What follows belongs to an exercise in optimizing a design on an open flow for small area and a short achievable clock period; a production flow would make more cautious choices. Where RTL was checked, it was by simulation tests only, not by an equivalence proof against the original. Some runs may be left out. An edit can pass the tests and still lose a function that they never use. Only the layout flow was run in runs 2 and 3; the RTL was not checked for function there. Power is estimated from default activity; no workload was simulated.

[design.v]
module fetch #(parameter PC_WIDTH=12, PMEM_WIDTH=16, PC_INCREMENT=2)
           (
            input                        clock,
            input                        reset,
            input      [  PC_WIDTH-1:0]  in_branch_pc,         
            input                        in_flush,             
            input      [PMEM_WIDTH-1:0]  in_instr,             
            input                        in_set_pc,            
            input                        in_stall,             
            output reg [PMEM_WIDTH-1:0]  out_instr,            
            output reg                   out_instr_is_bubble,  
            output     [  PC_WIDTH-1:0]  out_pc,               
            output     [  PC_WIDTH-1:0]  out_pmem_addr         
           );
    reg  [PMEM_WIDTH-1:0]  instr_ff;
    reg  [  PC_WIDTH-1:0] pc_next;
    reg  [  PC_WIDTH-1:0] pc_next_int;
    wire [  PC_WIDTH-1:0] pc_next_ext;
    reg  [  PC_WIDTH-1:0] pc_ff;
    reg  [  PC_WIDTH-1:0] pc_ff2;
    localparam MAX_PC = ((1<<PC_WIDTH)-PC_INCREMENT);
    assign pc_next_ext   = in_branch_pc;
    assign out_pc        = in_stall ? pc_ff2 : pc_ff;
    assign out_pmem_addr = pc_next;
    always @(posedge clock or posedge reset)
    begin
        if (!reset) begin
            instr_ff <= in_instr;
            pc_ff    <= pc_next;
            pc_ff2   <= pc_ff;
        end
        else begin
            instr_ff <= 0;
            pc_ff    <= MAX_PC;
            pc_ff2   <= 0;
        end
    end
    always @(posedge clock or posedge reset)
    begin
        if (!reset) begin
            out_instr_is_bubble <= in_flush;
        end
        else begin
            out_instr_is_bubble <= 0;
        end
    end
    always @(*)
    begin
        pc_next_int = pc_ff + PC_INCREMENT;
    end
    always @(*)
    begin
        if (in_stall) begin
            pc_next = pc_ff;
        end
        else if (in_set_pc == 1) begin
            pc_next = pc_next_ext;
        end
        else begin
            pc_next = pc_next_int;
        end
    end
    always @(*)
    begin
        if (in_flush == 1)
            out_instr = 0;
        else if (in_stall == 1)
            out_instr = instr_ff;
        else
            out_instr = in_instr;
    end
endmodule
module decoder #(parameter OPCODE_WIDTH    =  4,
                           PMEM_ADDR_WIDTH = 12,
                           PMEM_WORD_WIDTH = 16,
                           IALU_WORD_WIDTH = 16,
                           REG_IDX_WIDTH   =  4,
                           PC_WIDTH        = 12)
       (
       input                         clock,
       input                         reset,
       input                         in_flush,                           
       input  [PMEM_WORD_WIDTH-1:0]  in_instr,                           
       input                         in_instr_is_bubble,                 
       input  [       PC_WIDTH-1:0]  in_pc,                              
       input  [IALU_WORD_WIDTH-1:0]  in_res_EX,                          
       input  [IALU_WORD_WIDTH-1:0]  in_res_MEM,                         
       input  [  REG_IDX_WIDTH-1:0]  in_res_reg_idx_EX,                  
       input  [  REG_IDX_WIDTH-1:0]  in_res_reg_idx_MEM,                 
       input                         in_res_valid_EX,                    
       input                         in_res_valid_MEM,                   
       input  [IALU_WORD_WIDTH-1:0]  in_src1,                            
       input  [IALU_WORD_WIDTH-1:0]  in_src2,                            
       output reg                    out_act_branch_ialu_res_ff_eq0,     
       output reg                    out_act_branch_ialu_res_ff_gt0,     
       output reg                    out_act_branch_ialu_res_ff_lt0,     
       output reg                    out_act_ex_incr_pc_is_res,          
       output reg                    out_act_ialu_add,                   
       output reg                    out_act_ialu_and,                   
       output reg                    out_act_ialu_mul,                   
       output reg                    out_act_ialu_neg_src2,              
       output reg                    out_act_ialu_or,                    
       output reg                    out_act_ialu_sll,                   
       output reg                    out_act_ialu_sra,                   
       output reg                    out_act_ialu_src2_is_res,           
       output reg                    out_act_ialu_srl,                   
       output reg                    out_act_ialu_xor,                   
       output reg                    out_act_jump_to_ialu_res,           
       output reg                    out_act_load_dmem_byte_signed,      
       output reg                    out_act_load_dmem_byte_unsigned,    
       output reg                    out_act_load_dmem_word,             
       output reg                    out_act_store_dmem_byte,            
       output reg                    out_act_store_dmem_word,            
       output reg                    out_act_write_res_to_reg,           
       output                 [2:0]  out_cycle_in_instr,                 
       output [PMEM_WORD_WIDTH-1:0]  out_instr,                          
       output                        out_instr_is_bubble,                
       output [       PC_WIDTH-1:0]  out_pc,                             
       output [  REG_IDX_WIDTH-1:0]  out_res_reg_idx,                    
       output reg                    out_res_valid_EX,                   
       output reg                    out_res_valid_MEM,                  
       output reg [IALU_WORD_WIDTH-1:0]  out_src1,                           
       output [  REG_IDX_WIDTH-1:0]  out_src1_reg_idx,                   
       output reg [IALU_WORD_WIDTH-1:0]  out_src2,                           
       output [  REG_IDX_WIDTH-1:0]  out_src2_reg_idx,                   
       output reg [IALU_WORD_WIDTH-1:0]  out_src3,                           
       output                        out_stall                           
       );
    localparam IMMA_WIDTH  = 4;
    localparam IMMB_WITHD  = 16;
    localparam FUNC1_WIDTH = 4;
    localparam FUNC2_WIDTH = 4;
    localparam FUNC3_WIDTH = 4;
    reg  [                2:0]  cycle_in_instr_next;
    reg  [                2:0]  cycle_in_instr_ff;
    reg                         flush_ff;
    wire [PMEM_WORD_WIDTH-1:0]  instr_1st_word;      
    reg  [PMEM_WORD_WIDTH-1:0]  instr_ff;            
    reg  [PMEM_WORD_WIDTH-1:0]  instr_ff2;           
    reg                         instr_is_bubble_ff;
    reg  [PMEM_ADDR_WIDTH-1:0]  jump_offset;
    reg  [       PC_WIDTH-1:0]  pc_ff;
    reg  [       PC_WIDTH-1:0]  pc_ff2;
    reg  [IALU_WORD_WIDTH-1:0]  src1_mod;            
    reg                         src1_stall;          
    reg                         src1_used;           
    reg  [IALU_WORD_WIDTH-1:0]  src2_mod;            
    reg                         src2_stall;          
    reg                         src2_used;           
    wire [   OPCODE_WIDTH-1:0]  opcode           = instr_1st_word [OPCODE_WIDTH-1:0];
    wire [  REG_IDX_WIDTH-1:0]  res_reg_idx      = instr_1st_word [7:4];
    wire [  REG_IDX_WIDTH-1:0]  src1_reg_idx     = instr_1st_word [11:8];
    wire [  REG_IDX_WIDTH-1:0]  src2_reg_idx_pre = instr_1st_word [15:12];
    wire [  REG_IDX_WIDTH-1:0]  src2_reg_idx;
    wire [    FUNC1_WIDTH-1:0]  func1            = instr_1st_word [7:4];
    wire [    FUNC2_WIDTH-1:0]  func2            = instr_1st_word [11:8];
    wire [    FUNC3_WIDTH-1:0]  func3            = instr_1st_word [15:12];
    wire [                3:0]  immA             = instr_1st_word [15:12];
    wire [PMEM_WORD_WIDTH-1:0]  immB             = instr_ff;  
    assign out_cycle_in_instr  = cycle_in_instr_ff; 
    assign out_instr           = (src1_stall || src2_stall) ? {{12{1'b0}}, 4'b0000} : instr_ff;  
    assign out_instr_is_bubble = (src1_stall || src2_stall || flush_ff || instr_is_bubble_ff ) ? 1 : 0;
    assign out_pc              = pc_ff;
    assign out_res_reg_idx     = res_reg_idx;
    assign out_src1_reg_idx    = src1_reg_idx;
    assign out_src2_reg_idx    = src2_reg_idx;
    assign out_stall           = src1_stall | src2_stall;
    assign src2_reg_idx        = (opcode != 4'b0001) ? src2_reg_idx_pre : res_reg_idx;
    always @(posedge clock or posedge reset)
    begin
        if (!reset) begin
            cycle_in_instr_ff  <= cycle_in_instr_next;
            flush_ff           <= in_flush;
            instr_ff           <= in_instr;
            instr_ff2          <= instr_ff;
            instr_is_bubble_ff <= in_instr_is_bubble;
            pc_ff              <= in_pc;
            pc_ff2             <= pc_ff;
        end
        else begin
            cycle_in_instr_ff  <= 0;
            flush_ff           <= 0;
            instr_ff           <= 0;
            instr_ff2          <= 0;
            instr_is_bubble_ff <= 0;
            pc_ff              <= 0;
            pc_ff2             <= 0;
        end
    end
    assign instr_1st_word = (cycle_in_instr_ff == 0) ? instr_ff : instr_ff2;
    always @(*)
    begin
        if ((src1_reg_idx == in_res_reg_idx_EX) && in_res_valid_EX)
        begin
            src1_mod = in_res_EX;
            src1_stall = 0;
        end
        else if ((src1_reg_idx == in_res_reg_idx_MEM) && in_res_valid_MEM)
        begin
            src1_mod = in_res_MEM;
            src1_stall = 0;
        end
        else if ((src1_reg_idx == in_res_reg_idx_EX) && !in_res_valid_EX && in_res_valid_MEM && cycle_in_instr_ff == 0 && src1_used)
        begin
            src1_mod   = 0;
            src1_stall = 1;
        end
        else
        begin
            src1_mod = in_src1;
            src1_stall = 0;
        end
    end
    always @(*)
    begin
        if ((src2_reg_idx == in_res_reg_idx_EX) && in_res_valid_EX)
        begin
            src2_mod = in_res_EX;
            src2_stall = 0;
        end
        else if ((src2_reg_idx == in_res_reg_idx_MEM) && in_res_valid_MEM)
        begin
            src2_mod = in_res_MEM;
            src2_stall = 0;
        end
        else if ((src2_reg_idx == in_res_reg_idx_EX) && !in_res_valid_EX && in_res_valid_MEM && cycle_in_instr_ff == 0 && src2_used)
        begin
            src2_mod   = 0;
            src2_stall = 1;
        end
        else
        begin
            src2_mod = in_src2;
            src2_stall = 0;
        end
    end
    always @(*)
    begin
        case (opcode)
            4'b0011,
            4'b0110,
            4'b0111,
            4'b1000,
            4'b1001,
            4'b1010,
            4'b1011,
            4'b1100,
            4'b1101 ,
            4'b1110:
            begin
                src1_used = 1;
                src2_used = 1;
            end
            4'b0010:
            begin
                src1_used = 1;
                src2_used = 0;
            end
            default:
            begin
                src1_used = 0;
                src2_used = 0;
            end
        endcase
    end
    always @(*)
    begin
        cycle_in_instr_next      = 0;
        out_act_branch_ialu_res_ff_eq0  = 0;
        out_act_branch_ialu_res_ff_gt0  = 0;
        out_act_branch_ialu_res_ff_lt0  = 0;
        out_act_ex_incr_pc_is_res       = 0;
        out_act_ialu_add                = 0;
        out_act_ialu_and                = 0;
        out_act_ialu_mul                = 0;
        out_act_ialu_neg_src2           = 0;
        out_act_ialu_or                 = 0;
        out_act_ialu_sll                = 0;
        out_act_ialu_sra                = 0;
        out_act_ialu_src2_is_res        = 0;
        out_act_ialu_srl                = 0;
        out_act_ialu_xor                = 0;
        out_act_jump_to_ialu_res        = 0;
        out_act_load_dmem_byte_signed   = 0;
        out_act_load_dmem_byte_unsigned = 0;
        out_act_load_dmem_word          = 0;
        out_act_store_dmem_byte         = 0;
        out_act_store_dmem_word         = 0;
        out_act_write_res_to_reg        = 0;
        out_res_valid_EX                = 0;
        out_res_valid_MEM               = 0;
        out_src1                        = 0;
        out_src2                        = 0;
        out_src3                        = 0;
        if (flush_ff == 1 || src1_stall == 1 || src2_stall == 1) begin
            cycle_in_instr_next      = 0;
            out_act_branch_ialu_res_ff_eq0  = 0;
            out_act_branch_ialu_res_ff_gt0  = 0;
            out_act_branch_ialu_res_ff_lt0  = 0;
            out_act_ex_incr_pc_is_res       = 0;
            out_act_ialu_add                = 0;
            out_act_ialu_and                = 0;
            out_act_ialu_mul                = 0;
            out_act_ialu_neg_src2           = 0;
            out_act_ialu_or                 = 0;
            out_act_ialu_sll                = 0;
            out_act_ialu_sra                = 0;
            out_act_ialu_src2_is_res        = 0;
            out_act_ialu_srl                = 0;
            out_act_ialu_xor                = 0;
            out_act_jump_to_ialu_res        = 0;
            out_act_load_dmem_byte_signed   = 0;
            out_act_load_dmem_byte_unsigned = 0;
            out_act_load_dmem_word          = 0;
            out_act_store_dmem_byte         = 0;
            out_act_store_dmem_word         = 0;
            out_act_write_res_to_reg        = 0;
            out_res_valid_EX                = 0;
            out_res_valid_MEM               = 0;
            out_src1                        = 0;
            out_src2                        = 0;
            out_src3                        = 0;
        end
        else if (opcode == 4'b0001)
        begin
            case (func2)
                4'b0000:
                begin
                    if (cycle_in_instr_ff == 1) begin
                        cycle_in_instr_next                    = 0;
                        out_act_branch_ialu_res_ff_eq0         = 0;
                        out_act_branch_ialu_res_ff_gt0         = 0;
                        out_act_branch_ialu_res_ff_lt0         = 0;
                        out_act_ex_incr_pc_is_res              = 1;
                        out_act_ialu_add                       = 0;
                        out_act_ialu_and                       = 0;
                        out_act_ialu_mul                       = 0;
                        out_act_ialu_neg_src2                  = 0;
                        out_act_ialu_or                        = 0;
                        out_act_ialu_sll                       = 0; 
                        out_act_ialu_sra                       = 0; 
                        out_act_ialu_src2_is_res               = 1;
                        out_act_ialu_srl                       = 0; 
                        out_act_ialu_xor                       = 0;
                        out_act_jump_to_ialu_res               = 1;
                        out_act_load_dmem_byte_signed          = 0;
                        out_act_load_dmem_byte_unsigned        = 0;
                        out_act_load_dmem_word                 = 0;
                        out_act_store_dmem_byte                = 0;
                        out_act_store_dmem_word                = 0;
                        out_act_write_res_to_reg               = 1;
                        out_res_valid_EX                       = 0;     
                        out_res_valid_MEM                      = 0;     
                        out_src1                               = 0;
                        out_src2                               = immB;
                        out_src3                               = 0;
                    end
                    else begin
                        cycle_in_instr_next                    = 1;
                        out_act_branch_ialu_res_ff_eq0  = 0;
                        out_act_branch_ialu_res_ff_gt0  = 0;
                        out_act_branch_ialu_res_ff_lt0  = 0;
                        out_act_ex_incr_pc_is_res       = 0;
                        out_act_ialu_add                = 0;
                        out_act_ialu_and                = 0;
                        out_act_ialu_mul                = 0;
                        out_act_ialu_neg_src2           = 0;
                        out_act_ialu_or                 = 0;
                        out_act_ialu_sll                = 0;
                        out_act_ialu_sra                = 0;
                        out_act_ialu_src2_is_res        = 0;
                        out_act_ialu_srl                = 0;
                        out_act_ialu_xor                = 0;
                        out_act_jump_to_ialu_res        = 0;
                        out_act_load_dmem_byte_signed   = 0;
                        out_act_load_dmem_byte_unsigned = 0;
                        out_act_load_dmem_word          = 0;
                        out_act_store_dmem_byte         = 0;
                        out_act_store_dmem_word         = 0;
                        out_act_write_res_to_reg        = 0;
                        out_res_valid_EX                = 0;
                        out_res_valid_MEM               = 0;
                        out_src1                        = 0;
                        out_src2                        = 0;
                        out_src3                        = 0;
                    end
                end
                4'b0001:
                begin
                    if (cycle_in_instr_ff == 1) begin
                        cycle_in_instr_next                    = 0;
                        out_act_branch_ialu_res_ff_eq0         = 0;
                        out_act_branch_ialu_res_ff_gt0         = 0;
                        out_act_branch_ialu_res_ff_lt0         = 0;
                        out_act_ex_incr_pc_is_res              = 0;
                        out_act_ialu_add                       = 1;
                        out_act_ialu_and                       = 0;
                        out_act_ialu_mul                       = 0;
                        out_act_ialu_neg_src2                  = 0;
                        out_act_ialu_or                        = 0;
                        out_act_ialu_sll                       = 0; 
                        out_act_ialu_sra                       = 0; 
                        out_act_ialu_src2_is_res               = 0;
                        out_act_ialu_srl                       = 0; 
                        out_act_ialu_xor                       = 0;
                        out_act_jump_to_ialu_res               = 0;
                        out_act_load_dmem_byte_signed          = 0;
                        out_act_load_dmem_byte_unsigned        = 0;
                        out_act_load_dmem_word                 = 0;
                        out_act_store_dmem_byte                = 0;
                        out_act_store_dmem_word                = 0;
                        out_act_write_res_to_reg               = 1;
                        out_res_valid_EX                       = 1;          
                        out_res_valid_MEM                      = 1;          
                        out_src1                               = immB;       
                        out_src2                               = src2_mod;   
                        out_src3                               = 0;
                    end
                    else begin
                        cycle_in_instr_next                    = 1;
                        out_act_branch_ialu_res_ff_eq0  = 0;
                        out_act_branch_ialu_res_ff_gt0  = 0;
                        out_act_branch_ialu_res_ff_lt0  = 0;
                        out_act_ex_incr_pc_is_res       = 0;
                        out_act_ialu_add                = 0;
                        out_act_ialu_and                = 0;
                        out_act_ialu_mul                = 0;
                        out_act_ialu_neg_src2           = 0;
                        out_act_ialu_or                 = 0;
                        out_act_ialu_sll                = 0;
                        out_act_ialu_sra                = 0;
                        out_act_ialu_src2_is_res        = 0;
                        out_act_ialu_srl                = 0;
                        out_act_ialu_xor                = 0;
                        out_act_jump_to_ialu_res        = 0;
                        out_act_load_dmem_byte_signed   = 0;
                        out_act_load_dmem_byte_unsigned = 0;
                        out_act_load_dmem_word          = 0;
                        out_act_store_dmem_byte         = 0;
                        out_act_store_dmem_word         = 0;
                        out_act_write_res_to_reg        = 0;
                        out_res_valid_EX                = 0;
                        out_res_valid_MEM               = 0;
                        out_src1                        = 0;
                        out_src2                        = 0;
                        out_src3                        = 0;
                    end
                end
                4'b0010:
                begin
                        cycle_in_instr_next                    = 0;
                        out_act_branch_ialu_res_ff_eq0         = 0;
                        out_act_branch_ialu_res_ff_gt0         = 0;
                        out_act_branch_ialu_res_ff_lt0         = 0;
                        out_act_ex_incr_pc_is_res              = 0;
                        out_act_ialu_add                       = 1;
                        out_act_ialu_and                       = 0;
                        out_act_ialu_mul                       = 0;
                        out_act_ialu_neg_src2                  = 0;
                        out_act_ialu_or                        = 0;
                        out_act_ialu_sll                       = 0; 
                        out_act_ialu_sra                       = 0; 
                        out_act_ialu_src2_is_res               = 0;
                        out_act_ialu_srl                       = 0; 
                        out_act_ialu_xor                       = 0;
                        out_act_jump_to_ialu_res               = 0;
                        out_act_load_dmem_byte_signed          = 0;
                        out_act_load_dmem_byte_unsigned        = 0;
                        out_act_load_dmem_word                 = 0;
                        out_act_store_dmem_byte                = 0;
                        out_act_store_dmem_word                = 0;
                        out_act_write_res_to_reg               = 1;
                        out_res_valid_EX                       = 1;                       
                        out_res_valid_MEM                      = 1;                       
                        out_src1                               = {{12{immA[3]}}, immA};   
                        out_src2                               = src2_mod;                
                        out_src3                               = 0;
                end
                4'b0011:
                begin
                    if (cycle_in_instr_ff == 1) begin
                        cycle_in_instr_next                    = 0;
                        out_act_branch_ialu_res_ff_eq0         = 0;
                        out_act_branch_ialu_res_ff_gt0         = 0;
                        out_act_branch_ialu_res_ff_lt0         = 0;
                        out_act_ex_incr_pc_is_res              = 0;
                        out_act_ialu_add                       = 0;
                        out_act_ialu_and                       = 0;
                        out_act_ialu_mul                       = 0;
                        out_act_ialu_neg_src2                  = 0;
                        out_act_ialu_or                        = 0;
                        out_act_ialu_sll                       = 0; 
                        out_act_ialu_sra                       = 0; 
                        out_act_ialu_src2_is_res               = 1;
                        out_act_ialu_srl                       = 0; 
                        out_act_ialu_xor                       = 0;
                        out_act_jump_to_ialu_res               = 0;
                        out_act_load_dmem_byte_signed          = 0;
                        out_act_load_dmem_byte_unsigned        = 0;
                        out_act_load_dmem_word                 = 0;
                        out_act_store_dmem_byte                = 0;
                        out_act_store_dmem_word                = 0;
                        out_act_write_res_to_reg               = 1;
                        out_res_valid_EX                       = 1;     
                        out_res_valid_MEM                      = 1;
                        out_src1                               = 0;
                        out_src2                               = immB;
                        out_src3                               = 0;
                    end
                    else begin
                        cycle_in_instr_next                    = 1;
                        out_act_branch_ialu_res_ff_eq0  = 0;
                        out_act_branch_ialu_res_ff_gt0  = 0;
                        out_act_branch_ialu_res_ff_lt0  = 0;
                        out_act_ex_incr_pc_is_res       = 0;
                        out_act_ialu_add                = 0;
                        out_act_ialu_and                = 0;
                        out_act_ialu_mul                = 0;
                        out_act_ialu_neg_src2           = 0;
                        out_act_ialu_or                 = 0;
                        out_act_ialu_sll                = 0;
                        out_act_ialu_sra                = 0;
                        out_act_ialu_src2_is_res        = 0;
                        out_act_ialu_srl                = 0;
                        out_act_ialu_xor                = 0;
                        out_act_jump_to_ialu_res        = 0;
                        out_act_load_dmem_byte_signed   = 0;
                        out_act_load_dmem_byte_unsigned = 0;
                        out_act_load_dmem_word          = 0;
                        out_act_store_dmem_byte         = 0;
                        out_act_store_dmem_word         = 0;
                        out_act_write_res_to_reg        = 0;
                        out_res_valid_EX                = 0;
                        out_res_valid_MEM               = 0;
                        out_src1                        = 0;
                        out_src2                        = 0;
                        out_src3                        = 0;
                    end
                end
                4'b0100:
                begin
                        cycle_in_instr_next                    = 0;
                        out_act_branch_ialu_res_ff_eq0         = 0;
                        out_act_branch_ialu_res_ff_gt0         = 0;
                        out_act_branch_ialu_res_ff_lt0         = 0;
                        out_act_ex_incr_pc_is_res              = 0;
                        out_act_ialu_add                       = 0;
                        out_act_ialu_and                       = 0;
                        out_act_ialu_mul                       = 0;
                        out_act_ialu_neg_src2                  = 0;
                        out_act_ialu_or                        = 0;
                        out_act_ialu_sll                       = 0; 
                        out_act_ialu_sra                       = 0; 
                        out_act_ialu_src2_is_res               = 1;
                        out_act_ialu_srl                       = 0; 
                        out_act_ialu_xor                       = 0;
                        out_act_jump_to_ialu_res               = 0;
                        out_act_load_dmem_byte_signed          = 0;
                        out_act_load_dmem_byte_unsigned        = 0;
                        out_act_load_dmem_word                 = 0;
                        out_act_store_dmem_byte                = 0;
                        out_act_store_dmem_word                = 0;
                        out_act_write_res_to_reg               = 1;
                        out_res_valid_EX                       = 1;     
                        out_res_valid_MEM                      = 1;
                        out_src1                               = 0;
                        out_src2[IMMA_WIDTH-1:0]               = immA;
                        out_src2[IALU_WORD_WIDTH-1:IMMA_WIDTH] = 0;
                        out_src3                               = 0;
                end
                4'b0101:
                begin
                    if (cycle_in_instr_ff == 1) begin
                        cycle_in_instr_next                    = 0;
                        out_act_branch_ialu_res_ff_eq0         = 0;
                        out_act_branch_ialu_res_ff_gt0         = 0;
                        out_act_branch_ialu_res_ff_lt0         = 0;
                        out_act_ex_incr_pc_is_res              = 0;
                        out_act_ialu_add                       = 1;
                        out_act_ialu_and                       = 0;
                        out_act_ialu_mul                       = 0;
                        out_act_ialu_neg_src2                  = 0;
                        out_act_ialu_or                        = 0;
                        out_act_ialu_sll                       = 0; 
                        out_act_ialu_sra                       = 0; 
                        out_act_ialu_src2_is_res               = 0;
                        out_act_ialu_srl                       = 0; 
                        out_act_ialu_xor                       = 0;
                        out_act_jump_to_ialu_res               = 0;
                        out_act_load_dmem_byte_signed          = 0;
                        out_act_load_dmem_byte_unsigned        = 0;
                        out_act_load_dmem_word                 = 0;
                        out_act_store_dmem_byte                = 0;
                        out_act_store_dmem_word                = 0;
                        out_act_write_res_to_reg               = 1;
                        out_res_valid_EX                       = 1;              
                        out_res_valid_MEM                      = 1;              
                        out_src1[IALU_WORD_WIDTH-1:PC_WIDTH]   = 0;
                        out_src1[PC_WIDTH-1:0]                 = pc_ff2;         
                        out_src2                               = immB;           
                        out_src3                               = 0;
                    end
                    else begin
                        cycle_in_instr_next                    = 1;
                        out_act_branch_ialu_res_ff_eq0  = 0;
                        out_act_branch_ialu_res_ff_gt0  = 0;
                        out_act_branch_ialu_res_ff_lt0  = 0;
                        out_act_ex_incr_pc_is_res       = 0;
                        out_act_ialu_add                = 0;
                        out_act_ialu_and                = 0;
                        out_act_ialu_mul                = 0;
                        out_act_ialu_neg_src2           = 0;
                        out_act_ialu_or                 = 0;
                        out_act_ialu_sll                = 0;
                        out_act_ialu_sra                = 0;
                        out_act_ialu_src2_is_res        = 0;
                        out_act_ialu_srl                = 0;
                        out_act_ialu_xor                = 0;
                        out_act_jump_to_ialu_res        = 0;
                        out_act_load_dmem_byte_signed   = 0;
                        out_act_load_dmem_byte_unsigned = 0;
                        out_act_load_dmem_word          = 0;
                        out_act_store_dmem_byte         = 0;
                        out_act_store_dmem_word         = 0;
                        out_act_write_res_to_reg        = 0;
                        out_res_valid_EX                = 0;
                        out_res_valid_MEM               = 0;
                        out_src1                        = 0;
                        out_src2                        = 0;
                        out_src3                        = 0;
                    end
                end
                default:
                begin
                        cycle_in_instr_next                    = 0;
                        out_act_branch_ialu_res_ff_eq0  = 0;
                        out_act_branch_ialu_res_ff_gt0  = 0;
                        out_act_branch_ialu_res_ff_lt0  = 0;
                        out_act_ex_incr_pc_is_res       = 0;
                        out_act_ialu_add                = 0;
                        out_act_ialu_and                = 0;
                        out_act_ialu_mul                = 0;
                        out_act_ialu_neg_src2           = 0;
                        out_act_ialu_or                 = 0;
                        out_act_ialu_sll                = 0;
                        out_act_ialu_sra                = 0;
                        out_act_ialu_src2_is_res        = 0;
                        out_act_ialu_srl                = 0;
                        out_act_ialu_xor                = 0;
                        out_act_jump_to_ialu_res        = 0;
                        out_act_load_dmem_byte_signed   = 0;
                        out_act_load_dmem_byte_unsigned = 0;
                        out_act_load_dmem_word          = 0;
                        out_act_store_dmem_byte         = 0;
                        out_act_store_dmem_word         = 0;
                        out_act_write_res_to_reg        = 0;
                        out_res_valid_EX                = 0;
                        out_res_valid_MEM               = 0;
                        out_src1                        = 0;
                        out_src2                        = 0;
                        out_src3                        = 0;
                end
            endcase
        end   
        else if (opcode == 4'b0011)
        begin
            case (func1)
                4'b0000:
                begin
                        out_act_branch_ialu_res_ff_eq0         = 1;
                        out_act_branch_ialu_res_ff_gt0         = 0;
                        out_act_branch_ialu_res_ff_lt0         = 0;
                        out_act_ex_incr_pc_is_res              = 0;
                        out_act_ialu_add                       = 1;
                        out_act_ialu_and                       = 0;
                        out_act_ialu_mul                       = 0;
                        out_act_ialu_or                        = 0;
                        out_act_ialu_sll                       = 0; 
                        out_act_ialu_sra                       = 0; 
                        out_act_ialu_src2_is_res               = 0;
                        out_act_ialu_srl                       = 0; 
                        out_act_ialu_xor                       = 0;
                        out_act_jump_to_ialu_res               = 0;
                        out_act_load_dmem_byte_signed          = 0;
                        out_act_load_dmem_byte_unsigned        = 0;
                        out_act_load_dmem_word                 = 0;
                        out_act_store_dmem_byte                = 0;
                        out_act_store_dmem_word                = 0;
                        out_act_write_res_to_reg               = 0;
                        out_res_valid_EX                       = 0;     
                        out_res_valid_MEM                      = 0;
                    if (cycle_in_instr_ff == 0) begin
                        cycle_in_instr_next                    = 1;
                        out_act_ialu_neg_src2                  = 1;
                        out_src1                               = src1_mod;
                        out_src2                               = src2_mod;
                        out_src3                               = 0;
                    end
                    else if (cycle_in_instr_ff == 1) begin
                        cycle_in_instr_next                    = 0;
                        out_act_ialu_neg_src2                  = 0;
                        out_src1                               = immB;
                        out_src2[PC_WIDTH-1:0]                 = pc_ff2;
                        out_src2[IALU_WORD_WIDTH-1:PC_WIDTH]   = 0;
                        out_src3                               = 0;
                    end
                end
                4'b0001:
                begin
                        out_act_branch_ialu_res_ff_eq0         = 0;
                        out_act_branch_ialu_res_ff_gt0         = 1;
                        out_act_branch_ialu_res_ff_lt0         = 1;
                        out_act_ex_incr_pc_is_res              = 0;
                        out_act_ialu_add                       = 1;
                        out_act_ialu_and                       = 0;
                        out_act_ialu_mul                       = 0;
                        out_act_ialu_or                        = 0;
                        out_act_ialu_sll                       = 0; 
                        out_act_ialu_sra                       = 0; 
                        out_act_ialu_src2_is_res               = 0;
                        out_act_ialu_srl                       = 0; 
                        out_act_ialu_xor                       = 0;
                        out_act_jump_to_ialu_res               = 0;
                        out_act_load_dmem_byte_signed          = 0;
                        out_act_load_dmem_byte_unsigned        = 0;
                        out_act_load_dmem_word                 = 0;
                        out_act_store_dmem_byte                = 0;
                        out_act_store_dmem_word                = 0;
                        out_act_write_res_to_reg               = 0;
                        out_res_valid_EX                       = 0;     
                        out_res_valid_MEM                      = 0;
                    if (cycle_in_instr_ff == 0) begin
                        cycle_in_instr_next                    = 1;
                        out_act_ialu_neg_src2                  = 1;
                        out_src1                               = src1_mod;
                        out_src2                               = src2_mod;
                        out_src3                               = 0;
                    end
                    else if (cycle_in_instr_ff == 1) begin
                        cycle_in_instr_next                    = 0;
                        out_act_ialu_neg_src2                  = 0;
                        out_src1                               = immB;
                        out_src2[PC_WIDTH-1:0]                 = pc_ff2;
                        out_src2[IALU_WORD_WIDTH-1:PC_WIDTH]   = 0;
                        out_src3                               = 0;
                    end
                end
                4'b0010:
                begin
                        out_act_branch_ialu_res_ff_eq0         = 1;
                        out_act_branch_ialu_res_ff_gt0         = 1;
                        out_act_branch_ialu_res_ff_lt0         = 0;
                        out_act_ex_incr_pc_is_res              = 0;
                        out_act_ialu_add                       = 1;
                        out_act_ialu_and                       = 0;
                        out_act_ialu_mul                       = 0;
                        out_act_ialu_or                        = 0;
                        out_act_ialu_sll                       = 0; 
                        out_act_ialu_sra                       = 0; 
                        out_act_ialu_src2_is_res               = 0;
                        out_act_ialu_srl                       = 0; 
                        out_act_ialu_xor                       = 0;
                        out_act_jump_to_ialu_res               = 0;
                        out_act_load_dmem_byte_signed          = 0;
                        out_act_load_dmem_byte_unsigned        = 0;
                        out_act_load_dmem_word                 = 0;
                        out_act_store_dmem_byte                = 0;
                        out_act_store_dmem_word                = 0;
                        out_act_write_res_to_reg               = 0;
                        out_res_valid_EX                       = 0;     
                        out_res_valid_MEM                      = 0;
                    if (cycle_in_instr_ff == 0) begin
                        cycle_in_instr_next                    = 1;
                        out_act_ialu_neg_src2                  = 1;
                        out_src1                               = src1_mod;
                        out_src2                               = src2_mod;
                        out_src3                               = 0;
                    end
                    else if (cycle_in_instr_ff == 1) begin
                        cycle_in_instr_next                    = 0;
                        out_act_ialu_neg_src2                  = 0;
                        out_src1                               = immB;
                        out_src2[PC_WIDTH-1:0]                 = pc_ff2;
                        out_src2[IALU_WORD_WIDTH-1:PC_WIDTH]   = 0;
                        out_src3                               = 0;
                    end
                end
                4'b0011:
                begin
                        out_act_branch_ialu_res_ff_eq0         = 0;
                        out_act_branch_ialu_res_ff_gt0         = 0;
                        out_act_branch_ialu_res_ff_lt0         = 1;
                        out_act_ex_incr_pc_is_res              = 0;
                        out_act_ialu_add                       = 1;
                        out_act_ialu_and                       = 0;
                        out_act_ialu_mul                       = 0;
                        out_act_ialu_or                        = 0;
                        out_act_ialu_sll                       = 0; 
                        out_act_ialu_sra                       = 0; 
                        out_act_ialu_src2_is_res               = 0;
                        out_act_ialu_srl                       = 0; 
                        out_act_ialu_xor                       = 0;
                        out_act_jump_to_ialu_res               = 0;
                        out_act_load_dmem_byte_signed          = 0;
                        out_act_load_dmem_byte_unsigned        = 0;
                        out_act_load_dmem_word                 = 0;
                        out_act_store_dmem_byte                = 0;
                        out_act_store_dmem_word                = 0;
                        out_act_write_res_to_reg               = 0;
                        out_res_valid_EX                       = 0;     
                        out_res_valid_MEM                      = 0;
                    if (cycle_in_instr_ff == 0) begin
                        cycle_in_instr_next                    = 1;
                        out_act_ialu_neg_src2                  = 1;
                        out_src1                               = src1_mod;
                        out_src2                               = src2_mod;
                        out_src3                               = 0;
                    end
                    else if (cycle_in_instr_ff == 1) begin
                        cycle_in_instr_next                    = 0;
                        out_act_ialu_neg_src2                  = 0;
                        out_src1                               = immB;
                        out_src2[PC_WIDTH-1:0]                 = pc_ff2;
                        out_src2[IALU_WORD_WIDTH-1:PC_WIDTH]   = 0;
                        out_src3                               = 0;
                    end
                end
                4'b0100:
                begin
                        cycle_in_instr_next                    = 0;
                        out_act_branch_ialu_res_ff_eq0         = 0;
                        out_act_branch_ialu_res_ff_gt0         = 0;
                        out_act_branch_ialu_res_ff_lt0         = 0;
                        out_act_ex_incr_pc_is_res              = 0;
                        out_act_ialu_add                       = 0;
                        out_act_ialu_and                       = 0;
                        out_act_ialu_mul                       = 0;
                        out_act_ialu_neg_src2                  = 0;
                        out_act_ialu_or                        = 0;
                        out_act_ialu_sll                       = 0; 
                        out_act_ialu_sra                       = 0; 
                        out_act_ialu_src2_is_res               = 1;
                        out_act_ialu_srl                       = 0; 
                        out_act_ialu_xor                       = 0;
                        out_act_jump_to_ialu_res               = 0;
                        out_act_load_dmem_byte_signed          = 0;
                        out_act_load_dmem_byte_unsigned        = 0;
                        out_act_load_dmem_word                 = 0;
                        out_act_store_dmem_byte                = 0;
                        out_act_store_dmem_word                = 1;
                        out_act_write_res_to_reg               = 0;
                        out_res_valid_EX                       = 0;          
                        out_res_valid_MEM                      = 0;
                        out_src1                               = 0;          
                        out_src2                               = src2_mod;   
                        out_src3                               = src1_mod;   
                end
                4'b0101:
                begin
                    if (cycle_in_instr_ff == 1) begin
                        cycle_in_instr_next                    = 0;
                        out_act_branch_ialu_res_ff_eq0         = 0;
                        out_act_branch_ialu_res_ff_gt0         = 0;
                        out_act_branch_ialu_res_ff_lt0         = 0;
                        out_act_ex_incr_pc_is_res              = 0;
                        out_act_ialu_add                       = 1;
                        out_act_ialu_and                       = 0;
                        out_act_ialu_mul                       = 0;
                        out_act_ialu_neg_src2                  = 0;
                        out_act_ialu_or                        = 0;
                        out_act_ialu_sll                       = 0; 
                        out_act_ialu_sra                       = 0; 
                        out_act_ialu_src2_is_res               = 0;
                        out_act_ialu_srl                       = 0; 
                        out_act_ialu_xor                       = 0;
                        out_act_jump_to_ialu_res               = 0;
                        out_act_load_dmem_byte_signed          = 0;
                        out_act_load_dmem_byte_unsigned        = 0;
                        out_act_load_dmem_word                 = 0;
                        out_act_store_dmem_byte                = 0;
                        out_act_store_dmem_word                = 1;
                        out_act_write_res_to_reg               = 0;
                        out_res_valid_EX                       = 0;          
                        out_res_valid_MEM                      = 0;
                        out_src1                               = immB;       
                        out_src2                               = src2_mod;   
                        out_src3                               = src1_mod;   
                    end
                    else begin
                        cycle_in_instr_next                    = 1;
                        out_act_branch_ialu_res_ff_eq0  = 0;
                        out_act_branch_ialu_res_ff_gt0  = 0;
                        out_act_branch_ialu_res_ff_lt0  = 0;
                        out_act_ex_incr_pc_is_res       = 0;
                        out_act_ialu_add                = 0;
                        out_act_ialu_and                = 0;
                        out_act_ialu_mul                = 0;
                        out_act_ialu_neg_src2           = 0;
                        out_act_ialu_or                 = 0;
                        out_act_ialu_sll                = 0;
                        out_act_ialu_sra                = 0;
                        out_act_ialu_src2_is_res        = 0;
                        out_act_ialu_srl                = 0;
                        out_act_ialu_xor                = 0;
                        out_act_jump_to_ialu_res        = 0;
                        out_act_load_dmem_byte_signed   = 0;
                        out_act_load_dmem_byte_unsigned = 0;
                        out_act_load_dmem_word          = 0;
                        out_act_store_dmem_byte         = 0;
                        out_act_store_dmem_word         = 0;
                        out_act_write_res_to_reg        = 0;
                        out_res_valid_EX                = 0;
                        out_res_valid_MEM               = 0;
                        out_src1                        = 0;
                        out_src2                        = 0;
                        out_src3                        = 0;
                    end
                end
                4'b0110:
                begin
                        cycle_in_instr_next                    = 0;
                        out_act_branch_ialu_res_ff_eq0         = 0;
                        out_act_branch_ialu_res_ff_gt0         = 0;
                        out_act_branch_ialu_res_ff_lt0         = 0;
                        out_act_ex_incr_pc_is_res              = 0;
                        out_act_ialu_add                       = 0;
                        out_act_ialu_and                       = 0;
                        out_act_ialu_mul                       = 0;
                        out_act_ialu_neg_src2                  = 0;
                        out_act_ialu_or                        = 0;
                        out_act_ialu_sll                       = 0; 
                        out_act_ialu_sra                       = 0; 
                        out_act_ialu_src2_is_res               = 1;
                        out_act_ialu_srl                       = 0; 
                        out_act_ialu_xor                       = 0;
                        out_act_jump_to_ialu_res               = 0;
                        out_act_load_dmem_byte_signed          = 0;
                        out_act_load_dmem_byte_unsigned        = 0;
                        out_act_load_dmem_word                 = 0;
                        out_act_store_dmem_byte                = 1;
                        out_act_store_dmem_word                = 0;
                        out_act_write_res_to_reg               = 0;
                        out_res_valid_EX                       = 0;          
                        out_res_valid_MEM                      = 0;
                        out_src1                               = 0;          
                        out_src2                               = src2_mod;   
                        out_src3                               = src1_mod;   
                end
                4'b0111:
                begin
                    if (cycle_in_instr_ff == 1) begin
                        cycle_in_instr_next                    = 0;
                        out_act_branch_ialu_res_ff_eq0         = 0;
                        out_act_branch_ialu_res_ff_gt0         = 0;
                        out_act_branch_ialu_res_ff_lt0         = 0;
                        out_act_ex_incr_pc_is_res              = 0;
                        out_act_ialu_add                       = 1;
                        out_act_ialu_and                       = 0;
                        out_act_ialu_mul                       = 0;
                        out_act_ialu_neg_src2                  = 0;
                        out_act_ialu_or                        = 0;
                        out_act_ialu_sll                       = 0; 
                        out_act_ialu_sra                       = 0; 
                        out_act_ialu_src2_is_res               = 0;
                        out_act_ialu_srl                       = 0; 
                        out_act_ialu_xor                       = 0;
                        out_act_jump_to_ialu_res               = 0;
                        out_act_load_dmem_byte_signed          = 0;
                        out_act_load_dmem_byte_unsigned        = 0;
                        out_act_load_dmem_word                 = 0;
                        out_act_store_dmem_byte                = 1;
                        out_act_store_dmem_word                = 0;
                        out_act_write_res_to_reg               = 0;
                        out_res_valid_EX                       = 0;          
                        out_res_valid_MEM                      = 0;
                        out_src1                               = immB;       
                        out_src2                               = src2_mod;   
                        out_src3                               = src1_mod;   
                    end
                    else begin
                        cycle_in_instr_next                    = 1;
                        out_act_branch_ialu_res_ff_eq0  = 0;
                        out_act_branch_ialu_res_ff_gt0  = 0;
                        out_act_branch_ialu_res_ff_lt0  = 0;
                        out_act_ex_incr_pc_is_res       = 0;
                        out_act_ialu_add                = 0;
                        out_act_ialu_and                = 0;
                        out_act_ialu_mul                = 0;
                        out_act_ialu_neg_src2           = 0;
                        out_act_ialu_or                 = 0;
                        out_act_ialu_sll                = 0;
                        out_act_ialu_sra                = 0;
                        out_act_ialu_src2_is_res        = 0;
                        out_act_ialu_srl                = 0;
                        out_act_ialu_xor                = 0;
                        out_act_jump_to_ialu_res        = 0;
                        out_act_load_dmem_byte_signed   = 0;
                        out_act_load_dmem_byte_unsigned = 0;
                        out_act_load_dmem_word          = 0;
                        out_act_store_dmem_byte         = 0;
                        out_act_store_dmem_word         = 0;
                        out_act_write_res_to_reg        = 0;
                        out_res_valid_EX                = 0;
                        out_res_valid_MEM               = 0;
                        out_src1                        = 0;
                        out_src2                        = 0;
                        out_src3                        = 0;
                    end
                end
                default:
                begin
                    cycle_in_instr_next       = 0;
                    out_act_branch_ialu_res_ff_eq0  = 0;
                    out_act_branch_ialu_res_ff_gt0  = 0;
                    out_act_branch_ialu_res_ff_lt0  = 0;
                    out_act_ex_incr_pc_is_res       = 0;
                    out_act_ialu_add                = 0;
                    out_act_ialu_and                = 0;
                    out_act_ialu_mul                = 0;
                    out_act_ialu_neg_src2           = 0;
                    out_act_ialu_or                 = 0;
                    out_act_ialu_sll                = 0;
                    out_act_ialu_sra                = 0;
                    out_act_ialu_src2_is_res        = 0;
                    out_act_ialu_srl                = 0;
                    out_act_ialu_xor                = 0;
                    out_act_jump_to_ialu_res        = 0;
                    out_act_load_dmem_byte_signed   = 0;
                    out_act_load_dmem_byte_unsigned = 0;
                    out_act_load_dmem_word          = 0;
                    out_act_store_dmem_byte         = 0;
                    out_act_store_dmem_word         = 0;
                    out_act_write_res_to_reg        = 0;
                    out_res_valid_EX                = 0;
                    out_res_valid_MEM               = 0;
                    out_src1                        = 0;
                    out_src2                        = 0;
                    out_src3                        = 0;
                end
            endcase
        end
        else if (opcode == 4'b0010)
        begin
            case (func3)
                4'b0001:
                begin
                        cycle_in_instr_next                    = 0;
                        out_act_branch_ialu_res_ff_eq0         = 0;
                        out_act_branch_ialu_res_ff_gt0         = 0;
                        out_act_branch_ialu_res_ff_lt0         = 0;
                        out_act_ex_incr_pc_is_res              = 1;
                        out_act_ialu_add                       = 0;
                        out_act_ialu_and                       = 0;
                        out_act_ialu_mul                       = 0;
                        out_act_ialu_neg_src2                  = 0;
                        out_act_ialu_or                        = 0;
                        out_act_ialu_sll                       = 0; 
                        out_act_ialu_sra                       = 0; 
                        out_act_ialu_src2_is_res               = 1;
                        out_act_ialu_srl                       = 0; 
                        out_act_ialu_xor                       = 0;
                        out_act_jump_to_ialu_res               = 1;
                        out_act_load_dmem_byte_signed          = 0;
                        out_act_load_dmem_byte_unsigned        = 0;
                        out_act_load_dmem_word                 = 0;
                        out_act_store_dmem_byte                = 0;
                        out_act_store_dmem_word                = 0;
                        out_act_write_res_to_reg               = 1;
                        out_res_valid_EX                       = 0;     
                        out_res_valid_MEM                      = 0;     
                        out_src1                               = 0;
                        out_src2                               = src1_mod;
                        out_src3                               = 0;
                end
                4'b0010:
                begin
                        cycle_in_instr_next                    = 0;
                        out_act_branch_ialu_res_ff_eq0         = 0;
                        out_act_branch_ialu_res_ff_gt0         = 0;
                        out_act_branch_ialu_res_ff_lt0         = 0;
                        out_act_ex_incr_pc_is_res              = 0;
                        out_act_ialu_add                       = 0;
                        out_act_ialu_and                       = 0;
                        out_act_ialu_mul                       = 0;
                        out_act_ialu_neg_src2                  = 0;
                        out_act_ialu_or                        = 0;
                        out_act_ialu_sll                       = 0; 
                        out_act_ialu_sra                       = 0; 
                        out_act_ialu_src2_is_res               = 1;
                        out_act_ialu_srl                       = 0; 
                        out_act_ialu_xor                       = 0;
                        out_act_jump_to_ialu_res               = 0;
                        out_act_load_dmem_byte_signed          = 0;
                        out_act_load_dmem_byte_unsigned        = 0;
                        out_act_load_dmem_word                 = 1;
                        out_act_store_dmem_byte                = 0;
                        out_act_store_dmem_word                = 0;
                        out_act_write_res_to_reg               = 1;
                        out_res_valid_EX                       = 0;              
                        out_res_valid_MEM                      = 1;              
                        out_src1                               = 0;
                        out_src2                               = src1_mod;       
                        out_src3                               = 0;
                end
                4'b0011:
                begin
                    if (cycle_in_instr_ff == 1) begin
                        cycle_in_instr_next                    = 0;
                        out_act_branch_ialu_res_ff_eq0         = 0;
                        out_act_branch_ialu_res_ff_gt0         = 0;
                        out_act_branch_ialu_res_ff_lt0         = 0;
                        out_act_ex_incr_pc_is_res              = 0;
                        out_act_ialu_add                       = 1;
                        out_act_ialu_and                       = 0;
                        out_act_ialu_mul                       = 0;
                        out_act_ialu_neg_src2                  = 0;
                        out_act_ialu_or                        = 0;
                        out_act_ialu_sll                       = 0; 
                        out_act_ialu_sra                       = 0; 
                        out_act_ialu_src2_is_res               = 0;
                        out_act_ialu_srl                       = 0; 
                        out_act_ialu_xor                       = 0;
                        out_act_jump_to_ialu_res               = 0;
                        out_act_load_dmem_byte_signed          = 0;
                        out_act_load_dmem_byte_unsigned        = 0;
                        out_act_load_dmem_word                 = 1;
                        out_act_store_dmem_byte                = 0;
                        out_act_store_dmem_word                = 0;
                        out_act_write_res_to_reg               = 1;
                        out_res_valid_EX                       = 0;              
                        out_res_valid_MEM                      = 1;              
                        out_src1                               = src1_mod;
                        out_src2                               = immB;
                        out_src3                               = 0;
                    end
                    else begin
                        cycle_in_instr_next                    = 1;
                        out_act_branch_ialu_res_ff_eq0  = 0;
                        out_act_branch_ialu_res_ff_gt0  = 0;
                        out_act_branch_ialu_res_ff_lt0  = 0;
                        out_act_ex_incr_pc_is_res       = 0;
                        out_act_ialu_add                = 0;
                        out_act_ialu_and                = 0;
                        out_act_ialu_mul                = 0;
                        out_act_ialu_neg_src2           = 0;
                        out_act_ialu_or                 = 0;
                        out_act_ialu_sll                = 0;
                        out_act_ialu_sra                = 0;
                        out_act_ialu_src2_is_res        = 0;
                        out_act_ialu_srl                = 0;
                        out_act_ialu_xor                = 0;
                        out_act_jump_to_ialu_res        = 0;
                        out_act_load_dmem_byte_signed   = 0;
                        out_act_load_dmem_byte_unsigned = 0;
                        out_act_load_dmem_word          = 0;
                        out_act_store_dmem_byte         = 0;
                        out_act_store_dmem_word         = 0;
                        out_act_write_res_to_reg        = 0;
                        out_res_valid_EX                = 0;
                        out_res_valid_MEM               = 0;
                        out_src1                        = 0;
                        out_src2                        = 0;
                        out_src3                        = 0;
                    end
                end
                4'b0101:
                begin
                        cycle_in_instr_next                    = 0;
                        out_act_branch_ialu_res_ff_eq0         = 0;
                        out_act_branch_ialu_res_ff_gt0         = 0;
                        out_act_branch_ialu_res_ff_lt0         = 0;
                        out_act_ex_incr_pc_is_res              = 0;
                        out_act_ialu_add                       = 0;
                        out_act_ialu_and                       = 0;
                        out_act_ialu_mul                       = 0;
                        out_act_ialu_neg_src2                  = 0;
                        out_act_ialu_or                        = 0;
                        out_act_ialu_sll                       = 0; 
                        out_act_ialu_sra                       = 0; 
                        out_act_ialu_src2_is_res               = 1;
                        out_act_ialu_srl                       = 0; 
                        out_act_ialu_xor                       = 0;
                        out_act_jump_to_ialu_res               = 0;
                        out_act_load_dmem_byte_signed          = 1;
                        out_act_load_dmem_byte_unsigned        = 0;
                        out_act_load_dmem_word                 = 0;
                        out_act_store_dmem_byte                = 0;
                        out_act_store_dmem_word                = 0;
                        out_act_write_res_to_reg               = 1;
                        out_res_valid_EX                       = 0;              
                        out_res_valid_MEM                      = 1;              
                        out_src1                               = 0;
                        out_src2                               = src1_mod;       
                        out_src3                               = 0;
                end
                4'b0110:
                begin
                    if (cycle_in_instr_ff == 1) begin
                        cycle_in_instr_next                    = 0;
                        out_act_branch_ialu_res_ff_eq0         = 0;
                        out_act_branch_ialu_res_ff_gt0         = 0;
                        out_act_branch_ialu_res_ff_lt0         = 0;
                        out_act_ex_incr_pc_is_res              = 0;
                        out_act_ialu_add                       = 1;
                        out_act_ialu_and                       = 0;
                        out_act_ialu_mul                       = 0;
                        out_act_ialu_neg_src2                  = 0;
                        out_act_ialu_or                        = 0;
                        out_act_ialu_sll                       = 0; 
                        out_act_ialu_sra                       = 0; 
                        out_act_ialu_src2_is_res               = 0;
                        out_act_ialu_srl                       = 0; 
                        out_act_ialu_xor                       = 0;
                        out_act_jump_to_ialu_res               = 0;
                        out_act_load_dmem_byte_signed          = 1;
                        out_act_load_dmem_byte_unsigned        = 0;
                        out_act_load_dmem_word                 = 0;
                        out_act_store_dmem_byte                = 0;
                        out_act_store_dmem_word                = 0;
                        out_act_write_res_to_reg               = 1;
                        out_res_valid_EX                       = 0;              
                        out_res_valid_MEM                      = 1;              
                        out_src1                               = src1_mod;
                        out_src2                               = immB;
                        out_src3                               = 0;
                    end
                    else begin
                        cycle_in_instr_next                    = 1;
                        out_act_branch_ialu_res_ff_eq0  = 0;
                        out_act_branch_ialu_res_ff_gt0  = 0;
                        out_act_branch_ialu_res_ff_lt0  = 0;
                        out_act_ex_incr_pc_is_res       = 0;
                        out_act_ialu_add                = 0;
                        out_act_ialu_and                = 0;
                        out_act_ialu_mul                = 0;
                        out_act_ialu_neg_src2           = 0;
                        out_act_ialu_or                 = 0;
                        out_act_ialu_sll                = 0;
                        out_act_ialu_sra                = 0;
                        out_act_ialu_src2_is_res        = 0;
                        out_act_ialu_srl                = 0;
                        out_act_ialu_xor                = 0;
                        out_act_jump_to_ialu_res        = 0;
                        out_act_load_dmem_byte_signed   = 0;
                        out_act_load_dmem_byte_unsigned = 0;
                        out_act_load_dmem_word          = 0;
                        out_act_store_dmem_byte         = 0;
                        out_act_store_dmem_word         = 0;
                        out_act_write_res_to_reg        = 0;
                        out_res_valid_EX                = 0;
                        out_res_valid_MEM               = 0;
                        out_src1                        = 0;
                        out_src2                        = 0;
                        out_src3                        = 0;
                    end
                end
                4'b0111:
                begin
                        cycle_in_instr_next                    = 0;
                        out_act_branch_ialu_res_ff_eq0         = 0;
                        out_act_branch_ialu_res_ff_gt0         = 0;
                        out_act_branch_ialu_res_ff_lt0         = 0;
                        out_act_ex_incr_pc_is_res              = 0;
                        out_act_ialu_add                       = 0;
                        out_act_ialu_and                       = 0;
                        out_act_ialu_mul                       = 0;
                        out_act_ialu_neg_src2                  = 0;
                        out_act_ialu_or                        = 0;
                        out_act_ialu_sll                       = 0; 
                        out_act_ialu_sra                       = 0; 
                        out_act_ialu_src2_is_res               = 1;
                        out_act_ialu_srl                       = 0; 
                        out_act_ialu_xor                       = 0;
                        out_act_jump_to_ialu_res               = 0;
                        out_act_load_dmem_byte_signed          = 0;
                        out_act_load_dmem_byte_unsigned        = 1;
                        out_act_load_dmem_word                 = 0;
                        out_act_store_dmem_byte                = 0;
                        out_act_store_dmem_word                = 0;
                        out_act_write_res_to_reg               = 1;
                        out_res_valid_EX                       = 0;              
                        out_res_valid_MEM                      = 1;              
                        out_src1                               = 0;
                        out_src2                               = src1_mod;       
                        out_src3                               = 0;
                end
                4'b1000:
                begin
                    if (cycle_in_instr_ff == 1) begin
                        cycle_in_instr_next                    = 0;
                        out_act_branch_ialu_res_ff_eq0         = 0;
                        out_act_branch_ialu_res_ff_gt0         = 0;
                        out_act_branch_ialu_res_ff_lt0         = 0;
                        out_act_ex_incr_pc_is_res              = 0;
                        out_act_ialu_add                       = 1;
                        out_act_ialu_and                       = 0;
                        out_act_ialu_mul                       = 0;
                        out_act_ialu_neg_src2                  = 0;
                        out_act_ialu_or                        = 0;
                        out_act_ialu_sll                       = 0; 
                        out_act_ialu_sra                       = 0; 
                        out_act_ialu_src2_is_res               = 0;
                        out_act_ialu_srl                       = 0; 
                        out_act_ialu_xor                       = 0;
                        out_act_jump_to_ialu_res               = 0;
                        out_act_load_dmem_byte_signed          = 0;
                        out_act_load_dmem_byte_unsigned        = 1;
                        out_act_load_dmem_word                 = 0;
                        out_act_store_dmem_byte                = 0;
                        out_act_store_dmem_word                = 0;
                        out_act_write_res_to_reg               = 1;
                        out_res_valid_EX                       = 0;              
                        out_res_valid_MEM                      = 1;              
                        out_src1                               = src1_mod;
                        out_src2                               = immB;
                        out_src3                               = 0;
                    end
                    else begin
                        cycle_in_instr_next                    = 1;
                        out_act_branch_ialu_res_ff_eq0  = 0;
                        out_act_branch_ialu_res_ff_gt0  = 0;
                        out_act_branch_ialu_res_ff_lt0  = 0;
                        out_act_ex_incr_pc_is_res       = 0;
                        out_act_ialu_add                = 0;
                        out_act_ialu_and                = 0;
                        out_act_ialu_mul                = 0;
                        out_act_ialu_neg_src2           = 0;
                        out_act_ialu_or                 = 0;
                        out_act_ialu_sll                = 0;
                        out_act_ialu_sra                = 0;
                        out_act_ialu_src2_is_res        = 0;
                        out_act_ialu_srl                = 0;
                        out_act_ialu_xor                = 0;
                        out_act_jump_to_ialu_res        = 0;
                        out_act_load_dmem_byte_signed   = 0;
                        out_act_load_dmem_byte_unsigned = 0;
                        out_act_load_dmem_word          = 0;
                        out_act_store_dmem_byte         = 0;
                        out_act_store_dmem_word         = 0;
                        out_act_write_res_to_reg        = 0;
                        out_res_valid_EX                = 0;
                        out_res_valid_MEM               = 0;
                        out_src1                        = 0;
                        out_src2                        = 0;
                        out_src3                        = 0;
                    end
                end
                4'b0100:
                begin
                        cycle_in_instr_next                    = 0;
                        out_act_branch_ialu_res_ff_eq0         = 0;
                        out_act_branch_ialu_res_ff_gt0         = 0;
                        out_act_branch_ialu_res_ff_lt0         = 0;
                        out_act_ex_incr_pc_is_res              = 0;
                        out_act_ialu_add                       = 1;
                        out_act_ialu_and                       = 0;
                        out_act_ialu_mul                       = 0;
                        out_act_ialu_neg_src2                  = 0;
                        out_act_ialu_or                        = 0;
                        out_act_ialu_sll                       = 0; 
                        out_act_ialu_sra                       = 0; 
                        out_act_ialu_src2_is_res               = 0;
                        out_act_ialu_srl                       = 0; 
                        out_act_ialu_xor                       = 0;
                        out_act_jump_to_ialu_res               = 0;
                        out_act_load_dmem_byte_signed          = 0;
                        out_act_load_dmem_byte_unsigned        = 0;
                        out_act_load_dmem_word                 = 0;
                        out_act_store_dmem_byte                = 0;
                        out_act_store_dmem_word                = 0;
                        out_act_write_res_to_reg               = 1;
                        out_res_valid_EX                       = 1;              
                        out_res_valid_MEM                      = 1;              
                        out_src1                               = src1_mod;       
                        out_src2[IALU_WORD_WIDTH-1:PC_WIDTH]   = 0;
                        out_src2[PC_WIDTH-1:0]                 = pc_ff;          
                        out_src3                               = 0;
                end
                default:
                begin
                        cycle_in_instr_next                    = 0;
                        out_act_branch_ialu_res_ff_eq0  = 0;
                        out_act_branch_ialu_res_ff_gt0  = 0;
                        out_act_branch_ialu_res_ff_lt0  = 0;
                        out_act_ex_incr_pc_is_res       = 0;
                        out_act_ialu_add                = 0;
                        out_act_ialu_and                = 0;
                        out_act_ialu_mul                = 0;
                        out_act_ialu_neg_src2           = 0;
                        out_act_ialu_or                 = 0;
                        out_act_ialu_sll                = 0;
                        out_act_ialu_sra                = 0;
                        out_act_ialu_src2_is_res        = 0;
                        out_act_ialu_srl                = 0;
                        out_act_ialu_xor                = 0;
                        out_act_jump_to_ialu_res        = 0;
                        out_act_load_dmem_byte_signed   = 0;
                        out_act_load_dmem_byte_unsigned = 0;
                        out_act_load_dmem_word          = 0;
                        out_act_store_dmem_byte         = 0;
                        out_act_store_dmem_word         = 0;
                        out_act_write_res_to_reg        = 0;
                        out_res_valid_EX                = 0;
                        out_res_valid_MEM               = 0;
                        out_src1                        = 0;
                        out_src2                        = 0;
                        out_src3                        = 0;
                end
            endcase
        end
        else if (opcode == 4'b0110) begin
                cycle_in_instr_next                    = 0;
                out_act_branch_ialu_res_ff_eq0         = 0;
                out_act_branch_ialu_res_ff_gt0         = 0;
                out_act_branch_ialu_res_ff_lt0         = 0;
                out_act_ex_incr_pc_is_res              = 0;
                out_act_ialu_add                       = 1;
                out_act_ialu_and                       = 0;
                out_act_ialu_mul                       = 0;
                out_act_ialu_neg_src2                  = 0;
                out_act_ialu_or                        = 0;
                out_act_ialu_sll                       = 0; 
                out_act_ialu_sra                       = 0; 
                out_act_ialu_src2_is_res               = 0;
                out_act_ialu_srl                       = 0; 
                out_act_ialu_xor                       = 0;
                out_act_jump_to_ialu_res               = 0;
                out_act_load_dmem_byte_signed          = 0;
                out_act_load_dmem_byte_unsigned        = 0;
                out_act_load_dmem_word                 = 0;
                out_act_store_dmem_byte                = 0;
                out_act_store_dmem_word                = 0;
                out_act_write_res_to_reg               = 1;
                out_res_valid_EX                       = 1;              
                out_res_valid_MEM                      = 1;              
                out_src1                               = src1_mod;       
                out_src2                               = src2_mod;       
                out_src3                               = 0;
        end
        else if (opcode == 4'b0111) begin
                cycle_in_instr_next                    = 0;
                out_act_branch_ialu_res_ff_eq0         = 0;
                out_act_branch_ialu_res_ff_gt0         = 0;
                out_act_branch_ialu_res_ff_lt0         = 0;
                out_act_ex_incr_pc_is_res              = 0;
                out_act_ialu_add                       = 1;
                out_act_ialu_and                       = 0;
                out_act_ialu_mul                       = 0;
                out_act_ialu_neg_src2                  = 1;
                out_act_ialu_or                        = 0;
                out_act_ialu_sll                       = 0; 
                out_act_ialu_sra                       = 0; 
                out_act_ialu_src2_is_res               = 0;
                out_act_ialu_srl                       = 0; 
                out_act_ialu_xor                       = 0;
                out_act_jump_to_ialu_res               = 0;
                out_act_load_dmem_byte_signed          = 0;
                out_act_load_dmem_byte_unsigned        = 0;
                out_act_load_dmem_word                 = 0;
                out_act_store_dmem_byte                = 0;
                out_act_store_dmem_word                = 0;
                out_act_write_res_to_reg               = 1;
                out_res_valid_EX                       = 1;              
                out_res_valid_MEM                      = 1;              
                out_src1                               = src1_mod;       
                out_src2                               = src2_mod;       
                out_src3                               = 0;
        end
        else if (opcode == 4'b1000) begin
                cycle_in_instr_next                    = 0;
                out_act_branch_ialu_res_ff_eq0         = 0;
                out_act_branch_ialu_res_ff_gt0         = 0;
                out_act_branch_ialu_res_ff_lt0         = 0;
                out_act_ex_incr_pc_is_res              = 0;
                out_act_ialu_add                       = 0;
                out_act_ialu_and                       = 0;
                out_act_ialu_mul                       = 1;
                out_act_ialu_neg_src2                  = 0;
                out_act_ialu_or                        = 0;
                out_act_ialu_sll                       = 0; 
                out_act_ialu_sra                       = 0; 
                out_act_ialu_src2_is_res               = 0;
                out_act_ialu_srl                       = 0; 
                out_act_ialu_xor                       = 0;
                out_act_jump_to_ialu_res               = 0;
                out_act_load_dmem_byte_signed          = 0;
                out_act_load_dmem_byte_unsigned        = 0;
                out_act_load_dmem_word                 = 0;
                out_act_store_dmem_byte                = 0;
                out_act_store_dmem_word                = 0;
                out_act_write_res_to_reg               = 1;
                out_res_valid_EX                       = 1;              
                out_res_valid_MEM                      = 1;              
                out_src1                               = src1_mod;       
                out_src2                               = src2_mod;       
                out_src3                               = 0;
        end
        else if (opcode == 4'b1001) begin
                cycle_in_instr_next                    = 0;
                out_act_branch_ialu_res_ff_eq0         = 0;
                out_act_branch_ialu_res_ff_gt0         = 0;
                out_act_branch_ialu_res_ff_lt0         = 0;
                out_act_ex_incr_pc_is_res              = 0;
                out_act_ialu_add                       = 0;
                out_act_ialu_and                       = 0;
                out_act_ialu_mul                       = 0;
                out_act_ialu_neg_src2                  = 0;
                out_act_ialu_or                        = 0;
                out_act_ialu_sll                       = 1; 
                out_act_ialu_sra                       = 0; 
                out_act_ialu_src2_is_res               = 0;
                out_act_ialu_srl                       = 0; 
                out_act_ialu_xor                       = 0;
                out_act_jump_to_ialu_res               = 0;
                out_act_load_dmem_byte_signed          = 0;
                out_act_load_dmem_byte_unsigned        = 0;
                out_act_load_dmem_word                 = 0;
                out_act_store_dmem_byte                = 0;
                out_act_store_dmem_word                = 0;
                out_act_write_res_to_reg               = 1;
                out_res_valid_EX                       = 1;              
                out_res_valid_MEM                      = 1;              
                out_src1                               = src1_mod;       
                out_src2                               = src2_mod;       
                out_src3                               = 0;
        end
        else if (opcode == 4'b1010) begin
                cycle_in_instr_next                    = 0;
                out_act_branch_ialu_res_ff_eq0         = 0;
                out_act_branch_ialu_res_ff_gt0         = 0;
                out_act_branch_ialu_res_ff_lt0         = 0;
                out_act_ex_incr_pc_is_res              = 0;
                out_act_ialu_add                       = 0;
                out_act_ialu_and                       = 0;
                out_act_ialu_mul                       = 0;
                out_act_ialu_neg_src2                  = 0;
                out_act_ialu_or                        = 0;
                out_act_ialu_sll                       = 0; 
                out_act_ialu_sra                       = 0; 
                out_act_ialu_src2_is_res               = 0;
                out_act_ialu_srl                       = 1; 
                out_act_ialu_xor                       = 0;
                out_act_jump_to_ialu_res               = 0;
                out_act_load_dmem_byte_signed          = 0;
                out_act_load_dmem_byte_unsigned        = 0;
                out_act_load_dmem_word                 = 0;
                out_act_store_dmem_byte                = 0;
                out_act_store_dmem_word                = 0;
                out_act_write_res_to_reg               = 1;
                out_res_valid_EX                       = 1;              
                out_res_valid_MEM                      = 1;              
                out_src1                               = src1_mod;       
                out_src2                               = src2_mod;       
                out_src3                               = 0;
        end
        else if (opcode == 4'b1011) begin
                cycle_in_instr_next                    = 0;
                out_act_branch_ialu_res_ff_eq0         = 0;
                out_act_branch_ialu_res_ff_gt0         = 0;
                out_act_branch_ialu_res_ff_lt0         = 0;
                out_act_ex_incr_pc_is_res              = 0;
                out_act_ialu_add                       = 0;
                out_act_ialu_and                       = 0;
                out_act_ialu_mul                       = 0;
                out_act_ialu_neg_src2                  = 0;
                out_act_ialu_or                        = 0;
                out_act_ialu_sll                       = 0; 
                out_act_ialu_sra                       = 1; 
                out_act_ialu_src2_is_res               = 0;
                out_act_ialu_srl                       = 0; 
                out_act_ialu_xor                       = 0;
                out_act_jump_to_ialu_res               = 0;
                out_act_load_dmem_byte_signed          = 0;
                out_act_load_dmem_byte_unsigned        = 0;
                out_act_load_dmem_word                 = 0;
                out_act_store_dmem_byte                = 0;
                out_act_store_dmem_word                = 0;
                out_act_write_res_to_reg               = 1;
                out_res_valid_EX                       = 1;              
                out_res_valid_MEM                      = 1;              
                out_src1                               = src1_mod;       
                out_src2                               = src2_mod;       
                out_src3                               = 0;
        end
        else if (opcode == 4'b1100) begin
                cycle_in_instr_next                    = 0;
                out_act_branch_ialu_res_ff_eq0         = 0;
                out_act_branch_ialu_res_ff_gt0         = 0;
                out_act_branch_ialu_res_ff_lt0         = 0;
                out_act_ex_incr_pc_is_res              = 0;
                out_act_ialu_add                       = 0;
                out_act_ialu_and                       = 1;
                out_act_ialu_mul                       = 0;
                out_act_ialu_neg_src2                  = 0;
                out_act_ialu_or                        = 0;
                out_act_ialu_sll                       = 0; 
                out_act_ialu_sra                       = 0; 
                out_act_ialu_src2_is_res               = 0;
                out_act_ialu_srl                       = 0; 
                out_act_ialu_xor                       = 0;
                out_act_jump_to_ialu_res               = 0;
                out_act_load_dmem_byte_signed          = 0;
                out_act_load_dmem_byte_unsigned        = 0;
                out_act_load_dmem_word                 = 0;
                out_act_store_dmem_byte                = 0;
                out_act_store_dmem_word                = 0;
                out_act_write_res_to_reg               = 1;
                out_res_valid_EX                       = 1;              
                out_res_valid_MEM                      = 1;              
                out_src1                               = src1_mod;       
                out_src2                               = src2_mod;       
                out_src3                               = 0;
        end
        else if (opcode == 4'b1101) begin
                cycle_in_instr_next                    = 0;
                out_act_branch_ialu_res_ff_eq0         = 0;
                out_act_branch_ialu_res_ff_gt0         = 0;
                out_act_branch_ialu_res_ff_lt0         = 0;
                out_act_ex_incr_pc_is_res              = 0;
                out_act_ialu_add                       = 0;
                out_act_ialu_and                       = 0;
                out_act_ialu_mul                       = 0;
                out_act_ialu_neg_src2                  = 0;
                out_act_ialu_or                        = 1;
                out_act_ialu_sll                       = 0; 
                out_act_ialu_sra                       = 0; 
                out_act_ialu_src2_is_res               = 0;
                out_act_ialu_srl                       = 0; 
                out_act_ialu_xor                       = 0;
                out_act_jump_to_ialu_res               = 0;
                out_act_load_dmem_byte_signed          = 0;
                out_act_load_dmem_byte_unsigned        = 0;
                out_act_load_dmem_word                 = 0;
                out_act_store_dmem_byte                = 0;
                out_act_store_dmem_word                = 0;
                out_act_write_res_to_reg               = 1;
                out_res_valid_EX                       = 1;              
                out_res_valid_MEM                      = 1;              
                out_src1                               = src1_mod;       
                out_src2                               = src2_mod;       
                out_src3                               = 0;
        end
        else if (opcode == 4'b1110) begin
                cycle_in_instr_next                    = 0;
                out_act_branch_ialu_res_ff_eq0         = 0;
                out_act_branch_ialu_res_ff_gt0         = 0;
                out_act_branch_ialu_res_ff_lt0         = 0;
                out_act_ex_incr_pc_is_res              = 0;
                out_act_ialu_add                       = 0;
                out_act_ialu_and                       = 0;
                out_act_ialu_mul                       = 0;
                out_act_ialu_neg_src2                  = 0;
                out_act_ialu_or                        = 0;
                out_act_ialu_sll                       = 0; 
                out_act_ialu_sra                       = 0; 
                out_act_ialu_src2_is_res               = 0;
                out_act_ialu_srl                       = 0; 
                out_act_ialu_xor                       = 1;
                out_act_jump_to_ialu_res               = 0;
                out_act_load_dmem_byte_signed          = 0;
                out_act_load_dmem_byte_unsigned        = 0;
                out_act_load_dmem_word                 = 0;
                out_act_store_dmem_byte                = 0;
                out_act_store_dmem_word                = 0;
                out_act_write_res_to_reg               = 1;
                out_res_valid_EX                       = 1;              
                out_res_valid_MEM                      = 1;              
                out_src1                               = src1_mod;       
                out_src2                               = src2_mod;       
                out_src3                               = 0;
        end
        else if (opcode == 4'b0000) begin
            cycle_in_instr_next       = 0;
            out_act_branch_ialu_res_ff_eq0  = 0;
            out_act_branch_ialu_res_ff_gt0  = 0;
            out_act_branch_ialu_res_ff_lt0  = 0;
            out_act_ex_incr_pc_is_res       = 0;
            out_act_ialu_add                = 0;
            out_act_ialu_and                = 0;
            out_act_ialu_mul                = 0;
            out_act_ialu_neg_src2           = 0;
            out_act_ialu_or                 = 0;
            out_act_ialu_sll                = 0;
            out_act_ialu_sra                = 0;
            out_act_ialu_src2_is_res        = 0;
            out_act_ialu_srl                = 0;
            out_act_ialu_xor                = 0;
            out_act_jump_to_ialu_res        = 0;
            out_act_load_dmem_byte_signed   = 0;
            out_act_load_dmem_byte_unsigned = 0;
            out_act_load_dmem_word          = 0;
            out_act_store_dmem_byte         = 0;
            out_act_store_dmem_word         = 0;
            out_act_write_res_to_reg        = 0;
            out_res_valid_EX                = 0;
            out_res_valid_MEM               = 0;
            out_src1                        = 0;
            out_src2                        = 0;
            out_src3                        = 0;
        end
        else begin
            cycle_in_instr_next       = 0;
            out_act_branch_ialu_res_ff_eq0  = 0;
            out_act_branch_ialu_res_ff_gt0  = 0;
            out_act_branch_ialu_res_ff_lt0  = 0;
            out_act_ex_incr_pc_is_res       = 0;
            out_act_ialu_add                = 0;
            out_act_ialu_and                = 0;
            out_act_ialu_mul                = 0;
            out_act_ialu_neg_src2           = 0;
            out_act_ialu_or                 = 0;
            out_act_ialu_sll                = 0;
            out_act_ialu_sra                = 0;
            out_act_ialu_src2_is_res        = 0;
            out_act_ialu_srl                = 0;
            out_act_ialu_xor                = 0;
            out_act_jump_to_ialu_res        = 0;
            out_act_load_dmem_byte_signed   = 0;
            out_act_load_dmem_byte_unsigned = 0;
            out_act_load_dmem_word          = 0;
            out_act_store_dmem_byte         = 0;
            out_act_store_dmem_word         = 0;
            out_act_write_res_to_reg        = 0;
            out_res_valid_EX                = 0;
            out_res_valid_MEM               = 0;
            out_src1                        = 0;
            out_src2                        = 0;
            out_src3                        = 0;
        end
    end
endmodule
module exec #(parameter DMEM_ADDR_WIDTH = 12,
                        DMEM_WORD_WIDTH = 16,
                        IALU_WORD_WIDTH = 16,
                        OPCODE_WIDTH    =  4,
                        PC_INCREMENT    =  2,
                        PC_WIDTH        = 12,
                        PMEM_ADDR_WIDTH = 12,
                        PMEM_WORD_WIDTH = 16,
                        REG_IDX_WIDTH   =  4)
             (
             input                         clock,
             input                         reset,
             input                         in_act_branch_ialu_res_ff_eq0,
             input                         in_act_branch_ialu_res_ff_gt0,
             input                         in_act_branch_ialu_res_ff_lt0,
             input                         in_act_ex_incr_pc_is_res,
             input                         in_act_ialu_add,
             input                         in_act_ialu_and,
             input                         in_act_ialu_mul,
             input                         in_act_ialu_neg_src2,
             input                         in_act_ialu_or,
             input                         in_act_ialu_sll,
             input                         in_act_ialu_sra,
             input                         in_act_ialu_src2_is_res,
             input                         in_act_ialu_srl,
             input                         in_act_ialu_xor,
             input                         in_act_jump_to_ialu_res,
             input                         in_act_load_dmem_byte_signed,
             input                         in_act_load_dmem_byte_unsigned,
             input                         in_act_load_dmem_word,
             input                         in_act_store_dmem_byte,
             input                         in_act_store_dmem_word,
             input                         in_act_write_res_to_reg,
             input                  [2:0]  in_cycle_in_instr,
             input                         in_flush,
             input  [PMEM_WORD_WIDTH-1:0]  in_instr,
             input                         in_instr_is_bubble,
             input  [       PC_WIDTH-1:0]  in_pc,
             input  [  REG_IDX_WIDTH-1:0]  in_res_reg_idx,
             input                         in_res_valid_EX,
             input                         in_res_valid_MEM,
             input  [IALU_WORD_WIDTH-1:0]  in_src1,
             input  [IALU_WORD_WIDTH-1:0]  in_src2,
             input  [IALU_WORD_WIDTH-1:0]  in_src3,
             output reg                    out_act_load_dmem_byte_signed,
             output reg                    out_act_load_dmem_byte_unsigned,
             output reg                    out_act_load_dmem_word,
             output reg                    out_act_store_dmem_byte,
             output reg                    out_act_store_dmem_word,
             output reg                    out_act_write_res_to_reg,
             output reg [PMEM_ADDR_WIDTH-1:0]  out_branch_pc,
             output                 [2:0]  out_cycle_in_instr,
             output reg [DMEM_ADDR_WIDTH-1:0]  out_dmem_rd_addr,
             output reg [DMEM_ADDR_WIDTH-1:0]  out_dmem_wr_addr,
             output reg [DMEM_WORD_WIDTH-1:0]  out_dmem_wr_word,
             output reg                    out_flush_DC_and_EX,
             output reg                    out_flush_IF,
             output reg [PMEM_WORD_WIDTH-1:0]  out_instr,
             output                        out_instr_is_bubble,
             output reg [       PC_WIDTH-1:0]  out_pc,
             output reg [IALU_WORD_WIDTH-1:0]  out_res,
             output reg [  REG_IDX_WIDTH-1:0]  out_res_reg_idx,
             output                        out_res_valid_EX,
             output                        out_res_valid_MEM,
             output reg                    out_set_pc
             );
    reg                                act_branch_ialu_res_ff_eq0_ff;
    reg                                act_branch_ialu_res_ff_gt0_ff;
    reg                                act_branch_ialu_res_ff_lt0_ff;
    reg                                act_ex_incr_pc_is_res_ff;
    reg                                act_ialu_add_ff;
    reg                                act_ialu_and_ff;
    reg                                act_ialu_mul_ff;
    reg                                act_ialu_neg_src2_ff;
    reg                                act_ialu_or_ff;
    reg                                act_ialu_sll_ff;
    reg                                act_ialu_sra_ff;
    reg                                act_ialu_srl_ff;
    reg                                act_ialu_src2_is_res_ff;
    reg                                act_ialu_xor_ff;
    reg                                act_jump_to_ialu_res_ff;
    reg                                act_load_dmem_byte_signed_ff;
    reg                                act_load_dmem_byte_unsigned_ff;
    reg                                act_load_dmem_word_ff;
    reg                                act_store_dmem_byte_ff;
    reg                                act_store_dmem_word_ff;
    reg                                act_write_res_to_reg_ff;
    reg                         [2:0]  cycle_in_instr_ff;
    reg                                flush_ff;
    reg         [PMEM_WORD_WIDTH-1:0]  instr_ff;
    reg                                instr_is_bubble_ff;
    reg         [       PC_WIDTH-1:0]  pc_ff;
    reg         [  REG_IDX_WIDTH-1:0]  res_reg_idx_ff;
    reg                                res_valid_EX_ff;
    reg                                res_valid_MEM_ff;
    reg  signed [IALU_WORD_WIDTH-1:0]  src1_ff;
    reg  signed [IALU_WORD_WIDTH-1:0]  src2_ff;
    reg         [IALU_WORD_WIDTH-1:0]  src3_ff;
    wire [IALU_WORD_WIDTH-1:0]  src2_mod;
    assign src2_mod = (act_ialu_neg_src2_ff == 0) ? src2_ff : (~src2_ff + 1'b1);
    assign out_instr_is_bubble = (instr_is_bubble_ff | flush_ff);
    assign out_res_valid_EX    = res_valid_EX_ff;
    assign out_res_valid_MEM   = res_valid_MEM_ff;
    assign out_cycle_in_instr  = cycle_in_instr_ff;
    reg  [IALU_WORD_WIDTH-1:0]  ialu_res;
    reg  [IALU_WORD_WIDTH-1:0]  ialu_res_ff;
    always @(posedge clock or posedge reset)
    begin
        if (!reset) begin
            act_branch_ialu_res_ff_eq0_ff  <= in_act_branch_ialu_res_ff_eq0;
            act_branch_ialu_res_ff_gt0_ff  <= in_act_branch_ialu_res_ff_gt0;
            act_branch_ialu_res_ff_lt0_ff  <= in_act_branch_ialu_res_ff_lt0;
            act_ex_incr_pc_is_res_ff       <= in_act_ex_incr_pc_is_res;
            act_ialu_add_ff                <= in_act_ialu_add;
            act_ialu_and_ff                <= in_act_ialu_and;
            act_ialu_mul_ff                <= in_act_ialu_mul;
            act_ialu_neg_src2_ff           <= in_act_ialu_neg_src2;
            act_ialu_or_ff                 <= in_act_ialu_or;
            act_ialu_sll_ff                <= in_act_ialu_sll;
            act_ialu_sra_ff                <= in_act_ialu_sra;
            act_ialu_src2_is_res_ff        <= in_act_ialu_src2_is_res;
            act_ialu_srl_ff                <= in_act_ialu_srl;
            act_ialu_xor_ff                <= in_act_ialu_xor;
            act_jump_to_ialu_res_ff        <= in_act_jump_to_ialu_res;
            act_load_dmem_byte_signed_ff   <= in_act_load_dmem_byte_signed;
            act_load_dmem_byte_unsigned_ff <= in_act_load_dmem_byte_unsigned;
            act_load_dmem_word_ff          <= in_act_load_dmem_word;
            act_store_dmem_byte_ff         <= in_act_store_dmem_byte;
            act_store_dmem_word_ff         <= in_act_store_dmem_word;
            act_write_res_to_reg_ff        <= in_act_write_res_to_reg;
            cycle_in_instr_ff              <= in_cycle_in_instr;
            flush_ff                       <= in_flush;
            instr_ff                       <= in_instr;
            instr_is_bubble_ff             <= in_instr_is_bubble;
            pc_ff                          <= in_pc;
            res_reg_idx_ff                 <= in_res_reg_idx;
            res_valid_EX_ff                <= in_res_valid_EX;
            res_valid_MEM_ff               <= in_res_valid_MEM;
            src1_ff                        <= in_src1;
            src2_ff                        <= in_src2;
            src3_ff                        <= in_src3;
        end
        else begin
            act_branch_ialu_res_ff_eq0_ff  <= 0;
            act_branch_ialu_res_ff_gt0_ff  <= 0;
            act_branch_ialu_res_ff_lt0_ff  <= 0;
            act_ex_incr_pc_is_res_ff       <= 0;
            act_ialu_add_ff                <= 0;
            act_ialu_and_ff                <= 0;
            act_ialu_mul_ff                <= 0;
            act_ialu_neg_src2_ff           <= 0;
            act_ialu_or_ff                 <= 0;
            act_ialu_sll_ff                <= 0;
            act_ialu_sra_ff                <= 0;
            act_ialu_src2_is_res_ff        <= 0;
            act_ialu_srl_ff                <= 0;
            act_ialu_xor_ff                <= 0;
            act_jump_to_ialu_res_ff        <= 0;
            act_load_dmem_byte_signed_ff   <= 0;
            act_load_dmem_byte_unsigned_ff <= 0;
            act_load_dmem_word_ff          <= 0;
            act_store_dmem_byte_ff         <= 0;
            act_store_dmem_word_ff         <= 0;
            act_write_res_to_reg_ff        <= 0;
            cycle_in_instr_ff              <= 0;
            flush_ff                       <= 0;
            instr_ff                       <= 0;
            instr_is_bubble_ff             <= 0;
            pc_ff                          <= 0;
            res_reg_idx_ff                 <= 0;
            res_valid_EX_ff                <= 0;
            res_valid_MEM_ff               <= 0;
            src1_ff                        <= 0;
            src2_ff                        <= 0;
            src3_ff                        <= 0;
        end
    end
    always @(*)
    begin
        if (flush_ff == 0) begin
            out_act_load_dmem_byte_signed   = act_load_dmem_byte_signed_ff;
            out_act_load_dmem_byte_unsigned = act_load_dmem_byte_unsigned_ff;
            out_act_load_dmem_word          = act_load_dmem_word_ff;
            out_act_store_dmem_byte         = act_store_dmem_byte_ff;
            out_act_store_dmem_word         = act_store_dmem_word_ff;
            out_act_write_res_to_reg        = act_write_res_to_reg_ff;
            out_instr                       = instr_ff;
            out_pc                          = pc_ff;
            out_res_reg_idx                 = res_reg_idx_ff;
        end
        else begin
            out_act_load_dmem_byte_signed   = 0;
            out_act_load_dmem_byte_unsigned = 0;
            out_act_load_dmem_word          = 0;
            out_act_store_dmem_byte         = 0;
            out_act_store_dmem_word         = 0;
            out_act_write_res_to_reg        = 0;
            out_instr                       = 0;
            out_pc                          = 0;
            out_res_reg_idx                 = 0;
        end
    end
    always @(*)
    begin
        if (flush_ff == 1) begin
            ialu_res = 0;
        end
        else if (act_ialu_add_ff) begin
            ialu_res = src1_ff + src2_mod;
        end
        else if (act_ialu_mul_ff) begin
           ialu_res = src1_ff * src2_mod;
        end
        else if (act_ialu_sll_ff) begin
            ialu_res = src1_ff << src2_mod;
        end
        else if (act_ialu_srl_ff) begin
            ialu_res = src1_ff >> src2_mod;
        end
        else if (act_ialu_sra_ff) begin
            ialu_res = src1_ff >>> src2_mod;
        end
        else if (act_ialu_and_ff) begin
            ialu_res = src1_ff & src2_mod;
        end
        else if (act_ialu_or_ff) begin
            ialu_res = src1_ff | src2_mod;
        end
        else if (act_ialu_xor_ff) begin
            ialu_res = src1_ff ^ src2_mod;
        end
        else if (act_ialu_src2_is_res_ff) begin
            ialu_res = src2_mod;
        end
        else begin
            ialu_res = 0;
        end
    end
    always @(posedge clock or posedge reset)
    begin
        if (!reset) begin
            ialu_res_ff <= ialu_res;
        end
        else begin
            ialu_res_ff <= 0;
        end
    end
    always @(*)
    begin
        if (flush_ff == 1) begin
            out_flush_DC_and_EX = 0;
            out_flush_IF        = 0;
            out_set_pc          = 0;
            out_branch_pc       = 0;
        end
        else if (act_jump_to_ialu_res_ff) begin
            out_flush_DC_and_EX = 1;
            out_flush_IF        = 1;
            out_set_pc          = 1;
            out_branch_pc       = ialu_res[PMEM_ADDR_WIDTH-1:0];
        end
        else if (    ((cycle_in_instr_ff == 0) && (act_branch_ialu_res_ff_eq0_ff == 1) && (ialu_res == 0))
                  || ((cycle_in_instr_ff == 0) && (act_branch_ialu_res_ff_gt0_ff == 1) && (ialu_res[IALU_WORD_WIDTH-1] == 1'b0) && (ialu_res[IALU_WORD_WIDTH-2:0] != 0))
                  || ((cycle_in_instr_ff == 0) && (act_branch_ialu_res_ff_lt0_ff == 1) && (ialu_res[IALU_WORD_WIDTH-1] == 1'b1))
                )
        begin
            out_flush_DC_and_EX = 0;
            out_flush_IF        = 1;
            out_set_pc          = 0;
            out_branch_pc       = 0;
        end
        else if (    ((cycle_in_instr_ff == 1) && (act_branch_ialu_res_ff_eq0_ff == 1) && (ialu_res_ff == 0))
                  || ((cycle_in_instr_ff == 1) && (act_branch_ialu_res_ff_gt0_ff == 1) && (ialu_res_ff[IALU_WORD_WIDTH-1] == 1'b0) && (ialu_res_ff[IALU_WORD_WIDTH-2:0] != 0))
                  || ((cycle_in_instr_ff == 1) && (act_branch_ialu_res_ff_lt0_ff == 1) && (ialu_res_ff[IALU_WORD_WIDTH-1] == 1'b1))
                )
        begin
            out_flush_DC_and_EX = 1;
            out_flush_IF        = 1;
            out_set_pc          = 1;
            out_branch_pc       = ialu_res[PMEM_ADDR_WIDTH-1:0];
        end
        else begin
            out_flush_DC_and_EX = 0;
            out_flush_IF        = 0;
            out_set_pc          = 0;
            out_branch_pc       = 0;
        end
    end
    always @(*)
    begin
        if (flush_ff == 1) begin
            out_dmem_rd_addr = 0;
        end
        else if (act_load_dmem_word_ff | act_load_dmem_byte_signed_ff | act_load_dmem_byte_unsigned_ff) begin
            out_dmem_rd_addr = ialu_res[DMEM_ADDR_WIDTH-1:0];
        end
        else begin
            out_dmem_rd_addr = 0;
        end
        if (flush_ff == 1) begin
            out_dmem_wr_addr = 0;
            out_dmem_wr_word = 0;
        end
        if (act_store_dmem_word_ff | act_store_dmem_byte_ff) begin
            out_dmem_wr_addr = ialu_res[DMEM_ADDR_WIDTH-1:0];
            out_dmem_wr_word = src3_ff;
        end
        else begin
            out_dmem_wr_addr = 0;
            out_dmem_wr_word = 0;
        end
    end
    always @(*)
    begin
        if (act_ex_incr_pc_is_res_ff) begin
            out_res[IALU_WORD_WIDTH-1:PC_WIDTH] = 0;
            out_res[       PC_WIDTH-1:       0] = pc_ff+PC_INCREMENT;
        end
        else begin
            out_res = ialu_res;           
        end
    end
endmodule
module mem #(parameter DMEM_ADDR_WIDTH = 12,
                       DMEM_WORD_WIDTH = 16,
                       IALU_WORD_WIDTH = 16,
                       OPCODE_WIDTH    =  4,
                       PC_WIDTH        = 12,
                       PMEM_ADDR_WIDTH = 12,
                       PMEM_WORD_WIDTH = 16,
                       REG_IDX_WIDTH   =  4)
           (
           input                             clock,
           input                             reset,
           input                             in_act_load_dmem_byte_signed,
           input                             in_act_load_dmem_byte_unsigned,
           input                             in_act_load_dmem_word,
           input                             in_act_store_dmem_byte,
           input                             in_act_store_dmem_word,
           input                             in_act_write_res_to_reg,
           input      [                2:0]  in_cycle_in_instr,
           input      [PMEM_WORD_WIDTH-1:0]  in_instr,
           input                             in_instr_is_bubble,
           input      [DMEM_ADDR_WIDTH-1:0]  in_mem_rd_addr,
           input      [DMEM_WORD_WIDTH-1:0]  in_mem_rd_word,   
           input      [DMEM_ADDR_WIDTH-1:0]  in_mem_wr_addr,
           input      [DMEM_WORD_WIDTH-1:0]  in_mem_wr_word,
           input      [       PC_WIDTH-1:0]  in_pc,
           input      [IALU_WORD_WIDTH-1:0]  in_res,
           input      [  REG_IDX_WIDTH-1:0]  in_res_reg_idx,
           input                             in_res_valid_MEM,
           output reg                        out_act_write_res_to_reg,
           output reg [                2:0]  out_cycle_in_instr,
           output     [PMEM_WORD_WIDTH-1:0]  out_instr,
           output reg                        out_instr_is_bubble,
           output     [DMEM_ADDR_WIDTH-1:0]  out_mem_rd_addr,
           output     [DMEM_ADDR_WIDTH-1:0]  out_mem_wr_addr,
           output     [DMEM_WORD_WIDTH-1:0]  out_mem_wr_word,
           output                            out_mem_write_en,
           output     [       PC_WIDTH-1:0]  out_pc,
           output reg [IALU_WORD_WIDTH-1:0]  out_res,
           output reg [  REG_IDX_WIDTH-1:0]  out_res_reg_idx,
           output reg                        out_res_valid_MEM
           );
    reg                         act_load_dmem_word_ff;
    reg                         act_load_dmem_byte_signed_ff;
    reg                         act_load_dmem_byte_unsigned_ff;
    reg                         act_store_dmem_word_ff;
    reg  [       PC_WIDTH-1:0]  pc_ff;
    reg  [PMEM_WORD_WIDTH-1:0]  instr_ff;
    reg  [DMEM_ADDR_WIDTH-1:0]  mem_rd_addr_ff;
    reg  [IALU_WORD_WIDTH-1:0]  res_ff;
    reg  [DMEM_WORD_WIDTH-1:0]  mem_postp;
    assign out_mem_rd_addr  = in_mem_rd_addr;
    assign out_mem_wr_addr  = in_mem_wr_addr;
    assign out_mem_wr_word  = in_mem_wr_word;
    assign out_mem_write_en = in_act_store_dmem_word;
    assign out_instr        = instr_ff;
    assign out_pc           = pc_ff;
    always @(posedge clock or posedge reset) begin
        if (!reset) begin
            instr_ff                 <= in_instr;
            out_act_write_res_to_reg <= in_act_write_res_to_reg;
            out_cycle_in_instr       <= in_cycle_in_instr;
            out_instr_is_bubble      <= in_instr_is_bubble;
            out_res_reg_idx          <= in_res_reg_idx;
            out_res_valid_MEM        <= in_res_valid_MEM;
            pc_ff                    <= in_pc;
            res_ff                   <= in_res;
        end
        else begin
            instr_ff                 <= 0;
            out_act_write_res_to_reg <= 0;
            out_cycle_in_instr       <= 0;
            out_instr_is_bubble      <= 0;
            out_res_reg_idx          <= 0;
            out_res_valid_MEM        <= 0;
            pc_ff                    <= 0;
            res_ff                   <= 0;
        end
    end
    always @(posedge clock or posedge reset) begin
        if (!reset) begin
            act_load_dmem_byte_signed_ff   <= in_act_load_dmem_byte_signed;
            act_load_dmem_byte_unsigned_ff <= in_act_load_dmem_byte_unsigned;
            act_load_dmem_word_ff          <= in_act_load_dmem_word;
            act_store_dmem_word_ff         <= in_act_store_dmem_word;
            mem_rd_addr_ff                 <= in_mem_rd_addr;
        end
        else begin
            act_load_dmem_byte_signed_ff   <= 0;
            act_load_dmem_byte_unsigned_ff <= 0;
            act_load_dmem_word_ff          <= 0;
            act_store_dmem_word_ff         <= 0;
            mem_rd_addr_ff                 <= 0;
        end
    end
    always @(*)
    begin
        if (act_load_dmem_word_ff) begin
            mem_postp = in_mem_rd_word;
        end
        else begin
            if (mem_rd_addr_ff[0] == 0) begin
                mem_postp[7:0] = in_mem_rd_word[7:0];
            end
            else begin
                mem_postp[7:0] = in_mem_rd_word[15:8];
            end
            if (act_load_dmem_byte_signed_ff) begin
                mem_postp[15:8] = {8{in_mem_rd_word[7]}};
            end
            else begin
                mem_postp[15:8] = {8{1'b0}};
            end
        end
    end
    always @(*)
    begin
        if (act_load_dmem_word_ff | act_load_dmem_byte_signed_ff | act_load_dmem_byte_unsigned_ff) begin
            out_res = mem_postp;
        end
        else begin
            out_res = res_ff;
        end
    end
endmodule
module writeback #(parameter OPCODE_WIDTH    =  4,
                             PMEM_ADDR_WIDTH = 12,
                             PMEM_WORD_WIDTH = 16,
                             IALU_WORD_WIDTH = 16,
                             REG_IDX_WIDTH   =  4,
                             PC_WIDTH        = 12)
           (
           input                         clock,
           input                         reset,
           input                         in_act_write_res_to_reg,
           input  [PMEM_WORD_WIDTH-1:0]  in_instr,
           input  [       PC_WIDTH-1:0]  in_pc,
           input  [IALU_WORD_WIDTH-1:0]  in_res,
           input  [  REG_IDX_WIDTH-1:0]  in_res_reg_idx,
           output                        out_act_write_res_to_reg,
           output [IALU_WORD_WIDTH-1:0]  out_res,
           output [  REG_IDX_WIDTH-1:0]  out_res_reg_idx
           );
    reg [PMEM_WORD_WIDTH-1:0]  instr_ff;
    reg [       PC_WIDTH-1:0]  pc_ff;
    assign out_act_write_res_to_reg = in_act_write_res_to_reg;
    assign out_res                  = in_res;
    assign out_res_reg_idx          = in_res_reg_idx;
    always @(posedge clock or posedge reset) begin
        if (!reset) begin
            instr_ff                <= in_instr;
            pc_ff                   <= in_pc;
        end
        else begin
            instr_ff                <= 0;
            pc_ff                   <= 0;
        end
    end
endmodule
module regfile #(parameter WORD_WIDTH=16, IDX_WIDTH=4) 
       (
       input                   clock,
       input                   reset,
       input                   in_write,
       input  [IDX_WIDTH-1:0]  in_src1_idx,
       input  [IDX_WIDTH-1:0]  in_src2_idx,
       input  [IDX_WIDTH-1:0]  in_dst_idx,
       input  [WORD_WIDTH-1:0] in_dst,
       output reg [WORD_WIDTH-1:0] out_src1,
       output reg [WORD_WIDTH-1:0] out_src2
       );
    localparam NUM_REGS = (1<<IDX_WIDTH);
    integer i;
    reg [WORD_WIDTH-1:0] registers [NUM_REGS-1:0];
    always @(*)
    begin
        out_src1 = registers[in_src1_idx];
    end
    always @(*)
    begin
        out_src2 = registers[in_src2_idx];
    end
    always @(posedge clock or posedge reset)
    begin
        if (!reset)
        begin
            if (in_write)
            begin
                if (in_dst_idx > 0) begin
                    registers[in_dst_idx] <= in_dst;
                end
            end
        end
        else
        begin
            for (i=0; i<NUM_REGS; i=i+1)
            begin
                registers[i] = 0;
            end
        end
    end
endmodule
module swt16_top  #(parameter DMEM_ADDR_WIDTH = 12, 
                              DMEM_WORD_WIDTH = 16,
                              DMEM_NUM_WORDS  = 2048,
                              PMEM_ADDR_WIDTH = 12, 
                              PMEM_WORD_WIDTH = 16,
                              PMEM_NUM_WORDS  = 2048,
                              OPCODE_WIDTH    = 4,
                              REG_IDX_WIDTH   = 4,
                              REG_WORD_WIDTH  = 16,
                              IALU_WORD_WIDTH = 16,
                              PC_WIDTH        = 12,
                              PC_INCREMENT    =  2
                              ) 
                   (input                          clock,
                    input                          reset,
                    output [PMEM_ADDR_WIDTH-1 : 0] out_pmem_addr,
                    input  [PMEM_WORD_WIDTH-1 : 0] in_pmem_word,
                    output [DMEM_ADDR_WIDTH-1 : 0] out_dmem_rd_addr,
                    input  [DMEM_WORD_WIDTH-1 : 0] in_dmem_rd_word,
                    output [DMEM_ADDR_WIDTH-1 : 0] out_dmem_wr_addr,
                    output [DMEM_WORD_WIDTH-1 : 0] out_dmem_wr_word,
                    output                         out_dmem_write_en,
                    output                         out_nop_in_WB
);
   wire                         set_pc;
   wire                         flush_DC_and_EX;
   wire                         flush_IF;
   wire [PMEM_ADDR_WIDTH-1 : 0] branch_pc;
   wire [PMEM_ADDR_WIDTH-1 : 0] pmem_addr;
   wire [PMEM_WORD_WIDTH-1 : 0] pmem_word;
   wire [DMEM_ADDR_WIDTH-1 : 0] dmem_rd_addr;
   wire [DMEM_WORD_WIDTH-1 : 0] dmem_rd_word; 
   wire [DMEM_ADDR_WIDTH-1 : 0] dmem_wr_addr;
   wire [DMEM_WORD_WIDTH-1 : 0] dmem_wr_word; 
   wire                         dmem_write_en;
   wire [PMEM_WORD_WIDTH-1 : 0] instr_IF_DC;
   wire                         instr_is_bubble_IF_DC;
   wire [PMEM_ADDR_WIDTH-1 : 0] pc_IF_DC;
   wire                         act_branch_ialu_res_ff_eq0_DC_EX;
   wire                         act_branch_ialu_res_ff_gt0_DC_EX;
   wire                         act_branch_ialu_res_ff_lt0_DC_EX;
   wire                         act_ex_incr_pc_is_res_DC_EX;
   wire                         act_ialu_add_DC_EX;
   wire                         act_ialu_and_DC_EX;
   wire                         act_ialu_mul_DC_EX;
   wire                         act_ialu_neg_src2_DC_EX;
   wire                         act_ialu_or_DC_EX;
   wire                         act_ialu_sll_DC_EX;
   wire                         act_ialu_sra_DC_EX;
   wire                         act_ialu_srl_DC_EX;
   wire                         act_ialu_src2_is_res_DC_EX;
   wire                         act_ialu_xor_DC_EX;
   wire                         act_jump_to_ialu_res_DC_EX;
   wire                         act_load_dmem_byte_signed_DC_EX;
   wire                         act_load_dmem_byte_unsigned_DC_EX;
   wire                         act_load_dmem_word_DC_EX;
   wire                         act_store_dmem_byte_DC_EX;
   wire                         act_store_dmem_word_DC_EX;
   wire                         act_write_res_to_reg_DC_EX;
   wire [                2 : 0] cycle_in_instr_DC_EX;
   wire [PMEM_WORD_WIDTH-1 : 0] instr_DC_EX;
   wire                         instr_is_bubble_DC_EX;
   wire                         instr_is_bubble_EX_MEM;
   wire                         instr_is_bubble_MEM_WB;
   wire [PMEM_ADDR_WIDTH-1 : 0] pc_DC_EX;
   wire [  REG_IDX_WIDTH-1 : 0] res_reg_idx_DC_EX;
   wire                         res_valid_EX_DC_EX;
   wire                         res_valid_MEM_DC_EX;
   wire [IALU_WORD_WIDTH-1 : 0] src1_DC_EX;
   wire [IALU_WORD_WIDTH-1 : 0] src2_DC_EX;
   wire [IALU_WORD_WIDTH-1 : 0] src3_DC_EX;
   wire                         act_load_dmem_byte_signed_EX_MEM;
   wire                         act_load_dmem_byte_unsigned_EX_MEM;
   wire                         act_load_dmem_word_EX_MEM;
   wire                         act_store_dmem_byte_EX_MEM;
   wire                         act_store_dmem_word_EX_MEM;
   wire                         act_write_res_to_reg_EX_MEM;
   wire [                2 : 0] cycle_in_instr_EX_MEM;
   wire [DMEM_ADDR_WIDTH-1 : 0] dmem_rd_addr_EX_MEM;
   wire [DMEM_ADDR_WIDTH-1 : 0] dmem_wr_addr_EX_MEM;
   wire [DMEM_WORD_WIDTH-1 : 0] dmem_wr_word_EX_MEM;
   wire [PMEM_WORD_WIDTH-1 : 0] instr_EX_MEM;
   wire [PMEM_ADDR_WIDTH-1 : 0] pc_EX_MEM;
   wire [IALU_WORD_WIDTH-1 : 0] res_EX_MEM;
   wire [  REG_IDX_WIDTH-1 : 0] res_reg_idx_EX_MEM;
   wire                         res_valid_MEM_EX_MEM;
   wire                         act_write_res_to_reg_MEM_WB;
   wire [                2 : 0] cycle_in_instr_MEM_WB;
   wire [PMEM_WORD_WIDTH-1 : 0] instr_MEM_WB;
   wire [PMEM_ADDR_WIDTH-1 : 0] pc_MEM_WB;
   wire [IALU_WORD_WIDTH-1 : 0] res_MEM_WB;
   wire [  REG_IDX_WIDTH-1 : 0] res_reg_idx_MEM_WB;
   wire [ REG_WORD_WIDTH-1 : 0] dst;
   wire [  REG_IDX_WIDTH-1 : 0] dst_idx;
   wire                         reg_write;
   wire [  REG_IDX_WIDTH-1 : 0] src1_idx;
   wire [  REG_IDX_WIDTH-1 : 0] src2_idx;
   wire [ REG_WORD_WIDTH-1 : 0] src1;
   wire [ REG_WORD_WIDTH-1 : 0] src2;
   wire                         res_valid_EX_DC;
   wire                         res_valid_MEM_DC;
   wire                         stall_DC_IF;
   assign out_nop_in_WB = (instr_MEM_WB == {{12{1'b0}}, 4'b0000} && instr_is_bubble_MEM_WB == 0 && cycle_in_instr_MEM_WB == 0) ? 1 : 0;
   regfile #(.IDX_WIDTH(REG_IDX_WIDTH), .WORD_WIDTH(IALU_WORD_WIDTH)) regfile_inst
   (
      .clock       (clock),
      .reset       (reset),
      .in_write    (reg_write),
      .in_src1_idx (src1_idx),
      .in_src2_idx (src2_idx),
      .in_dst_idx  (dst_idx),
      .in_dst      (dst),
      .out_src1    (src1),
      .out_src2    (src2)
   );
   assign out_pmem_addr     = pmem_addr;
   assign pmem_word         = in_pmem_word;
   assign out_dmem_rd_addr  = dmem_rd_addr;
   assign dmem_rd_word      = in_dmem_rd_word;
   assign out_dmem_wr_addr  = dmem_wr_addr;
   assign out_dmem_wr_word  = dmem_wr_word;
   assign out_dmem_write_en = dmem_write_en;
   fetch #(.PC_WIDTH    (PC_WIDTH       ),
           .PMEM_WIDTH  (PMEM_WORD_WIDTH),
           .PC_INCREMENT(PC_INCREMENT   )  ) fetch_inst
   (
      .clock               ( clock ),
      .reset               ( reset ),
      .in_branch_pc        ( branch_pc ),
      .in_set_pc           ( set_pc ),
      .in_flush            ( flush_IF ),
      .in_instr            ( pmem_word ),
      .in_stall            ( stall_DC_IF ),
      .out_instr           ( instr_IF_DC ),
      .out_instr_is_bubble ( instr_is_bubble_IF_DC ),
      .out_pc              ( pc_IF_DC ),
      .out_pmem_addr       ( pmem_addr )
   );
   decoder #(.OPCODE_WIDTH   (OPCODE_WIDTH   ),
             .PMEM_ADDR_WIDTH(PMEM_ADDR_WIDTH),
             .PMEM_WORD_WIDTH(PMEM_WORD_WIDTH),
             .IALU_WORD_WIDTH(IALU_WORD_WIDTH),
             .REG_IDX_WIDTH  (REG_IDX_WIDTH  ),
             .PC_WIDTH       (PC_WIDTH       )) decoder_inst
   (
      .clock                           ( clock ),
      .reset                           ( reset ),
      .in_flush                        ( flush_DC_and_EX ),
      .in_instr                        ( instr_IF_DC ),
      .in_instr_is_bubble              ( instr_is_bubble_IF_DC ),
      .in_pc                           ( pc_IF_DC ),
      .in_res_EX                       ( res_EX_MEM ),
      .in_res_MEM                      ( res_MEM_WB ),
      .in_res_reg_idx_EX               ( res_reg_idx_EX_MEM ),
      .in_res_reg_idx_MEM              ( res_reg_idx_MEM_WB ),
      .in_res_valid_EX                 ( res_valid_EX_DC ),
      .in_res_valid_MEM                ( res_valid_MEM_DC ),
      .in_src1                         ( src1 ),
      .in_src2                         ( src2 ),
      .out_act_branch_ialu_res_ff_eq0  ( act_branch_ialu_res_ff_eq0_DC_EX ),
      .out_act_branch_ialu_res_ff_gt0  ( act_branch_ialu_res_ff_gt0_DC_EX ),
      .out_act_branch_ialu_res_ff_lt0  ( act_branch_ialu_res_ff_lt0_DC_EX ),
      .out_act_ex_incr_pc_is_res       ( act_ex_incr_pc_is_res_DC_EX ),
      .out_act_ialu_add                ( act_ialu_add_DC_EX ),
      .out_act_ialu_and                ( act_ialu_and_DC_EX ),
      .out_act_ialu_mul                ( act_ialu_mul_DC_EX ),
      .out_act_ialu_neg_src2           ( act_ialu_neg_src2_DC_EX ),
      .out_act_ialu_or                 ( act_ialu_or_DC_EX ),
      .out_act_ialu_sll                ( act_ialu_sll_DC_EX ),
      .out_act_ialu_sra                ( act_ialu_sra_DC_EX ),
      .out_act_ialu_src2_is_res        ( act_ialu_src2_is_res_DC_EX ),
      .out_act_ialu_srl                ( act_ialu_srl_DC_EX ),
      .out_act_ialu_xor                ( act_ialu_xor_DC_EX ),
      .out_act_jump_to_ialu_res        ( act_jump_to_ialu_res_DC_EX ),
      .out_act_load_dmem_byte_signed   ( act_load_dmem_byte_signed_DC_EX ),
      .out_act_load_dmem_byte_unsigned ( act_load_dmem_byte_unsigned_DC_EX ),
      .out_act_load_dmem_word          ( act_load_dmem_word_DC_EX ),
      .out_act_store_dmem_byte         ( act_store_dmem_byte_DC_EX ),
      .out_act_store_dmem_word         ( act_store_dmem_word_DC_EX ),
      .out_act_write_res_to_reg        ( act_write_res_to_reg_DC_EX ),
      .out_cycle_in_instr              ( cycle_in_instr_DC_EX ),
      .out_instr                       ( instr_DC_EX ),
      .out_instr_is_bubble             ( instr_is_bubble_DC_EX ),
      .out_pc                          ( pc_DC_EX ),
      .out_res_reg_idx                 ( res_reg_idx_DC_EX ),
      .out_res_valid_EX                ( res_valid_EX_DC_EX ),
      .out_res_valid_MEM               ( res_valid_MEM_DC_EX ),
      .out_src1                        ( src1_DC_EX ),
      .out_src1_reg_idx                ( src1_idx ),
      .out_src2                        ( src2_DC_EX ),
      .out_src2_reg_idx                ( src2_idx ),
      .out_src3                        ( src3_DC_EX ),
      .out_stall                       ( stall_DC_IF )
   );
   exec    #(.DMEM_ADDR_WIDTH(DMEM_ADDR_WIDTH),
             .DMEM_WORD_WIDTH(DMEM_WORD_WIDTH),
             .IALU_WORD_WIDTH(IALU_WORD_WIDTH),
             .OPCODE_WIDTH   (OPCODE_WIDTH   ),
             .PC_INCREMENT   (PC_INCREMENT   ),
             .PC_WIDTH       (PC_WIDTH       ),
             .PMEM_ADDR_WIDTH(PMEM_ADDR_WIDTH),
             .PMEM_WORD_WIDTH(PMEM_WORD_WIDTH),
             .REG_IDX_WIDTH  (REG_IDX_WIDTH  )) exec_inst
   (
       .clock                          ( clock ),
       .reset                          ( reset ),
       .in_act_branch_ialu_res_ff_eq0  ( act_branch_ialu_res_ff_eq0_DC_EX ),
       .in_act_branch_ialu_res_ff_gt0  ( act_branch_ialu_res_ff_gt0_DC_EX ),
       .in_act_branch_ialu_res_ff_lt0  ( act_branch_ialu_res_ff_lt0_DC_EX ),
       .in_act_ex_incr_pc_is_res       ( act_ex_incr_pc_is_res_DC_EX ),
       .in_act_ialu_add                ( act_ialu_add_DC_EX ),
       .in_act_ialu_and                ( act_ialu_and_DC_EX ),
       .in_act_ialu_mul                ( act_ialu_mul_DC_EX ),
       .in_act_ialu_neg_src2           ( act_ialu_neg_src2_DC_EX ),
       .in_act_ialu_or                 ( act_ialu_or_DC_EX ),
       .in_act_ialu_sll                ( act_ialu_sll_DC_EX ),
       .in_act_ialu_sra                ( act_ialu_sra_DC_EX ),
       .in_act_ialu_src2_is_res        ( act_ialu_src2_is_res_DC_EX ),
       .in_act_ialu_srl                ( act_ialu_srl_DC_EX ),
       .in_act_ialu_xor                ( act_ialu_xor_DC_EX ),
       .in_act_jump_to_ialu_res        ( act_jump_to_ialu_res_DC_EX ),
       .in_act_load_dmem_byte_signed   ( act_load_dmem_byte_signed_DC_EX ),
       .in_act_load_dmem_byte_unsigned ( act_load_dmem_byte_unsigned_DC_EX ),
       .in_act_load_dmem_word          ( act_load_dmem_word_DC_EX ),
       .in_act_store_dmem_byte         ( act_store_dmem_byte_DC_EX ),
       .in_act_store_dmem_word         ( act_store_dmem_word_DC_EX ),
       .in_act_write_res_to_reg        ( act_write_res_to_reg_DC_EX ),
       .in_cycle_in_instr              ( cycle_in_instr_DC_EX ),
       .in_flush                       ( flush_DC_and_EX ),
       .in_instr                       ( instr_DC_EX ),
       .in_instr_is_bubble             ( instr_is_bubble_DC_EX ),
       .in_pc                          ( pc_DC_EX ),
       .in_res_reg_idx                 ( res_reg_idx_DC_EX ),
       .in_res_valid_EX                ( res_valid_EX_DC_EX ),
       .in_res_valid_MEM               ( res_valid_MEM_DC_EX ),
       .in_src1                        ( src1_DC_EX ),
       .in_src2                        ( src2_DC_EX ),
       .in_src3                        ( src3_DC_EX ),
       .out_act_load_dmem_byte_signed  ( act_load_dmem_byte_signed_EX_MEM ),
       .out_act_load_dmem_byte_unsigned( act_load_dmem_byte_unsigned_EX_MEM ),
       .out_act_load_dmem_word         ( act_load_dmem_word_EX_MEM ),
       .out_act_store_dmem_byte        ( act_store_dmem_byte_EX_MEM ),
       .out_act_store_dmem_word        ( act_store_dmem_word_EX_MEM ),
       .out_act_write_res_to_reg       ( act_write_res_to_reg_EX_MEM ),
       .out_branch_pc                  ( branch_pc ),
       .out_cycle_in_instr             ( cycle_in_instr_EX_MEM ),
       .out_dmem_rd_addr               ( dmem_rd_addr_EX_MEM ),
       .out_dmem_wr_addr               ( dmem_wr_addr_EX_MEM ),
       .out_dmem_wr_word               ( dmem_wr_word_EX_MEM ),
       .out_flush_DC_and_EX            ( flush_DC_and_EX ),
       .out_flush_IF                   ( flush_IF ),
       .out_instr                      ( instr_EX_MEM ),
       .out_instr_is_bubble            ( instr_is_bubble_EX_MEM ),
       .out_pc                         ( pc_EX_MEM ),
       .out_res                        ( res_EX_MEM ),
       .out_res_reg_idx                ( res_reg_idx_EX_MEM ),
       .out_res_valid_EX               ( res_valid_EX_DC ),
       .out_res_valid_MEM              ( res_valid_MEM_EX_MEM ),
       .out_set_pc                     ( set_pc )
   );
   mem     #(.DMEM_ADDR_WIDTH(DMEM_ADDR_WIDTH),
             .DMEM_WORD_WIDTH(DMEM_WORD_WIDTH),
             .IALU_WORD_WIDTH(IALU_WORD_WIDTH),
             .OPCODE_WIDTH   (OPCODE_WIDTH   ),
             .PC_WIDTH       (PC_WIDTH       ),
             .PMEM_ADDR_WIDTH(PMEM_ADDR_WIDTH),
             .PMEM_WORD_WIDTH(PMEM_WORD_WIDTH),
             .REG_IDX_WIDTH  (REG_IDX_WIDTH  )) mem_inst
   (
       .clock                          ( clock ),
       .reset                          ( reset ),
       .in_act_load_dmem_byte_signed   ( act_load_dmem_byte_signed_EX_MEM ),
       .in_act_load_dmem_byte_unsigned ( act_load_dmem_byte_unsigned_EX_MEM ),
       .in_act_load_dmem_word          ( act_load_dmem_word_EX_MEM ),
       .in_act_store_dmem_byte         ( act_store_dmem_byte_EX_MEM ),
       .in_act_store_dmem_word         ( act_store_dmem_word_EX_MEM ),
       .in_act_write_res_to_reg        ( act_write_res_to_reg_EX_MEM ),
       .in_cycle_in_instr              ( cycle_in_instr_EX_MEM ),
       .in_instr                       ( instr_EX_MEM ),
       .in_instr_is_bubble             ( instr_is_bubble_EX_MEM ),
       .in_mem_rd_addr                 ( dmem_rd_addr_EX_MEM ),
       .in_mem_rd_word                 ( dmem_rd_word ),
       .in_mem_wr_addr                 ( dmem_wr_addr_EX_MEM ),
       .in_mem_wr_word                 ( dmem_wr_word_EX_MEM ),
       .in_pc                          ( pc_EX_MEM ),
       .in_res                         ( res_EX_MEM ),
       .in_res_reg_idx                 ( res_reg_idx_EX_MEM ),
       .in_res_valid_MEM               ( res_valid_MEM_EX_MEM ),
       .out_act_write_res_to_reg       ( act_write_res_to_reg_MEM_WB ),
       .out_cycle_in_instr             ( cycle_in_instr_MEM_WB ),
       .out_instr                      ( instr_MEM_WB ),
       .out_instr_is_bubble            ( instr_is_bubble_MEM_WB ),
       .out_mem_rd_addr                ( dmem_rd_addr ),
       .out_mem_wr_addr                ( dmem_wr_addr ),
       .out_mem_wr_word                ( dmem_wr_word ),
       .out_mem_write_en               ( dmem_write_en ),
       .out_pc                         ( pc_MEM_WB ),
       .out_res                        ( res_MEM_WB ),
       .out_res_reg_idx                ( res_reg_idx_MEM_WB ),
       .out_res_valid_MEM              ( res_valid_MEM_DC )
   );
   writeback #(.OPCODE_WIDTH   (OPCODE_WIDTH   ),
               .PMEM_ADDR_WIDTH(PMEM_ADDR_WIDTH),
               .PMEM_WORD_WIDTH(PMEM_WORD_WIDTH),
               .IALU_WORD_WIDTH(IALU_WORD_WIDTH),
               .REG_IDX_WIDTH  (REG_IDX_WIDTH  ),
               .PC_WIDTH       (PC_WIDTH       )) writeback_inst
   (
       .clock                    ( clock ),
       .reset                    ( reset ),
       .in_act_write_res_to_reg  ( act_write_res_to_reg_MEM_WB ),
       .in_instr                 ( instr_MEM_WB ),
       .in_pc                    ( pc_MEM_WB ),
       .in_res                   ( res_MEM_WB ),
       .in_res_reg_idx           ( res_reg_idx_MEM_WB ),
       .out_act_write_res_to_reg ( reg_write ),
       .out_res                  ( dst ),
       .out_res_reg_idx          ( dst_idx )
   );
endmodule
[run.sh]
#!/bin/bash
# synth_recipe.tcl (not shown) runs the flow's synth.tcl, then flattens the netlist and writes it again
# the make line also repeats each setting of config.mk as NAME=value (left out here)
make -C /OpenROAD-flow-scripts/flow DESIGN_CONFIG=/design/flow/config.mk WORK_HOME=/design/flow/orfs CLKGATE_MAP_FILE= SYNTH_SCRIPT=/design/flow/synth_recipe.tcl finish
[config.mk]
export PLATFORM = sky130hd
export DESIGN_NAME = swt16_top
export DESIGN_NICKNAME = swt16_top
export VERILOG_FILES = /design/flow/design.v
export SDC_FILE = /design/flow/constraint.sdc
export NUM_CORES = 4
export LEC_CHECK = 0
export CAP_MARGIN = 20
export CORE_MARGIN = 2
export CORE_UTILIZATION = 40
export SLEW_MARGIN = 20
[constraint.sdc]
create_clock -name core_clock -period 10.5 [get_ports {clock}]
set_input_delay 2.1000 -clock core_clock [delete_from_list [all_inputs] [get_ports {clock}]]
set_output_delay 2.1000 -clock core_clock [all_outputs]
set_load 0.01 [all_outputs]
**Run 1: wires at chosen ports, followed through buffers**

Bar = 100 microns.
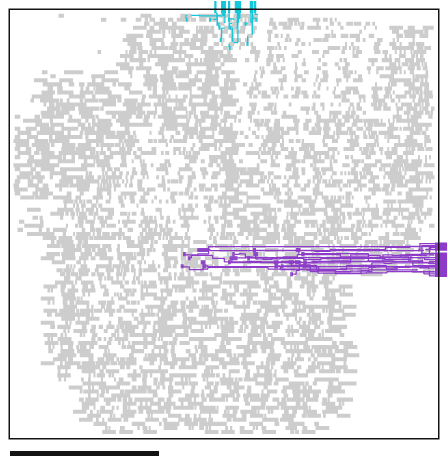
color	port	bits	direction	edge	end cells	wire
cyan	out_dmem_wr_addr	12	output	top	12	194 microns
purple	in_dmem_rd_word	16	input	right	25	2,290 microns

**Run 1: clock nets**

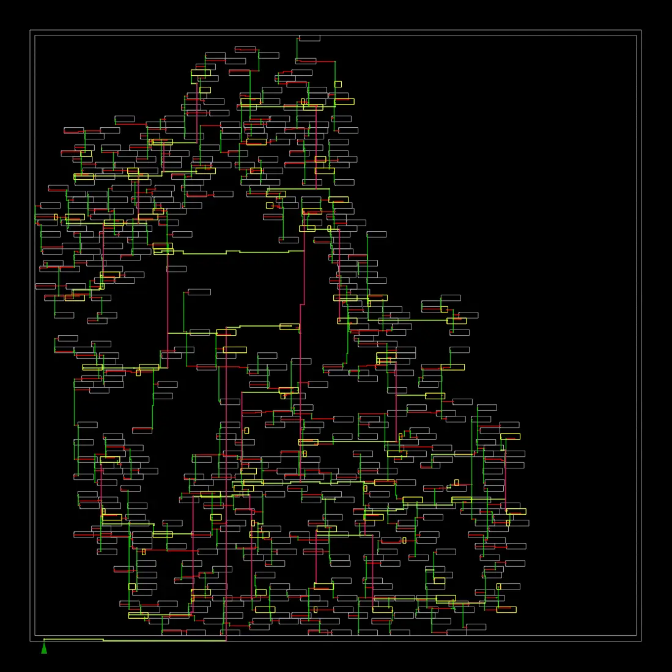
num sequential: 492
CTS Buf Count: 52
clk sinks: 492

**Run 1: cell sizes after repair**

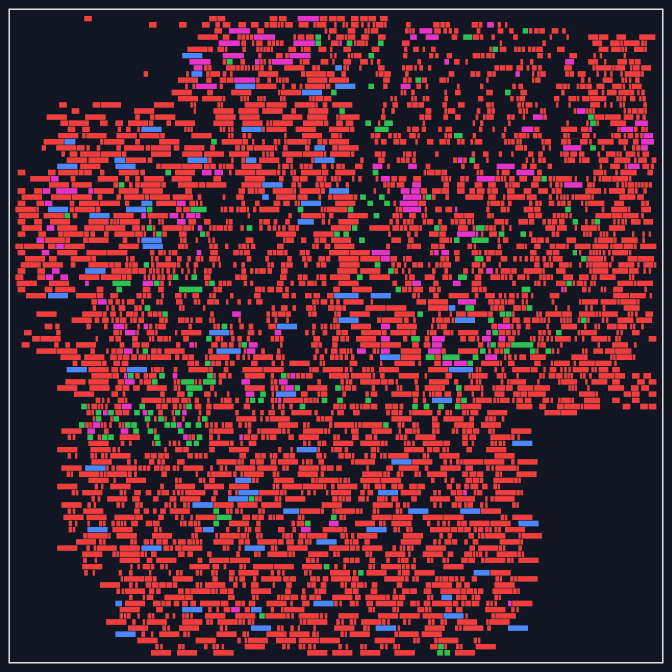
color	size	cells	share
magenta	x2	132	3.5%
red	x1 and smaller	3,391	90%
green	x3 and x4	168	4.5%
blue	x6 and larger	73	1.9%

==> metrics.md, run 1 <==
| Metric | Value |
|---|---|
| Die area | a little over 80,000 sq um |
| Pre-CTS setup slack | between 0.3 and 0.4 ns |
| Routed len/inst | ~28 microns |
| Fillers | a little under 8,000 |
| Vias in the first global route | approximately 29,000 |
| Max_cap viols | 0 |
| Cell depth of the worst setup path | 26 |
| WHS | between 0.3 and 0.4 ns |
| Dpl cells | roughly 4,700 |
| Vias/cell | 6.36 |
| Cts repair resizes | 4 |
| Initial antenna violation count | 2 |
| Antenna cell count | 0 |
| Synthesized area | about 32,000 sq um |
| Ys Warns | 7 |
| Status | no timing/DRC/antenna violations |
| Setup crit start | exec_inst.src2_ff[0] |
| Root buf cell | clkbuf_16 |
| Clock latency at the later pin of the worst-skew pair | 0.62 ns |
| Arrival time worst endpoint | between 8 and 9 ns |
| Setup Viol. Count Final | 0 |
| Slowest-stage cell, CP | or4_4 |
| Clock buffer count | a little under 80 |
| Comb_multi_in | ~2,700 |
| Commonest cells post-synth | nand2_1 (520), dfrtp_1 (481), o21ai_0 (397), nor2_1 (272), clkbuf_1 (227) |
| NetSw | just under 6 mW |
| Clock Power Share | roughly 16% |
**Run 1: selected gate families**

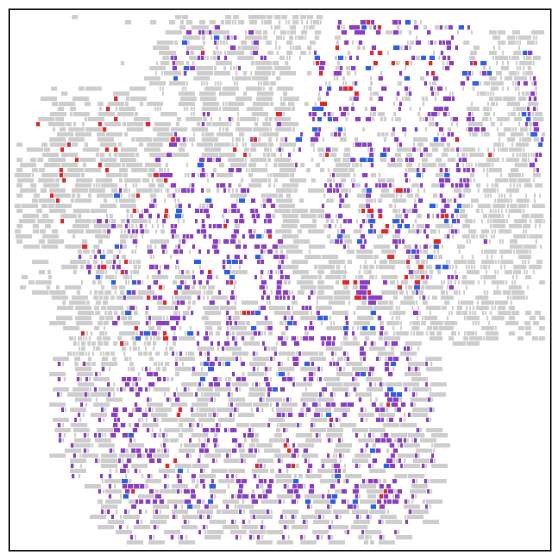

==> run 2: a larger rewrite; changed files in full <==
==> design.v <==
module mul16lo (input [15:0] a, input [15:0] b, output [15:0] p);
    wire neg0 = b[1];
    wire one0 = b[0] ^ 1'b0;
    wire two0 = (b[1] & ~b[0] & ~1'b0) | (~b[1] & b[0] & 1'b0);
    wire pp0_0 = ((one0 & a[0]) | (two0 & 1'b0)) ^ neg0;
    wire pp0_1 = ((one0 & a[1]) | (two0 & a[0])) ^ neg0;
    wire pp0_2 = ((one0 & a[2]) | (two0 & a[1])) ^ neg0;
    wire pp0_3 = ((one0 & a[3]) | (two0 & a[2])) ^ neg0;
    wire pp0_4 = ((one0 & a[4]) | (two0 & a[3])) ^ neg0;
    wire pp0_5 = ((one0 & a[5]) | (two0 & a[4])) ^ neg0;
    wire pp0_6 = ((one0 & a[6]) | (two0 & a[5])) ^ neg0;
    wire pp0_7 = ((one0 & a[7]) | (two0 & a[6])) ^ neg0;
    wire pp0_8 = ((one0 & a[8]) | (two0 & a[7])) ^ neg0;
    wire pp0_9 = ((one0 & a[9]) | (two0 & a[8])) ^ neg0;
    wire pp0_10 = ((one0 & a[10]) | (two0 & a[9])) ^ neg0;
    wire pp0_11 = ((one0 & a[11]) | (two0 & a[10])) ^ neg0;
    wire pp0_12 = ((one0 & a[12]) | (two0 & a[11])) ^ neg0;
    wire pp0_13 = ((one0 & a[13]) | (two0 & a[12])) ^ neg0;
    wire pp0_14 = ((one0 & a[14]) | (two0 & a[13])) ^ neg0;
    wire pp0_15 = ((one0 & a[15]) | (two0 & a[14])) ^ neg0;
    wire neg1 = b[3];
    wire one1 = b[2] ^ b[1];
    wire two1 = (b[3] & ~b[2] & ~b[1]) | (~b[3] & b[2] & b[1]);
    wire pp1_0 = ((one1 & a[0]) | (two1 & 1'b0)) ^ neg1;
    wire pp1_1 = ((one1 & a[1]) | (two1 & a[0])) ^ neg1;
    wire pp1_2 = ((one1 & a[2]) | (two1 & a[1])) ^ neg1;
    wire pp1_3 = ((one1 & a[3]) | (two1 & a[2])) ^ neg1;
    wire pp1_4 = ((one1 & a[4]) | (two1 & a[3])) ^ neg1;
    wire pp1_5 = ((one1 & a[5]) | (two1 & a[4])) ^ neg1;
    wire pp1_6 = ((one1 & a[6]) | (two1 & a[5])) ^ neg1;
    wire pp1_7 = ((one1 & a[7]) | (two1 & a[6])) ^ neg1;
    wire pp1_8 = ((one1 & a[8]) | (two1 & a[7])) ^ neg1;
    wire pp1_9 = ((one1 & a[9]) | (two1 & a[8])) ^ neg1;
    wire pp1_10 = ((one1 & a[10]) | (two1 & a[9])) ^ neg1;
    wire pp1_11 = ((one1 & a[11]) | (two1 & a[10])) ^ neg1;
    wire pp1_12 = ((one1 & a[12]) | (two1 & a[11])) ^ neg1;
    wire pp1_13 = ((one1 & a[13]) | (two1 & a[12])) ^ neg1;
    wire neg2 = b[5];
    wire one2 = b[4] ^ b[3];
    wire two2 = (b[5] & ~b[4] & ~b[3]) | (~b[5] & b[4] & b[3]);
    wire pp2_0 = ((one2 & a[0]) | (two2 & 1'b0)) ^ neg2;
    wire pp2_1 = ((one2 & a[1]) | (two2 & a[0])) ^ neg2;
    wire pp2_2 = ((one2 & a[2]) | (two2 & a[1])) ^ neg2;
    wire pp2_3 = ((one2 & a[3]) | (two2 & a[2])) ^ neg2;
    wire pp2_4 = ((one2 & a[4]) | (two2 & a[3])) ^ neg2;
    wire pp2_5 = ((one2 & a[5]) | (two2 & a[4])) ^ neg2;
    wire pp2_6 = ((one2 & a[6]) | (two2 & a[5])) ^ neg2;
    wire pp2_7 = ((one2 & a[7]) | (two2 & a[6])) ^ neg2;
    wire pp2_8 = ((one2 & a[8]) | (two2 & a[7])) ^ neg2;
    wire pp2_9 = ((one2 & a[9]) | (two2 & a[8])) ^ neg2;
    wire pp2_10 = ((one2 & a[10]) | (two2 & a[9])) ^ neg2;
    wire pp2_11 = ((one2 & a[11]) | (two2 & a[10])) ^ neg2;
    wire neg3 = b[7];
    wire one3 = b[6] ^ b[5];
    wire two3 = (b[7] & ~b[6] & ~b[5]) | (~b[7] & b[6] & b[5]);
    wire pp3_0 = ((one3 & a[0]) | (two3 & 1'b0)) ^ neg3;
    wire pp3_1 = ((one3 & a[1]) | (two3 & a[0])) ^ neg3;
    wire pp3_2 = ((one3 & a[2]) | (two3 & a[1])) ^ neg3;
    wire pp3_3 = ((one3 & a[3]) | (two3 & a[2])) ^ neg3;
    wire pp3_4 = ((one3 & a[4]) | (two3 & a[3])) ^ neg3;
    wire pp3_5 = ((one3 & a[5]) | (two3 & a[4])) ^ neg3;
    wire pp3_6 = ((one3 & a[6]) | (two3 & a[5])) ^ neg3;
    wire pp3_7 = ((one3 & a[7]) | (two3 & a[6])) ^ neg3;
    wire pp3_8 = ((one3 & a[8]) | (two3 & a[7])) ^ neg3;
    wire pp3_9 = ((one3 & a[9]) | (two3 & a[8])) ^ neg3;
    wire neg4 = b[9];
    wire one4 = b[8] ^ b[7];
    wire two4 = (b[9] & ~b[8] & ~b[7]) | (~b[9] & b[8] & b[7]);
    wire pp4_0 = ((one4 & a[0]) | (two4 & 1'b0)) ^ neg4;
    wire pp4_1 = ((one4 & a[1]) | (two4 & a[0])) ^ neg4;
    wire pp4_2 = ((one4 & a[2]) | (two4 & a[1])) ^ neg4;
    wire pp4_3 = ((one4 & a[3]) | (two4 & a[2])) ^ neg4;
    wire pp4_4 = ((one4 & a[4]) | (two4 & a[3])) ^ neg4;
    wire pp4_5 = ((one4 & a[5]) | (two4 & a[4])) ^ neg4;
    wire pp4_6 = ((one4 & a[6]) | (two4 & a[5])) ^ neg4;
    wire pp4_7 = ((one4 & a[7]) | (two4 & a[6])) ^ neg4;
    wire neg5 = b[11];
    wire one5 = b[10] ^ b[9];
    wire two5 = (b[11] & ~b[10] & ~b[9]) | (~b[11] & b[10] & b[9]);
    wire pp5_0 = ((one5 & a[0]) | (two5 & 1'b0)) ^ neg5;
    wire pp5_1 = ((one5 & a[1]) | (two5 & a[0])) ^ neg5;
    wire pp5_2 = ((one5 & a[2]) | (two5 & a[1])) ^ neg5;
    wire pp5_3 = ((one5 & a[3]) | (two5 & a[2])) ^ neg5;
    wire pp5_4 = ((one5 & a[4]) | (two5 & a[3])) ^ neg5;
    wire pp5_5 = ((one5 & a[5]) | (two5 & a[4])) ^ neg5;
    wire neg6 = b[13];
    wire one6 = b[12] ^ b[11];
    wire two6 = (b[13] & ~b[12] & ~b[11]) | (~b[13] & b[12] & b[11]);
    wire pp6_0 = ((one6 & a[0]) | (two6 & 1'b0)) ^ neg6;
    wire pp6_1 = ((one6 & a[1]) | (two6 & a[0])) ^ neg6;
    wire pp6_2 = ((one6 & a[2]) | (two6 & a[1])) ^ neg6;
    wire pp6_3 = ((one6 & a[3]) | (two6 & a[2])) ^ neg6;
    wire neg7 = b[15];
    wire one7 = b[14] ^ b[13];
    wire two7 = (b[15] & ~b[14] & ~b[13]) | (~b[15] & b[14] & b[13]);
    wire pp7_0 = ((one7 & a[0]) | (two7 & 1'b0)) ^ neg7;
    wire pp7_1 = ((one7 & a[1]) | (two7 & a[0])) ^ neg7;
    wire s1 = pp0_10 ^ pp1_8;
    wire c2 = pp0_10 & pp1_8;
    wire s3 = pp0_11 ^ pp1_9;
    wire c4 = pp0_11 & pp1_9;
    wire s5 = pp0_12 ^ pp1_10 ^ pp2_8;
    wire c6 = (pp0_12 & pp1_10) | (pp0_12 & pp2_8) | (pp1_10 & pp2_8);
    wire s7 = pp3_6 ^ pp4_4;
    wire c8 = pp3_6 & pp4_4;
    wire s9 = pp0_13 ^ pp1_11 ^ pp2_9;
    wire c10 = (pp0_13 & pp1_11) | (pp0_13 & pp2_9) | (pp1_11 & pp2_9);
    wire s11 = pp3_7 ^ pp4_5;
    wire c12 = pp3_7 & pp4_5;
    wire s13 = pp0_14 ^ pp1_12 ^ pp2_10;
    wire c14 = (pp0_14 & pp1_12) | (pp0_14 & pp2_10) | (pp1_12 & pp2_10);
    wire s15 = pp3_8 ^ pp4_6 ^ pp5_4;
    wire c16 = (pp3_8 & pp4_6) | (pp3_8 & pp5_4) | (pp4_6 & pp5_4);
    wire s17 = pp6_2 ^ pp7_0;
    wire c18 = pp6_2 & pp7_0;
    wire s19 = pp0_15 ^ pp1_13 ^ pp2_11;
    wire s21 = pp3_9 ^ pp4_7 ^ pp5_5;
    wire s23 = pp6_3 ^ pp7_1;
    wire s25 = pp0_6 ^ pp1_4;
    wire c26 = pp0_6 & pp1_4;
    wire s27 = pp0_7 ^ pp1_5;
    wire c28 = pp0_7 & pp1_5;
    wire s29 = pp0_8 ^ pp1_6 ^ pp2_4;
    wire c30 = (pp0_8 & pp1_6) | (pp0_8 & pp2_4) | (pp1_6 & pp2_4);
    wire s31 = pp3_2 ^ pp4_0;
    wire c32 = pp3_2 & pp4_0;
    wire s33 = pp0_9 ^ pp1_7 ^ pp2_5;
    wire c34 = (pp0_9 & pp1_7) | (pp0_9 & pp2_5) | (pp1_7 & pp2_5);
    wire s35 = pp3_3 ^ pp4_1;
    wire c36 = pp3_3 & pp4_1;
    wire s37 = pp2_6 ^ pp3_4 ^ pp4_2;
    wire c38 = (pp2_6 & pp3_4) | (pp2_6 & pp4_2) | (pp3_4 & pp4_2);
    wire s39 = pp5_0 ^ neg5 ^ s1;
    wire c40 = (pp5_0 & neg5) | (pp5_0 & s1) | (neg5 & s1);
    wire s41 = pp2_7 ^ pp3_5 ^ pp4_3;
    wire c42 = (pp2_7 & pp3_5) | (pp2_7 & pp4_3) | (pp3_5 & pp4_3);
    wire s43 = pp5_1 ^ s3 ^ c2;
    wire c44 = (pp5_1 & s3) | (pp5_1 & c2) | (s3 & c2);
    wire s45 = pp5_2 ^ pp6_0 ^ neg6;
    wire c46 = (pp5_2 & pp6_0) | (pp5_2 & neg6) | (pp6_0 & neg6);
    wire s47 = s5 ^ s7 ^ c4;
    wire c48 = (s5 & s7) | (s5 & c4) | (s7 & c4);
    wire s49 = pp5_3 ^ pp6_1 ^ s9;
    wire c50 = (pp5_3 & pp6_1) | (pp5_3 & s9) | (pp6_1 & s9);
    wire s51 = s11 ^ c6 ^ c8;
    wire c52 = (s11 & c6) | (s11 & c8) | (c6 & c8);
    wire s53 = neg7 ^ s13 ^ s15;
    wire c54 = (neg7 & s13) | (neg7 & s15) | (s13 & s15);
    wire s55 = s17 ^ c10 ^ c12;
    wire c56 = (s17 & c10) | (s17 & c12) | (c10 & c12);
    wire s57 = s19 ^ s21 ^ s23;
    wire s59 = c14 ^ c16 ^ c18;
    wire s61 = pp0_4 ^ pp1_2;
    wire c62 = pp0_4 & pp1_2;
    wire s63 = pp0_5 ^ pp1_3;
    wire c64 = pp0_5 & pp1_3;
    wire s65 = pp2_2 ^ pp3_0 ^ neg3;
    wire c66 = (pp2_2 & pp3_0) | (pp2_2 & neg3) | (pp3_0 & neg3);
    wire s67 = pp2_3 ^ pp3_1 ^ s27;
    wire c68 = (pp2_3 & pp3_1) | (pp2_3 & s27) | (pp3_1 & s27);
    wire s69 = neg4 ^ s29 ^ s31;
    wire c70 = (neg4 & s29) | (neg4 & s31) | (s29 & s31);
    wire s71 = s33 ^ s35 ^ c30;
    wire c72 = (s33 & s35) | (s33 & c30) | (s35 & c30);
    wire s73 = s37 ^ s39 ^ c34;
    wire c74 = (s37 & s39) | (s37 & c34) | (s39 & c34);
    wire s75 = s41 ^ s43 ^ c38;
    wire c76 = (s41 & s43) | (s41 & c38) | (s43 & c38);
    wire s77 = s45 ^ s47 ^ c42;
    wire c78 = (s45 & s47) | (s45 & c42) | (s47 & c42);
    wire s79 = s49 ^ s51 ^ c46;
    wire c80 = (s49 & s51) | (s49 & c46) | (s51 & c46);
    wire s81 = s53 ^ s55 ^ c50;
    wire c82 = (s53 & s55) | (s53 & c50) | (s55 & c50);
    wire s83 = s57 ^ s59 ^ c54;
    wire s85 = pp0_2 ^ pp1_0;
    wire c86 = pp0_2 & pp1_0;
    wire s87 = pp0_3 ^ pp1_1;
    wire c88 = pp0_3 & pp1_1;
    wire s89 = pp2_0 ^ neg2 ^ s61;
    wire c90 = (pp2_0 & neg2) | (pp2_0 & s61) | (neg2 & s61);
    wire s91 = pp2_1 ^ s63 ^ c62;
    wire c92 = (pp2_1 & s63) | (pp2_1 & c62) | (s63 & c62);
    wire s93 = s25 ^ s65 ^ c64;
    wire c94 = (s25 & s65) | (s25 & c64) | (s65 & c64);
    wire s95 = c26 ^ s67 ^ c66;
    wire c96 = (c26 & s67) | (c26 & c66) | (s67 & c66);
    wire s97 = c28 ^ s69 ^ c68;
    wire c98 = (c28 & s69) | (c28 & c68) | (s69 & c68);
    wire s99 = c32 ^ s71 ^ c70;
    wire c100 = (c32 & s71) | (c32 & c70) | (s71 & c70);
    wire s101 = c36 ^ s73 ^ c72;
    wire c102 = (c36 & s73) | (c36 & c72) | (s73 & c72);
    wire s103 = c40 ^ s75 ^ c74;
    wire c104 = (c40 & s75) | (c40 & c74) | (s75 & c74);
    wire s105 = c44 ^ s77 ^ c76;
    wire c106 = (c44 & s77) | (c44 & c76) | (s77 & c76);
    wire s107 = c48 ^ s79 ^ c78;
    wire c108 = (c48 & s79) | (c48 & c78) | (s79 & c78);
    wire s109 = c52 ^ s81 ^ c80;
    wire c110 = (c52 & s81) | (c52 & c80) | (s81 & c80);
    wire s111 = c56 ^ s83 ^ c82;
    wire [15:0] r0 = {s111, s109, s107, s105, s103, s101, s99, s97, s95, s93, s91, s89, s87, neg1, pp0_1, pp0_0};
    wire [15:0] r1 = {c110, c108, c106, c104, c102, c100, c98, c96, c94, c92, c90, c88, c86, s85, 1'b0, neg0};
    assign p = r0 + r1;
endmodule
module swt16_top (
    input             clock,
    input             reset,
    output     [11:0] out_pmem_addr,
    input      [15:0] in_pmem_word,
    output     [11:0] out_dmem_rd_addr,
    input      [15:0] in_dmem_rd_word,
    output     [11:0] out_dmem_wr_addr,
    output     [15:0] out_dmem_wr_word,
    output            out_dmem_write_en,
    output            out_nop_in_WB
);
    reg [11:0] f_pc;         
    reg        f_bub;        
    reg [15:0] f_iw;         
    reg        f_stl;        
    reg [15:0] d_iw;         
    reg [15:0] d_imm;        
    reg [11:0] d_pc;         
    reg        d_cyc;        
    reg        d_flush;
    reg        d_bub;
    reg [3:0]  d_rs2;        
    reg        d_u1, d_u2;   
    reg        p_e1, p_e2;   
    reg        p_z1, p_z2;   
    reg        p_m1, p_m2;   
    reg [15:0] e_a, e_b, e_c;
    reg        e_add, e_neg, e_mul, e_sll, e_srl, e_sra, e_and, e_or, e_xor;
    reg        e_beq, e_bgt, e_blt, e_br1, e_jmp;
    reg        e_ldw, e_ldbs, e_ldbu, e_stw, e_stb, e_wr, e_vex, e_vmem;
    reg [3:0]  e_rd;
    reg        e_flush, e_nop, e_c0;
    reg [15:0] m_res;
    reg [3:0]  m_rd;
    reg        m_wr, m_vmem, m_ldw, m_ldbs, m_ldbu, m_a0, m_nop;
    wire [255:0] rf_flat;
    wire [15:0]  rf_vld;
    wire [15:0] b_eff = e_b ^ {16{e_neg}};
    wire [15:0] sum   = e_a + b_eff + {15'd0, e_neg};
    wire        sum_z = (sum == 16'd0);
    wire        sum_n = sum[15];
    wire c0 = (e_beq & sum_z) | (e_bgt & ~sum_n & ~sum_z) | (e_blt & sum_n);
    wire set_pc   = ~e_flush & (e_jmp | (e_br1 & e_c0));
    wire flush_dx = set_pc;
    wire flush_if = set_pc | (~e_flush & c0);
    wire [15:0] prod;
    mul16lo u_mul (.a(e_a), .b(e_b), .p(prod));
    function [15:0] rev16(input [15:0] x);
        integer k;
        for (k = 0; k < 16; k = k + 1) rev16[k] = x[15-k];
    endfunction
    wire        sh_fill = e_sra & e_a[15];
    wire [15:0] sh_x    = e_sll ? rev16(e_a) : e_a;
    wire        sh_big  = |e_b[15:4];
    wire [31:0] sh_w    = {{16{sh_fill}}, sh_x} >> e_b[3:0];
    wire [15:0] sh_y    = sh_big ? {16{sh_fill}} : sh_w[15:0];
    wire [15:0] sh_res  = e_sll ? rev16(sh_y) : sh_y;
    wire s_add = e_add & ~e_flush & ~e_jmp;
    wire s_mul = e_mul & ~e_flush;
    wire s_shf = (e_sll | e_srl | e_sra) & ~e_flush;
    wire s_and = e_and & ~e_flush;
    wire s_or  = e_or  & ~e_flush;
    wire s_xor = e_xor & ~e_flush;
    wire [15:0] e_res = ({16{s_add}} & sum)
                      | ({16{s_mul}} & prod)
                      | ({16{s_shf}} & sh_res)
                      | ({16{s_and}} & (e_a & e_b))
                      | ({16{s_or}}  & (e_a | e_b))
                      | ({16{s_xor}} & (e_a ^ e_b))
                      | ({16{e_jmp}} & e_c);
    wire        e_ld  = e_ldw | e_ldbs | e_ldbu;
    wire        e_st  = e_stw | e_stb;
    wire [3:0]  e_rdx = e_flush ? 4'd0 : e_rd;
    assign out_dmem_rd_addr  = (~e_flush & e_ld) ? sum[11:0] : 12'd0;
    assign out_dmem_wr_addr  = (~e_flush & e_st) ? sum[11:0] : 12'd0;
    assign out_dmem_wr_word  = e_st ? e_c : 16'd0;
    assign out_dmem_write_en = e_stw & ~e_flush;
    wire        m_ld = m_ldw | m_ldbs | m_ldbu;
    wire [15:0] m_ldval = m_ldw ? in_dmem_rd_word
                        : {{8{m_ldbs & in_dmem_rd_word[7]}},
                           (m_a0 ? in_dmem_rd_word[15:8] : in_dmem_rd_word[7:0])};
    wire [15:0] m_out = m_ld ? m_ldval : m_res;
    assign out_nop_in_WB = m_nop;
    wire [3:0] opc  = d_iw[3:0];
    wire [3:0] f_rd = d_iw[7:4];
    wire [3:0] rs1  = d_iw[11:8];
    wire [3:0] f_hi = d_iw[15:12];
    wire       isU  = (opc == 4'b0001);
    wire       isJ  = (opc == 4'b0010);
    wire       isS  = (opc == 4'b0011);
    wire       isR  = (opc >= 4'b0110) && (opc <= 4'b1110);
    wire [3:0] rs2  = d_rs2;
    reg  [15:0] rf1, rf2;
    reg         rv1, rv2;
    integer k;
    always @(*) begin
        rf1 = 16'd0; rf2 = 16'd0;
        for (k = 1; k < 16; k = k + 1) begin
            rf1 = rf1 | ({16{rs1 == k}} & rf_flat[k*16 +: 16]);
            rf2 = rf2 | ({16{rs2 == k}} & rf_flat[k*16 +: 16]);
        end
        rv1 = |(rf_vld & (16'd1 << rs1));
        rv2 = |(rf_vld & (16'd1 << rs2));
    end
    wire eq1E = e_flush ? p_z1 : p_e1;
    wire eq2E = e_flush ? p_z2 : p_e2;
    wire hitE1 = eq1E & e_vex;
    wire hitE2 = eq2E & e_vex;
    wire hitM1 = p_m1 & m_vmem;
    wire hitM2 = p_m2 & m_vmem;
    wire [15:0] s1 = hitE1 ? e_res : hitM1 ? m_out : rv1 ? rf1 : 16'd0;
    wire [15:0] s2 = hitE2 ? e_res : hitM2 ? m_out : rv2 ? rf2 : 16'd0;
    wire stall1 = eq1E & ~e_vex & ~p_m1 & m_vmem & ~d_cyc & d_u1;
    wire stall2 = eq2E & ~e_vex & ~p_m2 & m_vmem & ~d_cyc & d_u2;
    wire stall  = stall1 | stall2;
    wire kill   = d_flush | stall;
    wire c1 = d_cyc;
    wire u_jal  = isU & (d_iw[11:8] == 4'b0000);
    wire u_inc  = isU & (d_iw[11:8] == 4'b0001);
    wire u_incl = isU & (d_iw[11:8] == 4'b0010);
    wire u_li   = isU & (d_iw[11:8] == 4'b0011);
    wire u_lil  = isU & (d_iw[11:8] == 4'b0100);
    wire u_apci = isU & (d_iw[11:8] == 4'b0101);
    wire s_br   = isS & (d_iw[7:6] == 2'b00);
    wire s_beq  = isS & (d_iw[7:4] == 4'b0000);
    wire s_bne  = isS & (d_iw[7:4] == 4'b0001);
    wire s_bge  = isS & (d_iw[7:4] == 4'b0010);
    wire s_blt  = isS & (d_iw[7:4] == 4'b0011);
    wire s_sth  = isS & (d_iw[7:4] == 4'b0100);
    wire s_sho  = isS & (d_iw[7:4] == 4'b0101);
    wire s_sb   = isS & (d_iw[7:4] == 4'b0110);
    wire s_sbo  = isS & (d_iw[7:4] == 4'b0111);
    wire j_jalr = isJ & (f_hi == 4'b0001);
    wire j_lh   = isJ & (f_hi == 4'b0010);
    wire j_lho  = isJ & (f_hi == 4'b0011);
    wire j_apc  = isJ & (f_hi == 4'b0100);
    wire j_lb   = isJ & (f_hi == 4'b0101);
    wire j_lbo  = isJ & (f_hi == 4'b0110);
    wire j_lbu  = isJ & (f_hi == 4'b0111);
    wire j_lbuo = isJ & (f_hi == 4'b1000);
    wire r_add  = (opc == 4'b0110);
    wire r_sub  = (opc == 4'b0111);
    wire r_mul  = (opc == 4'b1000);
    wire r_sll  = (opc == 4'b1001);
    wire r_srl  = (opc == 4'b1010);
    wire r_sra  = (opc == 4'b1011);
    wire r_and  = (opc == 4'b1100);
    wire r_or   = (opc == 4'b1101);
    wire r_xor  = (opc == 4'b1110);
    wire two    = u_jal | u_inc | u_li | u_apci | s_br | s_sho | s_sbo | j_lho | j_lbo | j_lbuo;
    wire cyc_next = ~kill & ~c1 & two;
    wire o_jal  = u_jal  & c1;
    wire o_inc  = u_inc  & c1;
    wire o_li   = u_li   & c1;
    wire o_apci = u_apci & c1;
    wire o_br0  = s_br   & ~c1;
    wire o_br1  = s_br   & c1;
    wire o_sho  = s_sho  & c1;
    wire o_sbo  = s_sbo  & c1;
    wire o_lho  = j_lho  & c1;
    wire o_lbo  = j_lbo  & c1;
    wire o_lbuo = j_lbuo & c1;
    wire o_ldw  = j_lh | o_lho;
    wire o_ldbs = j_lb | o_lbo;
    wire o_ldbu = j_lbu | o_lbuo;
    wire o_ld   = o_ldw | o_ldbs | o_ldbu;
    wire o_stw  = s_sth | o_sho;
    wire o_stb  = s_sb | o_sbo;
    wire o_jmp  = o_jal | j_jalr;
    wire o_rop  = r_add | r_sub | r_mul | r_sll | r_srl | r_sra | r_and | r_or | r_xor;
    wire o_addu = o_inc | u_incl | o_li | u_lil | o_apci | j_apc;     
    wire o_add  = o_addu | r_add | r_sub | o_br0 | o_br1 | o_stw | o_stb | o_jmp | o_ld;
    wire o_wr   = o_addu | o_rop | o_jmp | o_ld;
    wire o_vex  = o_addu | o_rop;
    wire o_vmem = o_addu | o_rop | o_ld;
    wire a_s1   = o_br0 | o_lho | o_lbo | o_lbuo | j_apc | o_rop;
    wire a_imm  = o_inc | o_br1 | o_sho | o_sbo;
    wire a_immA = u_incl;
    wire a_pc   = o_apci;
    wire b_s2   = o_inc | u_incl | o_br0 | o_stw | o_stb | o_rop;
    wire b_imm  = o_jal | o_li | o_apci | o_lho | o_lbo | o_lbuo;
    wire b_s1   = j_jalr | j_lh | j_lb | j_lbu;
    wire b_immA = u_lil;
    wire b_pc   = o_br1 | j_apc;
    wire c_s1   = o_stw | o_stb;
    wire [3:0]  immA = d_iw[15:12];
    wire [11:0] link = c1 ? f_pc : d_pc + 12'd2;
    wire [15:0] a_nx = ({16{a_s1}}   & s1)
                     | ({16{a_imm}}  & d_imm)
                     | ({16{a_immA}} & {{12{immA[3]}}, immA})
                     | ({16{a_pc}}   & {4'd0, d_pc});
    wire [15:0] b_nx = ({16{b_s2}}   & s2)
                     | ({16{b_imm}}  & d_imm)
                     | ({16{b_s1}}   & s1)
                     | ({16{b_immA}} & {12'd0, immA})
                     | ({16{b_pc}}   & {4'd0, d_pc});
    wire [15:0] c_nx = ({16{c_s1}}   & s1)
                     | ({16{o_jmp}}  & {4'd0, link});
    wire [11:0] pc_next = stall ? f_pc : set_pc ? sum[11:0] : f_pc + 12'd2;
    assign out_pmem_addr = pc_next;
    wire [15:0] f_out   = flush_if ? 16'd0 : stall ? f_iw : in_pmem_word;
    wire [15:0] iw_n   = cyc_next ? d_iw : f_out;
    wire [3:0]  rs1_n  = iw_n[11:8];
    wire        isU_n  = (iw_n[3:0] == 4'b0001);
    wire        isR_n  = (iw_n[3:0] >= 4'b0110) && (iw_n[3:0] <= 4'b1110);
    wire        isSR_n = (iw_n[3:0] == 4'b0011) | isR_n;
    wire [3:0]  rs2_n  = isU_n ? iw_n[7:4] : iw_n[15:12];
    always @(posedge clock or posedge reset) begin
        if (reset) begin
            f_pc    <= 12'hFFE;
            f_bub   <= 1'b0;
            f_iw    <= 16'd0;
            f_stl   <= 1'b0;
            d_iw    <= 16'd0;
            d_imm   <= 16'd0;
            d_pc    <= 12'd0;
            d_cyc   <= 1'b0;
            d_flush <= 1'b0;
            d_bub   <= 1'b0;
            d_rs2   <= 4'd0;
            d_u1    <= 1'b0;
            d_u2    <= 1'b0;
            p_e1    <= 1'b1;
            p_e2    <= 1'b1;
            p_z1    <= 1'b1;
            p_z2    <= 1'b1;
            p_m1    <= 1'b1;
            p_m2    <= 1'b1;
        end else begin
            f_pc    <= pc_next;
            f_bub   <= flush_if;
            f_iw    <= in_pmem_word;
            f_stl   <= stall;
            d_iw    <= iw_n;
            d_rs2   <= rs2_n;
            d_u1    <= isSR_n | (iw_n[3:0] == 4'b0010);
            d_u2    <= isSR_n;
            p_e1    <= (rs1_n == f_rd);
            p_e2    <= (rs2_n == f_rd);
            p_z1    <= (rs1_n == 4'd0);
            p_z2    <= (rs2_n == 4'd0);
            p_m1    <= (rs1_n == e_rdx);
            p_m2    <= (rs2_n == e_rdx);
            d_imm   <= f_out;
            d_pc    <= (cyc_next | (stall & ~f_stl)) ? d_pc : f_pc;
            d_cyc   <= cyc_next;
            d_flush <= flush_dx;
            d_bub   <= f_bub;
        end
    end
    always @(posedge clock or posedge reset) begin
        if (reset) begin
            e_a <= 16'd0; e_b <= 16'd0; e_c <= 16'd0;
            e_add <= 1'b0; e_neg <= 1'b0; e_mul <= 1'b0; e_sll <= 1'b0; e_srl <= 1'b0;
            e_sra <= 1'b0; e_and <= 1'b0; e_or <= 1'b0; e_xor <= 1'b0;
            e_beq <= 1'b0; e_bgt <= 1'b0; e_blt <= 1'b0; e_br1 <= 1'b0; e_jmp <= 1'b0;
            e_ldw <= 1'b0; e_ldbs <= 1'b0; e_ldbu <= 1'b0; e_stw <= 1'b0; e_stb <= 1'b0;
            e_wr <= 1'b0; e_vex <= 1'b0; e_vmem <= 1'b0;
            e_rd <= 4'd0;
            e_flush <= 1'b0; e_nop <= 1'b1; e_c0 <= 1'b0;
        end else begin
            e_a    <= kill ? 16'd0 : a_nx;
            e_b    <= kill ? 16'd0 : b_nx;
            e_c    <= kill ? 16'd0 : c_nx;
            e_add  <= ~kill & o_add;
            e_neg  <= ~kill & (r_sub | o_br0);
            e_mul  <= ~kill & r_mul;
            e_sll  <= ~kill & r_sll;
            e_srl  <= ~kill & r_srl;
            e_sra  <= ~kill & r_sra;
            e_and  <= ~kill & r_and;
            e_or   <= ~kill & r_or;
            e_xor  <= ~kill & r_xor;
            e_beq  <= ~kill & o_br0 & (s_beq | s_bge);
            e_bgt  <= ~kill & o_br0 & (s_bne | s_bge);
            e_blt  <= ~kill & o_br0 & (s_bne | s_blt);
            e_br1  <= ~kill & o_br1;
            e_jmp  <= ~kill & o_jmp;
            e_ldw  <= ~kill & o_ldw;
            e_ldbs <= ~kill & o_ldbs;
            e_ldbu <= ~kill & o_ldbu;
            e_stw  <= ~kill & o_stw;
            e_stb  <= ~kill & o_stb;
            e_wr   <= ~kill & o_wr;
            e_vex  <= ~kill & o_vex;
            e_vmem <= ~kill & o_vmem;
            e_rd   <= f_rd;
            e_flush <= flush_dx;
            e_nop  <= (d_imm == 16'd0) & ~stall & ~d_flush & ~d_bub & ~d_cyc;
            e_c0   <= ~e_flush & c0;
        end
    end
    always @(posedge clock or posedge reset) begin
        if (reset) begin
            m_res <= 16'd0; m_rd <= 4'd0;
            m_wr <= 1'b0; m_vmem <= 1'b0; m_ldw <= 1'b0; m_ldbs <= 1'b0; m_ldbu <= 1'b0;
            m_a0 <= 1'b0; m_nop <= 1'b1;
        end else begin
            m_res  <= e_res;
            m_rd   <= e_rdx;
            m_wr   <= e_wr & ~e_flush;
            m_vmem <= e_vmem;
            m_ldw  <= e_ldw  & ~e_flush;
            m_ldbs <= e_ldbs & ~e_flush;
            m_ldbu <= e_ldbu & ~e_flush;
            m_a0   <= sum[0];
            m_nop  <= e_nop & ~e_flush;
        end
    end
    assign rf_flat[15:0] = 16'd0;
    assign rf_vld[0] = 1'b0;
    genvar g;
    generate
        for (g = 1; g < 16; g = g + 1) begin : regs
            reg [15:0] q;
            reg        v;
            always @(posedge clock) begin
                if (m_wr && m_rd == g)
                    q <= m_out;
            end
            always @(posedge clock or posedge reset) begin
                if (reset)
                    v <= 1'b0;
                else if (m_wr && m_rd == g)
                    v <= 1'b1;
            end
            assign rf_flat[g*16 +: 16] = q;
            assign rf_vld[g] = v;
        end
    endgenerate
endmodule
==> config.mk <==
export PLATFORM = sky130hd
export DESIGN_NAME = swt16_top
export DESIGN_NICKNAME = swt16_top
export VERILOG_FILES = /design/flow/design.v
export SDC_FILE = /design/flow/constraint.sdc
export NUM_CORES = 4
export LEC_CHECK = 0
export ABC_CLOCK_PERIOD_IN_PS = 5000
export CAP_MARGIN = 20
export CORE_MARGIN = 2
export CORE_UTILIZATION = 40
export SETUP_SLACK_MARGIN = 5
export SLEW_MARGIN = 20
**Run 2: selected gate families**

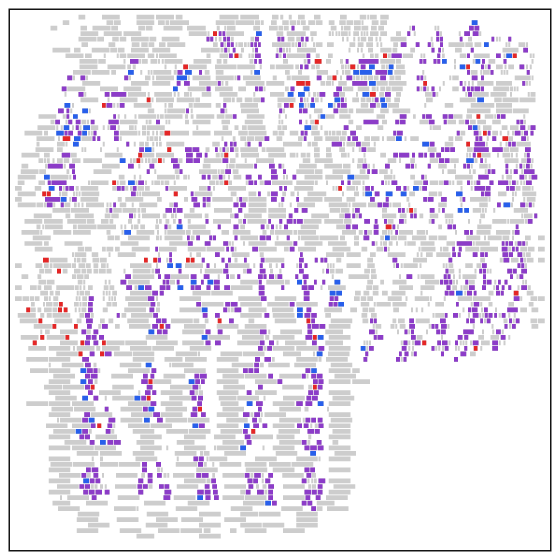
color	family	cells	most used
purple	aoi and oai cells	845	a21oi_1
red	and/or cells	71	or2_2
blue	non-inverting ao/oa cells	103	a22o_1

**Run 2: wires at chosen ports, followed through buffers**

Bar = 100 microns.
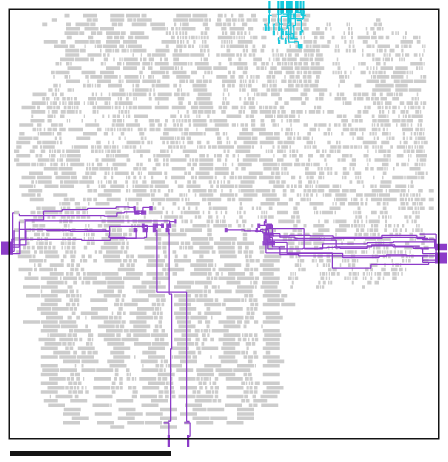
color	port	bits	direction	edge	end cells	wire
purple	in_dmem_rd_word	16	input	8 right, 6 left, 2 bottom	25	2,000 microns
cyan	out_dmem_wr_addr	12	output	top	12	231 microns
port bufs: 87
IO Pins: 88

==> metrics.md, run 2 <==
| Metric | Value |
|---|---|
| Hpwl dp | just over 70,000 microns |
| Routed len/inst | 29.9 microns (+6.2%) |
| CTS Hold Bufs | 0 |
| Clk sinks | 447 (-9.1%) |
| Vias/cell | 6.73 (+5.8%) |
| Detailed Route Iter0 Violations | 4,010 |
| Dpl cells | 3,621 (-23%) |
| Cell variety after synth | about 100 |
| Num sequential | 447 (-9.1%) |
| Antenna cell count | 1 (+1) |
| Signal buffers | between 200 and 250 |
| Synthesized area | 27,500 sq um (-15%) |
| Setup crit start | e_neg |
| Comb_multi_in | 1,991 (-27%) |
| Tot Pwr | between 9 and 10 mW |
| WL final | 113,000 microns |
| Clock Power Share | 16.9% (+1.1 points) |
| Max_cap viols | 0 (unchanged) |
| Initial antenna violation count | 0 (-2) |
| Vias in the first global route | 24,200 (-18%) |
| NetSw | 4.44 mW (-24%) |
| # Post-CTS Setup Buffers | 28 |
| Ys Warns | 1 (-6) |
| Routed wl met3 | between 10,000 and 15,000 microns |
| Top cell type's share of synthesized area | 26.3% |
| Setup Viol. Count Final | 0 (unchanged) |
| CTS Buf Count | 44 (-15%) |
| Pre-CTS setup slack | 3.80 ns (+3.49 ns) |
| Die area | 70,700 sq um (-15%) |
| Final Critical Period | about 5.5 ns |
| Skew final | between 0.04 and 0.05 ns |
| Root buf cell | clkbuf_16 |
| Area grow syn2layout | 16.3% |
| Most common cell in the netlist | nor2_1 |
| Arrival time worst endpoint | 3.40 ns (-4.80 ns) |
| Slowest-stage cell, CP | dfrtp_1 |
| Commonest non-fill, non-tap cell in the layout | nor2_1 |
| Clock latency at the later pin of the worst-skew pair | 0.59 ns (-0.03 ns) |
| Clock buffer count | 57 (-27%) |
| Total congestion overflow after global routing | 0 |
| WHS | 0.348 ns (-0.0101 ns) |
| Signal inverters | roughly 130 |
| Largest net degree at the start of global routing | 77 |
| Worst reg2reg startpoint | e_b[3] |
| Commonest cells post-synth | nor2_1 (261), edfxtp_1 (240), nand2_1 (205), a21oi_1 (188), dfrtp_1 (188) |
| Crit. End Element | output pin |
| Cell depth of the worst setup path | 12 (-54%) |
| Post-DP Area | roughly 30,000 sq um |
| Status | no timing/DRC/antenna violations |
**Run 2: cell sizes after repair**

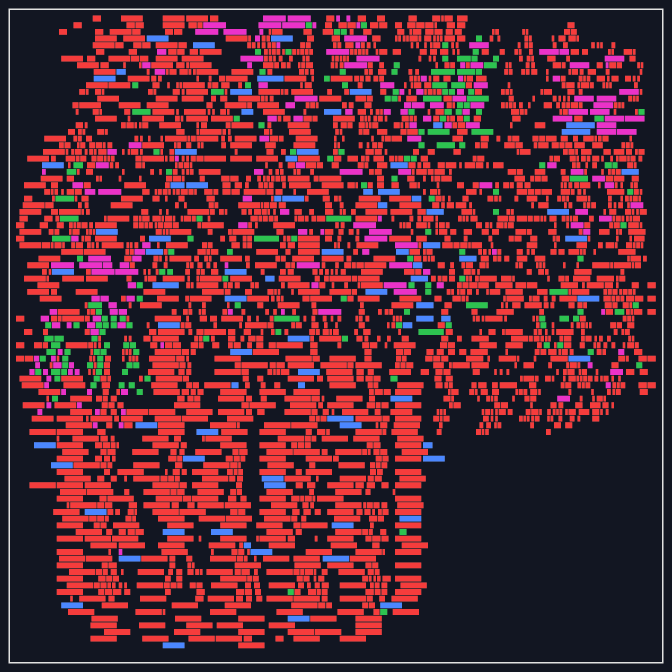

==> run 2 -> run 3 <==
--- a/design.v
+++ b/design.v
@@ -221,7 +221,6 @@
     reg [15:0] f_iw;         
     reg        f_stl;        
     reg [15:0] d_iw;         
-    reg [15:0] d_imm;        
     reg [11:0] d_pc;         
     reg        d_cyc;        
     reg        d_flush;
@@ -391,6 +390,7 @@
     wire b_pc   = o_br1 | j_apc;
     wire c_s1   = o_stw | o_stb;
     wire [3:0]  immA = d_iw[15:12];
+    wire [15:0] d_imm = f_bub ? 16'd0 : f_iw;
     wire [11:0] link = c1 ? f_pc : d_pc + 12'd2;
     wire [15:0] a_nx = ({16{a_s1}}   & s1)
                      | ({16{a_imm}}  & d_imm)
@@ -419,7 +419,6 @@
             f_iw    <= 16'd0;
             f_stl   <= 1'b0;
             d_iw    <= 16'd0;
-            d_imm   <= 16'd0;
             d_pc    <= 12'd0;
             d_cyc   <= 1'b0;
             d_flush <= 1'b0;
@@ -448,7 +447,6 @@
             p_z2    <= (rs2_n == 4'd0);
             p_m1    <= (rs1_n == e_rdx);
             p_m2    <= (rs2_n == e_rdx);
-            d_imm   <= f_out;
             d_pc    <= (cyc_next | (stall & ~f_stl)) ? d_pc : f_pc;
             d_cyc   <= cyc_next;
             d_flush <= flush_dx;
@@ -493,7 +491,7 @@
             e_vmem <= ~kill & o_vmem;
             e_rd   <= f_rd;
             e_flush <= flush_dx;
-            e_nop  <= (d_imm == 16'd0) & ~stall & ~d_flush & ~d_bub & ~d_cyc;
+            e_nop  <= (d_iw == 16'd0) & ~stall & ~d_flush & ~d_bub & ~d_cyc;
             e_c0   <= ~e_flush & c0;
         end
     end
--- a/config.mk
+++ b/config.mk
@@ -8,6 +8,6 @@
 export ABC_CLOCK_PERIOD_IN_PS = 5000
 export CAP_MARGIN = 20
 export CORE_MARGIN = 2
-export CORE_UTILIZATION = 40
+export CORE_UTILIZATION = 60
 export SETUP_SLACK_MARGIN = 5
 export SLEW_MARGIN = 20
**Run 3: cell sizes after repair**

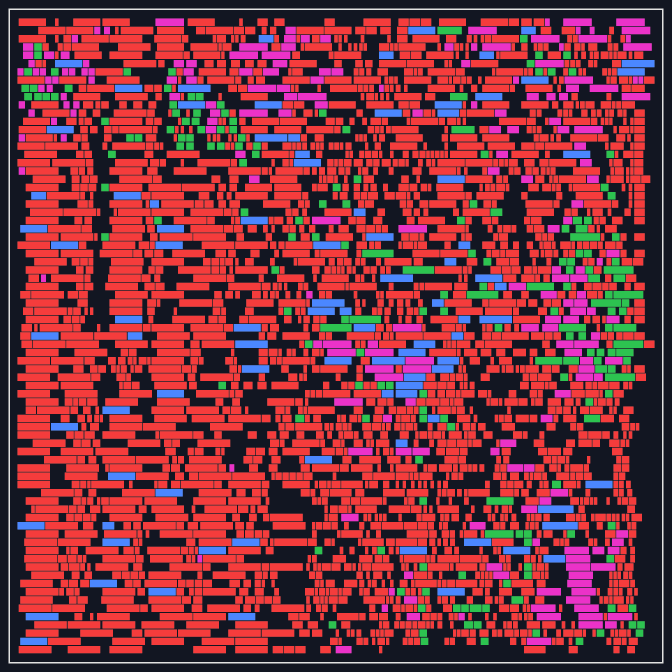
color	size	cells	share
blue	x6 and larger	90	3.2%
green	x3 and x4	188	6.7%
red	x1 and smaller	2,341	83%
magenta	x2	201	7.1%

**Run 3: wires at chosen ports, followed through buffers**

Bar = 50 microns.
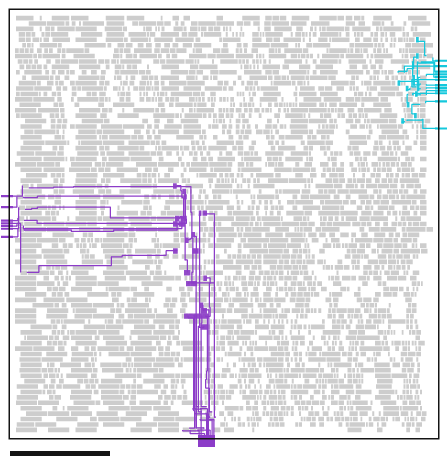
color	port	bits	direction	edge	end cells	wire
purple	in_dmem_rd_word	16	input	9 bottom, 7 left	25	1,620 microns
cyan	out_dmem_wr_addr	12	output	right	12	226 microns

==> metrics.md, run 3 <==
| Metric | Value |
|---|---|
| Status | no timing/DRC/antenna violations |
| Detailed Route Iter0 Violations | 4,723 (+18%) |
| Cell depth of the worst setup path | 12 (unchanged) |
| Comb_multi_in | 1,928 (-3.2%) |
| Commonest cells post-synth | edfxtp_1 (240), nor2_1 (234), a22oi_1 (189), nand2_1 (179), clkbuf_1 (178) |
| CTS Buf Count | 45 (+2.3%) |
| Signal buffers | 255 (+7.6%) |
| Synthesized area | 26,700 sq um (-2.8%) |
| Setup Viol. Count Final | 0 (unchanged) |
| Pre-CTS setup slack | 4.27 ns (+0.471 ns) |
| WHS | 0.343 ns (-0.00561 ns) |
| Area grow syn2layout | 17.2% |
| # Post-CTS Setup Buffers | 27 (-3.6%) |
| WL final | 103,000 microns (-8.2%) |
| Initial antenna violation count | 0 (unchanged) |
| Ys Warns | 1 (unchanged) |
| Vias/cell | 7.31 (+8.7%) |
| CTS Hold Bufs | 0 (unchanged) |
| Hpwl dp | 66,500 microns (-8.6%) |
| Cell variety after synth | 88 (-10%) |
| Commonest non-fill, non-tap cell in the layout | edfxtp_1 |
| Post-DP Area | 28,200 sq um (-3.8%) |
| Total congestion overflow after global routing | 0 (unchanged) |
| Tot Pwr | 10.2 mW (+7.9%) |
| Vias in the first global route | 23,600 (-2.4%) |
| Largest net degree at the start of global routing | 78 (+1.3%) |
| Clock Power Share | 17.1% (+0.2 points) |
| Die area | 46,200 sq um (-35%) |
| Clock latency at the later pin of the worst-skew pair | 0.61 ns (+0.02 ns) |
| Routed wl met3 | 13,800 microns (+7.8%) |
| Signal inverters | 124 (-3.9%) |
| NetSw | 4.78 mW (+7.7%) |
| IO Pins | 88 (unchanged) |
| Skew final | 0.0395 ns (-0.00292 ns) |
| Antenna cell count | 0 (-1) |
| Clock buffer count | 60 (+5.3%) |
| Final Critical Period | 5.56 ns (+0.0668 ns) |
| Num sequential | 431 (-3.6%) |
| Setup crit start | e_b[5] |
| Worst reg2reg startpoint | e_b[2] |
**Run 3: clock distribution**

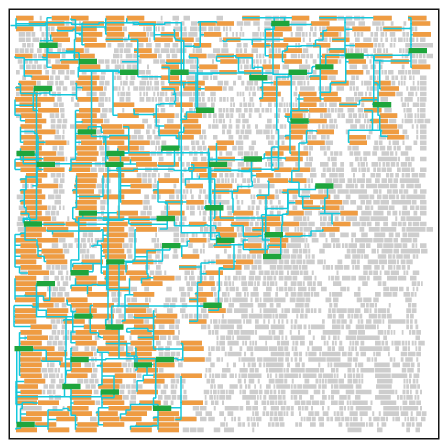

--- run 4 (changed files replaced; the others as in run 3) ---
==> design.v <==
module swt16_top (
    input             clock,
    input             reset,
    output     [11:0] out_pmem_addr,
    input      [15:0] in_pmem_word,
    output     [11:0] out_dmem_rd_addr,
    input      [15:0] in_dmem_rd_word,
    output     [11:0] out_dmem_wr_addr,
    output     [15:0] out_dmem_wr_word,
    output            out_dmem_write_en,
    output            out_nop_in_WB
);
    reg [11:0] f_pc;         
    reg        f_bub;        
    reg [15:0] f_iw;         
    reg        f_stl;        
    reg [15:0] d_iw;         
    reg [15:0] d_imm;        
    reg [11:0] d_pc;         
    reg        d_cyc;        
    reg        d_flush;
    reg        d_bub;
    reg [15:0] e_a, e_b, e_c;
    reg        e_add, e_neg, e_mul, e_sll, e_srl, e_sra, e_and, e_or, e_xor;
    reg        e_beq, e_bgt, e_blt, e_br1, e_jmp;
    reg        e_ldw, e_ldbs, e_ldbu, e_stw, e_stb, e_wr, e_vex, e_vmem;
    reg [3:0]  e_rd;
    reg        e_flush, e_nop, e_c0;
    reg [15:0] m_res;
    reg [3:0]  m_rd;
    reg        m_wr, m_vmem, m_ldw, m_ldbs, m_ldbu, m_a0, m_nop;
    wire [255:0] rf_flat;
    wire [15:0] b_eff = e_b ^ {16{e_neg}};
    wire [15:0] sum   = e_a + b_eff + {15'd0, e_neg};
    wire        sum_z = (sum == 16'd0);
    wire        sum_n = sum[15];
    wire c0 = (e_beq & sum_z) | (e_bgt & ~sum_n & ~sum_z) | (e_blt & sum_n);
    wire set_pc   = ~e_flush & (e_jmp | (e_br1 & e_c0));
    wire flush_dx = set_pc;
    wire flush_if = set_pc | (~e_flush & c0);
    wire [15:0] prod = e_a * e_b;
    function [15:0] rev16(input [15:0] x);
        integer k;
        for (k = 0; k < 16; k = k + 1) rev16[k] = x[15-k];
    endfunction
    wire        sh_fill = e_sra & e_a[15];
    wire [15:0] sh_x    = e_sll ? rev16(e_a) : e_a;
    wire        sh_big  = |e_b[15:4];
    wire [31:0] sh_w    = {{16{sh_fill}}, sh_x} >> e_b[3:0];
    wire [15:0] sh_y    = sh_big ? {16{sh_fill}} : sh_w[15:0];
    wire [15:0] sh_res  = e_sll ? rev16(sh_y) : sh_y;
    wire s_add = e_add & ~e_flush & ~e_jmp;
    wire s_mul = e_mul & ~e_flush;
    wire s_shf = (e_sll | e_srl | e_sra) & ~e_flush;
    wire s_and = e_and & ~e_flush;
    wire s_or  = e_or  & ~e_flush;
    wire s_xor = e_xor & ~e_flush;
    wire [15:0] e_res = ({16{s_add}} & sum)
                      | ({16{s_mul}} & prod)
                      | ({16{s_shf}} & sh_res)
                      | ({16{s_and}} & (e_a & e_b))
                      | ({16{s_or}}  & (e_a | e_b))
                      | ({16{s_xor}} & (e_a ^ e_b))
                      | ({16{e_jmp}} & e_c);
    wire        e_ld  = e_ldw | e_ldbs | e_ldbu;
    wire        e_st  = e_stw | e_stb;
    wire [3:0]  e_rdx = e_flush ? 4'd0 : e_rd;
    assign out_dmem_rd_addr  = (~e_flush & e_ld) ? sum[11:0] : 12'd0;
    assign out_dmem_wr_addr  = (~e_flush & e_st) ? sum[11:0] : 12'd0;
    assign out_dmem_wr_word  = e_st ? e_c : 16'd0;
    assign out_dmem_write_en = e_stw & ~e_flush;
    wire        m_ld = m_ldw | m_ldbs | m_ldbu;
    wire [15:0] m_ldval = m_ldw ? in_dmem_rd_word
                        : {{8{m_ldbs & in_dmem_rd_word[7]}},
                           (m_a0 ? in_dmem_rd_word[15:8] : in_dmem_rd_word[7:0])};
    wire [15:0] m_out = m_ld ? m_ldval : m_res;
    assign out_nop_in_WB = m_nop;
    wire [3:0] opc  = d_iw[3:0];
    wire [3:0] f_rd = d_iw[7:4];
    wire [3:0] rs1  = d_iw[11:8];
    wire [3:0] f_hi = d_iw[15:12];
    wire       isU  = (opc == 4'b0001);
    wire       isJ  = (opc == 4'b0010);
    wire       isS  = (opc == 4'b0011);
    wire       isR  = (opc >= 4'b0110) && (opc <= 4'b1110);
    wire [3:0] rs2  = isU ? f_rd : f_hi;
    wire       used1 = isS | isR | isJ;
    wire       used2 = isS | isR;
    wire [15:0] rf1 = rf_flat[rs1*16 +: 16];
    wire [15:0] rf2 = rf_flat[rs2*16 +: 16];
    wire eq1E = (rs1 == e_rdx);
    wire eq2E = (rs2 == e_rdx);
    wire hitE1 = eq1E & e_vex;
    wire hitE2 = eq2E & e_vex;
    wire hitM1 = (rs1 == m_rd) & m_vmem;
    wire hitM2 = (rs2 == m_rd) & m_vmem;
    wire [15:0] s1 = hitE1 ? e_res : hitM1 ? m_out : rf1;
    wire [15:0] s2 = hitE2 ? e_res : hitM2 ? m_out : rf2;
    wire stall1 = eq1E & ~e_vex & ~hitM1 & m_vmem & ~d_cyc & used1;
    wire stall2 = eq2E & ~e_vex & ~hitM2 & m_vmem & ~d_cyc & used2;
    wire stall  = stall1 | stall2;
    wire kill   = d_flush | stall;
    wire c1 = d_cyc;
    wire u_jal  = isU & (d_iw[11:8] == 4'b0000);
    wire u_inc  = isU & (d_iw[11:8] == 4'b0001);
    wire u_incl = isU & (d_iw[11:8] == 4'b0010);
    wire u_li   = isU & (d_iw[11:8] == 4'b0011);
    wire u_lil  = isU & (d_iw[11:8] == 4'b0100);
    wire u_apci = isU & (d_iw[11:8] == 4'b0101);
    wire s_br   = isS & (d_iw[7:6] == 2'b00);
    wire s_beq  = isS & (d_iw[7:4] == 4'b0000);
    wire s_bne  = isS & (d_iw[7:4] == 4'b0001);
    wire s_bge  = isS & (d_iw[7:4] == 4'b0010);
    wire s_blt  = isS & (d_iw[7:4] == 4'b0011);
    wire s_sth  = isS & (d_iw[7:4] == 4'b0100);
    wire s_sho  = isS & (d_iw[7:4] == 4'b0101);
    wire s_sb   = isS & (d_iw[7:4] == 4'b0110);
    wire s_sbo  = isS & (d_iw[7:4] == 4'b0111);
    wire j_jalr = isJ & (f_hi == 4'b0001);
    wire j_lh   = isJ & (f_hi == 4'b0010);
    wire j_lho  = isJ & (f_hi == 4'b0011);
    wire j_apc  = isJ & (f_hi == 4'b0100);
    wire j_lb   = isJ & (f_hi == 4'b0101);
    wire j_lbo  = isJ & (f_hi == 4'b0110);
    wire j_lbu  = isJ & (f_hi == 4'b0111);
    wire j_lbuo = isJ & (f_hi == 4'b1000);
    wire r_add  = (opc == 4'b0110);
    wire r_sub  = (opc == 4'b0111);
    wire r_mul  = (opc == 4'b1000);
    wire r_sll  = (opc == 4'b1001);
    wire r_srl  = (opc == 4'b1010);
    wire r_sra  = (opc == 4'b1011);
    wire r_and  = (opc == 4'b1100);
    wire r_or   = (opc == 4'b1101);
    wire r_xor  = (opc == 4'b1110);
    wire two    = u_jal | u_inc | u_li | u_apci | s_br | s_sho | s_sbo | j_lho | j_lbo | j_lbuo;
    wire cyc_next = ~kill & ~c1 & two;
    wire o_jal  = u_jal  & c1;
    wire o_inc  = u_inc  & c1;
    wire o_li   = u_li   & c1;
    wire o_apci = u_apci & c1;
    wire o_br0  = s_br   & ~c1;
    wire o_br1  = s_br   & c1;
    wire o_sho  = s_sho  & c1;
    wire o_sbo  = s_sbo  & c1;
    wire o_lho  = j_lho  & c1;
    wire o_lbo  = j_lbo  & c1;
    wire o_lbuo = j_lbuo & c1;
    wire o_ldw  = j_lh | o_lho;
    wire o_ldbs = j_lb | o_lbo;
    wire o_ldbu = j_lbu | o_lbuo;
    wire o_ld   = o_ldw | o_ldbs | o_ldbu;
    wire o_stw  = s_sth | o_sho;
    wire o_stb  = s_sb | o_sbo;
    wire o_jmp  = o_jal | j_jalr;
    wire o_rop  = r_add | r_sub | r_mul | r_sll | r_srl | r_sra | r_and | r_or | r_xor;
    wire o_addu = o_inc | u_incl | o_li | u_lil | o_apci | j_apc;     
    wire o_add  = o_addu | r_add | r_sub | o_br0 | o_br1 | o_stw | o_stb | o_jmp | o_ld;
    wire o_wr   = o_addu | o_rop | o_jmp | o_ld;
    wire o_vex  = o_addu | o_rop;
    wire o_vmem = o_addu | o_rop | o_ld;
    wire a_s1   = o_br0 | o_lho | o_lbo | o_lbuo | j_apc | o_rop;
    wire a_imm  = o_inc | o_br1 | o_sho | o_sbo;
    wire a_immA = u_incl;
    wire a_pc   = o_apci;
    wire b_s2   = o_inc | u_incl | o_br0 | o_stw | o_stb | o_rop;
    wire b_imm  = o_jal | o_li | o_apci | o_lho | o_lbo | o_lbuo;
    wire b_s1   = j_jalr | j_lh | j_lb | j_lbu;
    wire b_immA = u_lil;
    wire b_pc   = o_br1 | j_apc;
    wire c_s1   = o_stw | o_stb;
    wire [3:0]  immA = d_iw[15:12];
    wire [11:0] link = c1 ? f_pc : d_pc + 12'd2;
    wire [15:0] a_nx = ({16{a_s1}}   & s1)
                     | ({16{a_imm}}  & d_imm)
                     | ({16{a_immA}} & {{12{immA[3]}}, immA})
                     | ({16{a_pc}}   & {4'd0, d_pc});
    wire [15:0] b_nx = ({16{b_s2}}   & s2)
                     | ({16{b_imm}}  & d_imm)
                     | ({16{b_s1}}   & s1)
                     | ({16{b_immA}} & {12'd0, immA})
                     | ({16{b_pc}}   & {4'd0, d_pc});
    wire [15:0] c_nx = ({16{c_s1}}   & s1)
                     | ({16{o_jmp}}  & {4'd0, link});
    wire [11:0] pc_next = stall ? f_pc : set_pc ? sum[11:0] : f_pc + 12'd2;
    assign out_pmem_addr = pc_next;
    wire [15:0] f_out   = flush_if ? 16'd0 : stall ? f_iw : in_pmem_word;
    always @(posedge clock or posedge reset) begin
        if (reset) begin
            f_pc    <= 12'hFFE;
            f_bub   <= 1'b0;
            f_iw    <= 16'd0;
            f_stl   <= 1'b0;
            d_iw    <= 16'd0;
            d_imm   <= 16'd0;
            d_pc    <= 12'd0;
            d_cyc   <= 1'b0;
            d_flush <= 1'b0;
            d_bub   <= 1'b0;
        end else begin
            f_pc    <= pc_next;
            f_bub   <= flush_if;
            f_iw    <= in_pmem_word;
            f_stl   <= stall;
            d_iw    <= cyc_next ? d_iw : f_out;
            d_imm   <= f_out;
            d_pc    <= (cyc_next | (stall & ~f_stl)) ? d_pc : f_pc;
            d_cyc   <= cyc_next;
            d_flush <= flush_dx;
            d_bub   <= f_bub;
        end
    end
    always @(posedge clock or posedge reset) begin
        if (reset) begin
            e_a <= 16'd0; e_b <= 16'd0; e_c <= 16'd0;
            e_add <= 1'b0; e_neg <= 1'b0; e_mul <= 1'b0; e_sll <= 1'b0; e_srl <= 1'b0;
            e_sra <= 1'b0; e_and <= 1'b0; e_or <= 1'b0; e_xor <= 1'b0;
            e_beq <= 1'b0; e_bgt <= 1'b0; e_blt <= 1'b0; e_br1 <= 1'b0; e_jmp <= 1'b0;
            e_ldw <= 1'b0; e_ldbs <= 1'b0; e_ldbu <= 1'b0; e_stw <= 1'b0; e_stb <= 1'b0;
            e_wr <= 1'b0; e_vex <= 1'b0; e_vmem <= 1'b0;
            e_rd <= 4'd0;
            e_flush <= 1'b0; e_nop <= 1'b1; e_c0 <= 1'b0;
        end else begin
            e_a    <= kill ? 16'd0 : a_nx;
            e_b    <= kill ? 16'd0 : b_nx;
            e_c    <= kill ? 16'd0 : c_nx;
            e_add  <= ~kill & o_add;
            e_neg  <= ~kill & (r_sub | o_br0);
            e_mul  <= ~kill & r_mul;
            e_sll  <= ~kill & r_sll;
            e_srl  <= ~kill & r_srl;
            e_sra  <= ~kill & r_sra;
            e_and  <= ~kill & r_and;
            e_or   <= ~kill & r_or;
            e_xor  <= ~kill & r_xor;
            e_beq  <= ~kill & o_br0 & (s_beq | s_bge);
            e_bgt  <= ~kill & o_br0 & (s_bne | s_bge);
            e_blt  <= ~kill & o_br0 & (s_bne | s_blt);
            e_br1  <= ~kill & o_br1;
            e_jmp  <= ~kill & o_jmp;
            e_ldw  <= ~kill & o_ldw;
            e_ldbs <= ~kill & o_ldbs;
            e_ldbu <= ~kill & o_ldbu;
            e_stw  <= ~kill & o_stw;
            e_stb  <= ~kill & o_stb;
            e_wr   <= ~kill & o_wr;
            e_vex  <= ~kill & o_vex;
            e_vmem <= ~kill & o_vmem;
            e_rd   <= f_rd;
            e_flush <= flush_dx;
            e_nop  <= (d_imm == 16'd0) & ~stall & ~d_flush & ~d_bub & ~d_cyc;
            e_c0   <= ~e_flush & c0;
        end
    end
    always @(posedge clock or posedge reset) begin
        if (reset) begin
            m_res <= 16'd0; m_rd <= 4'd0;
            m_wr <= 1'b0; m_vmem <= 1'b0; m_ldw <= 1'b0; m_ldbs <= 1'b0; m_ldbu <= 1'b0;
            m_a0 <= 1'b0; m_nop <= 1'b1;
        end else begin
            m_res  <= e_res;
            m_rd   <= e_rdx;
            m_wr   <= e_wr & ~e_flush;
            m_vmem <= e_vmem;
            m_ldw  <= e_ldw  & ~e_flush;
            m_ldbs <= e_ldbs & ~e_flush;
            m_ldbu <= e_ldbu & ~e_flush;
            m_a0   <= sum[0];
            m_nop  <= e_nop & ~e_flush;
        end
    end
    assign rf_flat[15:0] = 16'd0;
    genvar g;
    generate
        for (g = 1; g < 16; g = g + 1) begin : regs
            reg [15:0] q;
            always @(posedge clock or posedge reset) begin
                if (reset)
                    q <= 16'd0;
                else if (m_wr && m_rd == g)
                    q <= m_out;
            end
            assign rf_flat[g*16 +: 16] = q;
        end
    endgenerate
endmodule
==> config.mk <==
export PLATFORM = sky130hd
export DESIGN_NAME = swt16_top
export DESIGN_NICKNAME = swt16_top
export VERILOG_FILES = /design/flow/design.v
export SDC_FILE = /design/flow/constraint.sdc
export NUM_CORES = 4
export LEC_CHECK = 0
export CAP_MARGIN = 20
export CORE_MARGIN = 2
export CORE_UTILIZATION = 40
export SLEW_MARGIN = 20
**Run 4: clock distribution**

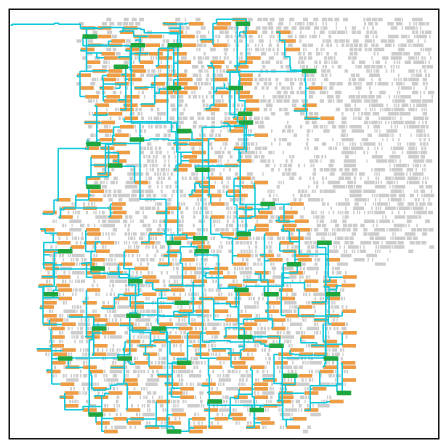
[cyan] clock wires | length: 5,940 microns
[green] clock-net drivers | count: 46
[orange] flip-flops | count: 420
routed clock nets	47

==> metrics.md, run 4 <==
| Metric | Value |
|---|---|
| Status | no timing/DRC/antenna violations |
| CTS tree | done |
| WL final | 101,000 microns (-2.4%) |
| Skew final | 0.0316 ns (-0.00785 ns) |
| Signal buffers | 159 (-38%) |
| Antenna cell count | 0 (unchanged) |
| Vias in the first global route | 23,900 (+1.4%) |
| Vias/cell | 5.88 (-20%) |
| Cell depth of the worst setup path | 12 (unchanged) |
| Setup Viol. Count Final | 0 (unchanged) |
| CTS Buf Count | 46 (+2.2%) |
| Setup crit start | d_iw[2] |
| Worst reg2reg startpoint | e_b[1] |
| Detailed Route Iter0 Violations | 2,905 (-38%) |
| Largest net degree at the start of global routing | 161 (+110%) |
| Initial antenna violation count | 0 (unchanged) |
| Area grow syn2layout | 11.4% |
| Pre-CTS setup slack | 3.69 ns (-0.571 ns) |
| Routed wl met3 | 7300 microns (-47%) |
| Cell variety after synth | 89 (+1.1%) |
| Routability cong. | ~1 |
| Comb_multi_in | 2,412 (+25%) |
| Tot Pwr | 9.65 mW (-5.4%) |
| WHS | 0.348 ns (+0.00537 ns) |
| Ys Warns | 1 (unchanged) |
| Post-DP Area | 30,300 sq um (+7.2%) |
| Largest cell class by area | multi-input gates |
| Clock latency at the later pin of the worst-skew pair | 0.61 ns (about the same) |
| IO Pins | 88 (unchanged) |
| CTS Hold Bufs | 0 (unchanged) |
| Total congestion overflow after global routing | 0 (unchanged) |
| Synthesized area | 28,600 sq um (+7.0%) |
| Clock buffer count | 66 (+10%) |
| Num sequential | 420 (-2.6%) |
| Post-Synth Adder-Cell Area | just under 10% |
| Commonest cells post-synth | nand2_1 (629), dfrtp_1 (407), o21ai_0 (338), nor2_1 (254), clkbuf_1 (188) |
| Clock Power Share | 16.8% (-0.3 points) |
| Initial cell density of the core | ~41% |
| Final Critical Period | 7.10 ns (+1.53 ns) |
**Run 4: wires at chosen ports, followed through buffers**

Bar = 100 microns.
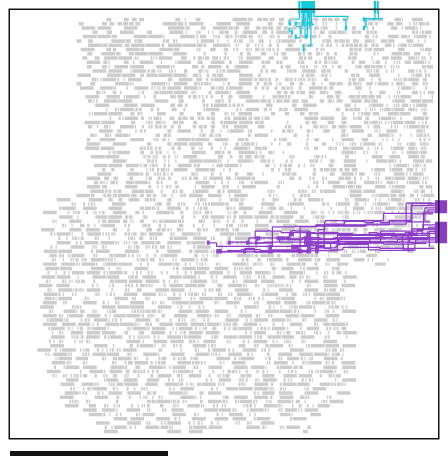
color	port	bits	direction	edge	end cells	wire
cyan	out_dmem_wr_addr	12	output	top	12	209 microns
purple	in_dmem_rd_word	16	input	right	25	2,070 microns

**Run 4: cell sizes after repair**

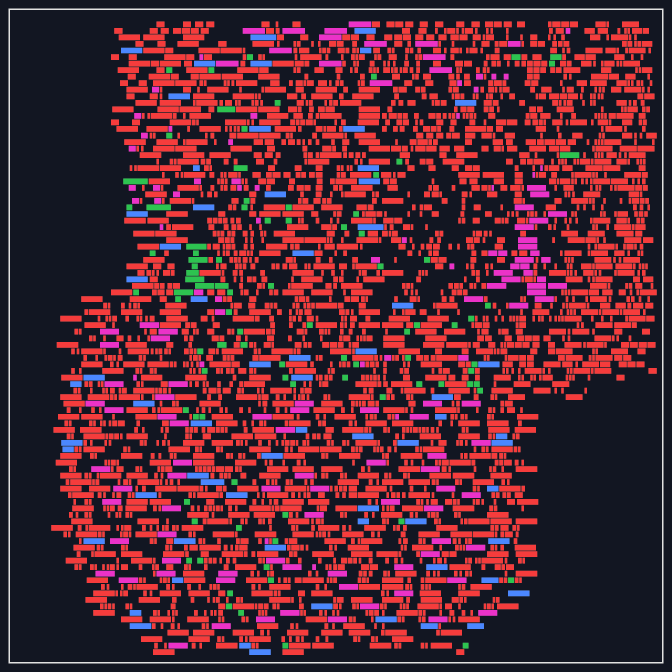

## Run 5: files that changed since run 4, shown whole
==> design.v <==
module mul16lo (input [15:0] a, input [15:0] b, output [15:0] p);
    wire pp0_0 = a[0] & b[0];
    wire pp0_1 = a[1] & b[0];
    wire pp0_2 = a[2] & b[0];
    wire pp0_3 = a[3] & b[0];
    wire pp0_4 = a[4] & b[0];
    wire pp0_5 = a[5] & b[0];
    wire pp0_6 = a[6] & b[0];
    wire pp0_7 = a[7] & b[0];
    wire pp0_8 = a[8] & b[0];
    wire pp0_9 = a[9] & b[0];
    wire pp0_10 = a[10] & b[0];
    wire pp0_11 = a[11] & b[0];
    wire pp0_12 = a[12] & b[0];
    wire pp0_13 = a[13] & b[0];
    wire pp0_14 = a[14] & b[0];
    wire pp0_15 = a[15] & b[0];
    wire pp1_0 = a[0] & b[1];
    wire pp1_1 = a[1] & b[1];
    wire pp1_2 = a[2] & b[1];
    wire pp1_3 = a[3] & b[1];
    wire pp1_4 = a[4] & b[1];
    wire pp1_5 = a[5] & b[1];
    wire pp1_6 = a[6] & b[1];
    wire pp1_7 = a[7] & b[1];
    wire pp1_8 = a[8] & b[1];
    wire pp1_9 = a[9] & b[1];
    wire pp1_10 = a[10] & b[1];
    wire pp1_11 = a[11] & b[1];
    wire pp1_12 = a[12] & b[1];
    wire pp1_13 = a[13] & b[1];
    wire pp1_14 = a[14] & b[1];
    wire pp2_0 = a[0] & b[2];
    wire pp2_1 = a[1] & b[2];
    wire pp2_2 = a[2] & b[2];
    wire pp2_3 = a[3] & b[2];
    wire pp2_4 = a[4] & b[2];
    wire pp2_5 = a[5] & b[2];
    wire pp2_6 = a[6] & b[2];
    wire pp2_7 = a[7] & b[2];
    wire pp2_8 = a[8] & b[2];
    wire pp2_9 = a[9] & b[2];
    wire pp2_10 = a[10] & b[2];
    wire pp2_11 = a[11] & b[2];
    wire pp2_12 = a[12] & b[2];
    wire pp2_13 = a[13] & b[2];
    wire pp3_0 = a[0] & b[3];
    wire pp3_1 = a[1] & b[3];
    wire pp3_2 = a[2] & b[3];
    wire pp3_3 = a[3] & b[3];
    wire pp3_4 = a[4] & b[3];
    wire pp3_5 = a[5] & b[3];
    wire pp3_6 = a[6] & b[3];
    wire pp3_7 = a[7] & b[3];
    wire pp3_8 = a[8] & b[3];
    wire pp3_9 = a[9] & b[3];
    wire pp3_10 = a[10] & b[3];
    wire pp3_11 = a[11] & b[3];
    wire pp3_12 = a[12] & b[3];
    wire pp4_0 = a[0] & b[4];
    wire pp4_1 = a[1] & b[4];
    wire pp4_2 = a[2] & b[4];
    wire pp4_3 = a[3] & b[4];
    wire pp4_4 = a[4] & b[4];
    wire pp4_5 = a[5] & b[4];
    wire pp4_6 = a[6] & b[4];
    wire pp4_7 = a[7] & b[4];
    wire pp4_8 = a[8] & b[4];
    wire pp4_9 = a[9] & b[4];
    wire pp4_10 = a[10] & b[4];
    wire pp4_11 = a[11] & b[4];
    wire pp5_0 = a[0] & b[5];
    wire pp5_1 = a[1] & b[5];
    wire pp5_2 = a[2] & b[5];
    wire pp5_3 = a[3] & b[5];
    wire pp5_4 = a[4] & b[5];
    wire pp5_5 = a[5] & b[5];
    wire pp5_6 = a[6] & b[5];
    wire pp5_7 = a[7] & b[5];
    wire pp5_8 = a[8] & b[5];
    wire pp5_9 = a[9] & b[5];
    wire pp5_10 = a[10] & b[5];
    wire pp6_0 = a[0] & b[6];
    wire pp6_1 = a[1] & b[6];
    wire pp6_2 = a[2] & b[6];
    wire pp6_3 = a[3] & b[6];
    wire pp6_4 = a[4] & b[6];
    wire pp6_5 = a[5] & b[6];
    wire pp6_6 = a[6] & b[6];
    wire pp6_7 = a[7] & b[6];
    wire pp6_8 = a[8] & b[6];
    wire pp6_9 = a[9] & b[6];
    wire pp7_0 = a[0] & b[7];
    wire pp7_1 = a[1] & b[7];
    wire pp7_2 = a[2] & b[7];
    wire pp7_3 = a[3] & b[7];
    wire pp7_4 = a[4] & b[7];
    wire pp7_5 = a[5] & b[7];
    wire pp7_6 = a[6] & b[7];
    wire pp7_7 = a[7] & b[7];
    wire pp7_8 = a[8] & b[7];
    wire pp8_0 = a[0] & b[8];
    wire pp8_1 = a[1] & b[8];
    wire pp8_2 = a[2] & b[8];
    wire pp8_3 = a[3] & b[8];
    wire pp8_4 = a[4] & b[8];
    wire pp8_5 = a[5] & b[8];
    wire pp8_6 = a[6] & b[8];
    wire pp8_7 = a[7] & b[8];
    wire pp9_0 = a[0] & b[9];
    wire pp9_1 = a[1] & b[9];
    wire pp9_2 = a[2] & b[9];
    wire pp9_3 = a[3] & b[9];
    wire pp9_4 = a[4] & b[9];
    wire pp9_5 = a[5] & b[9];
    wire pp9_6 = a[6] & b[9];
    wire pp10_0 = a[0] & b[10];
    wire pp10_1 = a[1] & b[10];
    wire pp10_2 = a[2] & b[10];
    wire pp10_3 = a[3] & b[10];
    wire pp10_4 = a[4] & b[10];
    wire pp10_5 = a[5] & b[10];
    wire pp11_0 = a[0] & b[11];
    wire pp11_1 = a[1] & b[11];
    wire pp11_2 = a[2] & b[11];
    wire pp11_3 = a[3] & b[11];
    wire pp11_4 = a[4] & b[11];
    wire pp12_0 = a[0] & b[12];
    wire pp12_1 = a[1] & b[12];
    wire pp12_2 = a[2] & b[12];
    wire pp12_3 = a[3] & b[12];
    wire pp13_0 = a[0] & b[13];
    wire pp13_1 = a[1] & b[13];
    wire pp13_2 = a[2] & b[13];
    wire pp14_0 = a[0] & b[14];
    wire pp14_1 = a[1] & b[14];
    wire pp15_0 = a[0] & b[15];
    wire s1 = pp0_13 ^ pp1_12;
    wire c2 = pp0_13 & pp1_12;
    wire s3 = pp0_14 ^ pp1_13 ^ pp2_12;
    wire c4 = (pp0_14 & pp1_13) | (pp0_14 & pp2_12) | (pp1_13 & pp2_12);
    wire s5 = pp3_11 ^ pp4_10;
    wire c6 = pp3_11 & pp4_10;
    wire s7 = pp0_15 ^ pp1_14 ^ pp2_13;
    wire s9 = pp3_12 ^ pp4_11 ^ pp5_10;
    wire s11 = pp6_9 ^ pp7_8;
    wire s13 = pp0_9 ^ pp1_8;
    wire c14 = pp0_9 & pp1_8;
    wire s15 = pp0_10 ^ pp1_9 ^ pp2_8;
    wire c16 = (pp0_10 & pp1_9) | (pp0_10 & pp2_8) | (pp1_9 & pp2_8);
    wire s17 = pp3_7 ^ pp4_6;
    wire c18 = pp3_7 & pp4_6;
    wire s19 = pp0_11 ^ pp1_10 ^ pp2_9;
    wire c20 = (pp0_11 & pp1_10) | (pp0_11 & pp2_9) | (pp1_10 & pp2_9);
    wire s21 = pp3_8 ^ pp4_7 ^ pp5_6;
    wire c22 = (pp3_8 & pp4_7) | (pp3_8 & pp5_6) | (pp4_7 & pp5_6);
    wire s23 = pp6_5 ^ pp7_4;
    wire c24 = pp6_5 & pp7_4;
    wire s25 = pp0_12 ^ pp1_11 ^ pp2_10;
    wire c26 = (pp0_12 & pp1_11) | (pp0_12 & pp2_10) | (pp1_11 & pp2_10);
    wire s27 = pp3_9 ^ pp4_8 ^ pp5_7;
    wire c28 = (pp3_9 & pp4_8) | (pp3_9 & pp5_7) | (pp4_8 & pp5_7);
    wire s29 = pp6_6 ^ pp7_5 ^ pp8_4;
    wire c30 = (pp6_6 & pp7_5) | (pp6_6 & pp8_4) | (pp7_5 & pp8_4);
    wire s31 = pp9_3 ^ pp10_2;
    wire c32 = pp9_3 & pp10_2;
    wire s33 = pp2_11 ^ pp3_10 ^ pp4_9;
    wire c34 = (pp2_11 & pp3_10) | (pp2_11 & pp4_9) | (pp3_10 & pp4_9);
    wire s35 = pp5_8 ^ pp6_7 ^ pp7_6;
    wire c36 = (pp5_8 & pp6_7) | (pp5_8 & pp7_6) | (pp6_7 & pp7_6);
    wire s37 = pp8_5 ^ pp9_4 ^ pp10_3;
    wire c38 = (pp8_5 & pp9_4) | (pp8_5 & pp10_3) | (pp9_4 & pp10_3);
    wire s39 = pp11_2 ^ pp12_1 ^ pp13_0;
    wire c40 = (pp11_2 & pp12_1) | (pp11_2 & pp13_0) | (pp12_1 & pp13_0);
    wire s41 = pp5_9 ^ pp6_8 ^ pp7_7;
    wire c42 = (pp5_9 & pp6_8) | (pp5_9 & pp7_7) | (pp6_8 & pp7_7);
    wire s43 = pp8_6 ^ pp9_5 ^ pp10_4;
    wire c44 = (pp8_6 & pp9_5) | (pp8_6 & pp10_4) | (pp9_5 & pp10_4);
    wire s45 = pp11_3 ^ pp12_2 ^ pp13_1;
    wire c46 = (pp11_3 & pp12_2) | (pp11_3 & pp13_1) | (pp12_2 & pp13_1);
    wire s47 = pp14_0 ^ s3 ^ s5;
    wire c48 = (pp14_0 & s3) | (pp14_0 & s5) | (s3 & s5);
    wire s49 = pp8_7 ^ pp9_6 ^ pp10_5;
    wire s51 = pp11_4 ^ pp12_3 ^ pp13_2;
    wire s53 = pp14_1 ^ pp15_0 ^ s7;
    wire s55 = s9 ^ s11 ^ c4;
    wire s57 = pp0_6 ^ pp1_5;
    wire c58 = pp0_6 & pp1_5;
    wire s59 = pp0_7 ^ pp1_6 ^ pp2_5;
    wire c60 = (pp0_7 & pp1_6) | (pp0_7 & pp2_5) | (pp1_6 & pp2_5);
    wire s61 = pp3_4 ^ pp4_3;
    wire c62 = pp3_4 & pp4_3;
    wire s63 = pp0_8 ^ pp1_7 ^ pp2_6;
    wire c64 = (pp0_8 & pp1_7) | (pp0_8 & pp2_6) | (pp1_7 & pp2_6);
    wire s65 = pp3_5 ^ pp4_4 ^ pp5_3;
    wire c66 = (pp3_5 & pp4_4) | (pp3_5 & pp5_3) | (pp4_4 & pp5_3);
    wire s67 = pp6_2 ^ pp7_1;
    wire c68 = pp6_2 & pp7_1;
    wire s69 = pp2_7 ^ pp3_6 ^ pp4_5;
    wire c70 = (pp2_7 & pp3_6) | (pp2_7 & pp4_5) | (pp3_6 & pp4_5);
    wire s71 = pp5_4 ^ pp6_3 ^ pp7_2;
    wire c72 = (pp5_4 & pp6_3) | (pp5_4 & pp7_2) | (pp6_3 & pp7_2);
    wire s73 = pp8_1 ^ pp9_0 ^ s13;
    wire c74 = (pp8_1 & pp9_0) | (pp8_1 & s13) | (pp9_0 & s13);
    wire s75 = pp5_5 ^ pp6_4 ^ pp7_3;
    wire c76 = (pp5_5 & pp6_4) | (pp5_5 & pp7_3) | (pp6_4 & pp7_3);
    wire s77 = pp8_2 ^ pp9_1 ^ pp10_0;
    wire c78 = (pp8_2 & pp9_1) | (pp8_2 & pp10_0) | (pp9_1 & pp10_0);
    wire s79 = s15 ^ s17 ^ c14;
    wire c80 = (s15 & s17) | (s15 & c14) | (s17 & c14);
    wire s81 = pp8_3 ^ pp9_2 ^ pp10_1;
    wire c82 = (pp8_3 & pp9_2) | (pp8_3 & pp10_1) | (pp9_2 & pp10_1);
    wire s83 = pp11_0 ^ s19 ^ s21;
    wire c84 = (pp11_0 & s19) | (pp11_0 & s21) | (s19 & s21);
    wire s85 = s23 ^ c16 ^ c18;
    wire c86 = (s23 & c16) | (s23 & c18) | (c16 & c18);
    wire s87 = pp11_1 ^ pp12_0 ^ s25;
    wire c88 = (pp11_1 & pp12_0) | (pp11_1 & s25) | (pp12_0 & s25);
    wire s89 = s27 ^ s29 ^ s31;
    wire c90 = (s27 & s29) | (s27 & s31) | (s29 & s31);
    wire s91 = c20 ^ c22 ^ c24;
    wire c92 = (c20 & c22) | (c20 & c24) | (c22 & c24);
    wire s93 = s1 ^ s33 ^ s35;
    wire c94 = (s1 & s33) | (s1 & s35) | (s33 & s35);
    wire s95 = s37 ^ s39 ^ c26;
    wire c96 = (s37 & s39) | (s37 & c26) | (s39 & c26);
    wire s97 = c28 ^ c30 ^ c32;
    wire c98 = (c28 & c30) | (c28 & c32) | (c30 & c32);
    wire s99 = c2 ^ s41 ^ s43;
    wire c100 = (c2 & s41) | (c2 & s43) | (s41 & s43);
    wire s101 = s45 ^ s47 ^ c34;
    wire c102 = (s45 & s47) | (s45 & c34) | (s47 & c34);
    wire s103 = c36 ^ c38 ^ c40;
    wire c104 = (c36 & c38) | (c36 & c40) | (c38 & c40);
    wire s105 = c6 ^ s49 ^ s51;
    wire s107 = s53 ^ s55 ^ c42;
    wire s109 = c44 ^ c46 ^ c48;
    wire s111 = pp0_4 ^ pp1_3;
    wire c112 = pp0_4 & pp1_3;
    wire s113 = pp0_5 ^ pp1_4 ^ pp2_3;
    wire c114 = (pp0_5 & pp1_4) | (pp0_5 & pp2_3) | (pp1_4 & pp2_3);
    wire s115 = pp3_2 ^ pp4_1;
    wire c116 = pp3_2 & pp4_1;
    wire s117 = pp2_4 ^ pp3_3 ^ pp4_2;
    wire c118 = (pp2_4 & pp3_3) | (pp2_4 & pp4_2) | (pp3_3 & pp4_2);
    wire s119 = pp5_1 ^ pp6_0 ^ s57;
    wire c120 = (pp5_1 & pp6_0) | (pp5_1 & s57) | (pp6_0 & s57);
    wire s121 = pp5_2 ^ pp6_1 ^ pp7_0;
    wire c122 = (pp5_2 & pp6_1) | (pp5_2 & pp7_0) | (pp6_1 & pp7_0);
    wire s123 = s59 ^ s61 ^ c58;
    wire c124 = (s59 & s61) | (s59 & c58) | (s61 & c58);
    wire s125 = pp8_0 ^ s63 ^ s65;
    wire c126 = (pp8_0 & s63) | (pp8_0 & s65) | (s63 & s65);
    wire s127 = s67 ^ c60 ^ c62;
    wire c128 = (s67 & c60) | (s67 & c62) | (c60 & c62);
    wire s129 = s69 ^ s71 ^ s73;
    wire c130 = (s69 & s71) | (s69 & s73) | (s71 & s73);
    wire s131 = c64 ^ c66 ^ c68;
    wire c132 = (c64 & c66) | (c64 & c68) | (c66 & c68);
    wire s133 = s75 ^ s77 ^ s79;
    wire c134 = (s75 & s77) | (s75 & s79) | (s77 & s79);
    wire s135 = c70 ^ c72 ^ c74;
    wire c136 = (c70 & c72) | (c70 & c74) | (c72 & c74);
    wire s137 = s81 ^ s83 ^ s85;
    wire c138 = (s81 & s83) | (s81 & s85) | (s83 & s85);
    wire s139 = c76 ^ c78 ^ c80;
    wire c140 = (c76 & c78) | (c76 & c80) | (c78 & c80);
    wire s141 = s87 ^ s89 ^ s91;
    wire c142 = (s87 & s89) | (s87 & s91) | (s89 & s91);
    wire s143 = c82 ^ c84 ^ c86;
    wire c144 = (c82 & c84) | (c82 & c86) | (c84 & c86);
    wire s145 = s93 ^ s95 ^ s97;
    wire c146 = (s93 & s95) | (s93 & s97) | (s95 & s97);
    wire s147 = c88 ^ c90 ^ c92;
    wire c148 = (c88 & c90) | (c88 & c92) | (c90 & c92);
    wire s149 = s99 ^ s101 ^ s103;
    wire c150 = (s99 & s101) | (s99 & s103) | (s101 & s103);
    wire s151 = c94 ^ c96 ^ c98;
    wire c152 = (c94 & c96) | (c94 & c98) | (c96 & c98);
    wire s153 = s105 ^ s107 ^ s109;
    wire s155 = c100 ^ c102 ^ c104;
    wire s157 = pp0_3 ^ pp1_2;
    wire c158 = pp0_3 & pp1_2;
    wire s159 = pp2_2 ^ pp3_1 ^ pp4_0;
    wire c160 = (pp2_2 & pp3_1) | (pp2_2 & pp4_0) | (pp3_1 & pp4_0);
    wire s161 = pp5_0 ^ s113 ^ s115;
    wire c162 = (pp5_0 & s113) | (pp5_0 & s115) | (s113 & s115);
    wire s163 = s117 ^ s119 ^ c114;
    wire c164 = (s117 & s119) | (s117 & c114) | (s119 & c114);
    wire s165 = s121 ^ s123 ^ c118;
    wire c166 = (s121 & s123) | (s121 & c118) | (s123 & c118);
    wire s167 = s125 ^ s127 ^ c122;
    wire c168 = (s125 & s127) | (s125 & c122) | (s127 & c122);
    wire s169 = s129 ^ s131 ^ c126;
    wire c170 = (s129 & s131) | (s129 & c126) | (s131 & c126);
    wire s171 = s133 ^ s135 ^ c130;
    wire c172 = (s133 & s135) | (s133 & c130) | (s135 & c130);
    wire s173 = s137 ^ s139 ^ c134;
    wire c174 = (s137 & s139) | (s137 & c134) | (s139 & c134);
    wire s175 = s141 ^ s143 ^ c138;
    wire c176 = (s141 & s143) | (s141 & c138) | (s143 & c138);
    wire s177 = s145 ^ s147 ^ c142;
    wire c178 = (s145 & s147) | (s145 & c142) | (s147 & c142);
    wire s179 = s149 ^ s151 ^ c146;
    wire c180 = (s149 & s151) | (s149 & c146) | (s151 & c146);
    wire s181 = s153 ^ s155 ^ c150;
    wire s183 = pp0_2 ^ pp1_1;
    wire c184 = pp0_2 & pp1_1;
    wire s185 = pp2_1 ^ pp3_0 ^ s157;
    wire c186 = (pp2_1 & pp3_0) | (pp2_1 & s157) | (pp3_0 & s157);
    wire s187 = s111 ^ s159 ^ c158;
    wire c188 = (s111 & s159) | (s111 & c158) | (s159 & c158);
    wire s189 = c112 ^ s161 ^ c160;
    wire c190 = (c112 & s161) | (c112 & c160) | (s161 & c160);
    wire s191 = c116 ^ s163 ^ c162;
    wire c192 = (c116 & s163) | (c116 & c162) | (s163 & c162);
    wire s193 = c120 ^ s165 ^ c164;
    wire c194 = (c120 & s165) | (c120 & c164) | (s165 & c164);
    wire s195 = c124 ^ s167 ^ c166;
    wire c196 = (c124 & s167) | (c124 & c166) | (s167 & c166);
    wire s197 = c128 ^ s169 ^ c168;
    wire c198 = (c128 & s169) | (c128 & c168) | (s169 & c168);
    wire s199 = c132 ^ s171 ^ c170;
    wire c200 = (c132 & s171) | (c132 & c170) | (s171 & c170);
    wire s201 = c136 ^ s173 ^ c172;
    wire c202 = (c136 & s173) | (c136 & c172) | (s173 & c172);
    wire s203 = c140 ^ s175 ^ c174;
    wire c204 = (c140 & s175) | (c140 & c174) | (s175 & c174);
    wire s205 = c144 ^ s177 ^ c176;
    wire c206 = (c144 & s177) | (c144 & c176) | (s177 & c176);
    wire s207 = c148 ^ s179 ^ c178;
    wire c208 = (c148 & s179) | (c148 & c178) | (s179 & c178);
    wire s209 = c152 ^ s181 ^ c180;
    wire [15:0] r0 = {s209, s207, s205, s203, s201, s199, s197, s195, s193, s191, s189, s187, s185, pp2_0, pp0_1, pp0_0};
    wire [15:0] r1 = {c208, c206, c204, c202, c200, c198, c196, c194, c192, c190, c188, c186, c184, s183, pp1_0, 1'b0};
    assign p = r0 + r1;
endmodule
module swt16_top (
    input             clock,
    input             reset,
    output     [11:0] out_pmem_addr,
    input      [15:0] in_pmem_word,
    output     [11:0] out_dmem_rd_addr,
    input      [15:0] in_dmem_rd_word,
    output     [11:0] out_dmem_wr_addr,
    output     [15:0] out_dmem_wr_word,
    output            out_dmem_write_en,
    output            out_nop_in_WB
);
    reg [11:0] f_pc;         
    reg        f_bub;        
    reg [15:0] f_iw;         
    reg        f_stl;        
    reg [15:0] d_iw;         
    reg [11:0] d_pc;         
    reg        d_cyc;        
    reg        d_flush;
    reg        d_bub;
    reg [3:0]  d_rs2;        
    reg        d_u1, d_u2;   
    reg        p_e1, p_e2;   
    reg        p_z1, p_z2;   
    reg        p_m1, p_m2;   
    reg [15:0] e_a, e_b, e_c;
    reg        e_add, e_neg, e_mul, e_sll, e_srl, e_sra, e_and, e_or, e_xor;
    reg        e_beq, e_bgt, e_blt, e_br1, e_jmp;
    reg        e_ldw, e_ldbs, e_ldbu, e_stw, e_stb, e_wr, e_vex, e_vmem;
    reg [3:0]  e_rd;
    reg        e_flush, e_nop, e_c0;
    reg [15:0] m_res;
    reg [3:0]  m_rd;
    reg        m_wr, m_vmem, m_ldw, m_ldbs, m_ldbu, m_a0, m_nop;
    wire [255:0] rf_flat;
    wire [15:0]  rf_vld;
    wire [15:0] b_eff = e_b ^ {16{e_neg}};
    wire [15:0] sum   = e_a + b_eff + {15'd0, e_neg};
    wire        sum_z = (sum == 16'd0);
    wire [11:0] addr  = e_a[11:0] + e_b[11:0];
    wire        sum_n = sum[15];
    wire c0 = (e_beq & sum_z) | (e_bgt & ~sum_n & ~sum_z) | (e_blt & sum_n);
    wire set_pc   = ~e_flush & (e_jmp | (e_br1 & e_c0));
    wire flush_dx = set_pc;
    wire flush_if = set_pc | (~e_flush & c0);
    wire [15:0] prod;
    mul16lo u_mul (.a(e_a), .b(e_b), .p(prod));
    function [15:0] rev16(input [15:0] x);
        integer k;
        for (k = 0; k < 16; k = k + 1) rev16[k] = x[15-k];
    endfunction
    wire        sh_fill = e_sra & e_a[15];
    wire [15:0] sh_x    = e_sll ? rev16(e_a) : e_a;
    wire        sh_big  = |e_b[15:4];
    wire [31:0] sh_w    = {{16{sh_fill}}, sh_x} >> e_b[3:0];
    wire [15:0] sh_y    = sh_big ? {16{sh_fill}} : sh_w[15:0];
    wire [15:0] sh_res  = e_sll ? rev16(sh_y) : sh_y;
    wire s_add = e_add & ~e_flush & ~e_jmp;
    wire s_mul = e_mul & ~e_flush;
    wire s_shf = (e_sll | e_srl | e_sra) & ~e_flush;
    wire s_and = e_and & ~e_flush;
    wire s_or  = e_or  & ~e_flush;
    wire s_xor = e_xor & ~e_flush;
    wire [15:0] e_rest = ({16{s_add}} & sum)
                      | ({16{s_shf}} & sh_res)
                      | ({16{s_and}} & (e_a & e_b))
                      | ({16{s_or}}  & (e_a | e_b))
                      | ({16{s_xor}} & (e_a ^ e_b))
                      | ({16{e_jmp}} & e_c);
    wire [15:0] e_res = ({16{s_mul}} & prod) | e_rest;
    wire        e_ld  = e_ldw | e_ldbs | e_ldbu;
    wire        e_st  = e_stw | e_stb;
    wire [3:0]  e_rdx = e_flush ? 4'd0 : e_rd;
    assign out_dmem_rd_addr  = (~e_flush & e_ld) ? addr : 12'd0;
    assign out_dmem_wr_addr  = (~e_flush & e_st) ? addr : 12'd0;
    assign out_dmem_wr_word  = e_st ? e_c : 16'd0;
    assign out_dmem_write_en = e_stw & ~e_flush;
    wire        m_ld = m_ldw | m_ldbs | m_ldbu;
    wire [15:0] m_ldval = m_ldw ? in_dmem_rd_word
                        : {{8{m_ldbs & in_dmem_rd_word[7]}},
                           (m_a0 ? in_dmem_rd_word[15:8] : in_dmem_rd_word[7:0])};
    wire [15:0] m_out = m_ld ? m_ldval : m_res;
    assign out_nop_in_WB = m_nop;
    wire [3:0] opc  = d_iw[3:0];
    wire [3:0] f_rd = d_iw[7:4];
    wire [3:0] rs1  = d_iw[11:8];
    wire [3:0] f_hi = d_iw[15:12];
    wire       isU  = (opc == 4'b0001);
    wire       isJ  = (opc == 4'b0010);
    wire       isS  = (opc == 4'b0011);
    wire       isR  = (opc >= 4'b0110) && (opc <= 4'b1110);
    wire [3:0] rs2  = d_rs2;
    reg  [15:0] rf1, rf2;
    reg         rv1, rv2;
    integer k;
    always @(*) begin
        rf1 = 16'd0; rf2 = 16'd0;
        for (k = 1; k < 16; k = k + 1) begin
            rf1 = rf1 | ({16{rs1 == k}} & rf_flat[k*16 +: 16]);
            rf2 = rf2 | ({16{rs2 == k}} & rf_flat[k*16 +: 16]);
        end
        rv1 = |(rf_vld & (16'd1 << rs1));
        rv2 = |(rf_vld & (16'd1 << rs2));
    end
    wire eq1E = e_flush ? p_z1 : p_e1;
    wire eq2E = e_flush ? p_z2 : p_e2;
    wire hitE1 = eq1E & e_vex;
    wire hitE2 = eq2E & e_vex;
    wire hitM1 = p_m1 & m_vmem;
    wire hitM2 = p_m2 & m_vmem;
    wire [15:0] s1 = hitE1 ? e_res : hitM1 ? m_out : rv1 ? rf1 : 16'd0;
    wire [15:0] s2 = hitE2 ? e_res : hitM2 ? m_out : rv2 ? rf2 : 16'd0;
    wire stall1 = eq1E & ~e_vex & ~p_m1 & m_vmem & ~d_cyc & d_u1;
    wire stall2 = eq2E & ~e_vex & ~p_m2 & m_vmem & ~d_cyc & d_u2;
    wire stall  = stall1 | stall2;
    wire kill   = d_flush | stall;
    wire c1 = d_cyc;
    wire u_jal  = isU & (d_iw[11:8] == 4'b0000);
    wire u_inc  = isU & (d_iw[11:8] == 4'b0001);
    wire u_incl = isU & (d_iw[11:8] == 4'b0010);
    wire u_li   = isU & (d_iw[11:8] == 4'b0011);
    wire u_lil  = isU & (d_iw[11:8] == 4'b0100);
    wire u_apci = isU & (d_iw[11:8] == 4'b0101);
    wire s_br   = isS & (d_iw[7:6] == 2'b00);
    wire s_beq  = isS & (d_iw[7:4] == 4'b0000);
    wire s_bne  = isS & (d_iw[7:4] == 4'b0001);
    wire s_bge  = isS & (d_iw[7:4] == 4'b0010);
    wire s_blt  = isS & (d_iw[7:4] == 4'b0011);
    wire s_sth  = isS & (d_iw[7:4] == 4'b0100);
    wire s_sho  = isS & (d_iw[7:4] == 4'b0101);
    wire s_sb   = isS & (d_iw[7:4] == 4'b0110);
    wire s_sbo  = isS & (d_iw[7:4] == 4'b0111);
    wire j_jalr = isJ & (f_hi == 4'b0001);
    wire j_lh   = isJ & (f_hi == 4'b0010);
    wire j_lho  = isJ & (f_hi == 4'b0011);
    wire j_apc  = isJ & (f_hi == 4'b0100);
    wire j_lb   = isJ & (f_hi == 4'b0101);
    wire j_lbo  = isJ & (f_hi == 4'b0110);
    wire j_lbu  = isJ & (f_hi == 4'b0111);
    wire j_lbuo = isJ & (f_hi == 4'b1000);
    wire r_add  = (opc == 4'b0110);
    wire r_sub  = (opc == 4'b0111);
    wire r_mul  = (opc == 4'b1000);
    wire r_sll  = (opc == 4'b1001);
    wire r_srl  = (opc == 4'b1010);
    wire r_sra  = (opc == 4'b1011);
    wire r_and  = (opc == 4'b1100);
    wire r_or   = (opc == 4'b1101);
    wire r_xor  = (opc == 4'b1110);
    wire two    = u_jal | u_inc | u_li | u_apci | s_br | s_sho | s_sbo | j_lho | j_lbo | j_lbuo;
    wire cyc_next = ~kill & ~c1 & two;
    wire o_jal  = u_jal  & c1;
    wire o_inc  = u_inc  & c1;
    wire o_li   = u_li   & c1;
    wire o_apci = u_apci & c1;
    wire o_br0  = s_br   & ~c1;
    wire o_br1  = s_br   & c1;
    wire o_sho  = s_sho  & c1;
    wire o_sbo  = s_sbo  & c1;
    wire o_lho  = j_lho  & c1;
    wire o_lbo  = j_lbo  & c1;
    wire o_lbuo = j_lbuo & c1;
    wire o_ldw  = j_lh | o_lho;
    wire o_ldbs = j_lb | o_lbo;
    wire o_ldbu = j_lbu | o_lbuo;
    wire o_ld   = o_ldw | o_ldbs | o_ldbu;
    wire o_stw  = s_sth | o_sho;
    wire o_stb  = s_sb | o_sbo;
    wire o_jmp  = o_jal | j_jalr;
    wire o_rop  = r_add | r_sub | r_mul | r_sll | r_srl | r_sra | r_and | r_or | r_xor;
    wire o_addu = o_inc | u_incl | o_li | u_lil | o_apci | j_apc;     
    wire o_add  = o_addu | r_add | r_sub | o_br0 | o_br1 | o_stw | o_stb | o_jmp | o_ld;
    wire o_wr   = o_addu | o_rop | o_jmp | o_ld;
    wire o_vex  = o_addu | o_rop;
    wire o_vmem = o_addu | o_rop | o_ld;
    wire a_s1   = o_br0 | o_lho | o_lbo | o_lbuo | j_apc | o_rop;
    wire a_imm  = o_inc | o_br1 | o_sho | o_sbo;
    wire a_immA = u_incl;
    wire a_pc   = o_apci;
    wire b_s2   = o_inc | u_incl | o_br0 | o_stw | o_stb | o_rop;
    wire b_imm  = o_jal | o_li | o_apci | o_lho | o_lbo | o_lbuo;
    wire b_s1   = j_jalr | j_lh | j_lb | j_lbu;
    wire b_immA = u_lil;
    wire b_pc   = o_br1 | j_apc;
    wire c_s1   = o_stw | o_stb;
    wire [3:0]  immA = d_iw[15:12];
    wire [15:0] d_imm = f_bub ? 16'd0 : f_iw;
    wire [11:0] link = c1 ? f_pc : d_pc + 12'd2;
    wire [15:0] s1e = hitM1 ? m_out : rv1 ? rf1 : 16'd0;    
    wire [15:0] s2e = hitM2 ? m_out : rv2 ? rf2 : 16'd0;
    wire ka_1x = ~kill & a_s1 & hitE1;
    wire kb_2x = ~kill & b_s2 & hitE2;
    wire kb_1x = ~kill & b_s1 & hitE1;
    wire kc_1x = ~kill & c_s1 & hitE1;
    wire ka_e  = ka_1x;
    wire kb_e  = kb_2x | kb_1x;
    wire kc_e  = kc_1x;
    wire [15:0] a_early = {16{~kill}} & (({16{a_s1 & ~hitE1}} & s1e)
                     | ({16{a_imm}}  & d_imm)
                     | ({16{a_immA}} & {{12{immA[3]}}, immA})
                     | ({16{a_pc}}   & {4'd0, d_pc}));
    wire [15:0] b_early = {16{~kill}} & (({16{b_s2 & ~hitE2}} & s2e)
                     | ({16{b_imm}}  & d_imm)
                     | ({16{b_s1 & ~hitE1}} & s1e)
                     | ({16{b_immA}} & {12'd0, immA})
                     | ({16{b_pc}}   & {4'd0, d_pc}));
    wire [15:0] c_early = {16{~kill}} & (({16{c_s1 & ~hitE1}} & s1e)
                     | ({16{o_jmp}}  & {4'd0, link}));
    wire [15:0] a_nx = ({16{ka_e & s_mul}} & prod) | ({16{ka_e}} & e_rest) | a_early;
    wire [15:0] b_nx = ({16{kb_e & s_mul}} & prod) | ({16{kb_e}} & e_rest) | b_early;
    wire [15:0] c_nx = ({16{kc_e & s_mul}} & prod) | ({16{kc_e}} & e_rest) | c_early;
    wire [11:0] pc_next = stall ? f_pc : set_pc ? addr : f_pc + 12'd2;
    assign out_pmem_addr = pc_next;
    wire [15:0] f_out   = flush_if ? 16'd0 : stall ? f_iw : in_pmem_word;
    wire [15:0] iw_n   = cyc_next ? d_iw : f_out;
    wire [3:0]  rs1_n  = iw_n[11:8];
    wire        isU_n  = (iw_n[3:0] == 4'b0001);
    wire        isR_n  = (iw_n[3:0] >= 4'b0110) && (iw_n[3:0] <= 4'b1110);
    wire        isSR_n = (iw_n[3:0] == 4'b0011) | isR_n;
    wire [3:0]  rs2_n  = isU_n ? iw_n[7:4] : iw_n[15:12];
    always @(posedge clock or posedge reset) begin
        if (reset) begin
            f_pc    <= 12'hFFE;
            f_bub   <= 1'b0;
            f_iw    <= 16'd0;
            f_stl   <= 1'b0;
            d_iw    <= 16'd0;
            d_pc    <= 12'd0;
            d_cyc   <= 1'b0;
            d_flush <= 1'b0;
            d_bub   <= 1'b0;
            d_rs2   <= 4'd0;
            d_u1    <= 1'b0;
            d_u2    <= 1'b0;
            p_e1    <= 1'b1;
            p_e2    <= 1'b1;
            p_z1    <= 1'b1;
            p_z2    <= 1'b1;
            p_m1    <= 1'b1;
            p_m2    <= 1'b1;
        end else begin
            f_pc    <= pc_next;
            f_bub   <= flush_if;
            f_iw    <= in_pmem_word;
            f_stl   <= stall;
            d_iw    <= iw_n;
            d_rs2   <= rs2_n;
            d_u1    <= isSR_n | (iw_n[3:0] == 4'b0010);
            d_u2    <= isSR_n;
            p_e1    <= (rs1_n == f_rd);
            p_e2    <= (rs2_n == f_rd);
            p_z1    <= (rs1_n == 4'd0);
            p_z2    <= (rs2_n == 4'd0);
            p_m1    <= (rs1_n == e_rdx);
            p_m2    <= (rs2_n == e_rdx);
            d_pc    <= (cyc_next | (stall & ~f_stl)) ? d_pc : f_pc;
            d_cyc   <= cyc_next;
            d_flush <= flush_dx;
            d_bub   <= f_bub;
        end
    end
    always @(posedge clock or posedge reset) begin
        if (reset) begin
            e_a <= 16'd0; e_b <= 16'd0; e_c <= 16'd0;
            e_add <= 1'b0; e_neg <= 1'b0; e_mul <= 1'b0; e_sll <= 1'b0; e_srl <= 1'b0;
            e_sra <= 1'b0; e_and <= 1'b0; e_or <= 1'b0; e_xor <= 1'b0;
            e_beq <= 1'b0; e_bgt <= 1'b0; e_blt <= 1'b0; e_br1 <= 1'b0; e_jmp <= 1'b0;
            e_ldw <= 1'b0; e_ldbs <= 1'b0; e_ldbu <= 1'b0; e_stw <= 1'b0; e_stb <= 1'b0;
            e_wr <= 1'b0; e_vex <= 1'b0; e_vmem <= 1'b0;
            e_rd <= 4'd0;
            e_flush <= 1'b0; e_nop <= 1'b1; e_c0 <= 1'b0;
        end else begin
            e_a    <= a_nx;
            e_b    <= b_nx;
            e_c    <= c_nx;
            e_add  <= ~kill & o_add;
            e_neg  <= ~kill & (r_sub | o_br0);
            e_mul  <= ~kill & r_mul;
            e_sll  <= ~kill & r_sll;
            e_srl  <= ~kill & r_srl;
            e_sra  <= ~kill & r_sra;
            e_and  <= ~kill & r_and;
            e_or   <= ~kill & r_or;
            e_xor  <= ~kill & r_xor;
            e_beq  <= ~kill & o_br0 & (s_beq | s_bge);
            e_bgt  <= ~kill & o_br0 & (s_bne | s_bge);
            e_blt  <= ~kill & o_br0 & (s_bne | s_blt);
            e_br1  <= ~kill & o_br1;
            e_jmp  <= ~kill & o_jmp;
            e_ldw  <= ~kill & o_ldw;
            e_ldbs <= ~kill & o_ldbs;
            e_ldbu <= ~kill & o_ldbu;
            e_stw  <= ~kill & o_stw;
            e_stb  <= ~kill & o_stb;
            e_wr   <= ~kill & o_wr;
            e_vex  <= ~kill & o_vex;
            e_vmem <= ~kill & o_vmem;
            e_rd   <= f_rd;
            e_flush <= flush_dx;
            e_nop  <= (d_iw == 16'd0) & ~stall & ~d_flush & ~d_bub & ~d_cyc;
            e_c0   <= ~e_flush & c0;
        end
    end
    always @(posedge clock or posedge reset) begin
        if (reset) begin
            m_res <= 16'd0; m_rd <= 4'd0;
            m_wr <= 1'b0; m_vmem <= 1'b0; m_ldw <= 1'b0; m_ldbs <= 1'b0; m_ldbu <= 1'b0;
            m_a0 <= 1'b0; m_nop <= 1'b1;
        end else begin
            m_res  <= e_res;
            m_rd   <= e_rdx;
            m_wr   <= e_wr & ~e_flush;
            m_vmem <= e_vmem;
            m_ldw  <= e_ldw  & ~e_flush;
            m_ldbs <= e_ldbs & ~e_flush;
            m_ldbu <= e_ldbu & ~e_flush;
            m_a0   <= addr[0];
            m_nop  <= e_nop & ~e_flush;
        end
    end
    assign rf_flat[15:0] = 16'd0;
    assign rf_vld[0] = 1'b0;
    genvar g;
    generate
        for (g = 1; g < 16; g = g + 1) begin : regs
            reg [15:0] q;
            reg        v;
            always @(posedge clock) begin
                if (m_wr && m_rd == g)
                    q <= m_out;
            end
            always @(posedge clock or posedge reset) begin
                if (reset)
                    v <= 1'b0;
                else if (m_wr && m_rd == g)
                    v <= 1'b1;
            end
            assign rf_flat[g*16 +: 16] = q;
            assign rf_vld[g] = v;
        end
    endgenerate
endmodule
==> config.mk <==
export PLATFORM = sky130hd
export DESIGN_NAME = swt16_top
export DESIGN_NICKNAME = swt16_top
export VERILOG_FILES = /design/flow/design.v
export SDC_FILE = /design/flow/constraint.sdc
export NUM_CORES = 4
export LEC_CHECK = 0
export ABC_CLOCK_PERIOD_IN_PS = 4000
export CAP_MARGIN = 20
export CORE_MARGIN = 2
export CORE_UTILIZATION = 60
export SETUP_SLACK_MARGIN = 5
export SLEW_MARGIN = 20
**Run 5: cell sizes after repair**

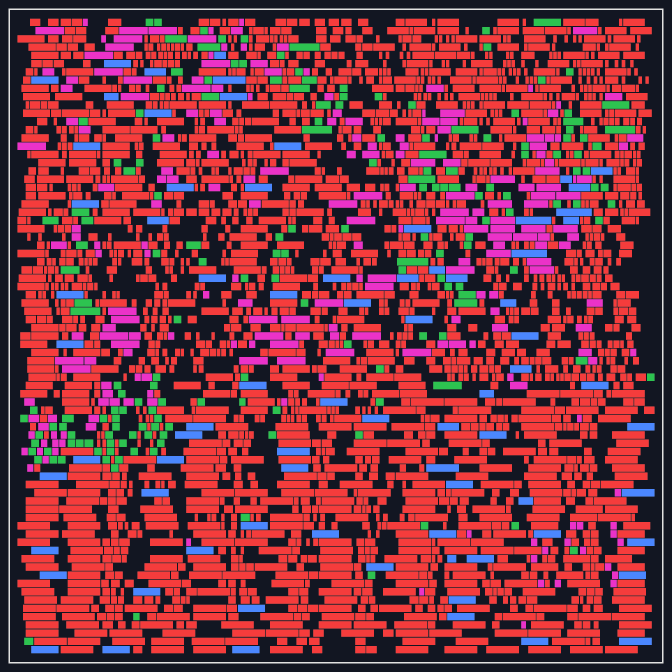
color	size	cells	share
green	x3 and x4	176	6.4%
red	x1 and smaller	2,277	83%
blue	x6 and larger	76	2.8%
magenta	x2	224	8.1%
area grow syn2layout: 16.9%
Signal buffers: 222
Design Area, Final: 31,200 sq um
setup ws final: 4.87 ns

**Run 5: clock nets**

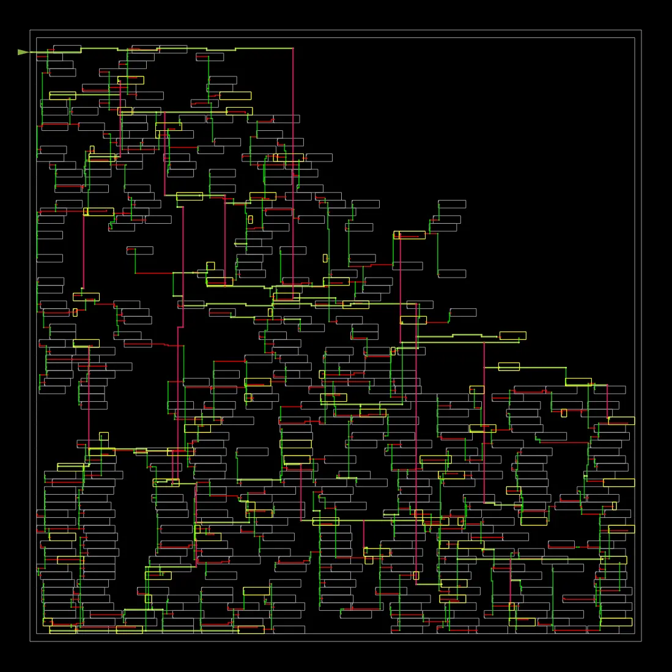
skew final: 0.0154 ns
clock latency at the later pin of the worst-skew pair: 0.60 ns
power in the clock group: 1.74 mW
num sequential: 431

==> metrics.md, run 5 <==
| Metric | Value |
|---|---|
| Routability cong. | 0.989 (+0.28%) |
| Cell depth of the worst setup path | 16 (+4) |
| Status | no timing/DRC/antenna violations |
| Multi-input combinational area share | 45.1% |
| Total congestion overflow after global routing | 0 (unchanged) |
| Final Critical Period | 5.63 ns (-1.47 ns) |
| CTS tree | done |
| IO Pins | 88 (unchanged) |
| Tot Pwr | 8.37 mW (-13%) |
| Pre-CTS setup slack | 4.10 ns (+0.410 ns) |
| # Post-CTS Setup Buffers | 31 |
| Post-Synth Adder-Cell Area | 9.74% (-0.19 points) |
| Vias/cell | 7.30 (+24%) |
| Comb_multi_in | 1,854 (-23%) |
| Setup crit start | e_b[1] |
| Sequential power share | about a third |
| H-tree depth | 2 |
| Clk slew on worst S/H paths | around 0.070 ns |
| Post-DP Area | 28,400 sq um (-6.4%) |
| Peak-usage layer in the global routing report | met2 |
| CP Buf/Inv Count | 4 |
| Post-route insts no fill | 3,345 |
| Hold WC Path Type | flip-flop to flip-flop |
| Crit path max-delay family | compound AO/OA/AOI/OAI gates |
| Routed wl met3 | 16,000 microns (+120%) |
| Mux share of post-synthesis cell area | around 4.3% |
| WP data required | about 8.4 ns |
| Crit-path cells | clkinv_4, buf_12, ha_4, a21o_1, a21oi_2, o21ai_2, a21oi_2, o21ai_2, a21oi_2, nand2b_4, a21boi_4, o41ai_2, xor2_1, buf_4, o31ai_4, buf_2 |
| Reg2Reg Setup Slack | about 5.0 ns |
| Largest cell class by area | multi-input gates |
| Slew Viols, Final | 0 |
| Initial antenna violation count | 1 (+1) |
| WHS | 0.359 ns (+0.0113 ns) |
| CTS Buf Count | 46 (unchanged) |
| Worst reg2reg startpoint | e_a[11] |
| Antenna cell count | 0 (unchanged) |
| Largest net degree at the start of global routing | 174 (+8.1%) |
| Detailed Route Iter0 Violations | 4,737 (+63%) |
| CTS Hold Bufs | 0 (unchanged) |
| Clock buffer count | 63 (-4.5%) |
| Slew HR | 25.2% |
| Setup Viol. Count Final | 0 (unchanged) |
| Peak supply drop | between 0.2 and 0.25 mV |
| Commonest cells post-synth | nor2_1 (280), edfxtp_1 (240), nand2_1 (182), dfrtp_1 (172), a22oi_1 (155) |
| Slowest-stage cell, CP | dfrtp_4 |
| Max reg flops | between 200 and 250 |
| Synthesized area | 26,700 sq um (-6.6%) |
| WL final | 103,000 microns (+1.8%) |
| Via count | ~24,000 |
| Cell variety after synth | 93 (+4.5%) |
| Vias in the first global route | 23,500 (-1.8%) |
| Die Width | between 200 and 250 microns |
| Setup TNS | 0 ns |
| Ys Warns | 1 (unchanged) |
| Compound-Gate Fraction of Synth Area | 19.8% |
| Seq/total area | between 30 and 40% |
| Aggregate global-route resource usage | 44.0% |
| Initial cell density of the core | 60.6% (+20 points) |
| Clock Power Share | 20.8% (+4.0 points) |
| Startpoint types | flip-flop |
**Run 5: selected gate families**

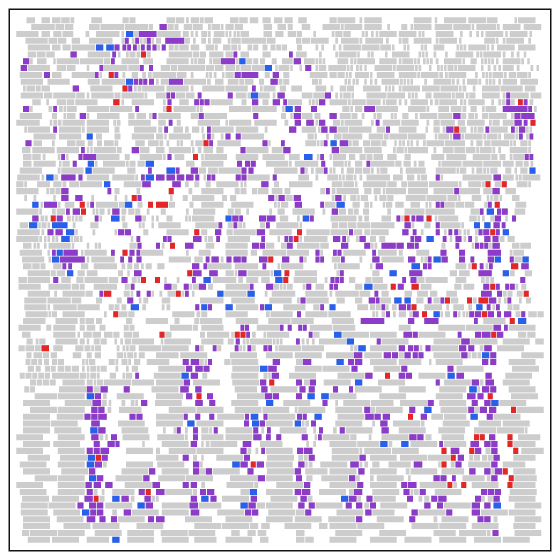

==> run 5 -> run 6 <==
==> flow/run.sh (new file) <==
#!/bin/bash
# Standard ORFS flow with two layout changes: port buffers use the smallest
# buffer cell (the resizer upsizes where needed), and clock tree synthesis
# adds no dummy loads.
set -uo pipefail
export BUFFER_PORTS_ARGS="-buffer_cell sky130_fd_sc_hd__buf_1"
export CTS_ARGS="-sink_clustering_enable -repair_clock_nets -dont_use_dummy_load -buf_list sky130_fd_sc_hd__clkbuf_8"
bash standard.sh synth > synth.log 2>&1 || exit 1
bash standard.sh finish > layout.log 2>&1 || exit 1
==> standard.sh (new file) <==
#!/bin/bash
# synth_recipe.tcl (not shown) runs the flow's synth.tcl, then flattens the netlist and writes it again
# the make line also repeats each setting of config.mk as NAME=value (left out here)
make -C /OpenROAD-flow-scripts/flow DESIGN_CONFIG=/design/flow/config.mk WORK_HOME=/design/flow/orfs CLKGATE_MAP_FILE= SYNTH_SCRIPT=/design/flow/synth_recipe.tcl "${@:-finish}"
removed: run.sh
**Run 6: selected gate families**

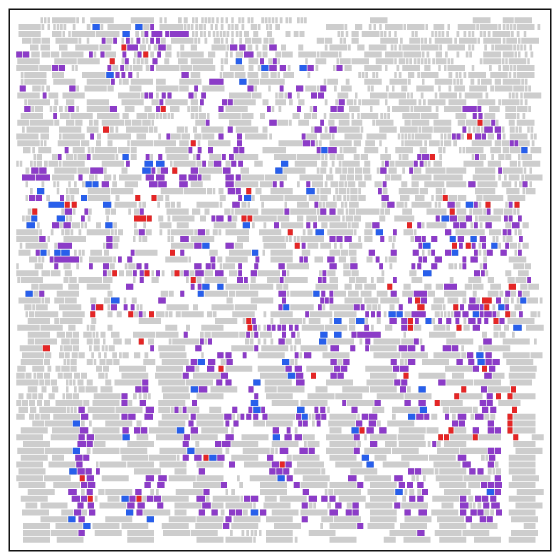
color	family	cells	most used
red	and/or cells	79	or2_2
purple	aoi and oai cells	636	a22oi_1
blue	non-inverting ao/oa cells	97	a22o_1

**Run 6: wires at chosen ports, followed through buffers**

Bar = 50 microns.
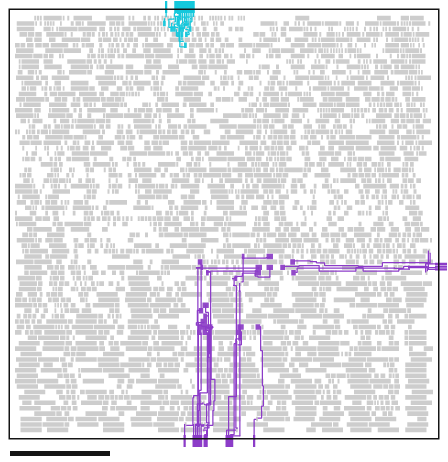

==> metrics.md, run 6 <==
| Metric | Value |
|---|---|
| Compound-Gate Fraction of Synth Area | 19.8% (unchanged) |
| Setup ws final | 4.94 ns (+0.0713 ns) |
| Power in the clock group | 1.22 mW (-30%) |
| WP data required | 8.40 ns (about the same) |
| Slowest-stage cell, CP | dfrtp_4 |
| Area grow syn2layout | 11.7% |
| Vias/cell | 7.25 (-0.65%) |
| # Post-CTS Setup Buffers | 33 (+6.5%) |
| Total congestion overflow after global routing | 0 (unchanged) |
| Setup TNS | 0 ns (unchanged) |
| Ys Warns | 1 (unchanged) |
| Tot Pwr | 7.81 mW (-6.7%) |
| Crit path max-delay family | compound AO/OA/AOI/OAI gates |
| Routed wl met3 | 16,000 microns (-0.15%) |
| Status | no timing/DRC/antenna violations |
| CP Buf/Inv Count | 6 (+2) |
| Slew HR | 26.7% (+1.5 points) |
| Post-Synth Adder-Cell Area | 9.74% (unchanged) |
| Multi-input combinational area share | 46.3% (+1.3 points) |
| Share of layout cells above drive strength 1 | ~16% |
| Mux share of post-synthesis cell area | 4.27% (unchanged) |
| Post-DP Area | 27,800 sq um (-1.9%) |
| Startpoint types | flip-flop |
| Via count | 24,200 (-0.88%) |
| Synthesized area | 26,700 sq um (unchanged) |
| Antenna cell count | 6 (+6) |
| Largest net degree at the start of global routing | 177 (+1.7%) |
| Seq/total area | 40.4% (+1.8 points) |
| Setup crit start | e_b[1] |
| Detailed Route Iter0 Violations | 4,488 (-5.3%) |
| Commonest cells post-synth | nor2_1 (280), edfxtp_1 (240), nand2_1 (182), dfrtp_1 (172), a22oi_1 (155) |
| Clock buffer count | 72 (+14%) |
| Reg2Reg Setup Slack | 5.02 ns (+0.02 ns) |
| Signal buffers | 222 (unchanged) |
| WL final | 104,000 microns (+1.2%) |
| Hold WC Path Type | flip-flop to flip-flop |
| CTS tree | done |
| Setup Viol. Count Final | 0 (unchanged) |
| Commonest cells after routing, fill and taps aside | nor2_1 (262), edfxtp_1 (240), nand2_1 (180) |
| Cell variety after synth | 93 (unchanged) |
| Peak supply drop | 0.278 mV (+18%) |
| Initial antenna violation count | 4 (+3) |
| Vias in the first global route | 22,800 (-3.1%) |
| H-tree depth | 3 (+1) |
| Comb_multi_in | 1,854 (unchanged) |
| CTS Buf Count | 72 (+57%) |
| Clock latency at the later pin of the worst-skew pair | 0.66 ns (+0.06 ns) |
| Skew final | 0.0769 ns (+0.0615 ns) |
| WHS | 0.350 ns (-0.00925 ns) |
| Num sequential | 431 (unchanged) |
| Clk slew on worst S/H paths | 0.06 ns (about the same) |
| Max reg flops | 240 (unchanged) |
| Die Width | 215 microns (unchanged) |
| Slew Viols, Final | 0 (unchanged) |
| Sequential power share | 34.2% (+2.5 points) |
| Routability cong. | 0.972 (-1.7%) |
| Cell depth of the worst setup path | 16 (unchanged) |
**Run 6: clock distribution**

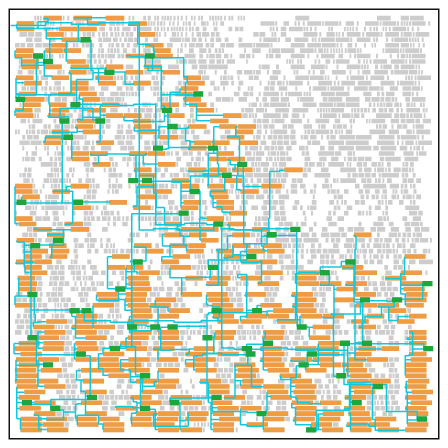

==> run 6 -> run 7 <==
--- a/design.v
+++ b/design.v
@@ -375,7 +375,6 @@
     wire [15:0] b_eff = e_b ^ {16{e_neg}};
     wire [15:0] sum   = e_a + b_eff + {15'd0, e_neg};
     wire        sum_z = (sum == 16'd0);
-    wire [11:0] addr  = e_a[11:0] + e_b[11:0];
     wire        sum_n = sum[15];
     wire c0 = (e_beq & sum_z) | (e_bgt & ~sum_n & ~sum_z) | (e_blt & sum_n);
     wire set_pc   = ~e_flush & (e_jmp | (e_br1 & e_c0));
@@ -399,18 +398,18 @@
     wire s_and = e_and & ~e_flush;
     wire s_or  = e_or  & ~e_flush;
     wire s_xor = e_xor & ~e_flush;
-    wire [15:0] e_rest = ({16{s_add}} & sum)
+    wire [15:0] e_res = ({16{s_add}} & sum)
+                      | ({16{s_mul}} & prod)
                       | ({16{s_shf}} & sh_res)
                       | ({16{s_and}} & (e_a & e_b))
                       | ({16{s_or}}  & (e_a | e_b))
                       | ({16{s_xor}} & (e_a ^ e_b))
                       | ({16{e_jmp}} & e_c);
-    wire [15:0] e_res = ({16{s_mul}} & prod) | e_rest;
     wire        e_ld  = e_ldw | e_ldbs | e_ldbu;
     wire        e_st  = e_stw | e_stb;
     wire [3:0]  e_rdx = e_flush ? 4'd0 : e_rd;
-    assign out_dmem_rd_addr  = (~e_flush & e_ld) ? addr : 12'd0;
-    assign out_dmem_wr_addr  = (~e_flush & e_st) ? addr : 12'd0;
+    assign out_dmem_rd_addr  = (~e_flush & e_ld) ? sum[11:0] : 12'd0;
+    assign out_dmem_wr_addr  = (~e_flush & e_st) ? sum[11:0] : 12'd0;
     assign out_dmem_wr_word  = e_st ? e_c : 16'd0;
     assign out_dmem_write_en = e_stw & ~e_flush;
     wire        m_ld = m_ldw | m_ldbs | m_ldbu;
@@ -524,30 +523,18 @@
     wire [3:0]  immA = d_iw[15:12];
     wire [15:0] d_imm = f_bub ? 16'd0 : f_iw;
     wire [11:0] link = c1 ? f_pc : d_pc + 12'd2;
-    wire [15:0] s1e = hitM1 ? m_out : rv1 ? rf1 : 16'd0;    
-    wire [15:0] s2e = hitM2 ? m_out : rv2 ? rf2 : 16'd0;
-    wire ka_1x = ~kill & a_s1 & hitE1;
-    wire kb_2x = ~kill & b_s2 & hitE2;
-    wire kb_1x = ~kill & b_s1 & hitE1;
-    wire kc_1x = ~kill & c_s1 & hitE1;
-    wire ka_e  = ka_1x;
-    wire kb_e  = kb_2x | kb_1x;
-    wire kc_e  = kc_1x;
-    wire [15:0] a_early = {16{~kill}} & (({16{a_s1 & ~hitE1}} & s1e)
+    wire [15:0] a_nx = ({16{a_s1}}   & s1)
                      | ({16{a_imm}}  & d_imm)
                      | ({16{a_immA}} & {{12{immA[3]}}, immA})
-                     | ({16{a_pc}}   & {4'd0, d_pc}));
-    wire [15:0] b_early = {16{~kill}} & (({16{b_s2 & ~hitE2}} & s2e)
+                     | ({16{a_pc}}   & {4'd0, d_pc});
+    wire [15:0] b_nx = ({16{b_s2}}   & s2)
                      | ({16{b_imm}}  & d_imm)
-                     | ({16{b_s1 & ~hitE1}} & s1e)
+                     | ({16{b_s1}}   & s1)
                      | ({16{b_immA}} & {12'd0, immA})
-                     | ({16{b_pc}}   & {4'd0, d_pc}));
-    wire [15:0] c_early = {16{~kill}} & (({16{c_s1 & ~hitE1}} & s1e)
-                     | ({16{o_jmp}}  & {4'd0, link}));
-    wire [15:0] a_nx = ({16{ka_e & s_mul}} & prod) | ({16{ka_e}} & e_rest) | a_early;
-    wire [15:0] b_nx = ({16{kb_e & s_mul}} & prod) | ({16{kb_e}} & e_rest) | b_early;
-    wire [15:0] c_nx = ({16{kc_e & s_mul}} & prod) | ({16{kc_e}} & e_rest) | c_early;
-    wire [11:0] pc_next = stall ? f_pc : set_pc ? addr : f_pc + 12'd2;
+                     | ({16{b_pc}}   & {4'd0, d_pc});
+    wire [15:0] c_nx = ({16{c_s1}}   & s1)
+                     | ({16{o_jmp}}  & {4'd0, link});
+    wire [11:0] pc_next = stall ? f_pc : set_pc ? sum[11:0] : f_pc + 12'd2;
     assign out_pmem_addr = pc_next;
     wire [15:0] f_out   = flush_if ? 16'd0 : stall ? f_iw : in_pmem_word;
     wire [15:0] iw_n   = cyc_next ? d_iw : f_out;
@@ -560,38 +547,16 @@
         if (reset) begin
             f_pc    <= 12'hFFE;
             f_bub   <= 1'b0;
-            f_iw    <= 16'd0;
             f_stl   <= 1'b0;
             d_iw    <= 16'd0;
-            d_pc    <= 12'd0;
             d_cyc   <= 1'b0;
             d_flush <= 1'b0;
             d_bub   <= 1'b0;
-            d_rs2   <= 4'd0;
-            d_u1    <= 1'b0;
-            d_u2    <= 1'b0;
-            p_e1    <= 1'b1;
-            p_e2    <= 1'b1;
-            p_z1    <= 1'b1;
-            p_z2    <= 1'b1;
-            p_m1    <= 1'b1;
-            p_m2    <= 1'b1;
         end else begin
             f_pc    <= pc_next;
             f_bub   <= flush_if;
-            f_iw    <= in_pmem_word;
             f_stl   <= stall;
             d_iw    <= iw_n;
-            d_rs2   <= rs2_n;
-            d_u1    <= isSR_n | (iw_n[3:0] == 4'b0010);
-            d_u2    <= isSR_n;
-            p_e1    <= (rs1_n == f_rd);
-            p_e2    <= (rs2_n == f_rd);
-            p_z1    <= (rs1_n == 4'd0);
-            p_z2    <= (rs2_n == 4'd0);
-            p_m1    <= (rs1_n == e_rdx);
-            p_m2    <= (rs2_n == e_rdx);
-            d_pc    <= (cyc_next | (stall & ~f_stl)) ? d_pc : f_pc;
             d_cyc   <= cyc_next;
             d_flush <= flush_dx;
             d_bub   <= f_bub;
@@ -599,18 +564,13 @@
     end
     always @(posedge clock or posedge reset) begin
         if (reset) begin
-            e_a <= 16'd0; e_b <= 16'd0; e_c <= 16'd0;
             e_add <= 1'b0; e_neg <= 1'b0; e_mul <= 1'b0; e_sll <= 1'b0; e_srl <= 1'b0;
             e_sra <= 1'b0; e_and <= 1'b0; e_or <= 1'b0; e_xor <= 1'b0;
             e_beq <= 1'b0; e_bgt <= 1'b0; e_blt <= 1'b0; e_br1 <= 1'b0; e_jmp <= 1'b0;
             e_ldw <= 1'b0; e_ldbs <= 1'b0; e_ldbu <= 1'b0; e_stw <= 1'b0; e_stb <= 1'b0;
             e_wr <= 1'b0; e_vex <= 1'b0; e_vmem <= 1'b0;
-            e_rd <= 4'd0;
             e_flush <= 1'b0; e_nop <= 1'b1; e_c0 <= 1'b0;
         end else begin
-            e_a    <= a_nx;
-            e_b    <= b_nx;
-            e_c    <= c_nx;
             e_add  <= ~kill & o_add;
             e_neg  <= ~kill & (r_sub | o_br0);
             e_mul  <= ~kill & r_mul;
@@ -633,7 +593,6 @@
             e_wr   <= ~kill & o_wr;
             e_vex  <= ~kill & o_vex;
             e_vmem <= ~kill & o_vmem;
-            e_rd   <= f_rd;
             e_flush <= flush_dx;
             e_nop  <= (d_iw == 16'd0) & ~stall & ~d_flush & ~d_bub & ~d_cyc;
             e_c0   <= ~e_flush & c0;
@@ -641,21 +600,37 @@
     end
     always @(posedge clock or posedge reset) begin
         if (reset) begin
-            m_res <= 16'd0; m_rd <= 4'd0;
             m_wr <= 1'b0; m_vmem <= 1'b0; m_ldw <= 1'b0; m_ldbs <= 1'b0; m_ldbu <= 1'b0;
-            m_a0 <= 1'b0; m_nop <= 1'b1;
+            m_nop <= 1'b1;
         end else begin
-            m_res  <= e_res;
-            m_rd   <= e_rdx;
             m_wr   <= e_wr & ~e_flush;
             m_vmem <= e_vmem;
             m_ldw  <= e_ldw  & ~e_flush;
             m_ldbs <= e_ldbs & ~e_flush;
             m_ldbu <= e_ldbu & ~e_flush;
-            m_a0   <= addr[0];
             m_nop  <= e_nop & ~e_flush;
         end
     end
+    always @(posedge clock) begin
+        f_iw   <= in_pmem_word;
+        d_rs2   <= rs2_n;
+        d_u1    <= isSR_n | (iw_n[3:0] == 4'b0010);
+        d_u2    <= isSR_n;
+        p_e1    <= (rs1_n == f_rd);
+        p_e2    <= (rs2_n == f_rd);
+        p_z1    <= (rs1_n == 4'd0);
+        p_z2    <= (rs2_n == 4'd0);
+        p_m1    <= (rs1_n == e_rdx);
+        p_m2    <= (rs2_n == e_rdx);
+        d_pc    <= (cyc_next | (stall & ~f_stl)) ? d_pc : f_pc;
+        e_a    <= a_nx;
+        e_b    <= b_nx;
+        e_c    <= c_nx;
+        e_rd   <= f_rd;
+        m_res  <= e_res;
+        m_rd   <= e_rdx;
+        m_a0   <= sum[0];
+    end
     assign rf_flat[15:0] = 16'd0;
     assign rf_vld[0] = 1'b0;
     genvar g;
==> flow/run.sh (replaced) <==
#!/bin/bash
# Standard ORFS flow with two layout changes: port buffers use the smallest
# buffer cell (the resizer upsizes where needed), and clock tree synthesis
# adds no dummy loads.
set -uo pipefail
export BUFFER_PORTS_ARGS="-buffer_cell sky130_fd_sc_hd__buf_1"
export CTS_ARGS="-sink_clustering_enable -repair_clock_nets -dont_use_dummy_load -buf_list sky130_fd_sc_hd__clkbuf_4"
bash standard.sh synth > synth.log 2>&1 || exit 1
bash standard.sh finish > layout.log 2>&1 || exit 1
**Run 7: clock distribution**

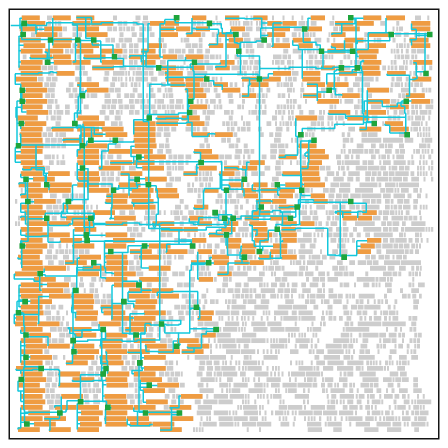
clock latency at the later pin of the worst-skew pair: 0.89 ns
skew final: 0.149 ns
power in the clock group: 1.05 mW
Clock Power Share: 13.5%

==> metrics.md, run 7 <==
| Metric | Value |
|---|---|
| Setup TNS | 0 ns (unchanged) |
| Synthesized area | 25,300 sq um (-5.3%) |
| Detailed Route Iter0 Violations | 3,871 (-14%) |
| Tapcells | ~540 |
| Routability cong. | 1.01 (+3.7%) |
| Slew HR | 24.6% (-2.1 points) |
| Via count | 23,000 (-5.0%) |
| Commonest cells after routing, fill and taps aside | edfxtp_1 (252), nor2_1 (221), nand2_1 (199) |
| Max reg flops | 240 (unchanged) |
| CTS tree | done |
| Crit path max-delay family | compound AO/OA/AOI/OAI gates |
| Largest net degree at the start of global routing | 79 (-55%) |
| Antenna cell count | 3 (-3) |
| Clk slew on worst S/H paths | 0.06 ns (about the same) |
| Setup ws final | 4.72 ns (-0.224 ns) |
| Hold WC Path Type | flip-flop to flip-flop |
| Slew Viols, Final | 0 (unchanged) |
| Area grow syn2layout | 12.4% |
| Sequential power share | 35.2% (+1.0 points) |
| Mapped Cells | 2,473 |
| Largest cell class by area | multi-input gates |
| Mux share of post-synthesis cell area | 2.79% (-1.5 points) |
| Post-Synth Adder-Cell Area | 10.1% (+0.32 points) |
| Comb_multi_in | 1,728 (-6.8%) |
| H-tree depth | 3 (unchanged) |
| Die Width | 209 microns (-2.7%) |
| Cell variety after synth | 84 (-9.7%) |
| Status | no timing/DRC/antenna violations |
| Peak-usage layer in the global routing report | met2 |
| # Post-CTS Setup Buffers | 18 (-45%) |
| Slowest-stage cell, CP | dfrtp_4 |
| Cell depth of the worst setup path | 14 (-2) |
| Commonest cells post-synth | edfxtp_1 (252), nor2_1 (239), nand2_1 (202), a22oi_1 (169), inv_1 (146) |
| WHS | 0.358 ns (+0.00844 ns) |
| Multi-input combinational area share | 46.2% (-0.11 points) |
| Setup Viol. Count Final | 0 (unchanged) |
| Tot Pwr | 7.77 mW (-0.42%) |
| Total congestion overflow after global routing | 0 (unchanged) |
| WP data required | 8.40 ns (about the same) |
| Initial antenna violation count | 5 (+1) |
| Seq/total area | 40.9% (+0.47 points) |
| Vias/cell | 7.22 (-0.49%) |
| Final Hold Vio Count | 0 |
| Signal buffers | 222 (unchanged) |
| Setup crit start | e_neg |
| CP Buf/Inv Count | 4 (-2) |
| Routed wl met3 | 12,800 microns (-20%) |
| Num sequential | 431 (unchanged) |
| Peak supply drop | 0.157 mV (-44%) |
| Post-DP Area | 26,300 sq um (-5.5%) |
| Share of layout cells above drive strength 1 | 17.2% (+1.2 points) |
| WL final | 95,800 microns (-7.7%) |
| Design Area, Final | between 20,000 and 30,000 sq um |
| Reg2Reg Setup Slack | 5.08 ns (+0.06 ns) |
| Vias in the first global route | 21,900 (-3.8%) |
| Startpoint types | flip-flop |
| Compound-Gate Fraction of Synth Area | 20.2% (+0.44 points) |
**Run 7: clock nets**

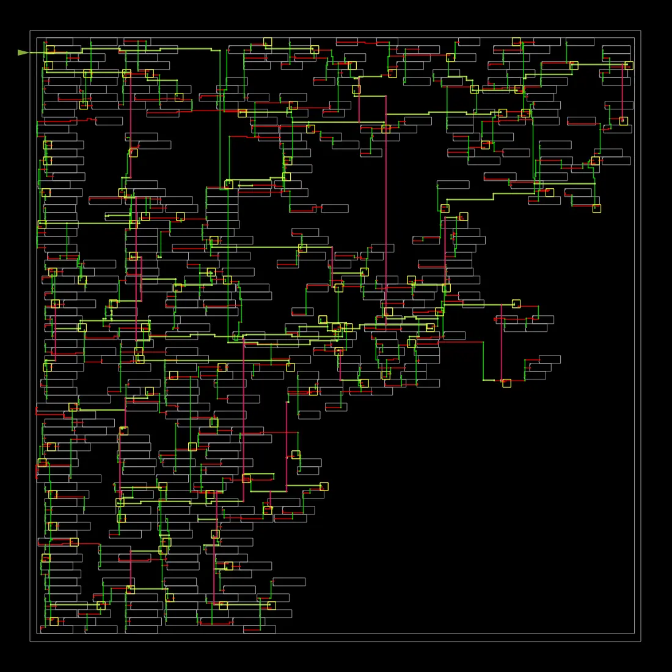
CTS Buf Count: 107
clock buffer count: 107
clk sinks: 431

**Run 7: cell sizes after repair**

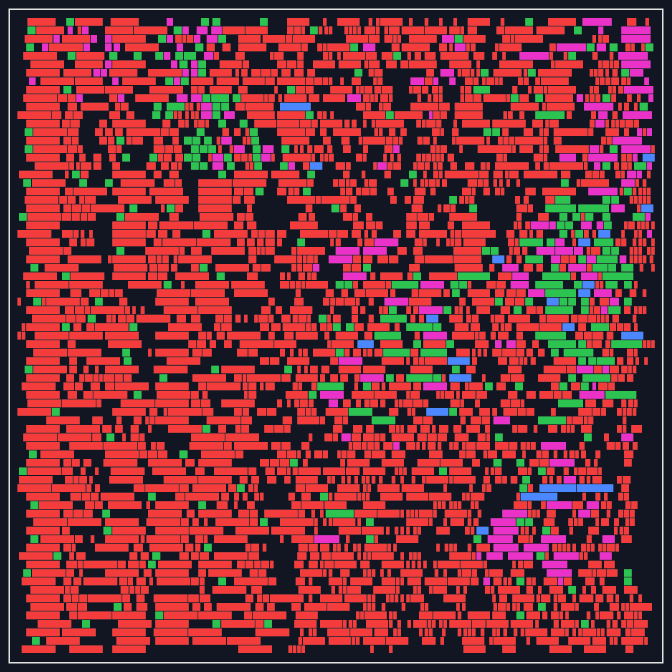

==> run 7 -> run 8 <==
==> flow/run.sh (replaced) <==
#!/bin/bash
# Standard ORFS flow with two layout changes: port buffers use the smallest
# buffer cell (the resizer upsizes where needed), and clock tree synthesis
# adds no dummy loads.
set -uo pipefail
export BUFFER_PORTS_ARGS="-buffer_cell sky130_fd_sc_hd__buf_1"
export CTS_ARGS="-sink_clustering_enable -repair_clock_nets -dont_use_dummy_load -buf_list sky130_fd_sc_hd__clkbuf_8"
bash standard.sh synth > synth.log 2>&1 || exit 1
bash standard.sh finish > layout.log 2>&1 || exit 1
--- a/config.mk
+++ b/config.mk
@@ -11,3 +11,4 @@
 export CORE_UTILIZATION = 60
 export SETUP_SLACK_MARGIN = 5
 export SLEW_MARGIN = 20
+export TNS_END_PERCENT = 20
**Run 8: cell sizes after repair**

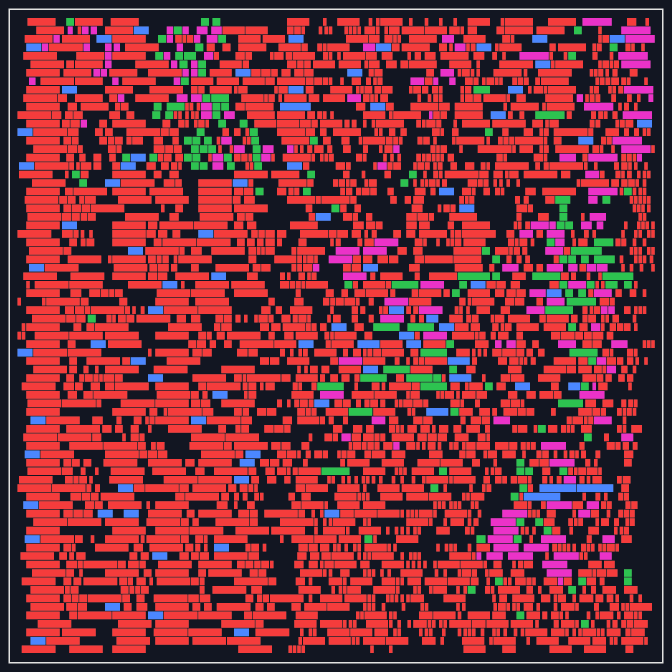
setup ws final: 4.96 ns
Signal buffers: 200

==> metrics.md, run 8 <==
| Metric | Value |
|---|---|
| Sequential power share | 35.1% (about the same) |
| Routed wl met3 | 12,500 microns (-2.5%) |
| Setup Viol. Count Final | 0 (unchanged) |
| Reg2Reg Setup Slack | 5.06 ns (-0.02 ns) |
| Num sequential | 431 (unchanged) |
| WL final | 95,200 microns (-0.68%) |
| Vias in the first global route | 21,700 (-0.82%) |
| Slew HR | 24.4% (-0.22 points) |
| Peak supply drop | 0.168 mV (+7.6%) |
| Crit path max-delay family | compound AO/OA/AOI/OAI gates |
| Largest cell class by area | multi-input gates |
| Compound-Gate Fraction of Synth Area | 20.2% (unchanged) |
| Synthesized area | 25,300 sq um (unchanged) |
| Final Hold Vio Count | 0 (unchanged) |
| Max reg flops | 240 (unchanged) |
| Detailed Route Iter0 Violations | 3,921 (+1.3%) |
| Slowest-stage cell, CP | dfrtp_4 |
| CTS Buf Count | 70 (-35%) |
| Power in the clock group | 1.18 mW (+12%) |
| Status | no timing/DRC/antenna violations |
| Antenna cell count | 5 (+2) |
| Area grow syn2layout | 11.3% |
| Clk slew on worst S/H paths | 0.06 ns (about the same) |
| Clock latency at the later pin of the worst-skew pair | 0.66 ns (-0.23 ns) |
| Tapcells | 539 (unchanged) |
| WHS | 0.358 ns (-0.0000500 ns) |
| Total congestion overflow after global routing | 0 (unchanged) |
| Startpoint types | flip-flop |
| Cell variety after synth | 84 (unchanged) |
| Comb_multi_in | 1,728 (unchanged) |
| Routability cong. | 1.01 (unchanged) |
| Skew final | 0.0835 ns (-0.0654 ns) |
| Seq/total area | 41.3% (+0.42 points) |
| Hold WC Path Type | flip-flop to flip-flop |
| Post-Synth Adder-Cell Area | 10.1% (unchanged) |
| # Post-CTS Setup Buffers | 17 (-1) |
| Die Width | 209 microns (unchanged) |
**Run 8: wires at chosen ports, followed through buffers**

Bar = 50 microns.
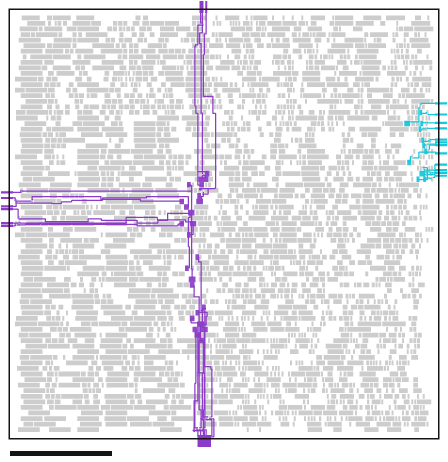
color	port	bits	direction	edge	end cells	wire
purple	in_dmem_rd_word	16	input	7 bottom, 6 left, 3 top	25	1,450 microns
cyan	out_dmem_wr_addr	12	output	right	12	130 microns

**Run 8: clock nets**

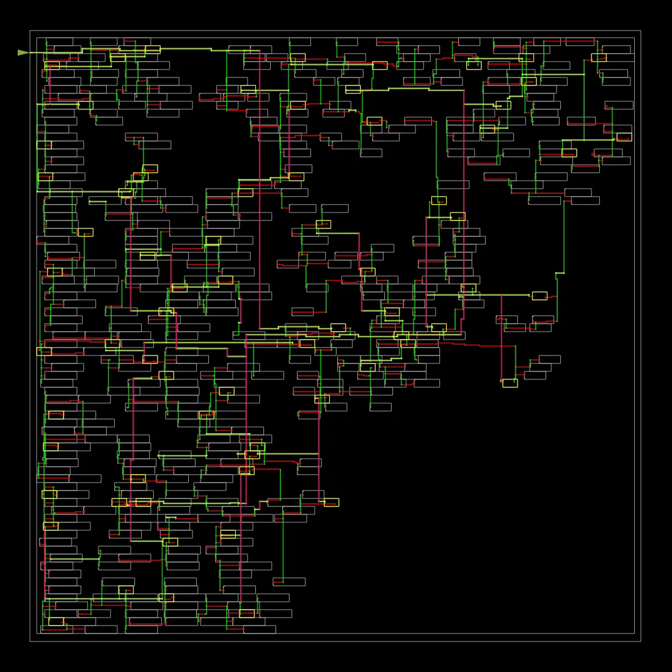

==> run 8 -> run 9 <==
--- a/config.mk
+++ b/config.mk
@@ -11,4 +11,3 @@
 export CORE_UTILIZATION = 60
 export SETUP_SLACK_MARGIN = 5
 export SLEW_MARGIN = 20
-export TNS_END_PERCENT = 20
**Run 9: clock nets**

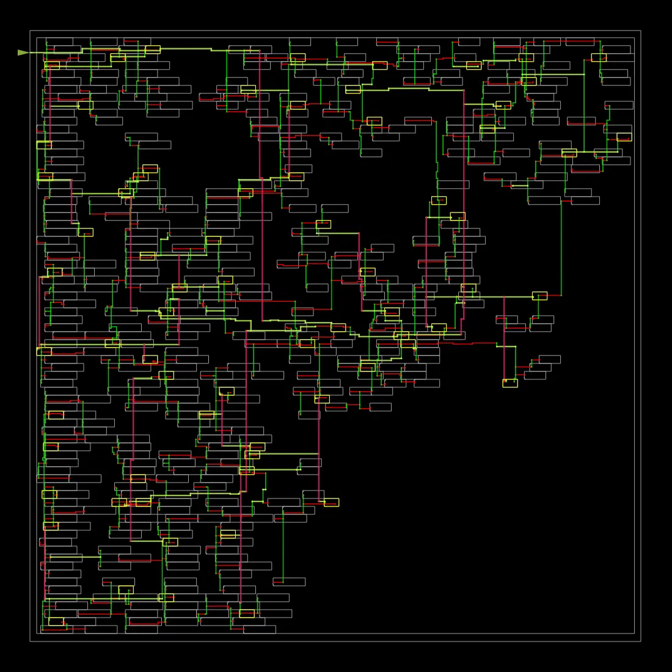
clock latency at the later pin of the worst-skew pair: 0.66 ns
power in the clock group: 1.18 mW
skew final: 0.0820 ns
CTS Buf Count: 70
clock buffer count: 70

**Run 9: clock distribution**

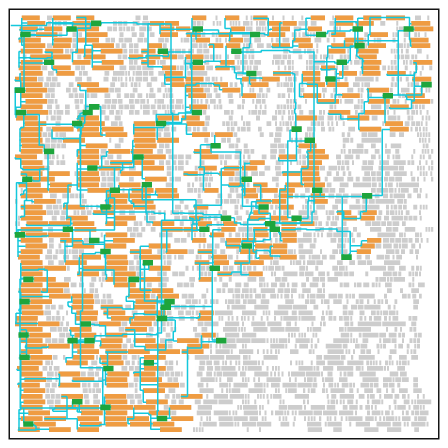
[cyan] clock wires | length: 5,080 microns
[orange] flip-flops | count: 431
[green] clock-net drivers | count: 70
routed clock nets	71

==> metrics.md, run 9 <==
| Metric | Value |
|---|---|
| Slew HR | 23.2% (-1.2 points) |
| Seq/total area | 41.2% (-0.066 points) |
| Detailed Route Iter0 Violations | 3,918 (-0.077%) |
| Largest cell class by area | multi-input gates |
| # Post-CTS Setup Buffers | 20 (+3) |
| Setup Viol. Count Final | 0 (unchanged) |
| Compound-Gate Fraction of Synth Area | 20.2% (unchanged) |
| Area grow syn2layout | 11.4% |
| Comb_multi_in | 1,728 (unchanged) |
| Crit path max-delay family | compound AO/OA/AOI/OAI gates |
| Setup ws final | 4.97 ns (+0.0137 ns) |
| WL final | 95,200 microns (about the same) |
| Slowest-stage cell, CP | dfrtp_4 |
| Clk slew on worst S/H paths | 0.06 ns (about the same) |
| Die Width | 209 microns (unchanged) |
| Routability cong. | 1.01 (unchanged) |
| Post-Synth Adder-Cell Area | 10.1% (unchanged) |
| Status | no timing/DRC/antenna violations |
| Hold WC Path Type | flip-flop to flip-flop |
| Antenna cell count | 4 (-1) |
| Sequential power share | 35.2% (about the same) |
| Num sequential | 431 (unchanged) |
| Vias in the first global route | 21,700 (-0.037%) |
| Startpoint types | flip-flop |
| Peak supply drop | 0.169 mV (+0.48%) |
| Tapcells | 539 (unchanged) |
| Total congestion overflow after global routing | 0 (unchanged) |
| Reg2Reg Setup Slack | 5.11 ns (+0.05 ns) |
**Run 9: wires at chosen ports, followed through buffers**

Bar = 50 microns.
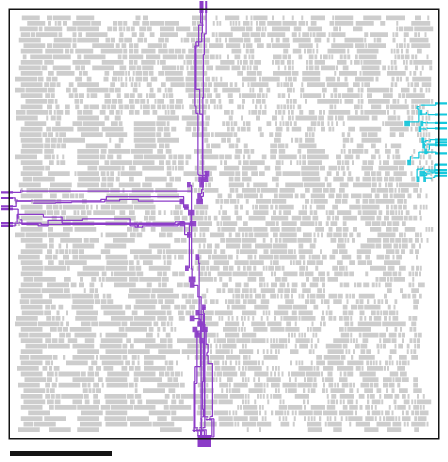

==> run 9 -> run 10 <==
--- a/config.mk
+++ b/config.mk
@@ -6,8 +6,8 @@
 export NUM_CORES = 4
 export LEC_CHECK = 0
 export ABC_CLOCK_PERIOD_IN_PS = 4000
-export CAP_MARGIN = 20
+export CAP_MARGIN = 10
 export CORE_MARGIN = 2
-export CORE_UTILIZATION = 60
+export CORE_UTILIZATION = 70
 export SETUP_SLACK_MARGIN = 5
-export SLEW_MARGIN = 20
+export SLEW_MARGIN = 10
**Run 10: wires at chosen ports, followed through buffers**

Bar = 50 microns.
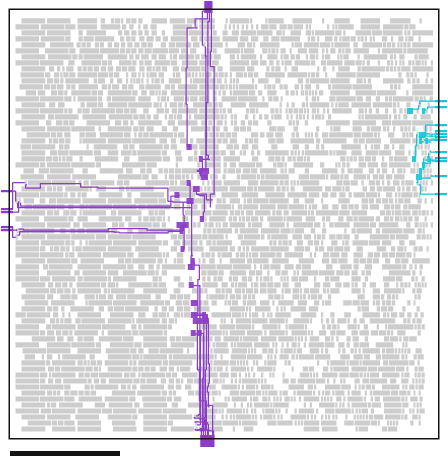
color	port	bits	direction	edge	end cells	wire
purple	in_dmem_rd_word	16	input	7 bottom, 5 left, 4 top	25	1,350 microns
cyan	out_dmem_wr_addr	12	output	right	12	126 microns

**Run 10: clock distribution**

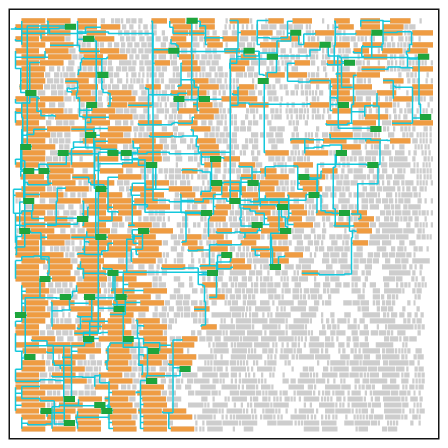
[orange] flip-flops | count: 431
[green] clock-net drivers | count: 68
[cyan] clock wires | length: 5,070 microns
routed clock nets	69
flops lie	widely spread
skew final: 0.114 ns
Clock Power Share: 15.1%

==> metrics.md, run 10 <==
| Metric | Value |
|---|---|
| Area grow syn2layout | 10.6% |
| Die height | 194 microns |
| Pre-Repair DR Iteration Count | 10 |
| WHS | approximately 0.35 ns |
| Max reg flops | between 200 and 250 |
| Post-synth top area cell | edfxtp_1 |
| Hold WC Path Type | flip-flop to flip-flop |
| Compound-Gate Fraction of Synth Area | 20.2% (unchanged) |
| Clock latency at the later pin of the worst-skew pair | 0.65 ns (about the same) |
| Power in the clock group | 1.17 mW (about the same) |
| Tot Pwr | ~8 mW |
| Hold Crit Depth | 0 |
| Cell depth of the worst setup path | 12 |
| Total congestion overflow after global routing | 0 (unchanged) |
| Remaining antenna violation count after routing | 0 |
| Post-Synth Adder-Cell Area | 10.1% (unchanged) |
| CTS Buf Count | 68 (-2.9%) |
| Status | no timing/DRC/antenna violations |
| Num sequential | 431 (unchanged) |
| Setup Viol. Count Final | 0 (unchanged) |
| Reg2Reg Setup Slack | 5.00 ns (-0.11 ns) |
| Detailed Route Iter0 Violations | 4,092 (+4.4%) |
| WL final | 93,200 microns (-2.1%) |
| # Post-CTS Setup Buffers | 17 (-15%) |
| Die Width | 194 microns (-7.3%) |
| Most common cell in the netlist | edfxtp_1 |
| Clock buffer count | 68 (-2.9%) |
| Tapcells | 461 (-14%) |
| Seq/total area | 41.5% (+0.30 points) |
| Slew HR | 25.3% (+2.1 points) |
| Vias in the first global route | 22,500 (+3.7%) |
| Setup ws final | 4.96 ns (-0.00914 ns) |
| Commonest non-fill, non-tap cell in the layout | edfxtp_1 |
| Worst-Margin Slew | 1.11 ns |
| Comb_multi_in | 1,728 (unchanged) |
| Startpoint types | flip-flop |
| Seq cells post-synth | 431 |
| Cell variety after synth | between 80 and 90 |
| Routability cong. | 1.03 (+2.2%) |
| Largest cell class by area | multi-input gates |
| Final Critical Period | about 5.5 ns |
| Commonest cells post-synth | edfxtp_1 (252), nor2_1 (239), nand2_1 (202), a22oi_1 (169), inv_1 (146) |
| Peak supply drop | 0.226 mV (+33%) |
| Design Area, Final | ~28,000 sq um |
| Sequential power share | 35.4% (+0.2 points) |
| Dpl cells | 2,929 |
| CP Buf/Inv Count | 2 |
| First-pass GRT wire length | 137,000 microns |
| Slowest-stage cell, CP | dfrtp_4 |
| Crit path max-delay family | compound AO/OA/AOI/OAI gates |
| Antenna cell count | 6 (+2) |
| Hold path startpoint | e_vmem |
| Clk sinks | ~430 |
| Cts repair resizes | 64 |
| Clk slew on worst S/H paths | 0.06 ns (about the same) |
**Run 10: clock nets**

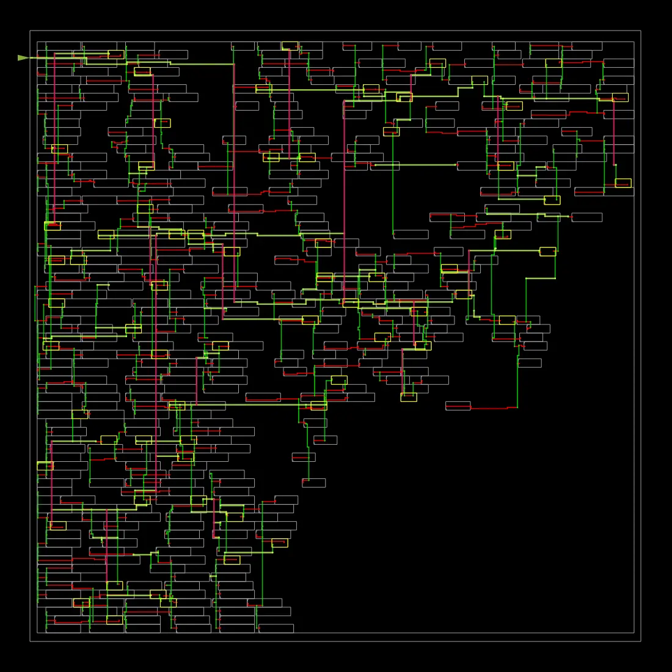

==> run 10 -> run 11 <==
==> flow/run.sh (replaced) <==
#!/bin/bash
# Standard ORFS flow with two layout changes: port buffers use the smallest
# buffer cell (the resizer upsizes where needed), and clock tree synthesis
# adds no dummy loads.
set -uo pipefail
export BUFFER_PORTS_ARGS="-buffer_cell sky130_fd_sc_hd__buf_1"
export CTS_ARGS="-sink_clustering_enable -repair_clock_nets -dont_use_dummy_load -buf_list sky130_fd_sc_hd__clkbuf_8 -sink_clustering_size 17 -sink_clustering_max_diameter 70"
bash standard.sh synth > synth.log 2>&1 || exit 1
bash standard.sh finish > layout.log 2>&1 || exit 1
--- a/config.mk
+++ b/config.mk
@@ -6,8 +6,8 @@
 export NUM_CORES = 4
 export LEC_CHECK = 0
 export ABC_CLOCK_PERIOD_IN_PS = 4000
-export CAP_MARGIN = 10
+export CAP_MARGIN = 20
 export CORE_MARGIN = 2
-export CORE_UTILIZATION = 70
+export CORE_UTILIZATION = 60
 export SETUP_SLACK_MARGIN = 5
-export SLEW_MARGIN = 10
+export SLEW_MARGIN = 20
**Run 11: clock nets**

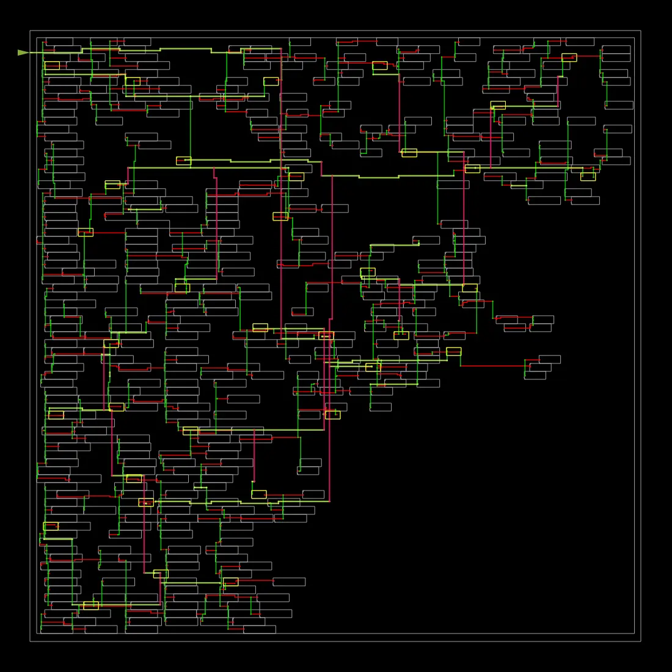
clock buffer count: 34
skew final: 0.0733 ns

==> metrics.md, run 11 <==
| Metric | Value |
|---|---|
| Post-Synth Adder-Cell Area | 10.1% (unchanged) |
| Pre-Repair DR Iteration Count | 7 (-3) |
| Clock latency at the later pin of the worst-skew pair | 0.65 ns (about the same) |
| Setup ws final | 4.93 ns (-0.0379 ns) |
| Largest cell class by area | multi-input gates |
| Clk slew on worst S/H paths | 0.11 ns (+0.05 ns) |
| WHS | 0.365 ns (+0.0108 ns) |
| Design Area, Final | 27,700 sq um (-0.98%) |
| Startpoint types | flip-flop |
| Final Critical Period | 5.57 ns (+0.0379 ns) |
| CTS Buf Count | 34 (-50%) |
| Cell depth of the worst setup path | 11 (-1) |
| Root buf cell | clkbuf_8 |
| Remaining antenna violation count after routing | 0 (unchanged) |
| Commonest non-fill, non-tap cell in the layout | edfxtp_1 |
| Post-synth top area cell | edfxtp_1 |
| Status | no timing/DRC/antenna violations |
| Seq cells post-synth | 431 (unchanged) |
| Max incr delay on CP | approximately 0.56 ns |
| Tot Pwr | 7.45 mW (-4.2%) |
| Comb_multi_in | 1,728 (unchanged) |
| Cell variety after synth | 84 (unchanged) |
| Hold Crit Depth | 0 (unchanged) |
| Worst-Margin Slew | 1.09 ns (-0.0158 ns) |
| Antenna cell count | 3 (-3) |
| Routability cong. | 1.01 (-2.1%) |
| Slowest-stage cell, CP | dfrtp_4 |
| Die Width | 209 microns (+7.8%) |
| Depth of the most critical reg-to-reg path | 17 |
| WL final | 94,500 microns (+1.4%) |
| Most common cell in the netlist | edfxtp_1 |
| Clk sinks | 431 (unchanged) |
| Sequential power share | 36.6% (+1.2 points) |
| Compound-Gate Fraction of Synth Area | 20.2% (unchanged) |
| Crit path max-delay family | compound AO/OA/AOI/OAI gates |
| First-pass GRT wire length | 137,000 microns (-0.48%) |
| Vias in the first global route | 21,200 (-5.6%) |
| Num sequential | 431 (unchanged) |
| Met2 wire length | 41,600 microns |
| Commonest cells post-synth | edfxtp_1 (252), nor2_1 (239), nand2_1 (202), a22oi_1 (169), inv_1 (146) |
| Routing usage on met2 | between 60% and 70% |
| Tapcells | 539 (+17%) |
| Power in the clock group | 0.821 mW (-30%) |
| Hold WC Path Type | flip-flop to flip-flop |
| Setup Viol. Count Final | 0 (unchanged) |
| Slew HR | 26.9% (+1.6 points) |
| Peak supply drop | 0.173 mV (-24%) |
| Total congestion overflow after global routing | 0 (unchanged) |
| CP Buf/Inv Count | 2 (unchanged) |
| Seq/total area | 41.9% (+0.40 points) |
| Detailed Route Iter0 Violations | 4,090 (-0.049%) |
**Run 11: wires at chosen ports, followed through buffers**

Bar = 50 microns.
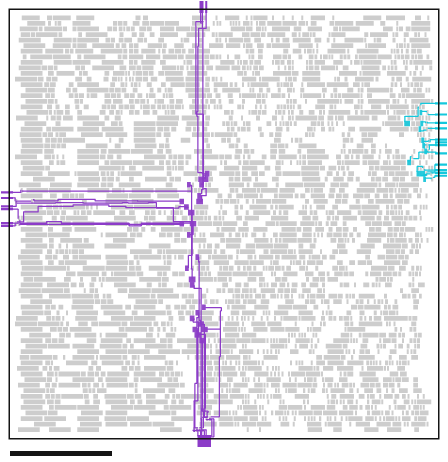
color	port	bits	direction	edge	end cells	wire
purple	in_dmem_rd_word	16	input	7 bottom, 6 left, 3 top	25	1,440 microns
cyan	out_dmem_wr_addr	12	output	right	12	119 microns


==> notes/layouts.md <==
Pictures saved along the way, in no particular order.

Selected gate families.
shot_01.png
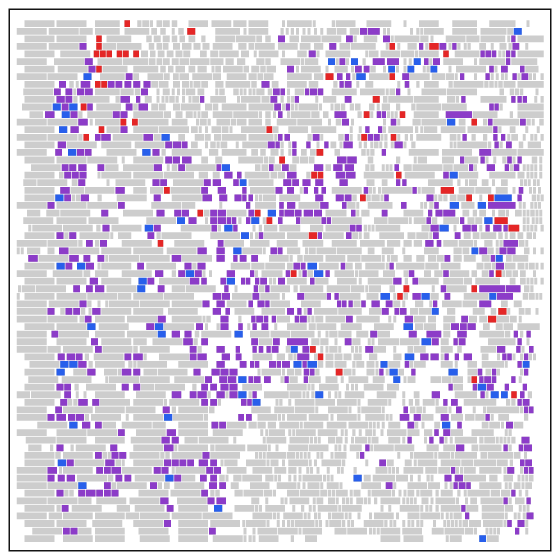
shot_02.png
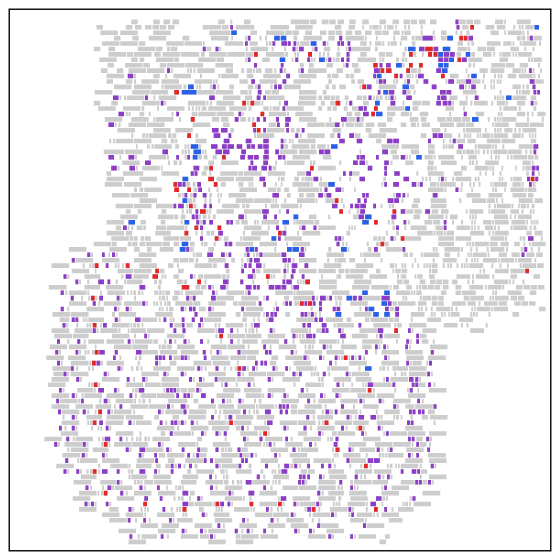
shot_03.png
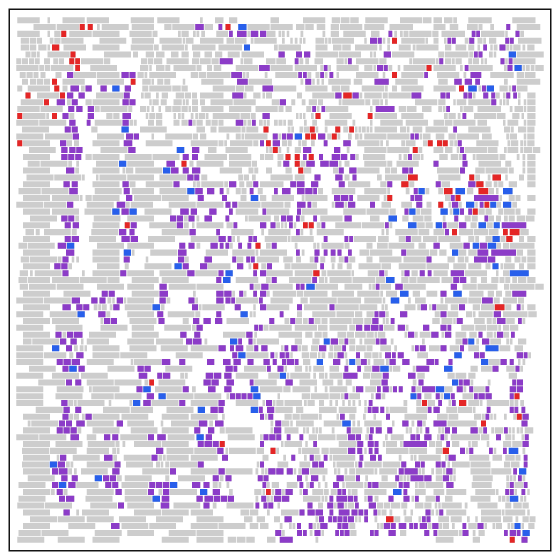
- run 10 = shot_01.png
- run 4 = shot_02.png
- run 3 = shot_03.png
- most cells: shot_02.png

Key to shot_02.png:
color	family	cells	most used
purple	aoi and oai cells	746	o21ai_0
blue	non-inverting ao/oa cells	58	o22a_1
red	and/or cells	91	and3_1


==> gallery <==
Cell sizes after repair.
image #1
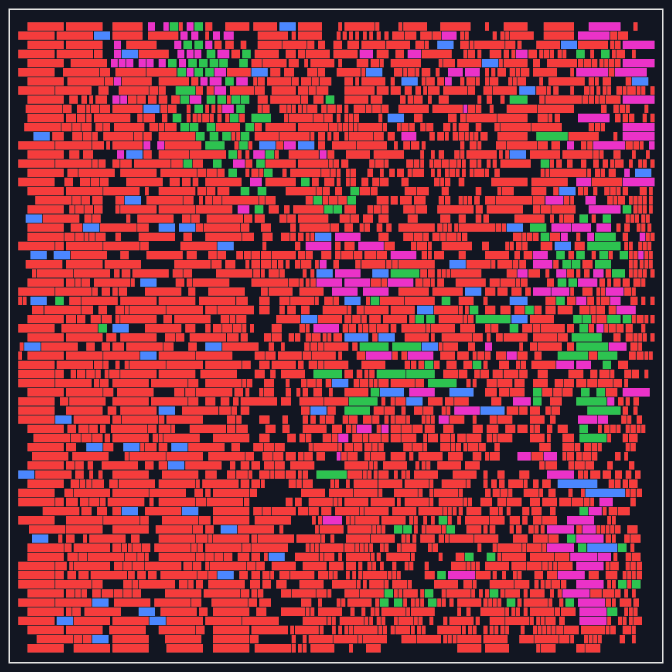
image #2
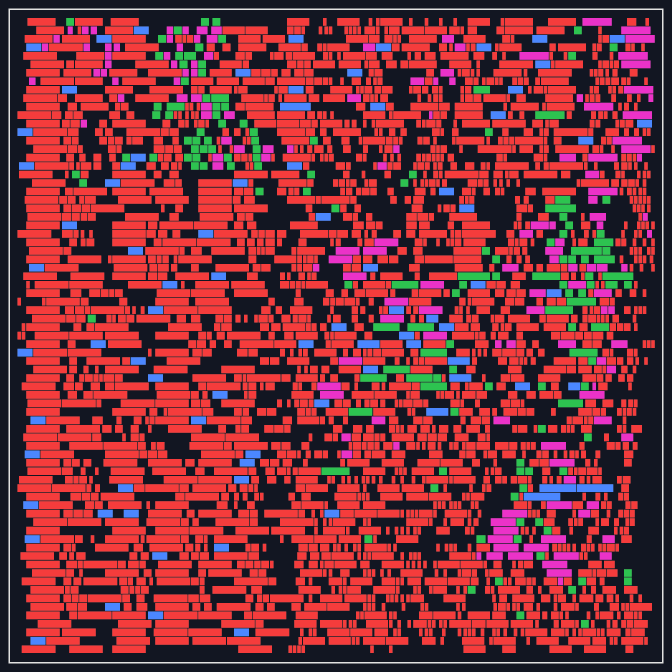
image #3
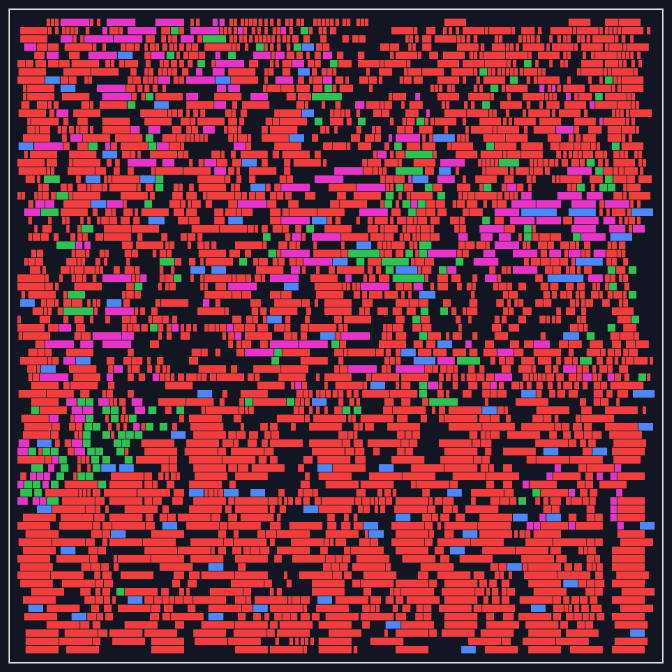
| picture | from |
|---|---|
| image #2 | run 9 |
| image #1 | run 10 |
| image #3 | run 6 |

Key to image #3:
color	size	cells	share
red	x1 and smaller	2,301	84%
green	x3 and x4	151	5.5%
blue	x6 and larger	90	3.3%
magenta	x2	197	7.2%

==> static timing again, ports no longer ideal <==
The results above use ideal ports. As a check the final layouts listed here were re-extracted and re-timed, cells and wires unchanged. Step 1 (the two cells are an assumption about what drives the block):
set clk [get_ports {clock}]
set_driving_cell -lib_cell sky130_fd_sc_hd__clkbuf_16 $clk
set_driving_cell -lib_cell sky130_fd_sc_hd__buf_2 [delete_from_list [all_inputs] $clk]
Step 2 times the ports against the registers' clock, not the clock port: input delays grow and output delays shrink by t, the midpoint of the rising clock arrivals with the driver on. a / b / c = ideal ports / drivers / drivers and shift; a / b = the first two.
run	shift t [ns]	slack for setup (ns)	hold slack, ns	clock arrival spread, ns	pins driven straight from the clock port
run 1	0.669	0.204 / 0.140 / 0.809	0.358 / 0.358 / 0.358	0.037 / 0.037	1
run 2	0.619	5.004 / 4.949 / 5.139	0.348 / 0.348 / 0.348	0.044 / 0.043	1
run 3	0.655	4.937 / 4.872 / 5.066	0.343 / 0.343 / 0.343	0.039 / 0.040	1
run 4	0.651	3.403 / 3.340 / 3.592	0.348 / 0.348 / 0.348	0.034 / 0.033	1
run 5	0.655	4.871 / 4.812 / 4.851	0.359 / 0.359 / 0.359	0.021 / 0.021	1
run 6	0.680	4.942 / 4.882 / 5.023	0.350 / 0.350 / 0.350	0.081 / 0.081	1
run 7	0.867	4.718 / 4.665 / 5.076	0.358 / 0.358 / 0.358	0.149 / 0.149	1
run 8	0.676	4.959 / 4.905 / 5.057	0.358 / 0.358 / 0.358	0.085 / 0.085	1
run 9	0.669	4.973 / 4.918 / 5.113	0.358 / 0.358 / 0.358	0.083 / 0.083	1
run 10	0.646	4.963 / 4.909 / 5.001	0.355 / 0.355 / 0.355	0.114 / 0.114	1
run 11	0.667	4.926 / 4.869 / 5.080	0.365 / 0.365 / 0.365	0.077 / 0.077	1
After both steps setup and hold are still met in every run listed. The setup slack of run 5, which loses most, moves by -0.059 ns with the drivers and by -0.020 ns with both steps.
